Context: an optimization exercise on an open-source flow, tuned for small area and a short achievable clock period. The choices shown serve that exercise and are no tape-out recipe.
At most, simulation tests tie the RTL to the original design; equivalence was not proved.
The series may have gaps, and a smaller design here may also do less where the tests do not look.
The RTL of run 2 was laid out without a check of its function.
Power figures rest on the tool's default switching activity, not on a simulated workload.

==> design/flow/config.mk <==
export PLATFORM = sky130hd
export DESIGN_NAME = mult32x32
export DESIGN_NICKNAME = mult32x32
export VERILOG_FILES = /design/flow/design.v
export SDC_FILE = /design/flow/constraint.sdc
export NUM_CORES = 4
export LEC_CHECK = 0
export CAP_MARGIN = 20
export CORE_MARGIN = 2
export CORE_UTILIZATION = 40
export SLEW_MARGIN = 20
==> design/flow/constraint.sdc <==
create_clock -name core_clock -period 4.0 [get_ports {i_clk}]
set_input_delay 0.8000 -clock core_clock [delete_from_list [all_inputs] [get_ports {i_clk}]]
set_output_delay 0.8000 -clock core_clock [all_outputs]
set_load 0.01 [all_outputs]
==> design/flow/run.sh <==
#!/bin/bash
# synth_recipe.tcl (not shown) runs the flow's synth.tcl, then flattens the netlist and writes it again
# the make line also repeats each setting of config.mk as NAME=value (left out here)
make -C /OpenROAD-flow-scripts/flow DESIGN_CONFIG=/design/flow/config.mk WORK_HOME=/design/flow/orfs CLKGATE_MAP_FILE= SYNTH_SCRIPT=/design/flow/synth_recipe.tcl finish
==> design/flow/design.v <==
`timescale 1ns/1ps
module full_adder(
	input   wire a,
	input   wire b,
	input   wire ci,
	output  wire s,
	output  wire co
);
assign s  = a ^ b ^ ci;
assign co = (a & b) | (a & ci) | (b & ci);
endmodule
`timescale 1ns/1ps
module half_adder(
	input   wire a,
	input   wire b,
	output  wire s,
	output  wire co
);
	assign s  = a ^ b;
	assign co = a & b;
endmodule
`timescale 1ns/1ps
module booth_r4_32x32 
(
	input  wire        i_multa_ns,  
	input  wire        i_multb_ns,  
	input  wire [31:0] i_multa   ,  
	input  wire [31:0] i_multb   ,  
	output wire [33:0] o_pp1     ,  
	output wire [33:0] o_pp2     ,
	output wire [33:0] o_pp3     ,
	output wire [33:0] o_pp4     ,
	output wire [33:0] o_pp5     ,
	output wire [33:0] o_pp6     ,
	output wire [33:0] o_pp7     ,
	output wire [33:0] o_pp8     ,
	output wire [33:0] o_pp9 	   ,
	output wire [33:0] o_pp10	   ,
	output wire [33:0] o_pp11	   ,
	output wire [33:0] o_pp12	   ,
	output wire [33:0] o_pp13	   ,
	output wire [33:0] o_pp14	   ,
	output wire [33:0] o_pp15	   ,
	output wire [33:0] o_pp16	   ,
	output wire [33:0] o_pp17	   
);
wire [1:0] sig_exta = ~i_multa_ns ? 2'b00 : {2{i_multa[31]}};
wire [1:0] sig_extb = ~i_multb_ns ? 2'b00 : {2{i_multb[31]}};
wire [33:0] x     =  {sig_exta, i_multa};
wire [33:0] x_c   = ~x + 1;     
wire [33:0] xm2   =  x << 1;    
wire [33:0] x_cm2 =  x_c << 1;  
wire [34:0] y     =  {sig_extb, i_multb, 1'b0};
wire [33:0] pp[16:0];
generate
  genvar i;
  for(i=0; i<34; i=i+2) begin : GEN_PP
    assign pp[i/2] = (y[i+2:i] == 3'b001 || y[i+2:i] == 3'b010) ? x     :
                     (y[i+2:i] == 3'b101 || y[i+2:i] == 3'b110) ? x_c   :
        	     	 (y[i+2:i] == 3'b011                      ) ? xm2   :
        	     	 (y[i+2:i] == 3'b100                      ) ? x_cm2 : 
					 34'b0;
  end
endgenerate
assign o_pp1   = pp[ 0];
assign o_pp2   = pp[ 1];
assign o_pp3   = pp[ 2];
assign o_pp4   = pp[ 3];
assign o_pp5   = pp[ 4];
assign o_pp6   = pp[ 5];
assign o_pp7   = pp[ 6];
assign o_pp8   = pp[ 7];
assign o_pp9   = pp[ 8];
assign o_pp10  = pp[ 9];
assign o_pp11  = pp[10];
assign o_pp12  = pp[11];
assign o_pp13  = pp[12];
assign o_pp14  = pp[13];
assign o_pp15  = pp[14];
assign o_pp16  = pp[15];
assign o_pp17  = pp[16];
endmodule
`timescale 1ns/1ps
module wtree_3to2_32x32(
	input    wire        clk    ,
	input    wire        rstn   ,
	input    wire [33:0] pp1    , 
	input    wire [33:0] pp2    , 
	input    wire [33:0] pp3    , 
	input    wire [33:0] pp4    , 
	input    wire [33:0] pp5    , 
	input    wire [33:0] pp6    , 
	input    wire [33:0] pp7    , 
	input    wire [33:0] pp8    , 
	input    wire [33:0] pp9    , 
	input    wire [33:0] pp10   , 
	input    wire [33:0] pp11   , 
	input    wire [33:0] pp12   , 
	input    wire [33:0] pp13   , 
	input    wire [33:0] pp14   , 
	input    wire [33:0] pp15   , 
	input    wire [33:0] pp16   , 
	input    wire [33:0] pp17   , 
	output   wire [63:0] final_p
);
wire [33:0] pp1_w;
wire [33:0] pp2_w;
wire [33:0] pp3_w;
wire [33:0] pp4_w;
wire [33:0] pp5_w;
wire [33:0] pp6_w;
wire [33:0] pp7_w;
wire [33:0] pp8_w;
wire [33:0] pp9_w; 
wire [33:0] pp10_w;
wire [33:0] pp11_w;
wire [33:0] pp12_w;
wire [33:0] pp13_w;
wire [33:0] pp14_w;
wire [33:0] pp15_w;
wire [33:0] pp16_w; 
wire [31:0] pp17_w;
reg  [33:0] pp1_ff;
reg  [33:0] pp2_ff;
reg  [33:0] pp3_ff;
reg  [33:0] pp4_ff;
reg  [33:0] pp5_ff;
reg  [33:0] pp6_ff;
reg  [33:0] pp7_ff;
reg  [33:0] pp8_ff;
reg  [33:0] pp9_ff; 
reg  [33:0] pp10_ff; 
reg  [33:0] pp11_ff;
reg  [33:0] pp12_ff;
reg  [33:0] pp13_ff;
reg  [33:0] pp14_ff;
reg  [33:0] pp15_ff;
reg  [33:0] pp16_ff; 
reg  [31:0] pp17_ff;
always @(posedge clk or negedge rstn) begin
  if(~rstn) begin
    pp1_ff  <= 34'b0;
    pp2_ff  <= 34'b0;
    pp3_ff  <= 34'b0;
    pp4_ff  <= 34'b0;
    pp5_ff  <= 34'b0;
    pp6_ff  <= 34'b0;
    pp7_ff  <= 34'b0;
    pp8_ff  <= 34'b0;
    pp9_ff  <= 34'b0;
    pp10_ff <= 34'b0;
    pp11_ff <= 34'b0;
    pp12_ff <= 34'b0;
    pp13_ff <= 34'b0;
    pp14_ff <= 34'b0;
    pp15_ff <= 34'b0;
    pp16_ff <= 34'b0;
    pp17_ff <= 32'b0;
  end
  else begin
    pp1_ff  <= pp1       ;
    pp2_ff  <= pp2       ;
    pp3_ff  <= pp3       ;
    pp4_ff  <= pp4       ;
    pp5_ff  <= pp5       ;
    pp6_ff  <= pp6       ;
    pp7_ff  <= pp7       ;
    pp8_ff  <= pp8       ;
    pp9_ff  <= pp9       ;
    pp10_ff <= pp10      ;
    pp11_ff <= pp11      ;
    pp12_ff <= pp12      ;
    pp13_ff <= pp13      ;
    pp14_ff <= pp14      ;
    pp15_ff <= pp15      ;
    pp16_ff <= pp16[33:0];
    pp17_ff <= pp17[31:0];
  end
end
assign pp1_w  = pp1_ff ;
assign pp2_w  = pp2_ff ;
assign pp3_w  = pp3_ff ;
assign pp4_w  = pp4_ff ;
assign pp5_w  = pp5_ff ;
assign pp6_w  = pp6_ff ;
assign pp7_w  = pp7_ff ;
assign pp8_w  = pp8_ff ;
assign pp9_w  = pp9_ff ;
assign pp10_w = pp10_ff;
assign pp11_w = pp11_ff;
assign pp12_w = pp12_ff;
assign pp13_w = pp13_ff;
assign pp14_w = pp14_ff;
assign pp15_w = pp15_ff;
assign pp16_w = pp16_ff;
assign pp17_w = pp17_ff;
wire [37:0] stg1_s1, stg1_c1;
wire [37:0] stg1_s2, stg1_c2;
wire [37:0] stg1_s3, stg1_c3;
wire [37:0] stg1_s4, stg1_c4;
wire [37:0] stg1_s5, stg1_c5;
assign stg1_s1[1:0]   = pp1_w[1:0];
assign stg1_c1[1:0]   = 2'b0;
half_adder u_a11_2 (.a(pp1_w[ 2]), .b(pp2_w[ 0]),                 .s(stg1_s1[ 2]), .co(stg1_c1[ 2]));
half_adder u_a11_3 (.a(pp1_w[ 3]), .b(pp2_w[ 1]),                 .s(stg1_s1[ 3]), .co(stg1_c1[ 3]));
full_adder u_a11_4 (.a(pp1_w[ 4]), .b(pp2_w[ 2]), .ci(pp3_w[ 0]), .s(stg1_s1[ 4]), .co(stg1_c1[ 4]));
full_adder u_a11_5 (.a(pp1_w[ 5]), .b(pp2_w[ 3]), .ci(pp3_w[ 1]), .s(stg1_s1[ 5]), .co(stg1_c1[ 5]));
full_adder u_a11_6 (.a(pp1_w[ 6]), .b(pp2_w[ 4]), .ci(pp3_w[ 2]), .s(stg1_s1[ 6]), .co(stg1_c1[ 6]));
full_adder u_a11_7 (.a(pp1_w[ 7]), .b(pp2_w[ 5]), .ci(pp3_w[ 3]), .s(stg1_s1[ 7]), .co(stg1_c1[ 7]));
full_adder u_a11_8 (.a(pp1_w[ 8]), .b(pp2_w[ 6]), .ci(pp3_w[ 4]), .s(stg1_s1[ 8]), .co(stg1_c1[ 8]));
full_adder u_a11_9 (.a(pp1_w[ 9]), .b(pp2_w[ 7]), .ci(pp3_w[ 5]), .s(stg1_s1[ 9]), .co(stg1_c1[ 9]));
full_adder u_a11_10(.a(pp1_w[10]), .b(pp2_w[ 8]), .ci(pp3_w[ 6]), .s(stg1_s1[10]), .co(stg1_c1[10]));
full_adder u_a11_11(.a(pp1_w[11]), .b(pp2_w[ 9]), .ci(pp3_w[ 7]), .s(stg1_s1[11]), .co(stg1_c1[11]));
full_adder u_a11_12(.a(pp1_w[12]), .b(pp2_w[10]), .ci(pp3_w[ 8]), .s(stg1_s1[12]), .co(stg1_c1[12]));
full_adder u_a11_13(.a(pp1_w[13]), .b(pp2_w[11]), .ci(pp3_w[ 9]), .s(stg1_s1[13]), .co(stg1_c1[13]));
full_adder u_a11_14(.a(pp1_w[14]), .b(pp2_w[12]), .ci(pp3_w[10]), .s(stg1_s1[14]), .co(stg1_c1[14]));
full_adder u_a11_15(.a(pp1_w[15]), .b(pp2_w[13]), .ci(pp3_w[11]), .s(stg1_s1[15]), .co(stg1_c1[15]));
full_adder u_a11_16(.a(pp1_w[16]), .b(pp2_w[14]), .ci(pp3_w[12]), .s(stg1_s1[16]), .co(stg1_c1[16]));
full_adder u_a11_17(.a(pp1_w[17]), .b(pp2_w[15]), .ci(pp3_w[13]), .s(stg1_s1[17]), .co(stg1_c1[17]));
full_adder u_a11_18(.a(pp1_w[18]), .b(pp2_w[16]), .ci(pp3_w[14]), .s(stg1_s1[18]), .co(stg1_c1[18]));
full_adder u_a11_19(.a(pp1_w[19]), .b(pp2_w[17]), .ci(pp3_w[15]), .s(stg1_s1[19]), .co(stg1_c1[19]));
full_adder u_a11_20(.a(pp1_w[20]), .b(pp2_w[18]), .ci(pp3_w[16]), .s(stg1_s1[20]), .co(stg1_c1[20]));
full_adder u_a11_21(.a(pp1_w[21]), .b(pp2_w[19]), .ci(pp3_w[17]), .s(stg1_s1[21]), .co(stg1_c1[21]));
full_adder u_a11_22(.a(pp1_w[22]), .b(pp2_w[20]), .ci(pp3_w[18]), .s(stg1_s1[22]), .co(stg1_c1[22]));
full_adder u_a11_23(.a(pp1_w[23]), .b(pp2_w[21]), .ci(pp3_w[19]), .s(stg1_s1[23]), .co(stg1_c1[23]));
full_adder u_a11_24(.a(pp1_w[24]), .b(pp2_w[22]), .ci(pp3_w[20]), .s(stg1_s1[24]), .co(stg1_c1[24]));
full_adder u_a11_25(.a(pp1_w[25]), .b(pp2_w[23]), .ci(pp3_w[21]), .s(stg1_s1[25]), .co(stg1_c1[25]));
full_adder u_a11_26(.a(pp1_w[26]), .b(pp2_w[24]), .ci(pp3_w[22]), .s(stg1_s1[26]), .co(stg1_c1[26]));
full_adder u_a11_27(.a(pp1_w[27]), .b(pp2_w[25]), .ci(pp3_w[23]), .s(stg1_s1[27]), .co(stg1_c1[27]));
full_adder u_a11_28(.a(pp1_w[28]), .b(pp2_w[26]), .ci(pp3_w[24]), .s(stg1_s1[28]), .co(stg1_c1[28]));
full_adder u_a11_29(.a(pp1_w[29]), .b(pp2_w[27]), .ci(pp3_w[25]), .s(stg1_s1[29]), .co(stg1_c1[29]));
full_adder u_a11_30(.a(pp1_w[30]), .b(pp2_w[28]), .ci(pp3_w[26]), .s(stg1_s1[30]), .co(stg1_c1[30]));
full_adder u_a11_31(.a(pp1_w[31]), .b(pp2_w[29]), .ci(pp3_w[27]), .s(stg1_s1[31]), .co(stg1_c1[31]));
full_adder u_a11_32(.a(pp1_w[32]), .b(pp2_w[30]), .ci(pp3_w[28]), .s(stg1_s1[32]), .co(stg1_c1[32]));
full_adder u_a11_33(.a(pp1_w[33]), .b(pp2_w[31]), .ci(pp3_w[29]), .s(stg1_s1[33]), .co(stg1_c1[33]));
full_adder u_a11_34(.a(pp1_w[33]), .b(pp2_w[32]), .ci(pp3_w[30]), .s(stg1_s1[34]), .co(stg1_c1[34]));
full_adder u_a11_35(.a(pp1_w[33]), .b(pp2_w[33]), .ci(pp3_w[31]), .s(stg1_s1[35]), .co(stg1_c1[35]));
full_adder u_a11_36(.a(pp1_w[33]), .b(pp2_w[33]), .ci(pp3_w[32]), .s(stg1_s1[36]), .co(stg1_c1[36]));
full_adder u_a11_37(.a(pp1_w[33]), .b(pp2_w[33]), .ci(pp3_w[33]), .s(stg1_s1[37]), .co(stg1_c1[37]));
assign stg1_s2[1:0]   = pp4_w[1:0];
assign stg1_c2[1:0]   = 2'b0;
half_adder u_a12_2 (.a(pp4_w[ 2]), .b(pp5_w[ 0]),                 .s(stg1_s2[ 2]), .co(stg1_c2[ 2]));
half_adder u_a12_3 (.a(pp4_w[ 3]), .b(pp5_w[ 1]),                 .s(stg1_s2[ 3]), .co(stg1_c2[ 3]));
full_adder u_a12_4 (.a(pp4_w[ 4]), .b(pp5_w[ 2]), .ci(pp6_w[ 0]), .s(stg1_s2[ 4]), .co(stg1_c2[ 4]));
full_adder u_a12_5 (.a(pp4_w[ 5]), .b(pp5_w[ 3]), .ci(pp6_w[ 1]), .s(stg1_s2[ 5]), .co(stg1_c2[ 5]));
full_adder u_a12_6 (.a(pp4_w[ 6]), .b(pp5_w[ 4]), .ci(pp6_w[ 2]), .s(stg1_s2[ 6]), .co(stg1_c2[ 6]));
full_adder u_a12_7 (.a(pp4_w[ 7]), .b(pp5_w[ 5]), .ci(pp6_w[ 3]), .s(stg1_s2[ 7]), .co(stg1_c2[ 7]));
full_adder u_a12_8 (.a(pp4_w[ 8]), .b(pp5_w[ 6]), .ci(pp6_w[ 4]), .s(stg1_s2[ 8]), .co(stg1_c2[ 8]));
full_adder u_a12_9 (.a(pp4_w[ 9]), .b(pp5_w[ 7]), .ci(pp6_w[ 5]), .s(stg1_s2[ 9]), .co(stg1_c2[ 9]));
full_adder u_a12_10(.a(pp4_w[10]), .b(pp5_w[ 8]), .ci(pp6_w[ 6]), .s(stg1_s2[10]), .co(stg1_c2[10]));
full_adder u_a12_11(.a(pp4_w[11]), .b(pp5_w[ 9]), .ci(pp6_w[ 7]), .s(stg1_s2[11]), .co(stg1_c2[11]));
full_adder u_a12_12(.a(pp4_w[12]), .b(pp5_w[10]), .ci(pp6_w[ 8]), .s(stg1_s2[12]), .co(stg1_c2[12]));
full_adder u_a12_13(.a(pp4_w[13]), .b(pp5_w[11]), .ci(pp6_w[ 9]), .s(stg1_s2[13]), .co(stg1_c2[13]));
full_adder u_a12_14(.a(pp4_w[14]), .b(pp5_w[12]), .ci(pp6_w[10]), .s(stg1_s2[14]), .co(stg1_c2[14]));
full_adder u_a12_15(.a(pp4_w[15]), .b(pp5_w[13]), .ci(pp6_w[11]), .s(stg1_s2[15]), .co(stg1_c2[15]));
full_adder u_a12_16(.a(pp4_w[16]), .b(pp5_w[14]), .ci(pp6_w[12]), .s(stg1_s2[16]), .co(stg1_c2[16]));
full_adder u_a12_17(.a(pp4_w[17]), .b(pp5_w[15]), .ci(pp6_w[13]), .s(stg1_s2[17]), .co(stg1_c2[17]));
full_adder u_a12_18(.a(pp4_w[18]), .b(pp5_w[16]), .ci(pp6_w[14]), .s(stg1_s2[18]), .co(stg1_c2[18]));
full_adder u_a12_19(.a(pp4_w[19]), .b(pp5_w[17]), .ci(pp6_w[15]), .s(stg1_s2[19]), .co(stg1_c2[19]));
full_adder u_a12_20(.a(pp4_w[20]), .b(pp5_w[18]), .ci(pp6_w[16]), .s(stg1_s2[20]), .co(stg1_c2[20]));
full_adder u_a12_21(.a(pp4_w[21]), .b(pp5_w[19]), .ci(pp6_w[17]), .s(stg1_s2[21]), .co(stg1_c2[21]));
full_adder u_a12_22(.a(pp4_w[22]), .b(pp5_w[20]), .ci(pp6_w[18]), .s(stg1_s2[22]), .co(stg1_c2[22]));
full_adder u_a12_23(.a(pp4_w[23]), .b(pp5_w[21]), .ci(pp6_w[19]), .s(stg1_s2[23]), .co(stg1_c2[23]));
full_adder u_a12_24(.a(pp4_w[24]), .b(pp5_w[22]), .ci(pp6_w[20]), .s(stg1_s2[24]), .co(stg1_c2[24]));
full_adder u_a12_25(.a(pp4_w[25]), .b(pp5_w[23]), .ci(pp6_w[21]), .s(stg1_s2[25]), .co(stg1_c2[25]));
full_adder u_a12_26(.a(pp4_w[26]), .b(pp5_w[24]), .ci(pp6_w[22]), .s(stg1_s2[26]), .co(stg1_c2[26]));
full_adder u_a12_27(.a(pp4_w[27]), .b(pp5_w[25]), .ci(pp6_w[23]), .s(stg1_s2[27]), .co(stg1_c2[27]));
full_adder u_a12_28(.a(pp4_w[28]), .b(pp5_w[26]), .ci(pp6_w[24]), .s(stg1_s2[28]), .co(stg1_c2[28]));
full_adder u_a12_29(.a(pp4_w[29]), .b(pp5_w[27]), .ci(pp6_w[25]), .s(stg1_s2[29]), .co(stg1_c2[29]));
full_adder u_a12_30(.a(pp4_w[30]), .b(pp5_w[28]), .ci(pp6_w[26]), .s(stg1_s2[30]), .co(stg1_c2[30]));
full_adder u_a12_31(.a(pp4_w[31]), .b(pp5_w[29]), .ci(pp6_w[27]), .s(stg1_s2[31]), .co(stg1_c2[31]));
full_adder u_a12_32(.a(pp4_w[32]), .b(pp5_w[30]), .ci(pp6_w[28]), .s(stg1_s2[32]), .co(stg1_c2[32]));
full_adder u_a12_33(.a(pp4_w[33]), .b(pp5_w[31]), .ci(pp6_w[29]), .s(stg1_s2[33]), .co(stg1_c2[33]));
full_adder u_a12_34(.a(pp4_w[33]), .b(pp5_w[32]), .ci(pp6_w[30]), .s(stg1_s2[34]), .co(stg1_c2[34]));
full_adder u_a12_35(.a(pp4_w[33]), .b(pp5_w[33]), .ci(pp6_w[31]), .s(stg1_s2[35]), .co(stg1_c2[35]));
full_adder u_a12_36(.a(pp4_w[33]), .b(pp5_w[33]), .ci(pp6_w[32]), .s(stg1_s2[36]), .co(stg1_c2[36]));
full_adder u_a12_37(.a(pp4_w[33]), .b(pp5_w[33]), .ci(pp6_w[33]), .s(stg1_s2[37]), .co(stg1_c2[37]));
assign stg1_s3[1:0]   = pp7_w[1:0];
assign stg1_c3[1:0]   = 2'b0;
half_adder u_a13_2 (.a(pp7_w[ 2]), .b(pp8_w[ 0]),                 .s(stg1_s3[ 2]), .co(stg1_c3[ 2]));
half_adder u_a13_3 (.a(pp7_w[ 3]), .b(pp8_w[ 1]),                 .s(stg1_s3[ 3]), .co(stg1_c3[ 3]));
full_adder u_a13_4 (.a(pp7_w[ 4]), .b(pp8_w[ 2]), .ci(pp9_w[ 0]), .s(stg1_s3[ 4]), .co(stg1_c3[ 4]));
full_adder u_a13_5 (.a(pp7_w[ 5]), .b(pp8_w[ 3]), .ci(pp9_w[ 1]), .s(stg1_s3[ 5]), .co(stg1_c3[ 5]));
full_adder u_a13_6 (.a(pp7_w[ 6]), .b(pp8_w[ 4]), .ci(pp9_w[ 2]), .s(stg1_s3[ 6]), .co(stg1_c3[ 6]));
full_adder u_a13_7 (.a(pp7_w[ 7]), .b(pp8_w[ 5]), .ci(pp9_w[ 3]), .s(stg1_s3[ 7]), .co(stg1_c3[ 7]));
full_adder u_a13_8 (.a(pp7_w[ 8]), .b(pp8_w[ 6]), .ci(pp9_w[ 4]), .s(stg1_s3[ 8]), .co(stg1_c3[ 8]));
full_adder u_a13_9 (.a(pp7_w[ 9]), .b(pp8_w[ 7]), .ci(pp9_w[ 5]), .s(stg1_s3[ 9]), .co(stg1_c3[ 9]));
full_adder u_a13_10(.a(pp7_w[10]), .b(pp8_w[ 8]), .ci(pp9_w[ 6]), .s(stg1_s3[10]), .co(stg1_c3[10]));
full_adder u_a13_11(.a(pp7_w[11]), .b(pp8_w[ 9]), .ci(pp9_w[ 7]), .s(stg1_s3[11]), .co(stg1_c3[11]));
full_adder u_a13_12(.a(pp7_w[12]), .b(pp8_w[10]), .ci(pp9_w[ 8]), .s(stg1_s3[12]), .co(stg1_c3[12]));
full_adder u_a13_13(.a(pp7_w[13]), .b(pp8_w[11]), .ci(pp9_w[ 9]), .s(stg1_s3[13]), .co(stg1_c3[13]));
full_adder u_a13_14(.a(pp7_w[14]), .b(pp8_w[12]), .ci(pp9_w[10]), .s(stg1_s3[14]), .co(stg1_c3[14]));
full_adder u_a13_15(.a(pp7_w[15]), .b(pp8_w[13]), .ci(pp9_w[11]), .s(stg1_s3[15]), .co(stg1_c3[15]));
full_adder u_a13_16(.a(pp7_w[16]), .b(pp8_w[14]), .ci(pp9_w[12]), .s(stg1_s3[16]), .co(stg1_c3[16]));
full_adder u_a13_17(.a(pp7_w[17]), .b(pp8_w[15]), .ci(pp9_w[13]), .s(stg1_s3[17]), .co(stg1_c3[17]));
full_adder u_a13_18(.a(pp7_w[18]), .b(pp8_w[16]), .ci(pp9_w[14]), .s(stg1_s3[18]), .co(stg1_c3[18]));
full_adder u_a13_19(.a(pp7_w[19]), .b(pp8_w[17]), .ci(pp9_w[15]), .s(stg1_s3[19]), .co(stg1_c3[19]));
full_adder u_a13_20(.a(pp7_w[20]), .b(pp8_w[18]), .ci(pp9_w[16]), .s(stg1_s3[20]), .co(stg1_c3[20]));
full_adder u_a13_21(.a(pp7_w[21]), .b(pp8_w[19]), .ci(pp9_w[17]), .s(stg1_s3[21]), .co(stg1_c3[21]));
full_adder u_a13_22(.a(pp7_w[22]), .b(pp8_w[20]), .ci(pp9_w[18]), .s(stg1_s3[22]), .co(stg1_c3[22]));
full_adder u_a13_23(.a(pp7_w[23]), .b(pp8_w[21]), .ci(pp9_w[19]), .s(stg1_s3[23]), .co(stg1_c3[23]));
full_adder u_a13_24(.a(pp7_w[24]), .b(pp8_w[22]), .ci(pp9_w[20]), .s(stg1_s3[24]), .co(stg1_c3[24]));
full_adder u_a13_25(.a(pp7_w[25]), .b(pp8_w[23]), .ci(pp9_w[21]), .s(stg1_s3[25]), .co(stg1_c3[25]));
full_adder u_a13_26(.a(pp7_w[26]), .b(pp8_w[24]), .ci(pp9_w[22]), .s(stg1_s3[26]), .co(stg1_c3[26]));
full_adder u_a13_27(.a(pp7_w[27]), .b(pp8_w[25]), .ci(pp9_w[23]), .s(stg1_s3[27]), .co(stg1_c3[27]));
full_adder u_a13_28(.a(pp7_w[28]), .b(pp8_w[26]), .ci(pp9_w[24]), .s(stg1_s3[28]), .co(stg1_c3[28]));
full_adder u_a13_29(.a(pp7_w[29]), .b(pp8_w[27]), .ci(pp9_w[25]), .s(stg1_s3[29]), .co(stg1_c3[29]));
full_adder u_a13_30(.a(pp7_w[30]), .b(pp8_w[28]), .ci(pp9_w[26]), .s(stg1_s3[30]), .co(stg1_c3[30]));
full_adder u_a13_31(.a(pp7_w[31]), .b(pp8_w[29]), .ci(pp9_w[27]), .s(stg1_s3[31]), .co(stg1_c3[31]));
full_adder u_a13_32(.a(pp7_w[32]), .b(pp8_w[30]), .ci(pp9_w[28]), .s(stg1_s3[32]), .co(stg1_c3[32]));
full_adder u_a13_33(.a(pp7_w[33]), .b(pp8_w[31]), .ci(pp9_w[29]), .s(stg1_s3[33]), .co(stg1_c3[33]));
full_adder u_a13_34(.a(pp7_w[33]), .b(pp8_w[32]), .ci(pp9_w[30]), .s(stg1_s3[34]), .co(stg1_c3[34]));
full_adder u_a13_35(.a(pp7_w[33]), .b(pp8_w[33]), .ci(pp9_w[31]), .s(stg1_s3[35]), .co(stg1_c3[35]));
full_adder u_a13_36(.a(pp7_w[33]), .b(pp8_w[33]), .ci(pp9_w[32]), .s(stg1_s3[36]), .co(stg1_c3[36]));
full_adder u_a13_37(.a(pp7_w[33]), .b(pp8_w[33]), .ci(pp9_w[33]), .s(stg1_s3[37]), .co(stg1_c3[37]));
assign stg1_s4[1:0]   = pp10_w[1:0];
assign stg1_c4[1:0]   = 2'b0;
half_adder u_a14_2  (.a(pp10_w[ 2]), .b(pp11_w[ 0]),                  .s(stg1_s4[ 2]), .co(stg1_c4[ 2]));
half_adder u_a14_3  (.a(pp10_w[ 3]), .b(pp11_w[ 1]),                  .s(stg1_s4[ 3]), .co(stg1_c4[ 3]));
full_adder u_a14_4  (.a(pp10_w[ 4]), .b(pp11_w[ 2]), .ci(pp12_w[ 0]), .s(stg1_s4[ 4]), .co(stg1_c4[ 4]));
full_adder u_a14_5  (.a(pp10_w[ 5]), .b(pp11_w[ 3]), .ci(pp12_w[ 1]), .s(stg1_s4[ 5]), .co(stg1_c4[ 5]));
full_adder u_a14_6  (.a(pp10_w[ 6]), .b(pp11_w[ 4]), .ci(pp12_w[ 2]), .s(stg1_s4[ 6]), .co(stg1_c4[ 6]));
full_adder u_a14_7  (.a(pp10_w[ 7]), .b(pp11_w[ 5]), .ci(pp12_w[ 3]), .s(stg1_s4[ 7]), .co(stg1_c4[ 7]));
full_adder u_a14_8  (.a(pp10_w[ 8]), .b(pp11_w[ 6]), .ci(pp12_w[ 4]), .s(stg1_s4[ 8]), .co(stg1_c4[ 8]));
full_adder u_a14_9  (.a(pp10_w[ 9]), .b(pp11_w[ 7]), .ci(pp12_w[ 5]), .s(stg1_s4[ 9]), .co(stg1_c4[ 9]));
full_adder u_a14_10 (.a(pp10_w[10]), .b(pp11_w[ 8]), .ci(pp12_w[ 6]), .s(stg1_s4[10]), .co(stg1_c4[10]));
full_adder u_a14_11 (.a(pp10_w[11]), .b(pp11_w[ 9]), .ci(pp12_w[ 7]), .s(stg1_s4[11]), .co(stg1_c4[11]));
full_adder u_a14_12 (.a(pp10_w[12]), .b(pp11_w[10]), .ci(pp12_w[ 8]), .s(stg1_s4[12]), .co(stg1_c4[12]));
full_adder u_a14_13 (.a(pp10_w[13]), .b(pp11_w[11]), .ci(pp12_w[ 9]), .s(stg1_s4[13]), .co(stg1_c4[13]));
full_adder u_a14_14 (.a(pp10_w[14]), .b(pp11_w[12]), .ci(pp12_w[10]), .s(stg1_s4[14]), .co(stg1_c4[14]));
full_adder u_a14_15 (.a(pp10_w[15]), .b(pp11_w[13]), .ci(pp12_w[11]), .s(stg1_s4[15]), .co(stg1_c4[15]));
full_adder u_a14_16 (.a(pp10_w[16]), .b(pp11_w[14]), .ci(pp12_w[12]), .s(stg1_s4[16]), .co(stg1_c4[16]));
full_adder u_a14_17 (.a(pp10_w[17]), .b(pp11_w[15]), .ci(pp12_w[13]), .s(stg1_s4[17]), .co(stg1_c4[17]));
full_adder u_a14_18 (.a(pp10_w[18]), .b(pp11_w[16]), .ci(pp12_w[14]), .s(stg1_s4[18]), .co(stg1_c4[18]));
full_adder u_a14_19 (.a(pp10_w[19]), .b(pp11_w[17]), .ci(pp12_w[15]), .s(stg1_s4[19]), .co(stg1_c4[19]));
full_adder u_a14_20 (.a(pp10_w[20]), .b(pp11_w[18]), .ci(pp12_w[16]), .s(stg1_s4[20]), .co(stg1_c4[20]));
full_adder u_a14_21 (.a(pp10_w[21]), .b(pp11_w[19]), .ci(pp12_w[17]), .s(stg1_s4[21]), .co(stg1_c4[21]));
full_adder u_a14_22 (.a(pp10_w[22]), .b(pp11_w[20]), .ci(pp12_w[18]), .s(stg1_s4[22]), .co(stg1_c4[22]));
full_adder u_a14_23 (.a(pp10_w[23]), .b(pp11_w[21]), .ci(pp12_w[19]), .s(stg1_s4[23]), .co(stg1_c4[23]));
full_adder u_a14_24 (.a(pp10_w[24]), .b(pp11_w[22]), .ci(pp12_w[20]), .s(stg1_s4[24]), .co(stg1_c4[24]));
full_adder u_a14_25 (.a(pp10_w[25]), .b(pp11_w[23]), .ci(pp12_w[21]), .s(stg1_s4[25]), .co(stg1_c4[25]));
full_adder u_a14_26 (.a(pp10_w[26]), .b(pp11_w[24]), .ci(pp12_w[22]), .s(stg1_s4[26]), .co(stg1_c4[26]));
full_adder u_a14_27 (.a(pp10_w[27]), .b(pp11_w[25]), .ci(pp12_w[23]), .s(stg1_s4[27]), .co(stg1_c4[27]));
full_adder u_a14_28 (.a(pp10_w[28]), .b(pp11_w[26]), .ci(pp12_w[24]), .s(stg1_s4[28]), .co(stg1_c4[28]));
full_adder u_a14_29 (.a(pp10_w[29]), .b(pp11_w[27]), .ci(pp12_w[25]), .s(stg1_s4[29]), .co(stg1_c4[29]));
full_adder u_a14_30 (.a(pp10_w[30]), .b(pp11_w[28]), .ci(pp12_w[26]), .s(stg1_s4[30]), .co(stg1_c4[30]));
full_adder u_a14_31 (.a(pp10_w[31]), .b(pp11_w[29]), .ci(pp12_w[27]), .s(stg1_s4[31]), .co(stg1_c4[31]));
full_adder u_a14_32 (.a(pp10_w[32]), .b(pp11_w[30]), .ci(pp12_w[28]), .s(stg1_s4[32]), .co(stg1_c4[32]));
full_adder u_a14_33 (.a(pp10_w[33]), .b(pp11_w[31]), .ci(pp12_w[29]), .s(stg1_s4[33]), .co(stg1_c4[33]));
full_adder u_a14_34 (.a(pp10_w[33]), .b(pp11_w[32]), .ci(pp12_w[30]), .s(stg1_s4[34]), .co(stg1_c4[34]));
full_adder u_a14_35 (.a(pp10_w[33]), .b(pp11_w[33]), .ci(pp12_w[31]), .s(stg1_s4[35]), .co(stg1_c4[35]));
full_adder u_a14_36 (.a(pp10_w[33]), .b(pp11_w[33]), .ci(pp12_w[32]), .s(stg1_s4[36]), .co(stg1_c4[36]));
full_adder u_a14_37 (.a(pp10_w[33]), .b(pp11_w[33]), .ci(pp12_w[33]), .s(stg1_s4[37]), .co(stg1_c4[37]));
assign stg1_s5[1:0]   = pp13_w[1:0];
assign stg1_c5[1:0]   = 2'b0;
half_adder u_a15_2  (.a(pp13_w[  2]), .b(pp14_w[  0]),                   .s(stg1_s5[  2]), .co(stg1_c5[  2]));
half_adder u_a15_3  (.a(pp13_w[  3]), .b(pp14_w[  1]),                   .s(stg1_s5[  3]), .co(stg1_c5[  3]));
full_adder u_a15_4  (.a(pp13_w[  4]), .b(pp14_w[  2]), .ci(pp15_w[  0]), .s(stg1_s5[  4]), .co(stg1_c5[  4]));
full_adder u_a15_5  (.a(pp13_w[  5]), .b(pp14_w[  3]), .ci(pp15_w[  1]), .s(stg1_s5[  5]), .co(stg1_c5[  5]));
full_adder u_a15_6  (.a(pp13_w[  6]), .b(pp14_w[  4]), .ci(pp15_w[  2]), .s(stg1_s5[  6]), .co(stg1_c5[  6]));
full_adder u_a15_7  (.a(pp13_w[  7]), .b(pp14_w[  5]), .ci(pp15_w[  3]), .s(stg1_s5[  7]), .co(stg1_c5[  7]));
full_adder u_a15_8  (.a(pp13_w[  8]), .b(pp14_w[  6]), .ci(pp15_w[  4]), .s(stg1_s5[  8]), .co(stg1_c5[  8]));
full_adder u_a15_9  (.a(pp13_w[  9]), .b(pp14_w[  7]), .ci(pp15_w[  5]), .s(stg1_s5[  9]), .co(stg1_c5[  9]));
full_adder u_a15_10 (.a(pp13_w[ 10]), .b(pp14_w[  8]), .ci(pp15_w[  6]), .s(stg1_s5[ 10]), .co(stg1_c5[ 10]));
full_adder u_a15_11 (.a(pp13_w[ 11]), .b(pp14_w[  9]), .ci(pp15_w[  7]), .s(stg1_s5[ 11]), .co(stg1_c5[ 11]));
full_adder u_a15_12 (.a(pp13_w[ 12]), .b(pp14_w[ 10]), .ci(pp15_w[  8]), .s(stg1_s5[ 12]), .co(stg1_c5[ 12]));
full_adder u_a15_13 (.a(pp13_w[ 13]), .b(pp14_w[ 11]), .ci(pp15_w[  9]), .s(stg1_s5[ 13]), .co(stg1_c5[ 13]));
full_adder u_a15_14 (.a(pp13_w[ 14]), .b(pp14_w[ 12]), .ci(pp15_w[ 10]), .s(stg1_s5[ 14]), .co(stg1_c5[ 14]));
full_adder u_a15_15 (.a(pp13_w[ 15]), .b(pp14_w[ 13]), .ci(pp15_w[ 11]), .s(stg1_s5[ 15]), .co(stg1_c5[ 15]));
full_adder u_a15_16 (.a(pp13_w[ 16]), .b(pp14_w[ 14]), .ci(pp15_w[ 12]), .s(stg1_s5[ 16]), .co(stg1_c5[ 16]));
full_adder u_a15_17 (.a(pp13_w[ 17]), .b(pp14_w[ 15]), .ci(pp15_w[ 13]), .s(stg1_s5[ 17]), .co(stg1_c5[ 17]));
full_adder u_a15_18 (.a(pp13_w[ 18]), .b(pp14_w[ 16]), .ci(pp15_w[ 14]), .s(stg1_s5[ 18]), .co(stg1_c5[ 18]));
full_adder u_a15_19 (.a(pp13_w[ 19]), .b(pp14_w[ 17]), .ci(pp15_w[ 15]), .s(stg1_s5[ 19]), .co(stg1_c5[ 19]));
full_adder u_a15_20 (.a(pp13_w[ 20]), .b(pp14_w[ 18]), .ci(pp15_w[ 16]), .s(stg1_s5[ 20]), .co(stg1_c5[ 20]));
full_adder u_a15_21 (.a(pp13_w[ 21]), .b(pp14_w[ 19]), .ci(pp15_w[ 17]), .s(stg1_s5[ 21]), .co(stg1_c5[ 21]));
full_adder u_a15_22 (.a(pp13_w[ 22]), .b(pp14_w[ 20]), .ci(pp15_w[ 18]), .s(stg1_s5[ 22]), .co(stg1_c5[ 22]));
full_adder u_a15_23 (.a(pp13_w[ 23]), .b(pp14_w[ 21]), .ci(pp15_w[ 19]), .s(stg1_s5[ 23]), .co(stg1_c5[ 23]));
full_adder u_a15_24 (.a(pp13_w[ 24]), .b(pp14_w[ 22]), .ci(pp15_w[ 20]), .s(stg1_s5[ 24]), .co(stg1_c5[ 24]));
full_adder u_a15_25 (.a(pp13_w[ 25]), .b(pp14_w[ 23]), .ci(pp15_w[ 21]), .s(stg1_s5[ 25]), .co(stg1_c5[ 25]));
full_adder u_a15_26 (.a(pp13_w[ 26]), .b(pp14_w[ 24]), .ci(pp15_w[ 22]), .s(stg1_s5[ 26]), .co(stg1_c5[ 26]));
full_adder u_a15_27 (.a(pp13_w[ 27]), .b(pp14_w[ 25]), .ci(pp15_w[ 23]), .s(stg1_s5[ 27]), .co(stg1_c5[ 27]));
full_adder u_a15_28 (.a(pp13_w[ 28]), .b(pp14_w[ 26]), .ci(pp15_w[ 24]), .s(stg1_s5[ 28]), .co(stg1_c5[ 28]));
full_adder u_a15_29 (.a(pp13_w[ 29]), .b(pp14_w[ 27]), .ci(pp15_w[ 25]), .s(stg1_s5[ 29]), .co(stg1_c5[ 29]));
full_adder u_a15_30 (.a(pp13_w[ 30]), .b(pp14_w[ 28]), .ci(pp15_w[ 26]), .s(stg1_s5[ 30]), .co(stg1_c5[ 30]));
full_adder u_a15_31 (.a(pp13_w[ 31]), .b(pp14_w[ 29]), .ci(pp15_w[ 27]), .s(stg1_s5[ 31]), .co(stg1_c5[ 31]));
full_adder u_a15_32 (.a(pp13_w[ 32]), .b(pp14_w[ 30]), .ci(pp15_w[ 28]), .s(stg1_s5[ 32]), .co(stg1_c5[ 32]));
full_adder u_a15_33 (.a(pp13_w[ 33]), .b(pp14_w[ 31]), .ci(pp15_w[ 29]), .s(stg1_s5[ 33]), .co(stg1_c5[ 33]));
full_adder u_a15_34 (.a(pp13_w[ 33]), .b(pp14_w[ 32]), .ci(pp15_w[ 30]), .s(stg1_s5[ 34]), .co(stg1_c5[ 34]));
full_adder u_a15_35 (.a(pp13_w[ 33]), .b(pp14_w[ 33]), .ci(pp15_w[ 31]), .s(stg1_s5[ 35]), .co(stg1_c5[ 35]));
full_adder u_a15_36 (.a(pp13_w[ 33]), .b(pp14_w[ 33]), .ci(pp15_w[ 32]), .s(stg1_s5[ 36]), .co(stg1_c5[ 36]));
full_adder u_a15_37 (.a(pp13_w[ 33]), .b(pp14_w[ 33]), .ci(pp15_w[ 33]), .s(stg1_s5[ 37]), .co(stg1_c5[ 37]));
wire [37:0] stg1_s1_w, stg1_c1_w;
wire [37:0] stg1_s2_w, stg1_c2_w;
wire [37:0] stg1_s3_w, stg1_c3_w;
wire [37:0] stg1_s4_w, stg1_c4_w;
wire [37:0] stg1_s5_w, stg1_c5_w;
wire [33:0] pp16_w2;
wire [31:0] pp17_w2;
reg [37:0] stg1_s1_ff, stg1_c1_ff;
reg [37:0] stg1_s2_ff, stg1_c2_ff;
reg [37:0] stg1_s3_ff, stg1_c3_ff;
reg [37:0] stg1_s4_ff, stg1_c4_ff;
reg [37:0] stg1_s5_ff, stg1_c5_ff;
reg [33:0] pp16_ff2;
reg [31:0] pp17_ff2;
always @(posedge clk or negedge rstn) begin
  if(~rstn) begin
    stg1_s1_ff <= 38'b0;
    stg1_c1_ff <= 38'b0;
    stg1_s2_ff <= 38'b0;
    stg1_c2_ff <= 38'b0;
    stg1_s3_ff <= 38'b0;
    stg1_c3_ff <= 38'b0;
    stg1_s4_ff <= 38'b0;
    stg1_c4_ff <= 38'b0;
    stg1_s5_ff <= 38'b0;
    stg1_c5_ff <= 38'b0;
    pp16_ff2 <= 34'b0;
    pp17_ff2 <= 32'b0;
  end
  else begin
    stg1_s1_ff <= stg1_s1;
    stg1_c1_ff <= stg1_c1;
    stg1_s2_ff <= stg1_s2;
    stg1_c2_ff <= stg1_c2;
    stg1_s3_ff <= stg1_s3;
    stg1_c3_ff <= stg1_c3;
    stg1_s4_ff <= stg1_s4;
    stg1_c4_ff <= stg1_c4;
    stg1_s5_ff <= stg1_s5;
    stg1_c5_ff <= stg1_c5;
    pp16_ff2   <= pp16_w[33:0];
    pp17_ff2   <= pp17_w[31:0];
  end
end
assign stg1_s1_w = stg1_s1_ff;
assign stg1_c1_w = stg1_c1_ff;
assign stg1_s2_w = stg1_s2_ff;
assign stg1_c2_w = stg1_c2_ff;
assign stg1_s3_w = stg1_s3_ff;
assign stg1_c3_w = stg1_c3_ff;
assign stg1_s4_w = stg1_s4_ff;
assign stg1_c4_w = stg1_c4_ff;
assign stg1_s5_w = stg1_s5_ff;
assign stg1_c5_w = stg1_c5_ff;
assign pp16_w2   = pp16_ff2;
assign pp17_w2   = pp17_ff2;
wire [43:0] stg2_s1, stg2_c1;
wire [43:0] stg2_s2, stg2_c2;
wire [43:0] stg2_s3, stg2_c3;
wire [38:0] stg2_s4, stg2_c4;
assign stg2_s1[0] = stg1_s1_w[0];
assign stg2_c1[0] = 1'b0; 
half_adder u_a21_1 (.a(stg1_s1_w[ 1]), .b(stg1_c1_w[ 0]),                     .s(stg2_s1[ 1]), .co(stg2_c1[ 1]));
half_adder u_a21_2 (.a(stg1_s1_w[ 2]), .b(stg1_c1_w[ 1]),                     .s(stg2_s1[ 2]), .co(stg2_c1[ 2]));
half_adder u_a21_3 (.a(stg1_s1_w[ 3]), .b(stg1_c1_w[ 2]),                     .s(stg2_s1[ 3]), .co(stg2_c1[ 3]));
half_adder u_a21_4 (.a(stg1_s1_w[ 4]), .b(stg1_c1_w[ 3]),                     .s(stg2_s1[ 4]), .co(stg2_c1[ 4]));
half_adder u_a21_5 (.a(stg1_s1_w[ 5]), .b(stg1_c1_w[ 4]),                     .s(stg2_s1[ 5]), .co(stg2_c1[ 5]));
full_adder u_a21_6 (.a(stg1_s1_w[ 6]), .b(stg1_c1_w[ 5]), .ci(stg1_s2_w[ 0]), .s(stg2_s1[ 6]), .co(stg2_c1[ 6]));
full_adder u_a21_7 (.a(stg1_s1_w[ 7]), .b(stg1_c1_w[ 6]), .ci(stg1_s2_w[ 1]), .s(stg2_s1[ 7]), .co(stg2_c1[ 7]));
full_adder u_a21_8 (.a(stg1_s1_w[ 8]), .b(stg1_c1_w[ 7]), .ci(stg1_s2_w[ 2]), .s(stg2_s1[ 8]), .co(stg2_c1[ 8]));
full_adder u_a21_9 (.a(stg1_s1_w[ 9]), .b(stg1_c1_w[ 8]), .ci(stg1_s2_w[ 3]), .s(stg2_s1[ 9]), .co(stg2_c1[ 9]));
full_adder u_a21_10(.a(stg1_s1_w[10]), .b(stg1_c1_w[ 9]), .ci(stg1_s2_w[ 4]), .s(stg2_s1[10]), .co(stg2_c1[10]));
full_adder u_a21_11(.a(stg1_s1_w[11]), .b(stg1_c1_w[10]), .ci(stg1_s2_w[ 5]), .s(stg2_s1[11]), .co(stg2_c1[11]));
full_adder u_a21_12(.a(stg1_s1_w[12]), .b(stg1_c1_w[11]), .ci(stg1_s2_w[ 6]), .s(stg2_s1[12]), .co(stg2_c1[12]));
full_adder u_a21_13(.a(stg1_s1_w[13]), .b(stg1_c1_w[12]), .ci(stg1_s2_w[ 7]), .s(stg2_s1[13]), .co(stg2_c1[13]));
full_adder u_a21_14(.a(stg1_s1_w[14]), .b(stg1_c1_w[13]), .ci(stg1_s2_w[ 8]), .s(stg2_s1[14]), .co(stg2_c1[14]));
full_adder u_a21_15(.a(stg1_s1_w[15]), .b(stg1_c1_w[14]), .ci(stg1_s2_w[ 9]), .s(stg2_s1[15]), .co(stg2_c1[15]));
full_adder u_a21_16(.a(stg1_s1_w[16]), .b(stg1_c1_w[15]), .ci(stg1_s2_w[10]), .s(stg2_s1[16]), .co(stg2_c1[16]));
full_adder u_a21_17(.a(stg1_s1_w[17]), .b(stg1_c1_w[16]), .ci(stg1_s2_w[11]), .s(stg2_s1[17]), .co(stg2_c1[17]));
full_adder u_a21_18(.a(stg1_s1_w[18]), .b(stg1_c1_w[17]), .ci(stg1_s2_w[12]), .s(stg2_s1[18]), .co(stg2_c1[18]));
full_adder u_a21_19(.a(stg1_s1_w[19]), .b(stg1_c1_w[18]), .ci(stg1_s2_w[13]), .s(stg2_s1[19]), .co(stg2_c1[19]));
full_adder u_a21_20(.a(stg1_s1_w[20]), .b(stg1_c1_w[19]), .ci(stg1_s2_w[14]), .s(stg2_s1[20]), .co(stg2_c1[20]));
full_adder u_a21_21(.a(stg1_s1_w[21]), .b(stg1_c1_w[20]), .ci(stg1_s2_w[15]), .s(stg2_s1[21]), .co(stg2_c1[21]));
full_adder u_a21_22(.a(stg1_s1_w[22]), .b(stg1_c1_w[21]), .ci(stg1_s2_w[16]), .s(stg2_s1[22]), .co(stg2_c1[22]));
full_adder u_a21_23(.a(stg1_s1_w[23]), .b(stg1_c1_w[22]), .ci(stg1_s2_w[17]), .s(stg2_s1[23]), .co(stg2_c1[23]));
full_adder u_a21_24(.a(stg1_s1_w[24]), .b(stg1_c1_w[23]), .ci(stg1_s2_w[18]), .s(stg2_s1[24]), .co(stg2_c1[24]));
full_adder u_a21_25(.a(stg1_s1_w[25]), .b(stg1_c1_w[24]), .ci(stg1_s2_w[19]), .s(stg2_s1[25]), .co(stg2_c1[25]));
full_adder u_a21_26(.a(stg1_s1_w[26]), .b(stg1_c1_w[25]), .ci(stg1_s2_w[20]), .s(stg2_s1[26]), .co(stg2_c1[26]));
full_adder u_a21_27(.a(stg1_s1_w[27]), .b(stg1_c1_w[26]), .ci(stg1_s2_w[21]), .s(stg2_s1[27]), .co(stg2_c1[27]));
full_adder u_a21_28(.a(stg1_s1_w[28]), .b(stg1_c1_w[27]), .ci(stg1_s2_w[22]), .s(stg2_s1[28]), .co(stg2_c1[28]));
full_adder u_a21_29(.a(stg1_s1_w[29]), .b(stg1_c1_w[28]), .ci(stg1_s2_w[23]), .s(stg2_s1[29]), .co(stg2_c1[29]));
full_adder u_a21_30(.a(stg1_s1_w[30]), .b(stg1_c1_w[29]), .ci(stg1_s2_w[24]), .s(stg2_s1[30]), .co(stg2_c1[30]));
full_adder u_a21_31(.a(stg1_s1_w[31]), .b(stg1_c1_w[30]), .ci(stg1_s2_w[25]), .s(stg2_s1[31]), .co(stg2_c1[31]));
full_adder u_a21_32(.a(stg1_s1_w[32]), .b(stg1_c1_w[31]), .ci(stg1_s2_w[26]), .s(stg2_s1[32]), .co(stg2_c1[32]));
full_adder u_a21_33(.a(stg1_s1_w[33]), .b(stg1_c1_w[32]), .ci(stg1_s2_w[27]), .s(stg2_s1[33]), .co(stg2_c1[33]));
full_adder u_a21_34(.a(stg1_s1_w[34]), .b(stg1_c1_w[33]), .ci(stg1_s2_w[28]), .s(stg2_s1[34]), .co(stg2_c1[34]));
full_adder u_a21_35(.a(stg1_s1_w[35]), .b(stg1_c1_w[34]), .ci(stg1_s2_w[29]), .s(stg2_s1[35]), .co(stg2_c1[35]));
full_adder u_a21_36(.a(stg1_s1_w[36]), .b(stg1_c1_w[35]), .ci(stg1_s2_w[30]), .s(stg2_s1[36]), .co(stg2_c1[36]));
full_adder u_a21_37(.a(stg1_s1_w[37]), .b(stg1_c1_w[36]), .ci(stg1_s2_w[31]), .s(stg2_s1[37]), .co(stg2_c1[37]));
full_adder u_a21_38(.a(stg1_s1_w[37]), .b(stg1_c1_w[37]), .ci(stg1_s2_w[32]), .s(stg2_s1[38]), .co(stg2_c1[38]));
full_adder u_a21_39(.a(stg1_s1_w[37]), .b(stg1_c1_w[37]), .ci(stg1_s2_w[33]), .s(stg2_s1[39]), .co(stg2_c1[39]));
full_adder u_a21_40(.a(stg1_s1_w[37]), .b(stg1_c1_w[37]), .ci(stg1_s2_w[34]), .s(stg2_s1[40]), .co(stg2_c1[40]));
full_adder u_a21_41(.a(stg1_s1_w[37]), .b(stg1_c1_w[37]), .ci(stg1_s2_w[35]), .s(stg2_s1[41]), .co(stg2_c1[41]));
full_adder u_a21_42(.a(stg1_s1_w[37]), .b(stg1_c1_w[37]), .ci(stg1_s2_w[36]), .s(stg2_s1[42]), .co(stg2_c1[42]));
full_adder u_a21_43(.a(stg1_s1_w[37]), .b(stg1_c1_w[37]), .ci(stg1_s2_w[37]), .s(stg2_s1[43]), .co(stg2_c1[43]));
assign stg2_s2[4:0] = stg1_c2_w[4:0];
assign stg2_c2[4:0] = 5'b0; 
half_adder u_a22_5 (.a(stg1_c2_w[ 5]), .b(stg1_s3_w[ 0]),                     .s(stg2_s2[ 5]), .co(stg2_c2[ 5]));
full_adder u_a22_6 (.a(stg1_c2_w[ 6]), .b(stg1_s3_w[ 1]), .ci(stg1_c3_w[ 0]), .s(stg2_s2[ 6]), .co(stg2_c2[ 6]));
full_adder u_a22_7 (.a(stg1_c2_w[ 7]), .b(stg1_s3_w[ 2]), .ci(stg1_c3_w[ 1]), .s(stg2_s2[ 7]), .co(stg2_c2[ 7]));
full_adder u_a22_8 (.a(stg1_c2_w[ 8]), .b(stg1_s3_w[ 3]), .ci(stg1_c3_w[ 2]), .s(stg2_s2[ 8]), .co(stg2_c2[ 8]));
full_adder u_a22_9 (.a(stg1_c2_w[ 9]), .b(stg1_s3_w[ 4]), .ci(stg1_c3_w[ 3]), .s(stg2_s2[ 9]), .co(stg2_c2[ 9]));
full_adder u_a22_10(.a(stg1_c2_w[10]), .b(stg1_s3_w[ 5]), .ci(stg1_c3_w[ 4]), .s(stg2_s2[10]), .co(stg2_c2[10]));
full_adder u_a22_11(.a(stg1_c2_w[11]), .b(stg1_s3_w[ 6]), .ci(stg1_c3_w[ 5]), .s(stg2_s2[11]), .co(stg2_c2[11]));
full_adder u_a22_12(.a(stg1_c2_w[12]), .b(stg1_s3_w[ 7]), .ci(stg1_c3_w[ 6]), .s(stg2_s2[12]), .co(stg2_c2[12]));
full_adder u_a22_13(.a(stg1_c2_w[13]), .b(stg1_s3_w[ 8]), .ci(stg1_c3_w[ 7]), .s(stg2_s2[13]), .co(stg2_c2[13]));
full_adder u_a22_14(.a(stg1_c2_w[14]), .b(stg1_s3_w[ 9]), .ci(stg1_c3_w[ 8]), .s(stg2_s2[14]), .co(stg2_c2[14]));
full_adder u_a22_15(.a(stg1_c2_w[15]), .b(stg1_s3_w[10]), .ci(stg1_c3_w[ 9]), .s(stg2_s2[15]), .co(stg2_c2[15]));
full_adder u_a22_16(.a(stg1_c2_w[16]), .b(stg1_s3_w[11]), .ci(stg1_c3_w[10]), .s(stg2_s2[16]), .co(stg2_c2[16]));
full_adder u_a22_17(.a(stg1_c2_w[17]), .b(stg1_s3_w[12]), .ci(stg1_c3_w[11]), .s(stg2_s2[17]), .co(stg2_c2[17]));
full_adder u_a22_18(.a(stg1_c2_w[18]), .b(stg1_s3_w[13]), .ci(stg1_c3_w[12]), .s(stg2_s2[18]), .co(stg2_c2[18]));
full_adder u_a22_19(.a(stg1_c2_w[19]), .b(stg1_s3_w[14]), .ci(stg1_c3_w[13]), .s(stg2_s2[19]), .co(stg2_c2[19]));
full_adder u_a22_20(.a(stg1_c2_w[20]), .b(stg1_s3_w[15]), .ci(stg1_c3_w[14]), .s(stg2_s2[20]), .co(stg2_c2[20]));
full_adder u_a22_21(.a(stg1_c2_w[21]), .b(stg1_s3_w[16]), .ci(stg1_c3_w[15]), .s(stg2_s2[21]), .co(stg2_c2[21]));
full_adder u_a22_22(.a(stg1_c2_w[22]), .b(stg1_s3_w[17]), .ci(stg1_c3_w[16]), .s(stg2_s2[22]), .co(stg2_c2[22]));
full_adder u_a22_23(.a(stg1_c2_w[23]), .b(stg1_s3_w[18]), .ci(stg1_c3_w[17]), .s(stg2_s2[23]), .co(stg2_c2[23]));
full_adder u_a22_24(.a(stg1_c2_w[24]), .b(stg1_s3_w[19]), .ci(stg1_c3_w[18]), .s(stg2_s2[24]), .co(stg2_c2[24]));
full_adder u_a22_25(.a(stg1_c2_w[25]), .b(stg1_s3_w[20]), .ci(stg1_c3_w[19]), .s(stg2_s2[25]), .co(stg2_c2[25]));
full_adder u_a22_26(.a(stg1_c2_w[26]), .b(stg1_s3_w[21]), .ci(stg1_c3_w[20]), .s(stg2_s2[26]), .co(stg2_c2[26]));
full_adder u_a22_27(.a(stg1_c2_w[27]), .b(stg1_s3_w[22]), .ci(stg1_c3_w[21]), .s(stg2_s2[27]), .co(stg2_c2[27]));
full_adder u_a22_28(.a(stg1_c2_w[28]), .b(stg1_s3_w[23]), .ci(stg1_c3_w[22]), .s(stg2_s2[28]), .co(stg2_c2[28]));
full_adder u_a22_29(.a(stg1_c2_w[29]), .b(stg1_s3_w[24]), .ci(stg1_c3_w[23]), .s(stg2_s2[29]), .co(stg2_c2[29]));
full_adder u_a22_30(.a(stg1_c2_w[30]), .b(stg1_s3_w[25]), .ci(stg1_c3_w[24]), .s(stg2_s2[30]), .co(stg2_c2[30]));
full_adder u_a22_31(.a(stg1_c2_w[31]), .b(stg1_s3_w[26]), .ci(stg1_c3_w[25]), .s(stg2_s2[31]), .co(stg2_c2[31]));
full_adder u_a22_32(.a(stg1_c2_w[32]), .b(stg1_s3_w[27]), .ci(stg1_c3_w[26]), .s(stg2_s2[32]), .co(stg2_c2[32]));
full_adder u_a22_33(.a(stg1_c2_w[33]), .b(stg1_s3_w[28]), .ci(stg1_c3_w[27]), .s(stg2_s2[33]), .co(stg2_c2[33]));
full_adder u_a22_34(.a(stg1_c2_w[34]), .b(stg1_s3_w[29]), .ci(stg1_c3_w[28]), .s(stg2_s2[34]), .co(stg2_c2[34]));
full_adder u_a22_35(.a(stg1_c2_w[35]), .b(stg1_s3_w[30]), .ci(stg1_c3_w[29]), .s(stg2_s2[35]), .co(stg2_c2[35]));
full_adder u_a22_36(.a(stg1_c2_w[36]), .b(stg1_s3_w[31]), .ci(stg1_c3_w[30]), .s(stg2_s2[36]), .co(stg2_c2[36]));
full_adder u_a22_37(.a(stg1_c2_w[37]), .b(stg1_s3_w[32]), .ci(stg1_c3_w[31]), .s(stg2_s2[37]), .co(stg2_c2[37]));
full_adder u_a22_38(.a(stg1_c2_w[37]), .b(stg1_s3_w[33]), .ci(stg1_c3_w[32]), .s(stg2_s2[38]), .co(stg2_c2[38]));
full_adder u_a22_39(.a(stg1_c2_w[37]), .b(stg1_s3_w[34]), .ci(stg1_c3_w[33]), .s(stg2_s2[39]), .co(stg2_c2[39]));
full_adder u_a22_40(.a(stg1_c2_w[37]), .b(stg1_s3_w[35]), .ci(stg1_c3_w[34]), .s(stg2_s2[40]), .co(stg2_c2[40]));
full_adder u_a22_41(.a(stg1_c2_w[37]), .b(stg1_s3_w[36]), .ci(stg1_c3_w[35]), .s(stg2_s2[41]), .co(stg2_c2[41]));
full_adder u_a22_42(.a(stg1_c2_w[37]), .b(stg1_s3_w[37]), .ci(stg1_c3_w[36]), .s(stg2_s2[42]), .co(stg2_c2[42]));
full_adder u_a22_43(.a(stg1_c2_w[37]), .b(stg1_s3_w[37]), .ci(stg1_c3_w[37]), .s(stg2_s2[43]), .co(stg2_c2[43]));
assign stg2_s3[0] = stg1_s4_w[0];
assign stg2_c3[0] = 1'b0; 
half_adder u_a23_1  (.a(stg1_s4_w[ 1]), .b(stg1_c4_w[ 0]),                     .s(stg2_s3[ 1]), .co(stg2_c3[ 1]));
half_adder u_a23_2  (.a(stg1_s4_w[ 2]), .b(stg1_c4_w[ 1]),                     .s(stg2_s3[ 2]), .co(stg2_c3[ 2]));
half_adder u_a23_3  (.a(stg1_s4_w[ 3]), .b(stg1_c4_w[ 2]),                     .s(stg2_s3[ 3]), .co(stg2_c3[ 3]));
half_adder u_a23_4  (.a(stg1_s4_w[ 4]), .b(stg1_c4_w[ 3]),                     .s(stg2_s3[ 4]), .co(stg2_c3[ 4]));
half_adder u_a23_5  (.a(stg1_s4_w[ 5]), .b(stg1_c4_w[ 4]),                     .s(stg2_s3[ 5]), .co(stg2_c3[ 5]));
full_adder u_a23_6  (.a(stg1_s4_w[ 6]), .b(stg1_c4_w[ 5]), .ci(stg1_s5_w[ 0]), .s(stg2_s3[ 6]), .co(stg2_c3[ 6]));
full_adder u_a23_7  (.a(stg1_s4_w[ 7]), .b(stg1_c4_w[ 6]), .ci(stg1_s5_w[ 1]), .s(stg2_s3[ 7]), .co(stg2_c3[ 7]));
full_adder u_a23_8  (.a(stg1_s4_w[ 8]), .b(stg1_c4_w[ 7]), .ci(stg1_s5_w[ 2]), .s(stg2_s3[ 8]), .co(stg2_c3[ 8]));
full_adder u_a23_9  (.a(stg1_s4_w[ 9]), .b(stg1_c4_w[ 8]), .ci(stg1_s5_w[ 3]), .s(stg2_s3[ 9]), .co(stg2_c3[ 9]));
full_adder u_a23_10 (.a(stg1_s4_w[10]), .b(stg1_c4_w[ 9]), .ci(stg1_s5_w[ 4]), .s(stg2_s3[10]), .co(stg2_c3[10]));
full_adder u_a23_11 (.a(stg1_s4_w[11]), .b(stg1_c4_w[10]), .ci(stg1_s5_w[ 5]), .s(stg2_s3[11]), .co(stg2_c3[11]));
full_adder u_a23_12 (.a(stg1_s4_w[12]), .b(stg1_c4_w[11]), .ci(stg1_s5_w[ 6]), .s(stg2_s3[12]), .co(stg2_c3[12]));
full_adder u_a23_13 (.a(stg1_s4_w[13]), .b(stg1_c4_w[12]), .ci(stg1_s5_w[ 7]), .s(stg2_s3[13]), .co(stg2_c3[13]));
full_adder u_a23_14 (.a(stg1_s4_w[14]), .b(stg1_c4_w[13]), .ci(stg1_s5_w[ 8]), .s(stg2_s3[14]), .co(stg2_c3[14]));
full_adder u_a23_15 (.a(stg1_s4_w[15]), .b(stg1_c4_w[14]), .ci(stg1_s5_w[ 9]), .s(stg2_s3[15]), .co(stg2_c3[15]));
full_adder u_a23_16 (.a(stg1_s4_w[16]), .b(stg1_c4_w[15]), .ci(stg1_s5_w[10]), .s(stg2_s3[16]), .co(stg2_c3[16]));
full_adder u_a23_17 (.a(stg1_s4_w[17]), .b(stg1_c4_w[16]), .ci(stg1_s5_w[11]), .s(stg2_s3[17]), .co(stg2_c3[17]));
full_adder u_a23_18 (.a(stg1_s4_w[18]), .b(stg1_c4_w[17]), .ci(stg1_s5_w[12]), .s(stg2_s3[18]), .co(stg2_c3[18]));
full_adder u_a23_19 (.a(stg1_s4_w[19]), .b(stg1_c4_w[18]), .ci(stg1_s5_w[13]), .s(stg2_s3[19]), .co(stg2_c3[19]));
full_adder u_a23_20 (.a(stg1_s4_w[20]), .b(stg1_c4_w[19]), .ci(stg1_s5_w[14]), .s(stg2_s3[20]), .co(stg2_c3[20]));
full_adder u_a23_21 (.a(stg1_s4_w[21]), .b(stg1_c4_w[20]), .ci(stg1_s5_w[15]), .s(stg2_s3[21]), .co(stg2_c3[21]));
full_adder u_a23_22 (.a(stg1_s4_w[22]), .b(stg1_c4_w[21]), .ci(stg1_s5_w[16]), .s(stg2_s3[22]), .co(stg2_c3[22]));
full_adder u_a23_23 (.a(stg1_s4_w[23]), .b(stg1_c4_w[22]), .ci(stg1_s5_w[17]), .s(stg2_s3[23]), .co(stg2_c3[23]));
full_adder u_a23_24 (.a(stg1_s4_w[24]), .b(stg1_c4_w[23]), .ci(stg1_s5_w[18]), .s(stg2_s3[24]), .co(stg2_c3[24]));
full_adder u_a23_25 (.a(stg1_s4_w[25]), .b(stg1_c4_w[24]), .ci(stg1_s5_w[19]), .s(stg2_s3[25]), .co(stg2_c3[25]));
full_adder u_a23_26 (.a(stg1_s4_w[26]), .b(stg1_c4_w[25]), .ci(stg1_s5_w[20]), .s(stg2_s3[26]), .co(stg2_c3[26]));
full_adder u_a23_27 (.a(stg1_s4_w[27]), .b(stg1_c4_w[26]), .ci(stg1_s5_w[21]), .s(stg2_s3[27]), .co(stg2_c3[27]));
full_adder u_a23_28 (.a(stg1_s4_w[28]), .b(stg1_c4_w[27]), .ci(stg1_s5_w[22]), .s(stg2_s3[28]), .co(stg2_c3[28]));
full_adder u_a23_29 (.a(stg1_s4_w[29]), .b(stg1_c4_w[28]), .ci(stg1_s5_w[23]), .s(stg2_s3[29]), .co(stg2_c3[29]));
full_adder u_a23_30 (.a(stg1_s4_w[30]), .b(stg1_c4_w[29]), .ci(stg1_s5_w[24]), .s(stg2_s3[30]), .co(stg2_c3[30]));
full_adder u_a23_31 (.a(stg1_s4_w[31]), .b(stg1_c4_w[30]), .ci(stg1_s5_w[25]), .s(stg2_s3[31]), .co(stg2_c3[31]));
full_adder u_a23_32 (.a(stg1_s4_w[32]), .b(stg1_c4_w[31]), .ci(stg1_s5_w[26]), .s(stg2_s3[32]), .co(stg2_c3[32]));
full_adder u_a23_33 (.a(stg1_s4_w[33]), .b(stg1_c4_w[32]), .ci(stg1_s5_w[27]), .s(stg2_s3[33]), .co(stg2_c3[33]));
full_adder u_a23_34 (.a(stg1_s4_w[34]), .b(stg1_c4_w[33]), .ci(stg1_s5_w[28]), .s(stg2_s3[34]), .co(stg2_c3[34]));
full_adder u_a23_35 (.a(stg1_s4_w[35]), .b(stg1_c4_w[34]), .ci(stg1_s5_w[29]), .s(stg2_s3[35]), .co(stg2_c3[35]));
full_adder u_a23_36 (.a(stg1_s4_w[36]), .b(stg1_c4_w[35]), .ci(stg1_s5_w[30]), .s(stg2_s3[36]), .co(stg2_c3[36]));
full_adder u_a23_37 (.a(stg1_s4_w[37]), .b(stg1_c4_w[36]), .ci(stg1_s5_w[31]), .s(stg2_s3[37]), .co(stg2_c3[37]));
full_adder u_a23_38 (.a(stg1_s4_w[37]), .b(stg1_c4_w[37]), .ci(stg1_s5_w[32]), .s(stg2_s3[38]), .co(stg2_c3[38]));
full_adder u_a23_39 (.a(stg1_s4_w[37]), .b(stg1_c4_w[37]), .ci(stg1_s5_w[33]), .s(stg2_s3[39]), .co(stg2_c3[39]));
full_adder u_a23_40 (.a(stg1_s4_w[37]), .b(stg1_c4_w[37]), .ci(stg1_s5_w[34]), .s(stg2_s3[40]), .co(stg2_c3[40]));
full_adder u_a23_41 (.a(stg1_s4_w[37]), .b(stg1_c4_w[37]), .ci(stg1_s5_w[35]), .s(stg2_s3[41]), .co(stg2_c3[41]));
full_adder u_a23_42 (.a(stg1_s4_w[37]), .b(stg1_c4_w[37]), .ci(stg1_s5_w[36]), .s(stg2_s3[42]), .co(stg2_c3[42]));
full_adder u_a23_43 (.a(stg1_s4_w[37]), .b(stg1_c4_w[37]), .ci(stg1_s5_w[37]), .s(stg2_s3[43]), .co(stg2_c3[43]));
assign stg2_s4[4:0] = stg1_c5_w[4:0];
assign stg2_c4[4:0] = 5'b0; 
half_adder u_a24_5  (.a(stg1_c5_w[ 5]), .b(pp16_w2[ 0]),                   .s(stg2_s4[ 5]), .co(stg2_c4[ 5]));
half_adder u_a24_6  (.a(stg1_c5_w[ 6]), .b(pp16_w2[ 1]),                   .s(stg2_s4[ 6]), .co(stg2_c4[ 6]));
full_adder u_a24_7  (.a(stg1_c5_w[ 7]), .b(pp16_w2[ 2]), .ci(pp17_w2[ 0]), .s(stg2_s4[ 7]), .co(stg2_c4[ 7]));
full_adder u_a24_8  (.a(stg1_c5_w[ 8]), .b(pp16_w2[ 3]), .ci(pp17_w2[ 1]), .s(stg2_s4[ 8]), .co(stg2_c4[ 8]));
full_adder u_a24_9  (.a(stg1_c5_w[ 9]), .b(pp16_w2[ 4]), .ci(pp17_w2[ 2]), .s(stg2_s4[ 9]), .co(stg2_c4[ 9]));
full_adder u_a24_10 (.a(stg1_c5_w[10]), .b(pp16_w2[ 5]), .ci(pp17_w2[ 3]), .s(stg2_s4[10]), .co(stg2_c4[10]));
full_adder u_a24_11 (.a(stg1_c5_w[11]), .b(pp16_w2[ 6]), .ci(pp17_w2[ 4]), .s(stg2_s4[11]), .co(stg2_c4[11]));
full_adder u_a24_12 (.a(stg1_c5_w[12]), .b(pp16_w2[ 7]), .ci(pp17_w2[ 5]), .s(stg2_s4[12]), .co(stg2_c4[12]));
full_adder u_a24_13 (.a(stg1_c5_w[13]), .b(pp16_w2[ 8]), .ci(pp17_w2[ 6]), .s(stg2_s4[13]), .co(stg2_c4[13]));
full_adder u_a24_14 (.a(stg1_c5_w[14]), .b(pp16_w2[ 9]), .ci(pp17_w2[ 7]), .s(stg2_s4[14]), .co(stg2_c4[14]));
full_adder u_a24_15 (.a(stg1_c5_w[15]), .b(pp16_w2[10]), .ci(pp17_w2[ 8]), .s(stg2_s4[15]), .co(stg2_c4[15]));
full_adder u_a24_16 (.a(stg1_c5_w[16]), .b(pp16_w2[11]), .ci(pp17_w2[ 9]), .s(stg2_s4[16]), .co(stg2_c4[16]));
full_adder u_a24_17 (.a(stg1_c5_w[17]), .b(pp16_w2[12]), .ci(pp17_w2[10]), .s(stg2_s4[17]), .co(stg2_c4[17]));
full_adder u_a24_18 (.a(stg1_c5_w[18]), .b(pp16_w2[13]), .ci(pp17_w2[11]), .s(stg2_s4[18]), .co(stg2_c4[18]));
full_adder u_a24_19 (.a(stg1_c5_w[19]), .b(pp16_w2[14]), .ci(pp17_w2[12]), .s(stg2_s4[19]), .co(stg2_c4[19]));
full_adder u_a24_20 (.a(stg1_c5_w[20]), .b(pp16_w2[15]), .ci(pp17_w2[13]), .s(stg2_s4[20]), .co(stg2_c4[20]));
full_adder u_a24_21 (.a(stg1_c5_w[21]), .b(pp16_w2[16]), .ci(pp17_w2[14]), .s(stg2_s4[21]), .co(stg2_c4[21]));
full_adder u_a24_22 (.a(stg1_c5_w[22]), .b(pp16_w2[17]), .ci(pp17_w2[15]), .s(stg2_s4[22]), .co(stg2_c4[22]));
full_adder u_a24_23 (.a(stg1_c5_w[23]), .b(pp16_w2[18]), .ci(pp17_w2[16]), .s(stg2_s4[23]), .co(stg2_c4[23]));
full_adder u_a24_24 (.a(stg1_c5_w[24]), .b(pp16_w2[19]), .ci(pp17_w2[17]), .s(stg2_s4[24]), .co(stg2_c4[24]));
full_adder u_a24_25 (.a(stg1_c5_w[25]), .b(pp16_w2[20]), .ci(pp17_w2[18]), .s(stg2_s4[25]), .co(stg2_c4[25]));
full_adder u_a24_26 (.a(stg1_c5_w[26]), .b(pp16_w2[21]), .ci(pp17_w2[19]), .s(stg2_s4[26]), .co(stg2_c4[26]));
full_adder u_a24_27 (.a(stg1_c5_w[27]), .b(pp16_w2[22]), .ci(pp17_w2[20]), .s(stg2_s4[27]), .co(stg2_c4[27]));
full_adder u_a24_28 (.a(stg1_c5_w[28]), .b(pp16_w2[23]), .ci(pp17_w2[21]), .s(stg2_s4[28]), .co(stg2_c4[28]));
full_adder u_a24_29 (.a(stg1_c5_w[29]), .b(pp16_w2[24]), .ci(pp17_w2[22]), .s(stg2_s4[29]), .co(stg2_c4[29]));
full_adder u_a24_30 (.a(stg1_c5_w[30]), .b(pp16_w2[25]), .ci(pp17_w2[23]), .s(stg2_s4[30]), .co(stg2_c4[30]));
full_adder u_a24_31 (.a(stg1_c5_w[31]), .b(pp16_w2[26]), .ci(pp17_w2[24]), .s(stg2_s4[31]), .co(stg2_c4[31]));
full_adder u_a24_32 (.a(stg1_c5_w[32]), .b(pp16_w2[27]), .ci(pp17_w2[25]), .s(stg2_s4[32]), .co(stg2_c4[32]));
full_adder u_a24_33 (.a(stg1_c5_w[33]), .b(pp16_w2[28]), .ci(pp17_w2[26]), .s(stg2_s4[33]), .co(stg2_c4[33]));
full_adder u_a24_34 (.a(stg1_c5_w[34]), .b(pp16_w2[29]), .ci(pp17_w2[27]), .s(stg2_s4[34]), .co(stg2_c4[34]));
full_adder u_a24_35 (.a(stg1_c5_w[35]), .b(pp16_w2[30]), .ci(pp17_w2[28]), .s(stg2_s4[35]), .co(stg2_c4[35]));
full_adder u_a24_36 (.a(stg1_c5_w[36]), .b(pp16_w2[31]), .ci(pp17_w2[29]), .s(stg2_s4[36]), .co(stg2_c4[36]));
full_adder u_a24_37 (.a(stg1_c5_w[37]), .b(pp16_w2[32]), .ci(pp17_w2[30]), .s(stg2_s4[37]), .co(stg2_c4[37]));
full_adder u_a24_38 (.a(stg1_c5_w[37]), .b(pp16_w2[33]), .ci(pp17_w2[31]), .s(stg2_s4[38]), .co(stg2_c4[38]));
wire [43:0] stg2_s1_w, stg2_c1_w;
wire [43:0] stg2_s2_w, stg2_c2_w;
wire [43:0] stg2_s3_w, stg2_c3_w;
wire [38:0] stg2_s4_w, stg2_c4_w;
reg [43:0] stg2_s1_ff, stg2_c1_ff;
reg [43:0] stg2_s2_ff, stg2_c2_ff;
reg [43:0] stg2_s3_ff, stg2_c3_ff;
reg [38:0] stg2_s4_ff, stg2_c4_ff;
always @(posedge clk or negedge rstn) begin
  if(~rstn) begin
    stg2_s1_ff <= 44'b0;
    stg2_c1_ff <= 44'b0;
    stg2_s2_ff <= 44'b0;
    stg2_c2_ff <= 44'b0;
    stg2_s3_ff <= 44'b0;
    stg2_c3_ff <= 44'b0;
    stg2_s4_ff <= 39'b0;
    stg2_c4_ff <= 39'b0;
  end
  else begin
    stg2_s1_ff <= stg2_s1;
    stg2_c1_ff <= stg2_c1;
    stg2_s2_ff <= stg2_s2;
    stg2_c2_ff <= stg2_c2;
    stg2_s3_ff <= stg2_s3;
    stg2_c3_ff <= stg2_c3;
    stg2_s4_ff <= stg2_s4;
    stg2_c4_ff <= stg2_c4;
  end
end
assign stg2_s1_w = stg2_s1_ff;
assign stg2_c1_w = stg2_c1_ff;
assign stg2_s2_w = stg2_s2_ff;
assign stg2_c2_w = stg2_c2_ff;
assign stg2_s3_w = stg2_s3_ff;
assign stg2_c3_w = stg2_c3_ff;
assign stg2_s4_w = stg2_s4_ff;
assign stg2_c4_w = stg2_c4_ff;
wire [50:0] stg3_s1, stg3_c1;
wire [54:0] stg3_s2, stg3_c2;
assign stg3_s1[0] = stg2_s1_w[0];
assign stg3_c1[0] = 1'b0;
half_adder u_a31_1 (.a(stg2_s1_w[ 1]), .b(stg2_c1_w[ 0]),                     .s(stg3_s1[ 1]), .co(stg3_c1[ 1]));
half_adder u_a31_2 (.a(stg2_s1_w[ 2]), .b(stg2_c1_w[ 1]),                     .s(stg3_s1[ 2]), .co(stg3_c1[ 2]));
half_adder u_a31_3 (.a(stg2_s1_w[ 3]), .b(stg2_c1_w[ 2]),                     .s(stg3_s1[ 3]), .co(stg3_c1[ 3]));
half_adder u_a31_4 (.a(stg2_s1_w[ 4]), .b(stg2_c1_w[ 3]),                     .s(stg3_s1[ 4]), .co(stg3_c1[ 4]));
half_adder u_a31_5 (.a(stg2_s1_w[ 5]), .b(stg2_c1_w[ 4]),                     .s(stg3_s1[ 5]), .co(stg3_c1[ 5]));
half_adder u_a31_6 (.a(stg2_s1_w[ 6]), .b(stg2_c1_w[ 5]),                     .s(stg3_s1[ 6]), .co(stg3_c1[ 6]));
full_adder u_a31_7 (.a(stg2_s1_w[ 7]), .b(stg2_c1_w[ 6]), .ci(stg2_s2_w[ 0]), .s(stg3_s1[ 7]), .co(stg3_c1[ 7]));
full_adder u_a31_8 (.a(stg2_s1_w[ 8]), .b(stg2_c1_w[ 7]), .ci(stg2_s2_w[ 1]), .s(stg3_s1[ 8]), .co(stg3_c1[ 8]));
full_adder u_a31_9 (.a(stg2_s1_w[ 9]), .b(stg2_c1_w[ 8]), .ci(stg2_s2_w[ 2]), .s(stg3_s1[ 9]), .co(stg3_c1[ 9]));
full_adder u_a31_10(.a(stg2_s1_w[10]), .b(stg2_c1_w[ 9]), .ci(stg2_s2_w[ 3]), .s(stg3_s1[10]), .co(stg3_c1[10]));
full_adder u_a31_11(.a(stg2_s1_w[11]), .b(stg2_c1_w[10]), .ci(stg2_s2_w[ 4]), .s(stg3_s1[11]), .co(stg3_c1[11]));
full_adder u_a31_12(.a(stg2_s1_w[12]), .b(stg2_c1_w[11]), .ci(stg2_s2_w[ 5]), .s(stg3_s1[12]), .co(stg3_c1[12]));
full_adder u_a31_13(.a(stg2_s1_w[13]), .b(stg2_c1_w[12]), .ci(stg2_s2_w[ 6]), .s(stg3_s1[13]), .co(stg3_c1[13]));
full_adder u_a31_14(.a(stg2_s1_w[14]), .b(stg2_c1_w[13]), .ci(stg2_s2_w[ 7]), .s(stg3_s1[14]), .co(stg3_c1[14]));
full_adder u_a31_15(.a(stg2_s1_w[15]), .b(stg2_c1_w[14]), .ci(stg2_s2_w[ 8]), .s(stg3_s1[15]), .co(stg3_c1[15]));
full_adder u_a31_16(.a(stg2_s1_w[16]), .b(stg2_c1_w[15]), .ci(stg2_s2_w[ 9]), .s(stg3_s1[16]), .co(stg3_c1[16]));
full_adder u_a31_17(.a(stg2_s1_w[17]), .b(stg2_c1_w[16]), .ci(stg2_s2_w[10]), .s(stg3_s1[17]), .co(stg3_c1[17]));
full_adder u_a31_18(.a(stg2_s1_w[18]), .b(stg2_c1_w[17]), .ci(stg2_s2_w[11]), .s(stg3_s1[18]), .co(stg3_c1[18]));
full_adder u_a31_19(.a(stg2_s1_w[19]), .b(stg2_c1_w[18]), .ci(stg2_s2_w[12]), .s(stg3_s1[19]), .co(stg3_c1[19]));
full_adder u_a31_20(.a(stg2_s1_w[20]), .b(stg2_c1_w[19]), .ci(stg2_s2_w[13]), .s(stg3_s1[20]), .co(stg3_c1[20]));
full_adder u_a31_21(.a(stg2_s1_w[21]), .b(stg2_c1_w[20]), .ci(stg2_s2_w[14]), .s(stg3_s1[21]), .co(stg3_c1[21]));
full_adder u_a31_22(.a(stg2_s1_w[22]), .b(stg2_c1_w[21]), .ci(stg2_s2_w[15]), .s(stg3_s1[22]), .co(stg3_c1[22]));
full_adder u_a31_23(.a(stg2_s1_w[23]), .b(stg2_c1_w[22]), .ci(stg2_s2_w[16]), .s(stg3_s1[23]), .co(stg3_c1[23]));
full_adder u_a31_24(.a(stg2_s1_w[24]), .b(stg2_c1_w[23]), .ci(stg2_s2_w[17]), .s(stg3_s1[24]), .co(stg3_c1[24]));
full_adder u_a31_25(.a(stg2_s1_w[25]), .b(stg2_c1_w[24]), .ci(stg2_s2_w[18]), .s(stg3_s1[25]), .co(stg3_c1[25]));
full_adder u_a31_26(.a(stg2_s1_w[26]), .b(stg2_c1_w[25]), .ci(stg2_s2_w[19]), .s(stg3_s1[26]), .co(stg3_c1[26]));
full_adder u_a31_27(.a(stg2_s1_w[27]), .b(stg2_c1_w[26]), .ci(stg2_s2_w[20]), .s(stg3_s1[27]), .co(stg3_c1[27]));
full_adder u_a31_28(.a(stg2_s1_w[28]), .b(stg2_c1_w[27]), .ci(stg2_s2_w[21]), .s(stg3_s1[28]), .co(stg3_c1[28]));
full_adder u_a31_29(.a(stg2_s1_w[29]), .b(stg2_c1_w[28]), .ci(stg2_s2_w[22]), .s(stg3_s1[29]), .co(stg3_c1[29]));
full_adder u_a31_30(.a(stg2_s1_w[30]), .b(stg2_c1_w[29]), .ci(stg2_s2_w[23]), .s(stg3_s1[30]), .co(stg3_c1[30]));
full_adder u_a31_31(.a(stg2_s1_w[31]), .b(stg2_c1_w[30]), .ci(stg2_s2_w[24]), .s(stg3_s1[31]), .co(stg3_c1[31]));
full_adder u_a31_32(.a(stg2_s1_w[32]), .b(stg2_c1_w[31]), .ci(stg2_s2_w[25]), .s(stg3_s1[32]), .co(stg3_c1[32]));
full_adder u_a31_33(.a(stg2_s1_w[33]), .b(stg2_c1_w[32]), .ci(stg2_s2_w[26]), .s(stg3_s1[33]), .co(stg3_c1[33]));
full_adder u_a31_34(.a(stg2_s1_w[34]), .b(stg2_c1_w[33]), .ci(stg2_s2_w[27]), .s(stg3_s1[34]), .co(stg3_c1[34]));
full_adder u_a31_35(.a(stg2_s1_w[35]), .b(stg2_c1_w[34]), .ci(stg2_s2_w[28]), .s(stg3_s1[35]), .co(stg3_c1[35]));
full_adder u_a31_36(.a(stg2_s1_w[36]), .b(stg2_c1_w[35]), .ci(stg2_s2_w[29]), .s(stg3_s1[36]), .co(stg3_c1[36]));
full_adder u_a31_37(.a(stg2_s1_w[37]), .b(stg2_c1_w[36]), .ci(stg2_s2_w[30]), .s(stg3_s1[37]), .co(stg3_c1[37]));
full_adder u_a31_38(.a(stg2_s1_w[38]), .b(stg2_c1_w[37]), .ci(stg2_s2_w[31]), .s(stg3_s1[38]), .co(stg3_c1[38]));
full_adder u_a31_39(.a(stg2_s1_w[39]), .b(stg2_c1_w[38]), .ci(stg2_s2_w[32]), .s(stg3_s1[39]), .co(stg3_c1[39]));
full_adder u_a31_40(.a(stg2_s1_w[40]), .b(stg2_c1_w[39]), .ci(stg2_s2_w[33]), .s(stg3_s1[40]), .co(stg3_c1[40]));
full_adder u_a31_41(.a(stg2_s1_w[41]), .b(stg2_c1_w[40]), .ci(stg2_s2_w[34]), .s(stg3_s1[41]), .co(stg3_c1[41]));
full_adder u_a31_42(.a(stg2_s1_w[42]), .b(stg2_c1_w[41]), .ci(stg2_s2_w[35]), .s(stg3_s1[42]), .co(stg3_c1[42]));
full_adder u_a31_43(.a(stg2_s1_w[43]), .b(stg2_c1_w[42]), .ci(stg2_s2_w[36]), .s(stg3_s1[43]), .co(stg3_c1[43]));
full_adder u_a31_44(.a(stg2_s1_w[43]), .b(stg2_c1_w[43]), .ci(stg2_s2_w[37]), .s(stg3_s1[44]), .co(stg3_c1[44]));
full_adder u_a31_45(.a(stg2_s1_w[43]), .b(stg2_c1_w[43]), .ci(stg2_s2_w[38]), .s(stg3_s1[45]), .co(stg3_c1[45]));
full_adder u_a31_46(.a(stg2_s1_w[43]), .b(stg2_c1_w[43]), .ci(stg2_s2_w[39]), .s(stg3_s1[46]), .co(stg3_c1[46]));
full_adder u_a31_47(.a(stg2_s1_w[43]), .b(stg2_c1_w[43]), .ci(stg2_s2_w[40]), .s(stg3_s1[47]), .co(stg3_c1[47]));
full_adder u_a31_48(.a(stg2_s1_w[43]), .b(stg2_c1_w[43]), .ci(stg2_s2_w[41]), .s(stg3_s1[48]), .co(stg3_c1[48]));
full_adder u_a31_49(.a(stg2_s1_w[43]), .b(stg2_c1_w[43]), .ci(stg2_s2_w[42]), .s(stg3_s1[49]), .co(stg3_c1[49]));
full_adder u_a31_50(.a(stg2_s1_w[43]), .b(stg2_c1_w[43]), .ci(stg2_s2_w[43]), .s(stg3_s1[50]), .co(stg3_c1[50]));
assign stg3_s2[9:0] = stg2_c2_w[9:0];
assign stg3_c2[9:0] = 10'b0;
half_adder u_a32_10 (.a(stg2_c2_w[10]), .b(stg2_s3_w[ 0]),                     .s(stg3_s2[10]), .co(stg3_c2[10]));
full_adder u_a32_11 (.a(stg2_c2_w[11]), .b(stg2_s3_w[ 1]), .ci(stg2_c3_w[ 0]), .s(stg3_s2[11]), .co(stg3_c2[11]));
full_adder u_a32_12 (.a(stg2_c2_w[12]), .b(stg2_s3_w[ 2]), .ci(stg2_c3_w[ 1]), .s(stg3_s2[12]), .co(stg3_c2[12]));
full_adder u_a32_13 (.a(stg2_c2_w[13]), .b(stg2_s3_w[ 3]), .ci(stg2_c3_w[ 2]), .s(stg3_s2[13]), .co(stg3_c2[13]));
full_adder u_a32_14 (.a(stg2_c2_w[14]), .b(stg2_s3_w[ 4]), .ci(stg2_c3_w[ 3]), .s(stg3_s2[14]), .co(stg3_c2[14]));
full_adder u_a32_15 (.a(stg2_c2_w[15]), .b(stg2_s3_w[ 5]), .ci(stg2_c3_w[ 4]), .s(stg3_s2[15]), .co(stg3_c2[15]));
full_adder u_a32_16 (.a(stg2_c2_w[16]), .b(stg2_s3_w[ 6]), .ci(stg2_c3_w[ 5]), .s(stg3_s2[16]), .co(stg3_c2[16]));
full_adder u_a32_17 (.a(stg2_c2_w[17]), .b(stg2_s3_w[ 7]), .ci(stg2_c3_w[ 6]), .s(stg3_s2[17]), .co(stg3_c2[17]));
full_adder u_a32_18 (.a(stg2_c2_w[18]), .b(stg2_s3_w[ 8]), .ci(stg2_c3_w[ 7]), .s(stg3_s2[18]), .co(stg3_c2[18]));
full_adder u_a32_19 (.a(stg2_c2_w[19]), .b(stg2_s3_w[ 9]), .ci(stg2_c3_w[ 8]), .s(stg3_s2[19]), .co(stg3_c2[19]));
full_adder u_a32_20 (.a(stg2_c2_w[20]), .b(stg2_s3_w[10]), .ci(stg2_c3_w[ 9]), .s(stg3_s2[20]), .co(stg3_c2[20]));
full_adder u_a32_21 (.a(stg2_c2_w[21]), .b(stg2_s3_w[11]), .ci(stg2_c3_w[10]), .s(stg3_s2[21]), .co(stg3_c2[21]));
full_adder u_a32_22 (.a(stg2_c2_w[22]), .b(stg2_s3_w[12]), .ci(stg2_c3_w[11]), .s(stg3_s2[22]), .co(stg3_c2[22]));
full_adder u_a32_23 (.a(stg2_c2_w[23]), .b(stg2_s3_w[13]), .ci(stg2_c3_w[12]), .s(stg3_s2[23]), .co(stg3_c2[23]));
full_adder u_a32_24 (.a(stg2_c2_w[24]), .b(stg2_s3_w[14]), .ci(stg2_c3_w[13]), .s(stg3_s2[24]), .co(stg3_c2[24]));
full_adder u_a32_25 (.a(stg2_c2_w[25]), .b(stg2_s3_w[15]), .ci(stg2_c3_w[14]), .s(stg3_s2[25]), .co(stg3_c2[25]));
full_adder u_a32_26 (.a(stg2_c2_w[26]), .b(stg2_s3_w[16]), .ci(stg2_c3_w[15]), .s(stg3_s2[26]), .co(stg3_c2[26]));
full_adder u_a32_27 (.a(stg2_c2_w[27]), .b(stg2_s3_w[17]), .ci(stg2_c3_w[16]), .s(stg3_s2[27]), .co(stg3_c2[27]));
full_adder u_a32_28 (.a(stg2_c2_w[28]), .b(stg2_s3_w[18]), .ci(stg2_c3_w[17]), .s(stg3_s2[28]), .co(stg3_c2[28]));
full_adder u_a32_29 (.a(stg2_c2_w[29]), .b(stg2_s3_w[19]), .ci(stg2_c3_w[18]), .s(stg3_s2[29]), .co(stg3_c2[29]));
full_adder u_a32_30 (.a(stg2_c2_w[30]), .b(stg2_s3_w[20]), .ci(stg2_c3_w[19]), .s(stg3_s2[30]), .co(stg3_c2[30]));
full_adder u_a32_31 (.a(stg2_c2_w[31]), .b(stg2_s3_w[21]), .ci(stg2_c3_w[20]), .s(stg3_s2[31]), .co(stg3_c2[31]));
full_adder u_a32_32 (.a(stg2_c2_w[32]), .b(stg2_s3_w[22]), .ci(stg2_c3_w[21]), .s(stg3_s2[32]), .co(stg3_c2[32]));
full_adder u_a32_33 (.a(stg2_c2_w[33]), .b(stg2_s3_w[23]), .ci(stg2_c3_w[22]), .s(stg3_s2[33]), .co(stg3_c2[33]));
full_adder u_a32_34 (.a(stg2_c2_w[34]), .b(stg2_s3_w[24]), .ci(stg2_c3_w[23]), .s(stg3_s2[34]), .co(stg3_c2[34]));
full_adder u_a32_35 (.a(stg2_c2_w[35]), .b(stg2_s3_w[25]), .ci(stg2_c3_w[24]), .s(stg3_s2[35]), .co(stg3_c2[35]));
full_adder u_a32_36 (.a(stg2_c2_w[36]), .b(stg2_s3_w[26]), .ci(stg2_c3_w[25]), .s(stg3_s2[36]), .co(stg3_c2[36]));
full_adder u_a32_37 (.a(stg2_c2_w[37]), .b(stg2_s3_w[27]), .ci(stg2_c3_w[26]), .s(stg3_s2[37]), .co(stg3_c2[37]));
full_adder u_a32_38 (.a(stg2_c2_w[38]), .b(stg2_s3_w[28]), .ci(stg2_c3_w[27]), .s(stg3_s2[38]), .co(stg3_c2[38]));
full_adder u_a32_39 (.a(stg2_c2_w[39]), .b(stg2_s3_w[29]), .ci(stg2_c3_w[28]), .s(stg3_s2[39]), .co(stg3_c2[39]));
full_adder u_a32_40 (.a(stg2_c2_w[40]), .b(stg2_s3_w[30]), .ci(stg2_c3_w[29]), .s(stg3_s2[40]), .co(stg3_c2[40]));
full_adder u_a32_41 (.a(stg2_c2_w[41]), .b(stg2_s3_w[31]), .ci(stg2_c3_w[30]), .s(stg3_s2[41]), .co(stg3_c2[41]));
full_adder u_a32_42 (.a(stg2_c2_w[42]), .b(stg2_s3_w[32]), .ci(stg2_c3_w[31]), .s(stg3_s2[42]), .co(stg3_c2[42]));
full_adder u_a32_43 (.a(stg2_c2_w[43]), .b(stg2_s3_w[33]), .ci(stg2_c3_w[32]), .s(stg3_s2[43]), .co(stg3_c2[43]));
full_adder u_a32_44 (.a(stg2_c2_w[43]), .b(stg2_s3_w[34]), .ci(stg2_c3_w[33]), .s(stg3_s2[44]), .co(stg3_c2[44]));
full_adder u_a32_45 (.a(stg2_c2_w[43]), .b(stg2_s3_w[35]), .ci(stg2_c3_w[34]), .s(stg3_s2[45]), .co(stg3_c2[45]));
full_adder u_a32_46 (.a(stg2_c2_w[43]), .b(stg2_s3_w[36]), .ci(stg2_c3_w[35]), .s(stg3_s2[46]), .co(stg3_c2[46]));
full_adder u_a32_47 (.a(stg2_c2_w[43]), .b(stg2_s3_w[37]), .ci(stg2_c3_w[36]), .s(stg3_s2[47]), .co(stg3_c2[47]));
full_adder u_a32_48 (.a(stg2_c2_w[43]), .b(stg2_s3_w[38]), .ci(stg2_c3_w[37]), .s(stg3_s2[48]), .co(stg3_c2[48]));
full_adder u_a32_49 (.a(stg2_c2_w[43]), .b(stg2_s3_w[39]), .ci(stg2_c3_w[38]), .s(stg3_s2[49]), .co(stg3_c2[49]));
full_adder u_a32_50 (.a(stg2_c2_w[43]), .b(stg2_s3_w[40]), .ci(stg2_c3_w[39]), .s(stg3_s2[50]), .co(stg3_c2[50]));
full_adder u_a32_51 (.a(stg2_c2_w[43]), .b(stg2_s3_w[41]), .ci(stg2_c3_w[40]), .s(stg3_s2[51]), .co(stg3_c2[51]));
full_adder u_a32_52 (.a(stg2_c2_w[43]), .b(stg2_s3_w[42]), .ci(stg2_c3_w[41]), .s(stg3_s2[52]), .co(stg3_c2[52]));
full_adder u_a32_53 (.a(stg2_c2_w[43]), .b(stg2_s3_w[43]), .ci(stg2_c3_w[42]), .s(stg3_s2[53]), .co(stg3_c2[53]));
full_adder u_a32_54 (.a(stg2_c2_w[43]), .b(stg2_s3_w[43]), .ci(stg2_c3_w[43]), .s(stg3_s2[54]), .co(stg3_c2[54]));
wire [50:0] stg3_s1_w, stg3_c1_w;
wire [54:0] stg3_s2_w, stg3_c2_w;
wire [38:0] stg2_s4_w2;
wire [37:0] stg2_c4_w2;
reg [50:0] stg3_s1_ff, stg3_c1_ff;
reg [54:0] stg3_s2_ff, stg3_c2_ff;
reg [38:0] stg2_s4_ff2;
reg [37:0] stg2_c4_ff2;
always @(posedge clk or negedge rstn) begin
  if(~rstn) begin
    stg3_s1_ff  <= 51'b0;
    stg3_c1_ff  <= 51'b0;
    stg3_s2_ff  <= 55'b0;
    stg3_c2_ff  <= 55'b0;
    stg2_s4_ff2 <= 39'b0;
    stg2_c4_ff2 <= 38'b0;
  end
  else begin
    stg3_s1_ff  <= stg3_s1         ;
    stg3_c1_ff  <= stg3_c1         ;
    stg3_s2_ff  <= stg3_s2         ;
    stg3_c2_ff  <= stg3_c2         ;
    stg2_s4_ff2 <= stg2_s4_w[38:0] ;
    stg2_c4_ff2 <= stg2_c4_w[37:0] ;
  end
end
assign stg3_s1_w  = stg3_s1_ff ;
assign stg3_c1_w  = stg3_c1_ff ;
assign stg3_s2_w  = stg3_s2_ff ;
assign stg3_c2_w  = stg3_c2_ff ;
assign stg2_s4_w2 = stg2_s4_ff2;
assign stg2_c4_w2 = stg2_c4_ff2;
wire [62:0] stg4_s1, stg4_c1;
wire [54:0] stg4_s2, stg4_c2;
assign stg4_s1[0] = stg3_s1_w[0];
assign stg4_c1[0] = 1'b0;
half_adder u_a41_1  (.a(stg3_s1_w[ 1]), .b(stg3_c1_w[ 0]),                     .s(stg4_s1[ 1]), .co(stg4_c1[ 1]));
half_adder u_a41_2  (.a(stg3_s1_w[ 2]), .b(stg3_c1_w[ 1]),                     .s(stg4_s1[ 2]), .co(stg4_c1[ 2]));
half_adder u_a41_3  (.a(stg3_s1_w[ 3]), .b(stg3_c1_w[ 2]),                     .s(stg4_s1[ 3]), .co(stg4_c1[ 3]));
half_adder u_a41_4  (.a(stg3_s1_w[ 4]), .b(stg3_c1_w[ 3]),                     .s(stg4_s1[ 4]), .co(stg4_c1[ 4]));
half_adder u_a41_5  (.a(stg3_s1_w[ 5]), .b(stg3_c1_w[ 4]),                     .s(stg4_s1[ 5]), .co(stg4_c1[ 5]));
half_adder u_a41_6  (.a(stg3_s1_w[ 6]), .b(stg3_c1_w[ 5]),                     .s(stg4_s1[ 6]), .co(stg4_c1[ 6]));
half_adder u_a41_7  (.a(stg3_s1_w[ 7]), .b(stg3_c1_w[ 6]),                     .s(stg4_s1[ 7]), .co(stg4_c1[ 7]));
full_adder u_a41_8  (.a(stg3_s1_w[ 8]), .b(stg3_c1_w[ 7]), .ci(stg3_s2_w[ 0]), .s(stg4_s1[ 8]), .co(stg4_c1[ 8]));
full_adder u_a41_9  (.a(stg3_s1_w[ 9]), .b(stg3_c1_w[ 8]), .ci(stg3_s2_w[ 1]), .s(stg4_s1[ 9]), .co(stg4_c1[ 9]));
full_adder u_a41_10 (.a(stg3_s1_w[10]), .b(stg3_c1_w[ 9]), .ci(stg3_s2_w[ 2]), .s(stg4_s1[10]), .co(stg4_c1[10]));
full_adder u_a41_11 (.a(stg3_s1_w[11]), .b(stg3_c1_w[10]), .ci(stg3_s2_w[ 3]), .s(stg4_s1[11]), .co(stg4_c1[11]));
full_adder u_a41_12 (.a(stg3_s1_w[12]), .b(stg3_c1_w[11]), .ci(stg3_s2_w[ 4]), .s(stg4_s1[12]), .co(stg4_c1[12]));
full_adder u_a41_13 (.a(stg3_s1_w[13]), .b(stg3_c1_w[12]), .ci(stg3_s2_w[ 5]), .s(stg4_s1[13]), .co(stg4_c1[13]));
full_adder u_a41_14 (.a(stg3_s1_w[14]), .b(stg3_c1_w[13]), .ci(stg3_s2_w[ 6]), .s(stg4_s1[14]), .co(stg4_c1[14]));
full_adder u_a41_15 (.a(stg3_s1_w[15]), .b(stg3_c1_w[14]), .ci(stg3_s2_w[ 7]), .s(stg4_s1[15]), .co(stg4_c1[15]));
full_adder u_a41_16 (.a(stg3_s1_w[16]), .b(stg3_c1_w[15]), .ci(stg3_s2_w[ 8]), .s(stg4_s1[16]), .co(stg4_c1[16]));
full_adder u_a41_17 (.a(stg3_s1_w[17]), .b(stg3_c1_w[16]), .ci(stg3_s2_w[9]), .s(stg4_s1[17]), .co(stg4_c1[17]));
full_adder u_a41_18 (.a(stg3_s1_w[18]), .b(stg3_c1_w[17]), .ci(stg3_s2_w[10]), .s(stg4_s1[18]), .co(stg4_c1[18]));
full_adder u_a41_19 (.a(stg3_s1_w[19]), .b(stg3_c1_w[18]), .ci(stg3_s2_w[11]), .s(stg4_s1[19]), .co(stg4_c1[19]));
full_adder u_a41_20 (.a(stg3_s1_w[20]), .b(stg3_c1_w[19]), .ci(stg3_s2_w[12]), .s(stg4_s1[20]), .co(stg4_c1[20]));
full_adder u_a41_21 (.a(stg3_s1_w[21]), .b(stg3_c1_w[20]), .ci(stg3_s2_w[13]), .s(stg4_s1[21]), .co(stg4_c1[21]));
full_adder u_a41_22 (.a(stg3_s1_w[22]), .b(stg3_c1_w[21]), .ci(stg3_s2_w[14]), .s(stg4_s1[22]), .co(stg4_c1[22]));
full_adder u_a41_23 (.a(stg3_s1_w[23]), .b(stg3_c1_w[22]), .ci(stg3_s2_w[15]), .s(stg4_s1[23]), .co(stg4_c1[23]));
full_adder u_a41_24 (.a(stg3_s1_w[24]), .b(stg3_c1_w[23]), .ci(stg3_s2_w[16]), .s(stg4_s1[24]), .co(stg4_c1[24]));
full_adder u_a41_25 (.a(stg3_s1_w[25]), .b(stg3_c1_w[24]), .ci(stg3_s2_w[17]), .s(stg4_s1[25]), .co(stg4_c1[25]));
full_adder u_a41_26 (.a(stg3_s1_w[26]), .b(stg3_c1_w[25]), .ci(stg3_s2_w[18]), .s(stg4_s1[26]), .co(stg4_c1[26]));
full_adder u_a41_27 (.a(stg3_s1_w[27]), .b(stg3_c1_w[26]), .ci(stg3_s2_w[19]), .s(stg4_s1[27]), .co(stg4_c1[27]));
full_adder u_a41_28 (.a(stg3_s1_w[28]), .b(stg3_c1_w[27]), .ci(stg3_s2_w[20]), .s(stg4_s1[28]), .co(stg4_c1[28]));
full_adder u_a41_29 (.a(stg3_s1_w[29]), .b(stg3_c1_w[28]), .ci(stg3_s2_w[21]), .s(stg4_s1[29]), .co(stg4_c1[29]));
full_adder u_a41_30 (.a(stg3_s1_w[30]), .b(stg3_c1_w[29]), .ci(stg3_s2_w[22]), .s(stg4_s1[30]), .co(stg4_c1[30]));
full_adder u_a41_31 (.a(stg3_s1_w[31]), .b(stg3_c1_w[30]), .ci(stg3_s2_w[23]), .s(stg4_s1[31]), .co(stg4_c1[31]));
full_adder u_a41_32 (.a(stg3_s1_w[32]), .b(stg3_c1_w[31]), .ci(stg3_s2_w[24]), .s(stg4_s1[32]), .co(stg4_c1[32]));
full_adder u_a41_33 (.a(stg3_s1_w[33]), .b(stg3_c1_w[32]), .ci(stg3_s2_w[25]), .s(stg4_s1[33]), .co(stg4_c1[33]));
full_adder u_a41_34 (.a(stg3_s1_w[34]), .b(stg3_c1_w[33]), .ci(stg3_s2_w[26]), .s(stg4_s1[34]), .co(stg4_c1[34]));
full_adder u_a41_35 (.a(stg3_s1_w[35]), .b(stg3_c1_w[34]), .ci(stg3_s2_w[27]), .s(stg4_s1[35]), .co(stg4_c1[35]));
full_adder u_a41_36 (.a(stg3_s1_w[36]), .b(stg3_c1_w[35]), .ci(stg3_s2_w[28]), .s(stg4_s1[36]), .co(stg4_c1[36]));
full_adder u_a41_37 (.a(stg3_s1_w[37]), .b(stg3_c1_w[36]), .ci(stg3_s2_w[29]), .s(stg4_s1[37]), .co(stg4_c1[37]));
full_adder u_a41_38 (.a(stg3_s1_w[38]), .b(stg3_c1_w[37]), .ci(stg3_s2_w[30]), .s(stg4_s1[38]), .co(stg4_c1[38]));
full_adder u_a41_39 (.a(stg3_s1_w[39]), .b(stg3_c1_w[38]), .ci(stg3_s2_w[31]), .s(stg4_s1[39]), .co(stg4_c1[39]));
full_adder u_a41_40 (.a(stg3_s1_w[40]), .b(stg3_c1_w[39]), .ci(stg3_s2_w[32]), .s(stg4_s1[40]), .co(stg4_c1[40]));
full_adder u_a41_41 (.a(stg3_s1_w[41]), .b(stg3_c1_w[40]), .ci(stg3_s2_w[33]), .s(stg4_s1[41]), .co(stg4_c1[41]));
full_adder u_a41_42 (.a(stg3_s1_w[42]), .b(stg3_c1_w[41]), .ci(stg3_s2_w[34]), .s(stg4_s1[42]), .co(stg4_c1[42]));
full_adder u_a41_43 (.a(stg3_s1_w[43]), .b(stg3_c1_w[42]), .ci(stg3_s2_w[35]), .s(stg4_s1[43]), .co(stg4_c1[43]));
full_adder u_a41_44 (.a(stg3_s1_w[44]), .b(stg3_c1_w[43]), .ci(stg3_s2_w[36]), .s(stg4_s1[44]), .co(stg4_c1[44]));
full_adder u_a41_45 (.a(stg3_s1_w[45]), .b(stg3_c1_w[44]), .ci(stg3_s2_w[37]), .s(stg4_s1[45]), .co(stg4_c1[45]));
full_adder u_a41_46 (.a(stg3_s1_w[46]), .b(stg3_c1_w[45]), .ci(stg3_s2_w[38]), .s(stg4_s1[46]), .co(stg4_c1[46]));
full_adder u_a41_47 (.a(stg3_s1_w[47]), .b(stg3_c1_w[46]), .ci(stg3_s2_w[39]), .s(stg4_s1[47]), .co(stg4_c1[47]));
full_adder u_a41_48 (.a(stg3_s1_w[48]), .b(stg3_c1_w[47]), .ci(stg3_s2_w[40]), .s(stg4_s1[48]), .co(stg4_c1[48]));
full_adder u_a41_49 (.a(stg3_s1_w[49]), .b(stg3_c1_w[48]), .ci(stg3_s2_w[41]), .s(stg4_s1[49]), .co(stg4_c1[49]));
full_adder u_a41_50 (.a(stg3_s1_w[50]), .b(stg3_c1_w[49]), .ci(stg3_s2_w[42]), .s(stg4_s1[50]), .co(stg4_c1[50]));
full_adder u_a41_51 (.a(stg3_s1_w[50]), .b(stg3_c1_w[50]), .ci(stg3_s2_w[43]), .s(stg4_s1[51]), .co(stg4_c1[51]));
full_adder u_a41_52 (.a(stg3_s1_w[50]), .b(stg3_c1_w[50]), .ci(stg3_s2_w[44]), .s(stg4_s1[52]), .co(stg4_c1[52]));
full_adder u_a41_53 (.a(stg3_s1_w[50]), .b(stg3_c1_w[50]), .ci(stg3_s2_w[45]), .s(stg4_s1[53]), .co(stg4_c1[53]));
full_adder u_a41_54 (.a(stg3_s1_w[50]), .b(stg3_c1_w[50]), .ci(stg3_s2_w[46]), .s(stg4_s1[54]), .co(stg4_c1[54]));
full_adder u_a41_55 (.a(stg3_s1_w[50]), .b(stg3_c1_w[50]), .ci(stg3_s2_w[47]), .s(stg4_s1[55]), .co(stg4_c1[55]));
full_adder u_a41_56 (.a(stg3_s1_w[50]), .b(stg3_c1_w[50]), .ci(stg3_s2_w[48]), .s(stg4_s1[56]), .co(stg4_c1[56]));
full_adder u_a41_57 (.a(stg3_s1_w[50]), .b(stg3_c1_w[50]), .ci(stg3_s2_w[49]), .s(stg4_s1[57]), .co(stg4_c1[57]));
full_adder u_a41_58 (.a(stg3_s1_w[50]), .b(stg3_c1_w[50]), .ci(stg3_s2_w[50]), .s(stg4_s1[58]), .co(stg4_c1[58]));
full_adder u_a41_59 (.a(stg3_s1_w[50]), .b(stg3_c1_w[50]), .ci(stg3_s2_w[51]), .s(stg4_s1[59]), .co(stg4_c1[59]));
full_adder u_a41_60 (.a(stg3_s1_w[50]), .b(stg3_c1_w[50]), .ci(stg3_s2_w[52]), .s(stg4_s1[60]), .co(stg4_c1[60]));
full_adder u_a41_61 (.a(stg3_s1_w[50]), .b(stg3_c1_w[50]), .ci(stg3_s2_w[53]), .s(stg4_s1[61]), .co(stg4_c1[61]));
full_adder u_a41_62 (.a(stg3_s1_w[50]), .b(stg3_c1_w[50]), .ci(stg3_s2_w[54]), .s(stg4_s1[62]), .co(stg4_c1[62]));
assign stg4_s2[15:0] = stg3_c2_w[15:0];
assign stg4_c2[15:0] = 16'b0;
half_adder u_a42_16 (.a(stg3_c2_w[16]), .b(stg2_s4_w2[ 0]),                      .s(stg4_s2[16]), .co(stg4_c2[16]));
full_adder u_a42_17 (.a(stg3_c2_w[17]), .b(stg2_s4_w2[ 1]), .ci(stg2_c4_w2[ 0]), .s(stg4_s2[17]), .co(stg4_c2[17]));
full_adder u_a42_18 (.a(stg3_c2_w[18]), .b(stg2_s4_w2[ 2]), .ci(stg2_c4_w2[ 1]), .s(stg4_s2[18]), .co(stg4_c2[18]));
full_adder u_a42_19 (.a(stg3_c2_w[19]), .b(stg2_s4_w2[ 3]), .ci(stg2_c4_w2[ 2]), .s(stg4_s2[19]), .co(stg4_c2[19]));
full_adder u_a42_20 (.a(stg3_c2_w[20]), .b(stg2_s4_w2[ 4]), .ci(stg2_c4_w2[ 3]), .s(stg4_s2[20]), .co(stg4_c2[20]));
full_adder u_a42_21 (.a(stg3_c2_w[21]), .b(stg2_s4_w2[ 5]), .ci(stg2_c4_w2[ 4]), .s(stg4_s2[21]), .co(stg4_c2[21]));
full_adder u_a42_22 (.a(stg3_c2_w[22]), .b(stg2_s4_w2[ 6]), .ci(stg2_c4_w2[ 5]), .s(stg4_s2[22]), .co(stg4_c2[22]));
full_adder u_a42_23 (.a(stg3_c2_w[23]), .b(stg2_s4_w2[ 7]), .ci(stg2_c4_w2[ 6]), .s(stg4_s2[23]), .co(stg4_c2[23]));
full_adder u_a42_24 (.a(stg3_c2_w[24]), .b(stg2_s4_w2[ 8]), .ci(stg2_c4_w2[ 7]), .s(stg4_s2[24]), .co(stg4_c2[24]));
full_adder u_a42_25 (.a(stg3_c2_w[25]), .b(stg2_s4_w2[ 9]), .ci(stg2_c4_w2[ 8]), .s(stg4_s2[25]), .co(stg4_c2[25]));
full_adder u_a42_26 (.a(stg3_c2_w[26]), .b(stg2_s4_w2[10]), .ci(stg2_c4_w2[ 9]), .s(stg4_s2[26]), .co(stg4_c2[26]));
full_adder u_a42_27 (.a(stg3_c2_w[27]), .b(stg2_s4_w2[11]), .ci(stg2_c4_w2[10]), .s(stg4_s2[27]), .co(stg4_c2[27]));
full_adder u_a42_28 (.a(stg3_c2_w[28]), .b(stg2_s4_w2[12]), .ci(stg2_c4_w2[11]), .s(stg4_s2[28]), .co(stg4_c2[28]));
full_adder u_a42_29 (.a(stg3_c2_w[29]), .b(stg2_s4_w2[13]), .ci(stg2_c4_w2[12]), .s(stg4_s2[29]), .co(stg4_c2[29]));
full_adder u_a42_30 (.a(stg3_c2_w[30]), .b(stg2_s4_w2[14]), .ci(stg2_c4_w2[13]), .s(stg4_s2[30]), .co(stg4_c2[30]));
full_adder u_a42_31 (.a(stg3_c2_w[31]), .b(stg2_s4_w2[15]), .ci(stg2_c4_w2[14]), .s(stg4_s2[31]), .co(stg4_c2[31]));
full_adder u_a42_32 (.a(stg3_c2_w[32]), .b(stg2_s4_w2[16]), .ci(stg2_c4_w2[15]), .s(stg4_s2[32]), .co(stg4_c2[32]));
full_adder u_a42_33 (.a(stg3_c2_w[33]), .b(stg2_s4_w2[17]), .ci(stg2_c4_w2[16]), .s(stg4_s2[33]), .co(stg4_c2[33]));
full_adder u_a42_34 (.a(stg3_c2_w[34]), .b(stg2_s4_w2[18]), .ci(stg2_c4_w2[17]), .s(stg4_s2[34]), .co(stg4_c2[34]));
full_adder u_a42_35 (.a(stg3_c2_w[35]), .b(stg2_s4_w2[19]), .ci(stg2_c4_w2[18]), .s(stg4_s2[35]), .co(stg4_c2[35]));
full_adder u_a42_36 (.a(stg3_c2_w[36]), .b(stg2_s4_w2[20]), .ci(stg2_c4_w2[19]), .s(stg4_s2[36]), .co(stg4_c2[36]));
full_adder u_a42_37 (.a(stg3_c2_w[37]), .b(stg2_s4_w2[21]), .ci(stg2_c4_w2[20]), .s(stg4_s2[37]), .co(stg4_c2[37]));
full_adder u_a42_38 (.a(stg3_c2_w[38]), .b(stg2_s4_w2[22]), .ci(stg2_c4_w2[21]), .s(stg4_s2[38]), .co(stg4_c2[38]));
full_adder u_a42_39 (.a(stg3_c2_w[39]), .b(stg2_s4_w2[23]), .ci(stg2_c4_w2[22]), .s(stg4_s2[39]), .co(stg4_c2[39]));
full_adder u_a42_40 (.a(stg3_c2_w[40]), .b(stg2_s4_w2[24]), .ci(stg2_c4_w2[23]), .s(stg4_s2[40]), .co(stg4_c2[40]));
full_adder u_a42_41 (.a(stg3_c2_w[41]), .b(stg2_s4_w2[25]), .ci(stg2_c4_w2[24]), .s(stg4_s2[41]), .co(stg4_c2[41]));
full_adder u_a42_42 (.a(stg3_c2_w[42]), .b(stg2_s4_w2[26]), .ci(stg2_c4_w2[25]), .s(stg4_s2[42]), .co(stg4_c2[42]));
full_adder u_a42_43 (.a(stg3_c2_w[43]), .b(stg2_s4_w2[27]), .ci(stg2_c4_w2[26]), .s(stg4_s2[43]), .co(stg4_c2[43]));
full_adder u_a42_44 (.a(stg3_c2_w[44]), .b(stg2_s4_w2[28]), .ci(stg2_c4_w2[27]), .s(stg4_s2[44]), .co(stg4_c2[44]));
full_adder u_a42_45 (.a(stg3_c2_w[45]), .b(stg2_s4_w2[29]), .ci(stg2_c4_w2[28]), .s(stg4_s2[45]), .co(stg4_c2[45]));
full_adder u_a42_46 (.a(stg3_c2_w[46]), .b(stg2_s4_w2[30]), .ci(stg2_c4_w2[29]), .s(stg4_s2[46]), .co(stg4_c2[46]));
full_adder u_a42_47 (.a(stg3_c2_w[47]), .b(stg2_s4_w2[31]), .ci(stg2_c4_w2[30]), .s(stg4_s2[47]), .co(stg4_c2[47]));
full_adder u_a42_48 (.a(stg3_c2_w[48]), .b(stg2_s4_w2[32]), .ci(stg2_c4_w2[31]), .s(stg4_s2[48]), .co(stg4_c2[48]));
full_adder u_a42_49 (.a(stg3_c2_w[49]), .b(stg2_s4_w2[33]), .ci(stg2_c4_w2[32]), .s(stg4_s2[49]), .co(stg4_c2[49]));
full_adder u_a42_50 (.a(stg3_c2_w[50]), .b(stg2_s4_w2[34]), .ci(stg2_c4_w2[33]), .s(stg4_s2[50]), .co(stg4_c2[50]));
full_adder u_a42_51 (.a(stg3_c2_w[51]), .b(stg2_s4_w2[35]), .ci(stg2_c4_w2[34]), .s(stg4_s2[51]), .co(stg4_c2[51]));
full_adder u_a42_52 (.a(stg3_c2_w[52]), .b(stg2_s4_w2[36]), .ci(stg2_c4_w2[35]), .s(stg4_s2[52]), .co(stg4_c2[52]));
full_adder u_a42_53 (.a(stg3_c2_w[53]), .b(stg2_s4_w2[37]), .ci(stg2_c4_w2[36]), .s(stg4_s2[53]), .co(stg4_c2[53]));
full_adder u_a42_54 (.a(stg3_c2_w[54]), .b(stg2_s4_w2[38]), .ci(stg2_c4_w2[37]), .s(stg4_s2[54]), .co(stg4_c2[54]));
wire [62:0] stg4_s1_w, stg4_c1_w;
wire [54:0] stg4_s2_w, stg4_c2_w;
reg [62:0] stg4_s1_ff, stg4_c1_ff;
reg [54:0] stg4_s2_ff, stg4_c2_ff;
always @(posedge clk or negedge rstn) begin
  if(~rstn) begin
    stg4_s1_ff <= 63'b0;
    stg4_c1_ff <= 63'b0;
	  stg4_s2_ff <= 55'b0;
    stg4_c2_ff <= 55'b0;
  end
  else begin
    stg4_s1_ff <= stg4_s1;
    stg4_c1_ff <= stg4_c1;
    stg4_s2_ff <= stg4_s2;
    stg4_c2_ff <= stg4_c2;
  end
end
assign stg4_s1_w = stg4_s1_ff;
assign stg4_c1_w = stg4_c1_ff;
assign stg4_s2_w = stg4_s2_ff;
assign stg4_c2_w = stg4_c2_ff;
wire [63:0] stg5_s1, stg5_c1;
assign stg5_s1[0] = stg4_s1_w[0];
assign stg5_c1[0] = 1'b0;
half_adder u_a51_1  (.a(stg4_s1_w[ 1]), .b(stg4_c1_w[ 0]),                     .s(stg5_s1[ 1]), .co(stg5_c1[ 1]));
half_adder u_a51_2  (.a(stg4_s1_w[ 2]), .b(stg4_c1_w[ 1]),                     .s(stg5_s1[ 2]), .co(stg5_c1[ 2]));
half_adder u_a51_3  (.a(stg4_s1_w[ 3]), .b(stg4_c1_w[ 2]),                     .s(stg5_s1[ 3]), .co(stg5_c1[ 3]));
half_adder u_a51_4  (.a(stg4_s1_w[ 4]), .b(stg4_c1_w[ 3]),                     .s(stg5_s1[ 4]), .co(stg5_c1[ 4]));
half_adder u_a51_5  (.a(stg4_s1_w[ 5]), .b(stg4_c1_w[ 4]),                     .s(stg5_s1[ 5]), .co(stg5_c1[ 5]));
half_adder u_a51_6  (.a(stg4_s1_w[ 6]), .b(stg4_c1_w[ 5]),                     .s(stg5_s1[ 6]), .co(stg5_c1[ 6]));
half_adder u_a51_7  (.a(stg4_s1_w[ 7]), .b(stg4_c1_w[ 6]),                     .s(stg5_s1[ 7]), .co(stg5_c1[ 7]));
half_adder u_a51_8  (.a(stg4_s1_w[ 8]), .b(stg4_c1_w[ 7]),                     .s(stg5_s1[ 8]), .co(stg5_c1[ 8]));
full_adder u_a51_9  (.a(stg4_s1_w[ 9]), .b(stg4_c1_w[ 8]), .ci(stg4_s2_w[ 0]), .s(stg5_s1[ 9]), .co(stg5_c1[ 9]));
full_adder u_a51_10 (.a(stg4_s1_w[10]), .b(stg4_c1_w[ 9]), .ci(stg4_s2_w[ 1]), .s(stg5_s1[10]), .co(stg5_c1[10]));
full_adder u_a51_11 (.a(stg4_s1_w[11]), .b(stg4_c1_w[10]), .ci(stg4_s2_w[ 2]), .s(stg5_s1[11]), .co(stg5_c1[11]));
full_adder u_a51_12 (.a(stg4_s1_w[12]), .b(stg4_c1_w[11]), .ci(stg4_s2_w[ 3]), .s(stg5_s1[12]), .co(stg5_c1[12]));
full_adder u_a51_13 (.a(stg4_s1_w[13]), .b(stg4_c1_w[12]), .ci(stg4_s2_w[ 4]), .s(stg5_s1[13]), .co(stg5_c1[13]));
full_adder u_a51_14 (.a(stg4_s1_w[14]), .b(stg4_c1_w[13]), .ci(stg4_s2_w[ 5]), .s(stg5_s1[14]), .co(stg5_c1[14]));
full_adder u_a51_15 (.a(stg4_s1_w[15]), .b(stg4_c1_w[14]), .ci(stg4_s2_w[ 6]), .s(stg5_s1[15]), .co(stg5_c1[15]));
full_adder u_a51_16 (.a(stg4_s1_w[16]), .b(stg4_c1_w[15]), .ci(stg4_s2_w[ 7]), .s(stg5_s1[16]), .co(stg5_c1[16]));
full_adder u_a51_17 (.a(stg4_s1_w[17]), .b(stg4_c1_w[16]), .ci(stg4_s2_w[ 8]), .s(stg5_s1[17]), .co(stg5_c1[17]));
full_adder u_a51_18 (.a(stg4_s1_w[18]), .b(stg4_c1_w[17]), .ci(stg4_s2_w[ 9]), .s(stg5_s1[18]), .co(stg5_c1[18]));
full_adder u_a51_19 (.a(stg4_s1_w[19]), .b(stg4_c1_w[18]), .ci(stg4_s2_w[10]), .s(stg5_s1[19]), .co(stg5_c1[19]));
full_adder u_a51_20 (.a(stg4_s1_w[20]), .b(stg4_c1_w[19]), .ci(stg4_s2_w[11]), .s(stg5_s1[20]), .co(stg5_c1[20]));
full_adder u_a51_21 (.a(stg4_s1_w[21]), .b(stg4_c1_w[20]), .ci(stg4_s2_w[12]), .s(stg5_s1[21]), .co(stg5_c1[21]));
full_adder u_a51_22 (.a(stg4_s1_w[22]), .b(stg4_c1_w[21]), .ci(stg4_s2_w[13]), .s(stg5_s1[22]), .co(stg5_c1[22]));
full_adder u_a51_23 (.a(stg4_s1_w[23]), .b(stg4_c1_w[22]), .ci(stg4_s2_w[14]), .s(stg5_s1[23]), .co(stg5_c1[23]));
full_adder u_a51_24 (.a(stg4_s1_w[24]), .b(stg4_c1_w[23]), .ci(stg4_s2_w[15]), .s(stg5_s1[24]), .co(stg5_c1[24]));
full_adder u_a51_25 (.a(stg4_s1_w[25]), .b(stg4_c1_w[24]), .ci(stg4_s2_w[16]), .s(stg5_s1[25]), .co(stg5_c1[25]));
full_adder u_a51_26 (.a(stg4_s1_w[26]), .b(stg4_c1_w[25]), .ci(stg4_s2_w[17]), .s(stg5_s1[26]), .co(stg5_c1[26]));
full_adder u_a51_27 (.a(stg4_s1_w[27]), .b(stg4_c1_w[26]), .ci(stg4_s2_w[18]), .s(stg5_s1[27]), .co(stg5_c1[27]));
full_adder u_a51_28 (.a(stg4_s1_w[28]), .b(stg4_c1_w[27]), .ci(stg4_s2_w[19]), .s(stg5_s1[28]), .co(stg5_c1[28]));
full_adder u_a51_29 (.a(stg4_s1_w[29]), .b(stg4_c1_w[28]), .ci(stg4_s2_w[20]), .s(stg5_s1[29]), .co(stg5_c1[29]));
full_adder u_a51_30 (.a(stg4_s1_w[30]), .b(stg4_c1_w[29]), .ci(stg4_s2_w[21]), .s(stg5_s1[30]), .co(stg5_c1[30]));
full_adder u_a51_31 (.a(stg4_s1_w[31]), .b(stg4_c1_w[30]), .ci(stg4_s2_w[22]), .s(stg5_s1[31]), .co(stg5_c1[31]));
full_adder u_a51_32 (.a(stg4_s1_w[32]), .b(stg4_c1_w[31]), .ci(stg4_s2_w[23]), .s(stg5_s1[32]), .co(stg5_c1[32]));
full_adder u_a51_33 (.a(stg4_s1_w[33]), .b(stg4_c1_w[32]), .ci(stg4_s2_w[24]), .s(stg5_s1[33]), .co(stg5_c1[33]));
full_adder u_a51_34 (.a(stg4_s1_w[34]), .b(stg4_c1_w[33]), .ci(stg4_s2_w[25]), .s(stg5_s1[34]), .co(stg5_c1[34]));
full_adder u_a51_35 (.a(stg4_s1_w[35]), .b(stg4_c1_w[34]), .ci(stg4_s2_w[26]), .s(stg5_s1[35]), .co(stg5_c1[35]));
full_adder u_a51_36 (.a(stg4_s1_w[36]), .b(stg4_c1_w[35]), .ci(stg4_s2_w[27]), .s(stg5_s1[36]), .co(stg5_c1[36]));
full_adder u_a51_37 (.a(stg4_s1_w[37]), .b(stg4_c1_w[36]), .ci(stg4_s2_w[28]), .s(stg5_s1[37]), .co(stg5_c1[37]));
full_adder u_a51_38 (.a(stg4_s1_w[38]), .b(stg4_c1_w[37]), .ci(stg4_s2_w[29]), .s(stg5_s1[38]), .co(stg5_c1[38]));
full_adder u_a51_39 (.a(stg4_s1_w[39]), .b(stg4_c1_w[38]), .ci(stg4_s2_w[30]), .s(stg5_s1[39]), .co(stg5_c1[39]));
full_adder u_a51_40 (.a(stg4_s1_w[40]), .b(stg4_c1_w[39]), .ci(stg4_s2_w[31]), .s(stg5_s1[40]), .co(stg5_c1[40]));
full_adder u_a51_41 (.a(stg4_s1_w[41]), .b(stg4_c1_w[40]), .ci(stg4_s2_w[32]), .s(stg5_s1[41]), .co(stg5_c1[41]));
full_adder u_a51_42 (.a(stg4_s1_w[42]), .b(stg4_c1_w[41]), .ci(stg4_s2_w[33]), .s(stg5_s1[42]), .co(stg5_c1[42]));
full_adder u_a51_43 (.a(stg4_s1_w[43]), .b(stg4_c1_w[42]), .ci(stg4_s2_w[34]), .s(stg5_s1[43]), .co(stg5_c1[43]));
full_adder u_a51_44 (.a(stg4_s1_w[44]), .b(stg4_c1_w[43]), .ci(stg4_s2_w[35]), .s(stg5_s1[44]), .co(stg5_c1[44]));
full_adder u_a51_45 (.a(stg4_s1_w[45]), .b(stg4_c1_w[44]), .ci(stg4_s2_w[36]), .s(stg5_s1[45]), .co(stg5_c1[45]));
full_adder u_a51_46 (.a(stg4_s1_w[46]), .b(stg4_c1_w[45]), .ci(stg4_s2_w[37]), .s(stg5_s1[46]), .co(stg5_c1[46]));
full_adder u_a51_47 (.a(stg4_s1_w[47]), .b(stg4_c1_w[46]), .ci(stg4_s2_w[38]), .s(stg5_s1[47]), .co(stg5_c1[47]));
full_adder u_a51_48 (.a(stg4_s1_w[48]), .b(stg4_c1_w[47]), .ci(stg4_s2_w[39]), .s(stg5_s1[48]), .co(stg5_c1[48]));
full_adder u_a51_49 (.a(stg4_s1_w[49]), .b(stg4_c1_w[48]), .ci(stg4_s2_w[40]), .s(stg5_s1[49]), .co(stg5_c1[49]));
full_adder u_a51_50 (.a(stg4_s1_w[50]), .b(stg4_c1_w[49]), .ci(stg4_s2_w[41]), .s(stg5_s1[50]), .co(stg5_c1[50]));
full_adder u_a51_51 (.a(stg4_s1_w[51]), .b(stg4_c1_w[50]), .ci(stg4_s2_w[42]), .s(stg5_s1[51]), .co(stg5_c1[51]));
full_adder u_a51_52 (.a(stg4_s1_w[52]), .b(stg4_c1_w[51]), .ci(stg4_s2_w[43]), .s(stg5_s1[52]), .co(stg5_c1[52]));
full_adder u_a51_53 (.a(stg4_s1_w[53]), .b(stg4_c1_w[52]), .ci(stg4_s2_w[44]), .s(stg5_s1[53]), .co(stg5_c1[53]));
full_adder u_a51_54 (.a(stg4_s1_w[54]), .b(stg4_c1_w[53]), .ci(stg4_s2_w[45]), .s(stg5_s1[54]), .co(stg5_c1[54]));
full_adder u_a51_55 (.a(stg4_s1_w[55]), .b(stg4_c1_w[54]), .ci(stg4_s2_w[46]), .s(stg5_s1[55]), .co(stg5_c1[55]));
full_adder u_a51_56 (.a(stg4_s1_w[56]), .b(stg4_c1_w[55]), .ci(stg4_s2_w[47]), .s(stg5_s1[56]), .co(stg5_c1[56]));
full_adder u_a51_57 (.a(stg4_s1_w[57]), .b(stg4_c1_w[56]), .ci(stg4_s2_w[48]), .s(stg5_s1[57]), .co(stg5_c1[57]));
full_adder u_a51_58 (.a(stg4_s1_w[58]), .b(stg4_c1_w[57]), .ci(stg4_s2_w[49]), .s(stg5_s1[58]), .co(stg5_c1[58]));
full_adder u_a51_59 (.a(stg4_s1_w[59]), .b(stg4_c1_w[58]), .ci(stg4_s2_w[50]), .s(stg5_s1[59]), .co(stg5_c1[59]));
full_adder u_a51_60 (.a(stg4_s1_w[60]), .b(stg4_c1_w[59]), .ci(stg4_s2_w[51]), .s(stg5_s1[60]), .co(stg5_c1[60]));
full_adder u_a51_61 (.a(stg4_s1_w[61]), .b(stg4_c1_w[60]), .ci(stg4_s2_w[52]), .s(stg5_s1[61]), .co(stg5_c1[61]));
full_adder u_a51_62 (.a(stg4_s1_w[62]), .b(stg4_c1_w[61]), .ci(stg4_s2_w[53]), .s(stg5_s1[62]), .co(stg5_c1[62]));
full_adder u_a51_63 (.a(stg4_s1_w[62]), .b(stg4_c1_w[62]), .ci(stg4_s2_w[54]), .s(stg5_s1[63]), .co(stg5_c1[63]));
wire [63:0] stg5_s1_w, stg5_c1_w;
wire [53:0] stg4_c2_w2;
reg [63:0] stg5_s1_ff, stg5_c1_ff;
reg [53:0] stg4_c2_ff2;
always @(posedge clk or negedge rstn) begin
  if(~rstn) begin
    stg5_s1_ff  <= 64'b0;
    stg5_c1_ff  <= 64'b0;
    stg4_c2_ff2 <= 54'b0;
  end
  else begin
    stg5_s1_ff  <= stg5_s1;
    stg5_c1_ff  <= stg5_c1;
    stg4_c2_ff2 <= stg4_c2_w[53:0] ;
  end
end
assign stg5_s1_w = stg5_s1_ff;
assign stg5_c1_w = stg5_c1_ff;
assign stg4_c2_w2 = stg4_c2_ff2;
wire [63:0] stg6_s1, stg6_c1;
assign stg6_s1[0] = stg5_s1_w[0];
assign stg6_c1[0] = 1'b0;
half_adder u_a61_1  (.a(stg5_s1_w[ 1]), .b(stg5_c1_w[ 0]),                      .s(stg6_s1[ 1]), .co(stg6_c1[ 1]));
half_adder u_a61_2  (.a(stg5_s1_w[ 2]), .b(stg5_c1_w[ 1]),                      .s(stg6_s1[ 2]), .co(stg6_c1[ 2]));
half_adder u_a61_3  (.a(stg5_s1_w[ 3]), .b(stg5_c1_w[ 2]),                      .s(stg6_s1[ 3]), .co(stg6_c1[ 3]));
half_adder u_a61_4  (.a(stg5_s1_w[ 4]), .b(stg5_c1_w[ 3]),                      .s(stg6_s1[ 4]), .co(stg6_c1[ 4]));
half_adder u_a61_5  (.a(stg5_s1_w[ 5]), .b(stg5_c1_w[ 4]),                      .s(stg6_s1[ 5]), .co(stg6_c1[ 5]));
half_adder u_a61_6  (.a(stg5_s1_w[ 6]), .b(stg5_c1_w[ 5]),                      .s(stg6_s1[ 6]), .co(stg6_c1[ 6]));
half_adder u_a61_7  (.a(stg5_s1_w[ 7]), .b(stg5_c1_w[ 6]),                      .s(stg6_s1[ 7]), .co(stg6_c1[ 7]));
half_adder u_a61_8  (.a(stg5_s1_w[ 8]), .b(stg5_c1_w[ 7]),                      .s(stg6_s1[ 8]), .co(stg6_c1[ 8]));
half_adder u_a61_9  (.a(stg5_s1_w[ 9]), .b(stg5_c1_w[ 8]),                      .s(stg6_s1[ 9]), .co(stg6_c1[ 9]));
full_adder u_a61_10 (.a(stg5_s1_w[10]), .b(stg5_c1_w[ 9]), .ci(stg4_c2_w2[ 0]), .s(stg6_s1[10]), .co(stg6_c1[10]));
full_adder u_a61_11 (.a(stg5_s1_w[11]), .b(stg5_c1_w[10]), .ci(stg4_c2_w2[ 1]), .s(stg6_s1[11]), .co(stg6_c1[11]));
full_adder u_a61_12 (.a(stg5_s1_w[12]), .b(stg5_c1_w[11]), .ci(stg4_c2_w2[ 2]), .s(stg6_s1[12]), .co(stg6_c1[12]));
full_adder u_a61_13 (.a(stg5_s1_w[13]), .b(stg5_c1_w[12]), .ci(stg4_c2_w2[ 3]), .s(stg6_s1[13]), .co(stg6_c1[13]));
full_adder u_a61_14 (.a(stg5_s1_w[14]), .b(stg5_c1_w[13]), .ci(stg4_c2_w2[ 4]), .s(stg6_s1[14]), .co(stg6_c1[14]));
full_adder u_a61_15 (.a(stg5_s1_w[15]), .b(stg5_c1_w[14]), .ci(stg4_c2_w2[ 5]), .s(stg6_s1[15]), .co(stg6_c1[15]));
full_adder u_a61_16 (.a(stg5_s1_w[16]), .b(stg5_c1_w[15]), .ci(stg4_c2_w2[ 6]), .s(stg6_s1[16]), .co(stg6_c1[16]));
full_adder u_a61_17 (.a(stg5_s1_w[17]), .b(stg5_c1_w[16]), .ci(stg4_c2_w2[ 7]), .s(stg6_s1[17]), .co(stg6_c1[17]));
full_adder u_a61_18 (.a(stg5_s1_w[18]), .b(stg5_c1_w[17]), .ci(stg4_c2_w2[ 8]), .s(stg6_s1[18]), .co(stg6_c1[18]));
full_adder u_a61_19 (.a(stg5_s1_w[19]), .b(stg5_c1_w[18]), .ci(stg4_c2_w2[ 9]), .s(stg6_s1[19]), .co(stg6_c1[19]));
full_adder u_a61_20 (.a(stg5_s1_w[20]), .b(stg5_c1_w[19]), .ci(stg4_c2_w2[10]), .s(stg6_s1[20]), .co(stg6_c1[20]));
full_adder u_a61_21 (.a(stg5_s1_w[21]), .b(stg5_c1_w[20]), .ci(stg4_c2_w2[11]), .s(stg6_s1[21]), .co(stg6_c1[21]));
full_adder u_a61_22 (.a(stg5_s1_w[22]), .b(stg5_c1_w[21]), .ci(stg4_c2_w2[12]), .s(stg6_s1[22]), .co(stg6_c1[22]));
full_adder u_a61_23 (.a(stg5_s1_w[23]), .b(stg5_c1_w[22]), .ci(stg4_c2_w2[13]), .s(stg6_s1[23]), .co(stg6_c1[23]));
full_adder u_a61_24 (.a(stg5_s1_w[24]), .b(stg5_c1_w[23]), .ci(stg4_c2_w2[14]), .s(stg6_s1[24]), .co(stg6_c1[24]));
full_adder u_a61_25 (.a(stg5_s1_w[25]), .b(stg5_c1_w[24]), .ci(stg4_c2_w2[15]), .s(stg6_s1[25]), .co(stg6_c1[25]));
full_adder u_a61_26 (.a(stg5_s1_w[26]), .b(stg5_c1_w[25]), .ci(stg4_c2_w2[16]), .s(stg6_s1[26]), .co(stg6_c1[26]));
full_adder u_a61_27 (.a(stg5_s1_w[27]), .b(stg5_c1_w[26]), .ci(stg4_c2_w2[17]), .s(stg6_s1[27]), .co(stg6_c1[27]));
full_adder u_a61_28 (.a(stg5_s1_w[28]), .b(stg5_c1_w[27]), .ci(stg4_c2_w2[18]), .s(stg6_s1[28]), .co(stg6_c1[28]));
full_adder u_a61_29 (.a(stg5_s1_w[29]), .b(stg5_c1_w[28]), .ci(stg4_c2_w2[19]), .s(stg6_s1[29]), .co(stg6_c1[29]));
full_adder u_a61_30 (.a(stg5_s1_w[30]), .b(stg5_c1_w[29]), .ci(stg4_c2_w2[20]), .s(stg6_s1[30]), .co(stg6_c1[30]));
full_adder u_a61_31 (.a(stg5_s1_w[31]), .b(stg5_c1_w[30]), .ci(stg4_c2_w2[21]), .s(stg6_s1[31]), .co(stg6_c1[31]));
full_adder u_a61_32 (.a(stg5_s1_w[32]), .b(stg5_c1_w[31]), .ci(stg4_c2_w2[22]), .s(stg6_s1[32]), .co(stg6_c1[32]));
full_adder u_a61_33 (.a(stg5_s1_w[33]), .b(stg5_c1_w[32]), .ci(stg4_c2_w2[23]), .s(stg6_s1[33]), .co(stg6_c1[33]));
full_adder u_a61_34 (.a(stg5_s1_w[34]), .b(stg5_c1_w[33]), .ci(stg4_c2_w2[24]), .s(stg6_s1[34]), .co(stg6_c1[34]));
full_adder u_a61_35 (.a(stg5_s1_w[35]), .b(stg5_c1_w[34]), .ci(stg4_c2_w2[25]), .s(stg6_s1[35]), .co(stg6_c1[35]));
full_adder u_a61_36 (.a(stg5_s1_w[36]), .b(stg5_c1_w[35]), .ci(stg4_c2_w2[26]), .s(stg6_s1[36]), .co(stg6_c1[36]));
full_adder u_a61_37 (.a(stg5_s1_w[37]), .b(stg5_c1_w[36]), .ci(stg4_c2_w2[27]), .s(stg6_s1[37]), .co(stg6_c1[37]));
full_adder u_a61_38 (.a(stg5_s1_w[38]), .b(stg5_c1_w[37]), .ci(stg4_c2_w2[28]), .s(stg6_s1[38]), .co(stg6_c1[38]));
full_adder u_a61_39 (.a(stg5_s1_w[39]), .b(stg5_c1_w[38]), .ci(stg4_c2_w2[29]), .s(stg6_s1[39]), .co(stg6_c1[39]));
full_adder u_a61_40 (.a(stg5_s1_w[40]), .b(stg5_c1_w[39]), .ci(stg4_c2_w2[30]), .s(stg6_s1[40]), .co(stg6_c1[40]));
full_adder u_a61_41 (.a(stg5_s1_w[41]), .b(stg5_c1_w[40]), .ci(stg4_c2_w2[31]), .s(stg6_s1[41]), .co(stg6_c1[41]));
full_adder u_a61_42 (.a(stg5_s1_w[42]), .b(stg5_c1_w[41]), .ci(stg4_c2_w2[32]), .s(stg6_s1[42]), .co(stg6_c1[42]));
full_adder u_a61_43 (.a(stg5_s1_w[43]), .b(stg5_c1_w[42]), .ci(stg4_c2_w2[33]), .s(stg6_s1[43]), .co(stg6_c1[43]));
full_adder u_a61_44 (.a(stg5_s1_w[44]), .b(stg5_c1_w[43]), .ci(stg4_c2_w2[34]), .s(stg6_s1[44]), .co(stg6_c1[44]));
full_adder u_a61_45 (.a(stg5_s1_w[45]), .b(stg5_c1_w[44]), .ci(stg4_c2_w2[35]), .s(stg6_s1[45]), .co(stg6_c1[45]));
full_adder u_a61_46 (.a(stg5_s1_w[46]), .b(stg5_c1_w[45]), .ci(stg4_c2_w2[36]), .s(stg6_s1[46]), .co(stg6_c1[46]));
full_adder u_a61_47 (.a(stg5_s1_w[47]), .b(stg5_c1_w[46]), .ci(stg4_c2_w2[37]), .s(stg6_s1[47]), .co(stg6_c1[47]));
full_adder u_a61_48 (.a(stg5_s1_w[48]), .b(stg5_c1_w[47]), .ci(stg4_c2_w2[38]), .s(stg6_s1[48]), .co(stg6_c1[48]));
full_adder u_a61_49 (.a(stg5_s1_w[49]), .b(stg5_c1_w[48]), .ci(stg4_c2_w2[39]), .s(stg6_s1[49]), .co(stg6_c1[49]));
full_adder u_a61_50 (.a(stg5_s1_w[50]), .b(stg5_c1_w[49]), .ci(stg4_c2_w2[40]), .s(stg6_s1[50]), .co(stg6_c1[50]));
full_adder u_a61_51 (.a(stg5_s1_w[51]), .b(stg5_c1_w[50]), .ci(stg4_c2_w2[41]), .s(stg6_s1[51]), .co(stg6_c1[51]));
full_adder u_a61_52 (.a(stg5_s1_w[52]), .b(stg5_c1_w[51]), .ci(stg4_c2_w2[42]), .s(stg6_s1[52]), .co(stg6_c1[52]));
full_adder u_a61_53 (.a(stg5_s1_w[53]), .b(stg5_c1_w[52]), .ci(stg4_c2_w2[43]), .s(stg6_s1[53]), .co(stg6_c1[53]));
full_adder u_a61_54 (.a(stg5_s1_w[54]), .b(stg5_c1_w[53]), .ci(stg4_c2_w2[44]), .s(stg6_s1[54]), .co(stg6_c1[54]));
full_adder u_a61_55 (.a(stg5_s1_w[55]), .b(stg5_c1_w[54]), .ci(stg4_c2_w2[45]), .s(stg6_s1[55]), .co(stg6_c1[55]));
full_adder u_a61_56 (.a(stg5_s1_w[56]), .b(stg5_c1_w[55]), .ci(stg4_c2_w2[46]), .s(stg6_s1[56]), .co(stg6_c1[56]));
full_adder u_a61_57 (.a(stg5_s1_w[57]), .b(stg5_c1_w[56]), .ci(stg4_c2_w2[47]), .s(stg6_s1[57]), .co(stg6_c1[57]));
full_adder u_a61_58 (.a(stg5_s1_w[58]), .b(stg5_c1_w[57]), .ci(stg4_c2_w2[48]), .s(stg6_s1[58]), .co(stg6_c1[58]));
full_adder u_a61_59 (.a(stg5_s1_w[59]), .b(stg5_c1_w[58]), .ci(stg4_c2_w2[49]), .s(stg6_s1[59]), .co(stg6_c1[59]));
full_adder u_a61_60 (.a(stg5_s1_w[60]), .b(stg5_c1_w[59]), .ci(stg4_c2_w2[50]), .s(stg6_s1[60]), .co(stg6_c1[60]));
full_adder u_a61_61 (.a(stg5_s1_w[61]), .b(stg5_c1_w[60]), .ci(stg4_c2_w2[51]), .s(stg6_s1[61]), .co(stg6_c1[61]));
full_adder u_a61_62 (.a(stg5_s1_w[62]), .b(stg5_c1_w[61]), .ci(stg4_c2_w2[52]), .s(stg6_s1[62]), .co(stg6_c1[62]));
full_adder u_a61_63 (.a(stg5_s1_w[63]), .b(stg5_c1_w[62]), .ci(stg4_c2_w2[53]), .s(stg6_s1[63]), .co(stg6_c1[63]));
wire [63:0] stg6_s1_w, stg6_c1_w;
reg [63:0] stg6_s1_ff, stg6_c1_ff;
always @(posedge clk or negedge rstn) begin
  if(~rstn) begin
    stg6_s1_ff <= 64'b0;
    stg6_c1_ff <= 64'b0;
  end
  else begin
    stg6_s1_ff <= stg6_s1;
    stg6_c1_ff <= stg6_c1;
  end
end
assign stg6_s1_w = stg6_s1_ff;
assign stg6_c1_w = stg6_c1_ff;
wire [63:0] stg7_s;
assign stg7_s = stg6_s1_w + {stg6_c1_w[62:0], 1'b0};  
reg [63:0] stg7_s_ff;
always @(posedge clk or negedge rstn) begin
  if(~rstn)
    stg7_s_ff <= 64'b0;
  else
    stg7_s_ff <= stg7_s;
end
assign final_p = stg7_s_ff;                    
endmodule
`timescale 1ns/1ps
module mult32x32 (
	input              i_clk     ,
	input              i_rstn    ,
	input  wire        i_multa_ns,      
	input  wire        i_multb_ns,      
	input  wire [31:0] i_multa   ,      
	input  wire [31:0] i_multb   ,      
	output wire [63:0] o_product
);
wire [33:0] pp1, pp2, pp3, pp4, pp5, pp6, pp7, pp8, pp9, pp10, pp11, pp12, pp13, pp14, pp15, pp16, pp17;
wire [63:0] final_p;
booth_r4_32x32 U_BOOTH_R4_32X32(
  .i_multa_ns  (i_multa_ns),
  .i_multb_ns  (i_multb_ns),
  .i_multa     (i_multa   ),
  .i_multb     (i_multb   ),
  .o_pp1       (pp1       ),
  .o_pp2       (pp2       ),
  .o_pp3       (pp3       ),
  .o_pp4       (pp4       ),
  .o_pp5       (pp5       ),
  .o_pp6       (pp6       ),
  .o_pp7       (pp7       ),
  .o_pp8       (pp8       ),
  .o_pp9       (pp9       ),
  .o_pp10      (pp10      ),
  .o_pp11      (pp11      ),
  .o_pp12      (pp12      ),
  .o_pp13      (pp13      ),
  .o_pp14      (pp14      ),
  .o_pp15      (pp15      ),
  .o_pp16      (pp16      ),
  .o_pp17      (pp17      )
);
wtree_3to2_32x32 U_WALLACE_TREE(
  .clk         (i_clk      ),
  .rstn        (i_rstn     ),
  .pp1         (pp1        ),
  .pp2         (pp2        ),
  .pp3         (pp3        ),
  .pp4         (pp4        ),
  .pp5         (pp5        ),
  .pp6         (pp6        ),
  .pp7         (pp7        ),
  .pp8         (pp8        ),
  .pp9         (pp9        ),
  .pp10        (pp10       ),
  .pp11        (pp11       ),
  .pp12        (pp12       ),
  .pp13        (pp13       ),
  .pp14        (pp14       ),
  .pp15        (pp15       ),
  .pp16        (pp16       ),
  .pp17        (pp17       ),
  .final_p     (final_p    )
);
assign o_product = final_p[63:0];
endmodule
Figure 1. M1 wires (run 1).
Scale: 1.5 px per um.
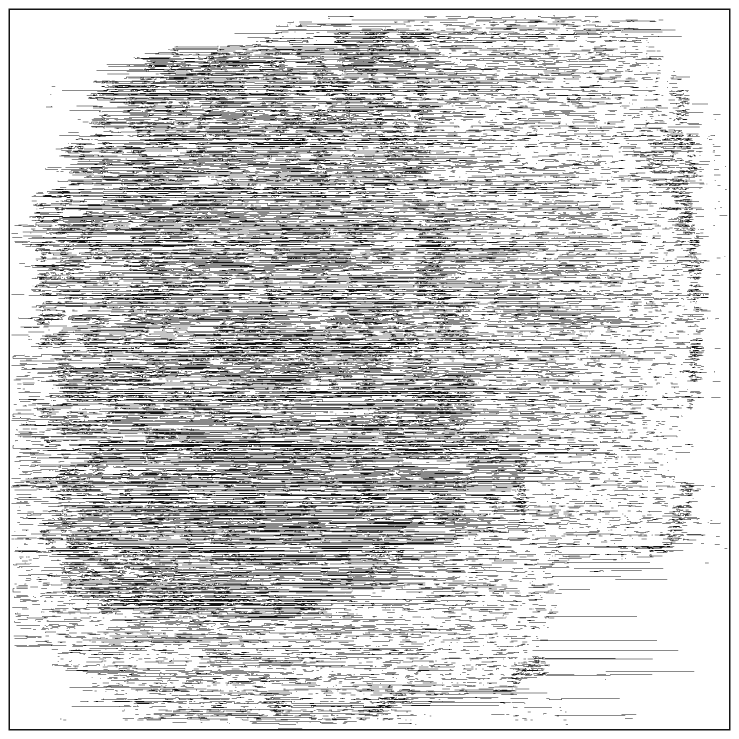
- main direction: horizontal
- longest straight run: 119 um
- wire length on this layer: 157 mm
- nets with wire on the layer: 7,754

Figure 2. M2 wires (run 1).
Scale: 1 px per um.
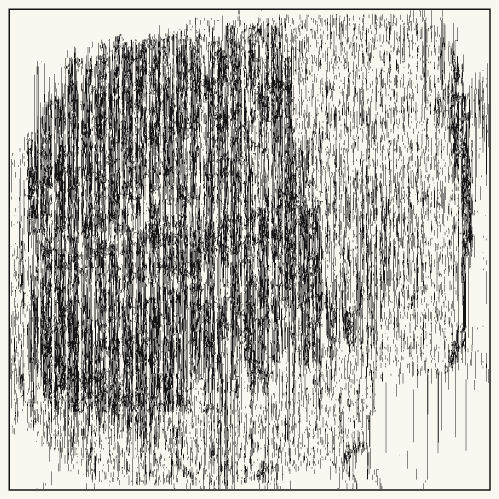
- wire length on this layer: 150 mm
- nets with wire on the layer: 6,683
- share of all routed wire: 40%
- main direction: vertical
- longest straight run: 160 um

==> flow_summary.toml, run 1 <==
[synthesis]
synth.distinct_cells = 78
yosys-top-cells-count = "dfrtp_1, o21ai_0, a21oi_1, fa_1, nand2_1"
synthSimpleGateAreaFrac = 0.06197
yosys.area.top_type = "dfrtp_1"
syn_inst = 7150
synth_nets = 7908
synth_top_family_by_area = "compound AO/OA/AOI/OAI gates"

[sta]
hold_ws_ns = 0.2096
grt_setup_unrepaired = "no"
setup_ws_ns = 0.3043
hold_viol = 0
worst_pin_slew_ns = 1.314

[grt]
grt_pass1_vias = 63690
grt_max_degree = 149
grt_antenna_before_repair = 92

[power_and_ir_drop]
p_per_area_nw_per_um2 = 671.4
leakagePower_nw = 48.15
pg_clk_w = 0.0221
sw_frac_of_total = 0.3308
maxPowerGroup = "registers"

[critical_path]
reg2reg_depth = 10
critPathTopFamily = "compound AO/OA/AOI/OAI gates"
r2r_slack_ns = 0.30
endpoint_kind = "flip-flop"
crit_start = "U_WALLACE_TREE.stg6_c1_ff[11]$_DFF_PN0_"
cp-start-kind = "flip-flop"

[cells_and_area]
nClkBuffers = 302
fill_cells = 19670
seq_cells = 2139
stdcell_count = 10810
final_util = 0.4775

[clock_tree]
cts_hold_buffers = 1
cts_setup_buffers = 0
cts.repair.resized = 1

[outcome]
status = "timing/DRC/antenna clean"

[route]
met1_length_um = 157100
wl_met2_um = 149700
drt_iter0_drc = 9030

[min_path]
hold_depth = 2
Figure 3. The metal 3 layer (run 1).
Scale: 1.5 px per um. Cells faint in the background.
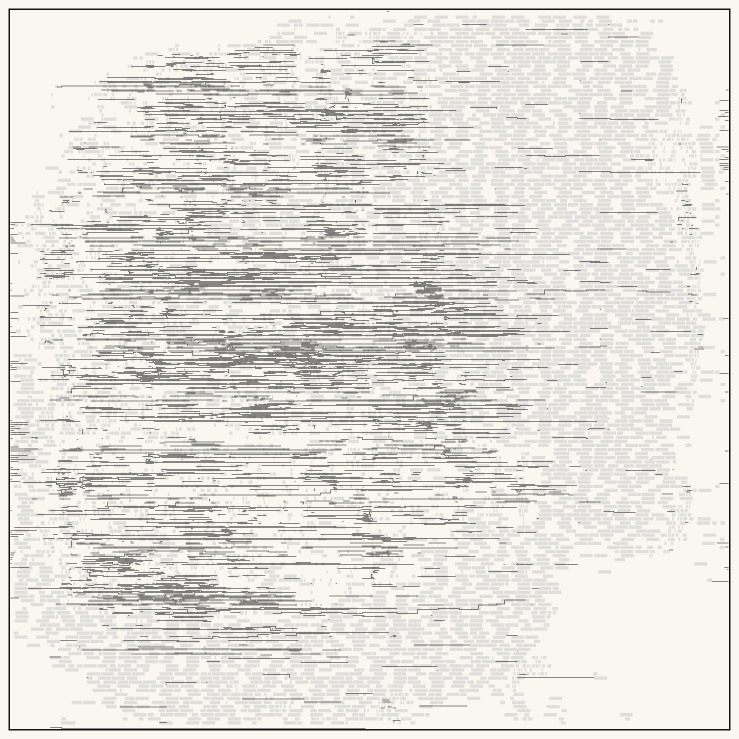
- share of all routed wire: 12%
- longest straight run: 294 um

Figure 4. Met4 routing (run 1).
Scale: 1 px per um.
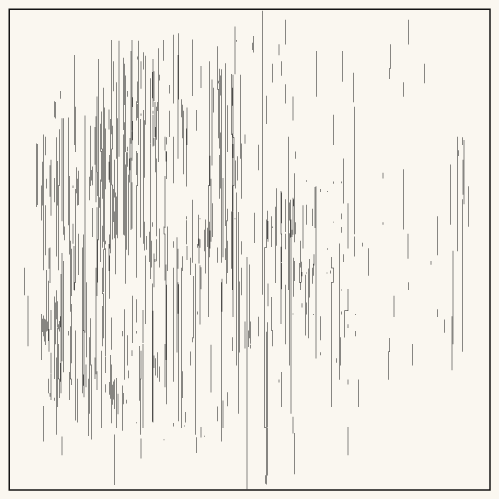
- share of all routed wire: 5.9%
- main direction: vertical

==> run 2: too many edits to list; what changed since run 1 <==
design/flow/design.v: 1153 -> 3712 lines; modules unchanged: 0
  mult32x32: edited, 58 -> 3711 lines
  removed: full_adder, half_adder, booth_r4_32x32, wtree_3to2_32x32
Figure 5. Met4 routing (run 2).
Scale: 1.5 px per um.
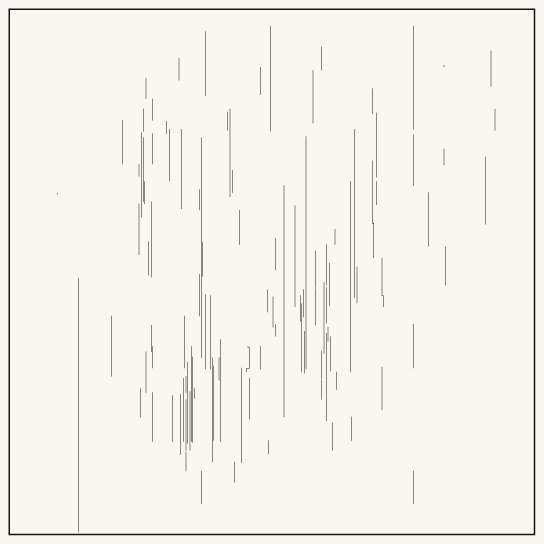
- nets with wire on the layer: 61
- main direction: vertical
- wire length on this layer: 3,830 um
- longest straight run: 169 um

==> run 2 against run 1 <==
Effect of this change: sequential power shrank 46%; largest power group unchanged; total power down 38%; hold slack worse by 0.083 ns; global-route usage decreased by 12 points; largest cell class is now multi-input gates; cell area down 49%; utilization shrank 1.3 points.
==> flow_summary.toml, run 2 <==
[outcome]
status = "timing/DRC/antenna clean"

[synthesis]
synth_top_family_by_area = "adder cells"
synth-compound-area-share = 0.1027
ys_seq_elements = 1053
synth_nets = 4789
synth.distinct_cells = 66
yosys-top-cells-count = "dfxtp_1, inv_1, xnor2_1, fa_1, a22oi_1"
synthSimpleGateAreaFrac = 0.03775
synthesis.area_um2 = 47660
yosys.area.top_type = "dfxtp_1"
syn_inst = 4140

[route]
wl_met2_um = 58650
drt_iter0_drc = 2854
met1_length_um = 54020

[sta]
fmax_mhz = 333.7
grt_setup_unrepaired = "no"
hold_ws_ns = 0.1271
worst_pin_slew_ns = 1.091
period_share = 0.7492
hold_viol = 0

[cells_and_area]
reg_top3 = "prod_q x64, vld x7"
stdcell_count = 5814
seq_cells = 1053
final_util = 0.4646
fill_cells = 10630
stdcell_area_um2 = 54860
clk_share = 0.06920
nClkBuffers = 148

[critical_path]
cpPeakStageDelay_ns = 0.82
endpoint_kind = "flip-flop"
critPathTopFamily = "compound AO/OA/AOI/OAI gates"
reg2reg_depth = 7
cp.depth = 7
crit_start = "i_multb[2]"
reg2reg_from = "s4_2424$_DFF_P_"
r2r_slack_ns = 1.11
cp-start-kind = "input pin"

[floorplan]
tap_cells = 1536
die_h_um = 349.2
rows = 126

[power_and_ir_drop]
powerSeq_w = 0.0174
p_per_area_nw_per_um2 = 819.4
maxPowerGroup = "registers"
sw_frac_of_total = 0.3546
leakagePower_nw = 23.14

[clock_tree]
clock_latency_ns = 0.70
cts_setup_buffers = 0
clkTransAtPathRegs_ns = 0.06
cts.repair.resized = 0

[grt]
grt_max_degree = 65
grt_antenna_before_repair = 3
grt_pass1_vias = 30710
Figure 6. M1 wires (run 2).
Scale: 2 px per um.
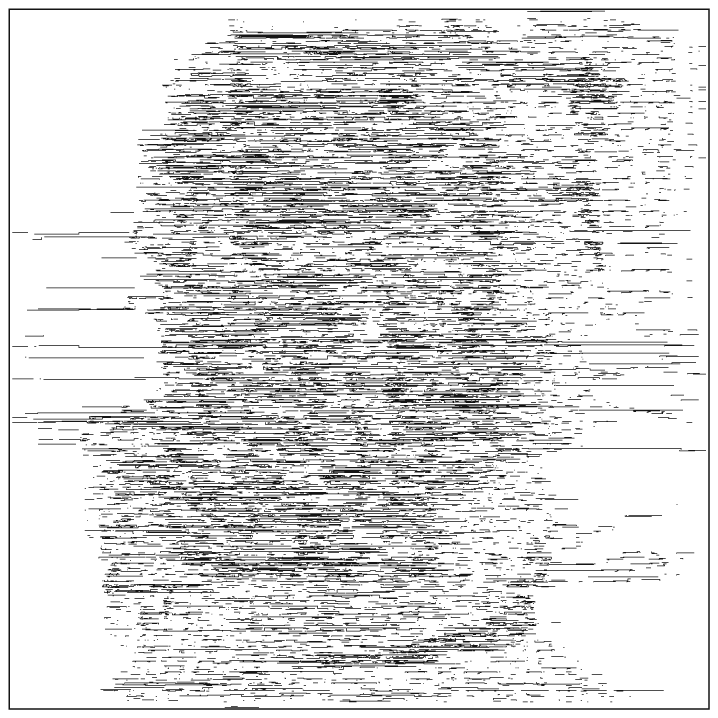
- share of all routed wire: 43%
- wire length on this layer: 54.0 mm
- main direction: horizontal
- longest straight run: 79.6 um

## what the ideal ports hide
No port has a modelled driver above. Below, the same layouts with a new extraction and two added sets of constraints. Step 1: set_driving_cell puts a clkbuf_16 on i_clk and a buf_2 on each other input, an assumption about the parent block. Step 2 also shifts input and output timing later by t, the mid clock arrival at the registers, as if the neighbouring blocks saw the same clock. Three values: no drivers, after step 1, after step 2; two values: the first two.
run | shift t [ns] | setup WS [ns] | clock arrival spread, ns | worst slew at a driven data input, ns | cell pins on the clock port's net
run 1 | 0.954 | 0.304 / 0.304 / -0.344 | 0.123 / 0.122 | 0.26 | 1
run 2 | 0.764 | 1.003 / 1.057 / 0.293 | 0.038 / 0.038 | 0.14 | 1
Met with ideal ports but missed after step 2: setup timing in run 1. For run 2, which loses most, drivers alone change the setup slack by +0.054 ns; drivers and shift together by -0.710 ns.
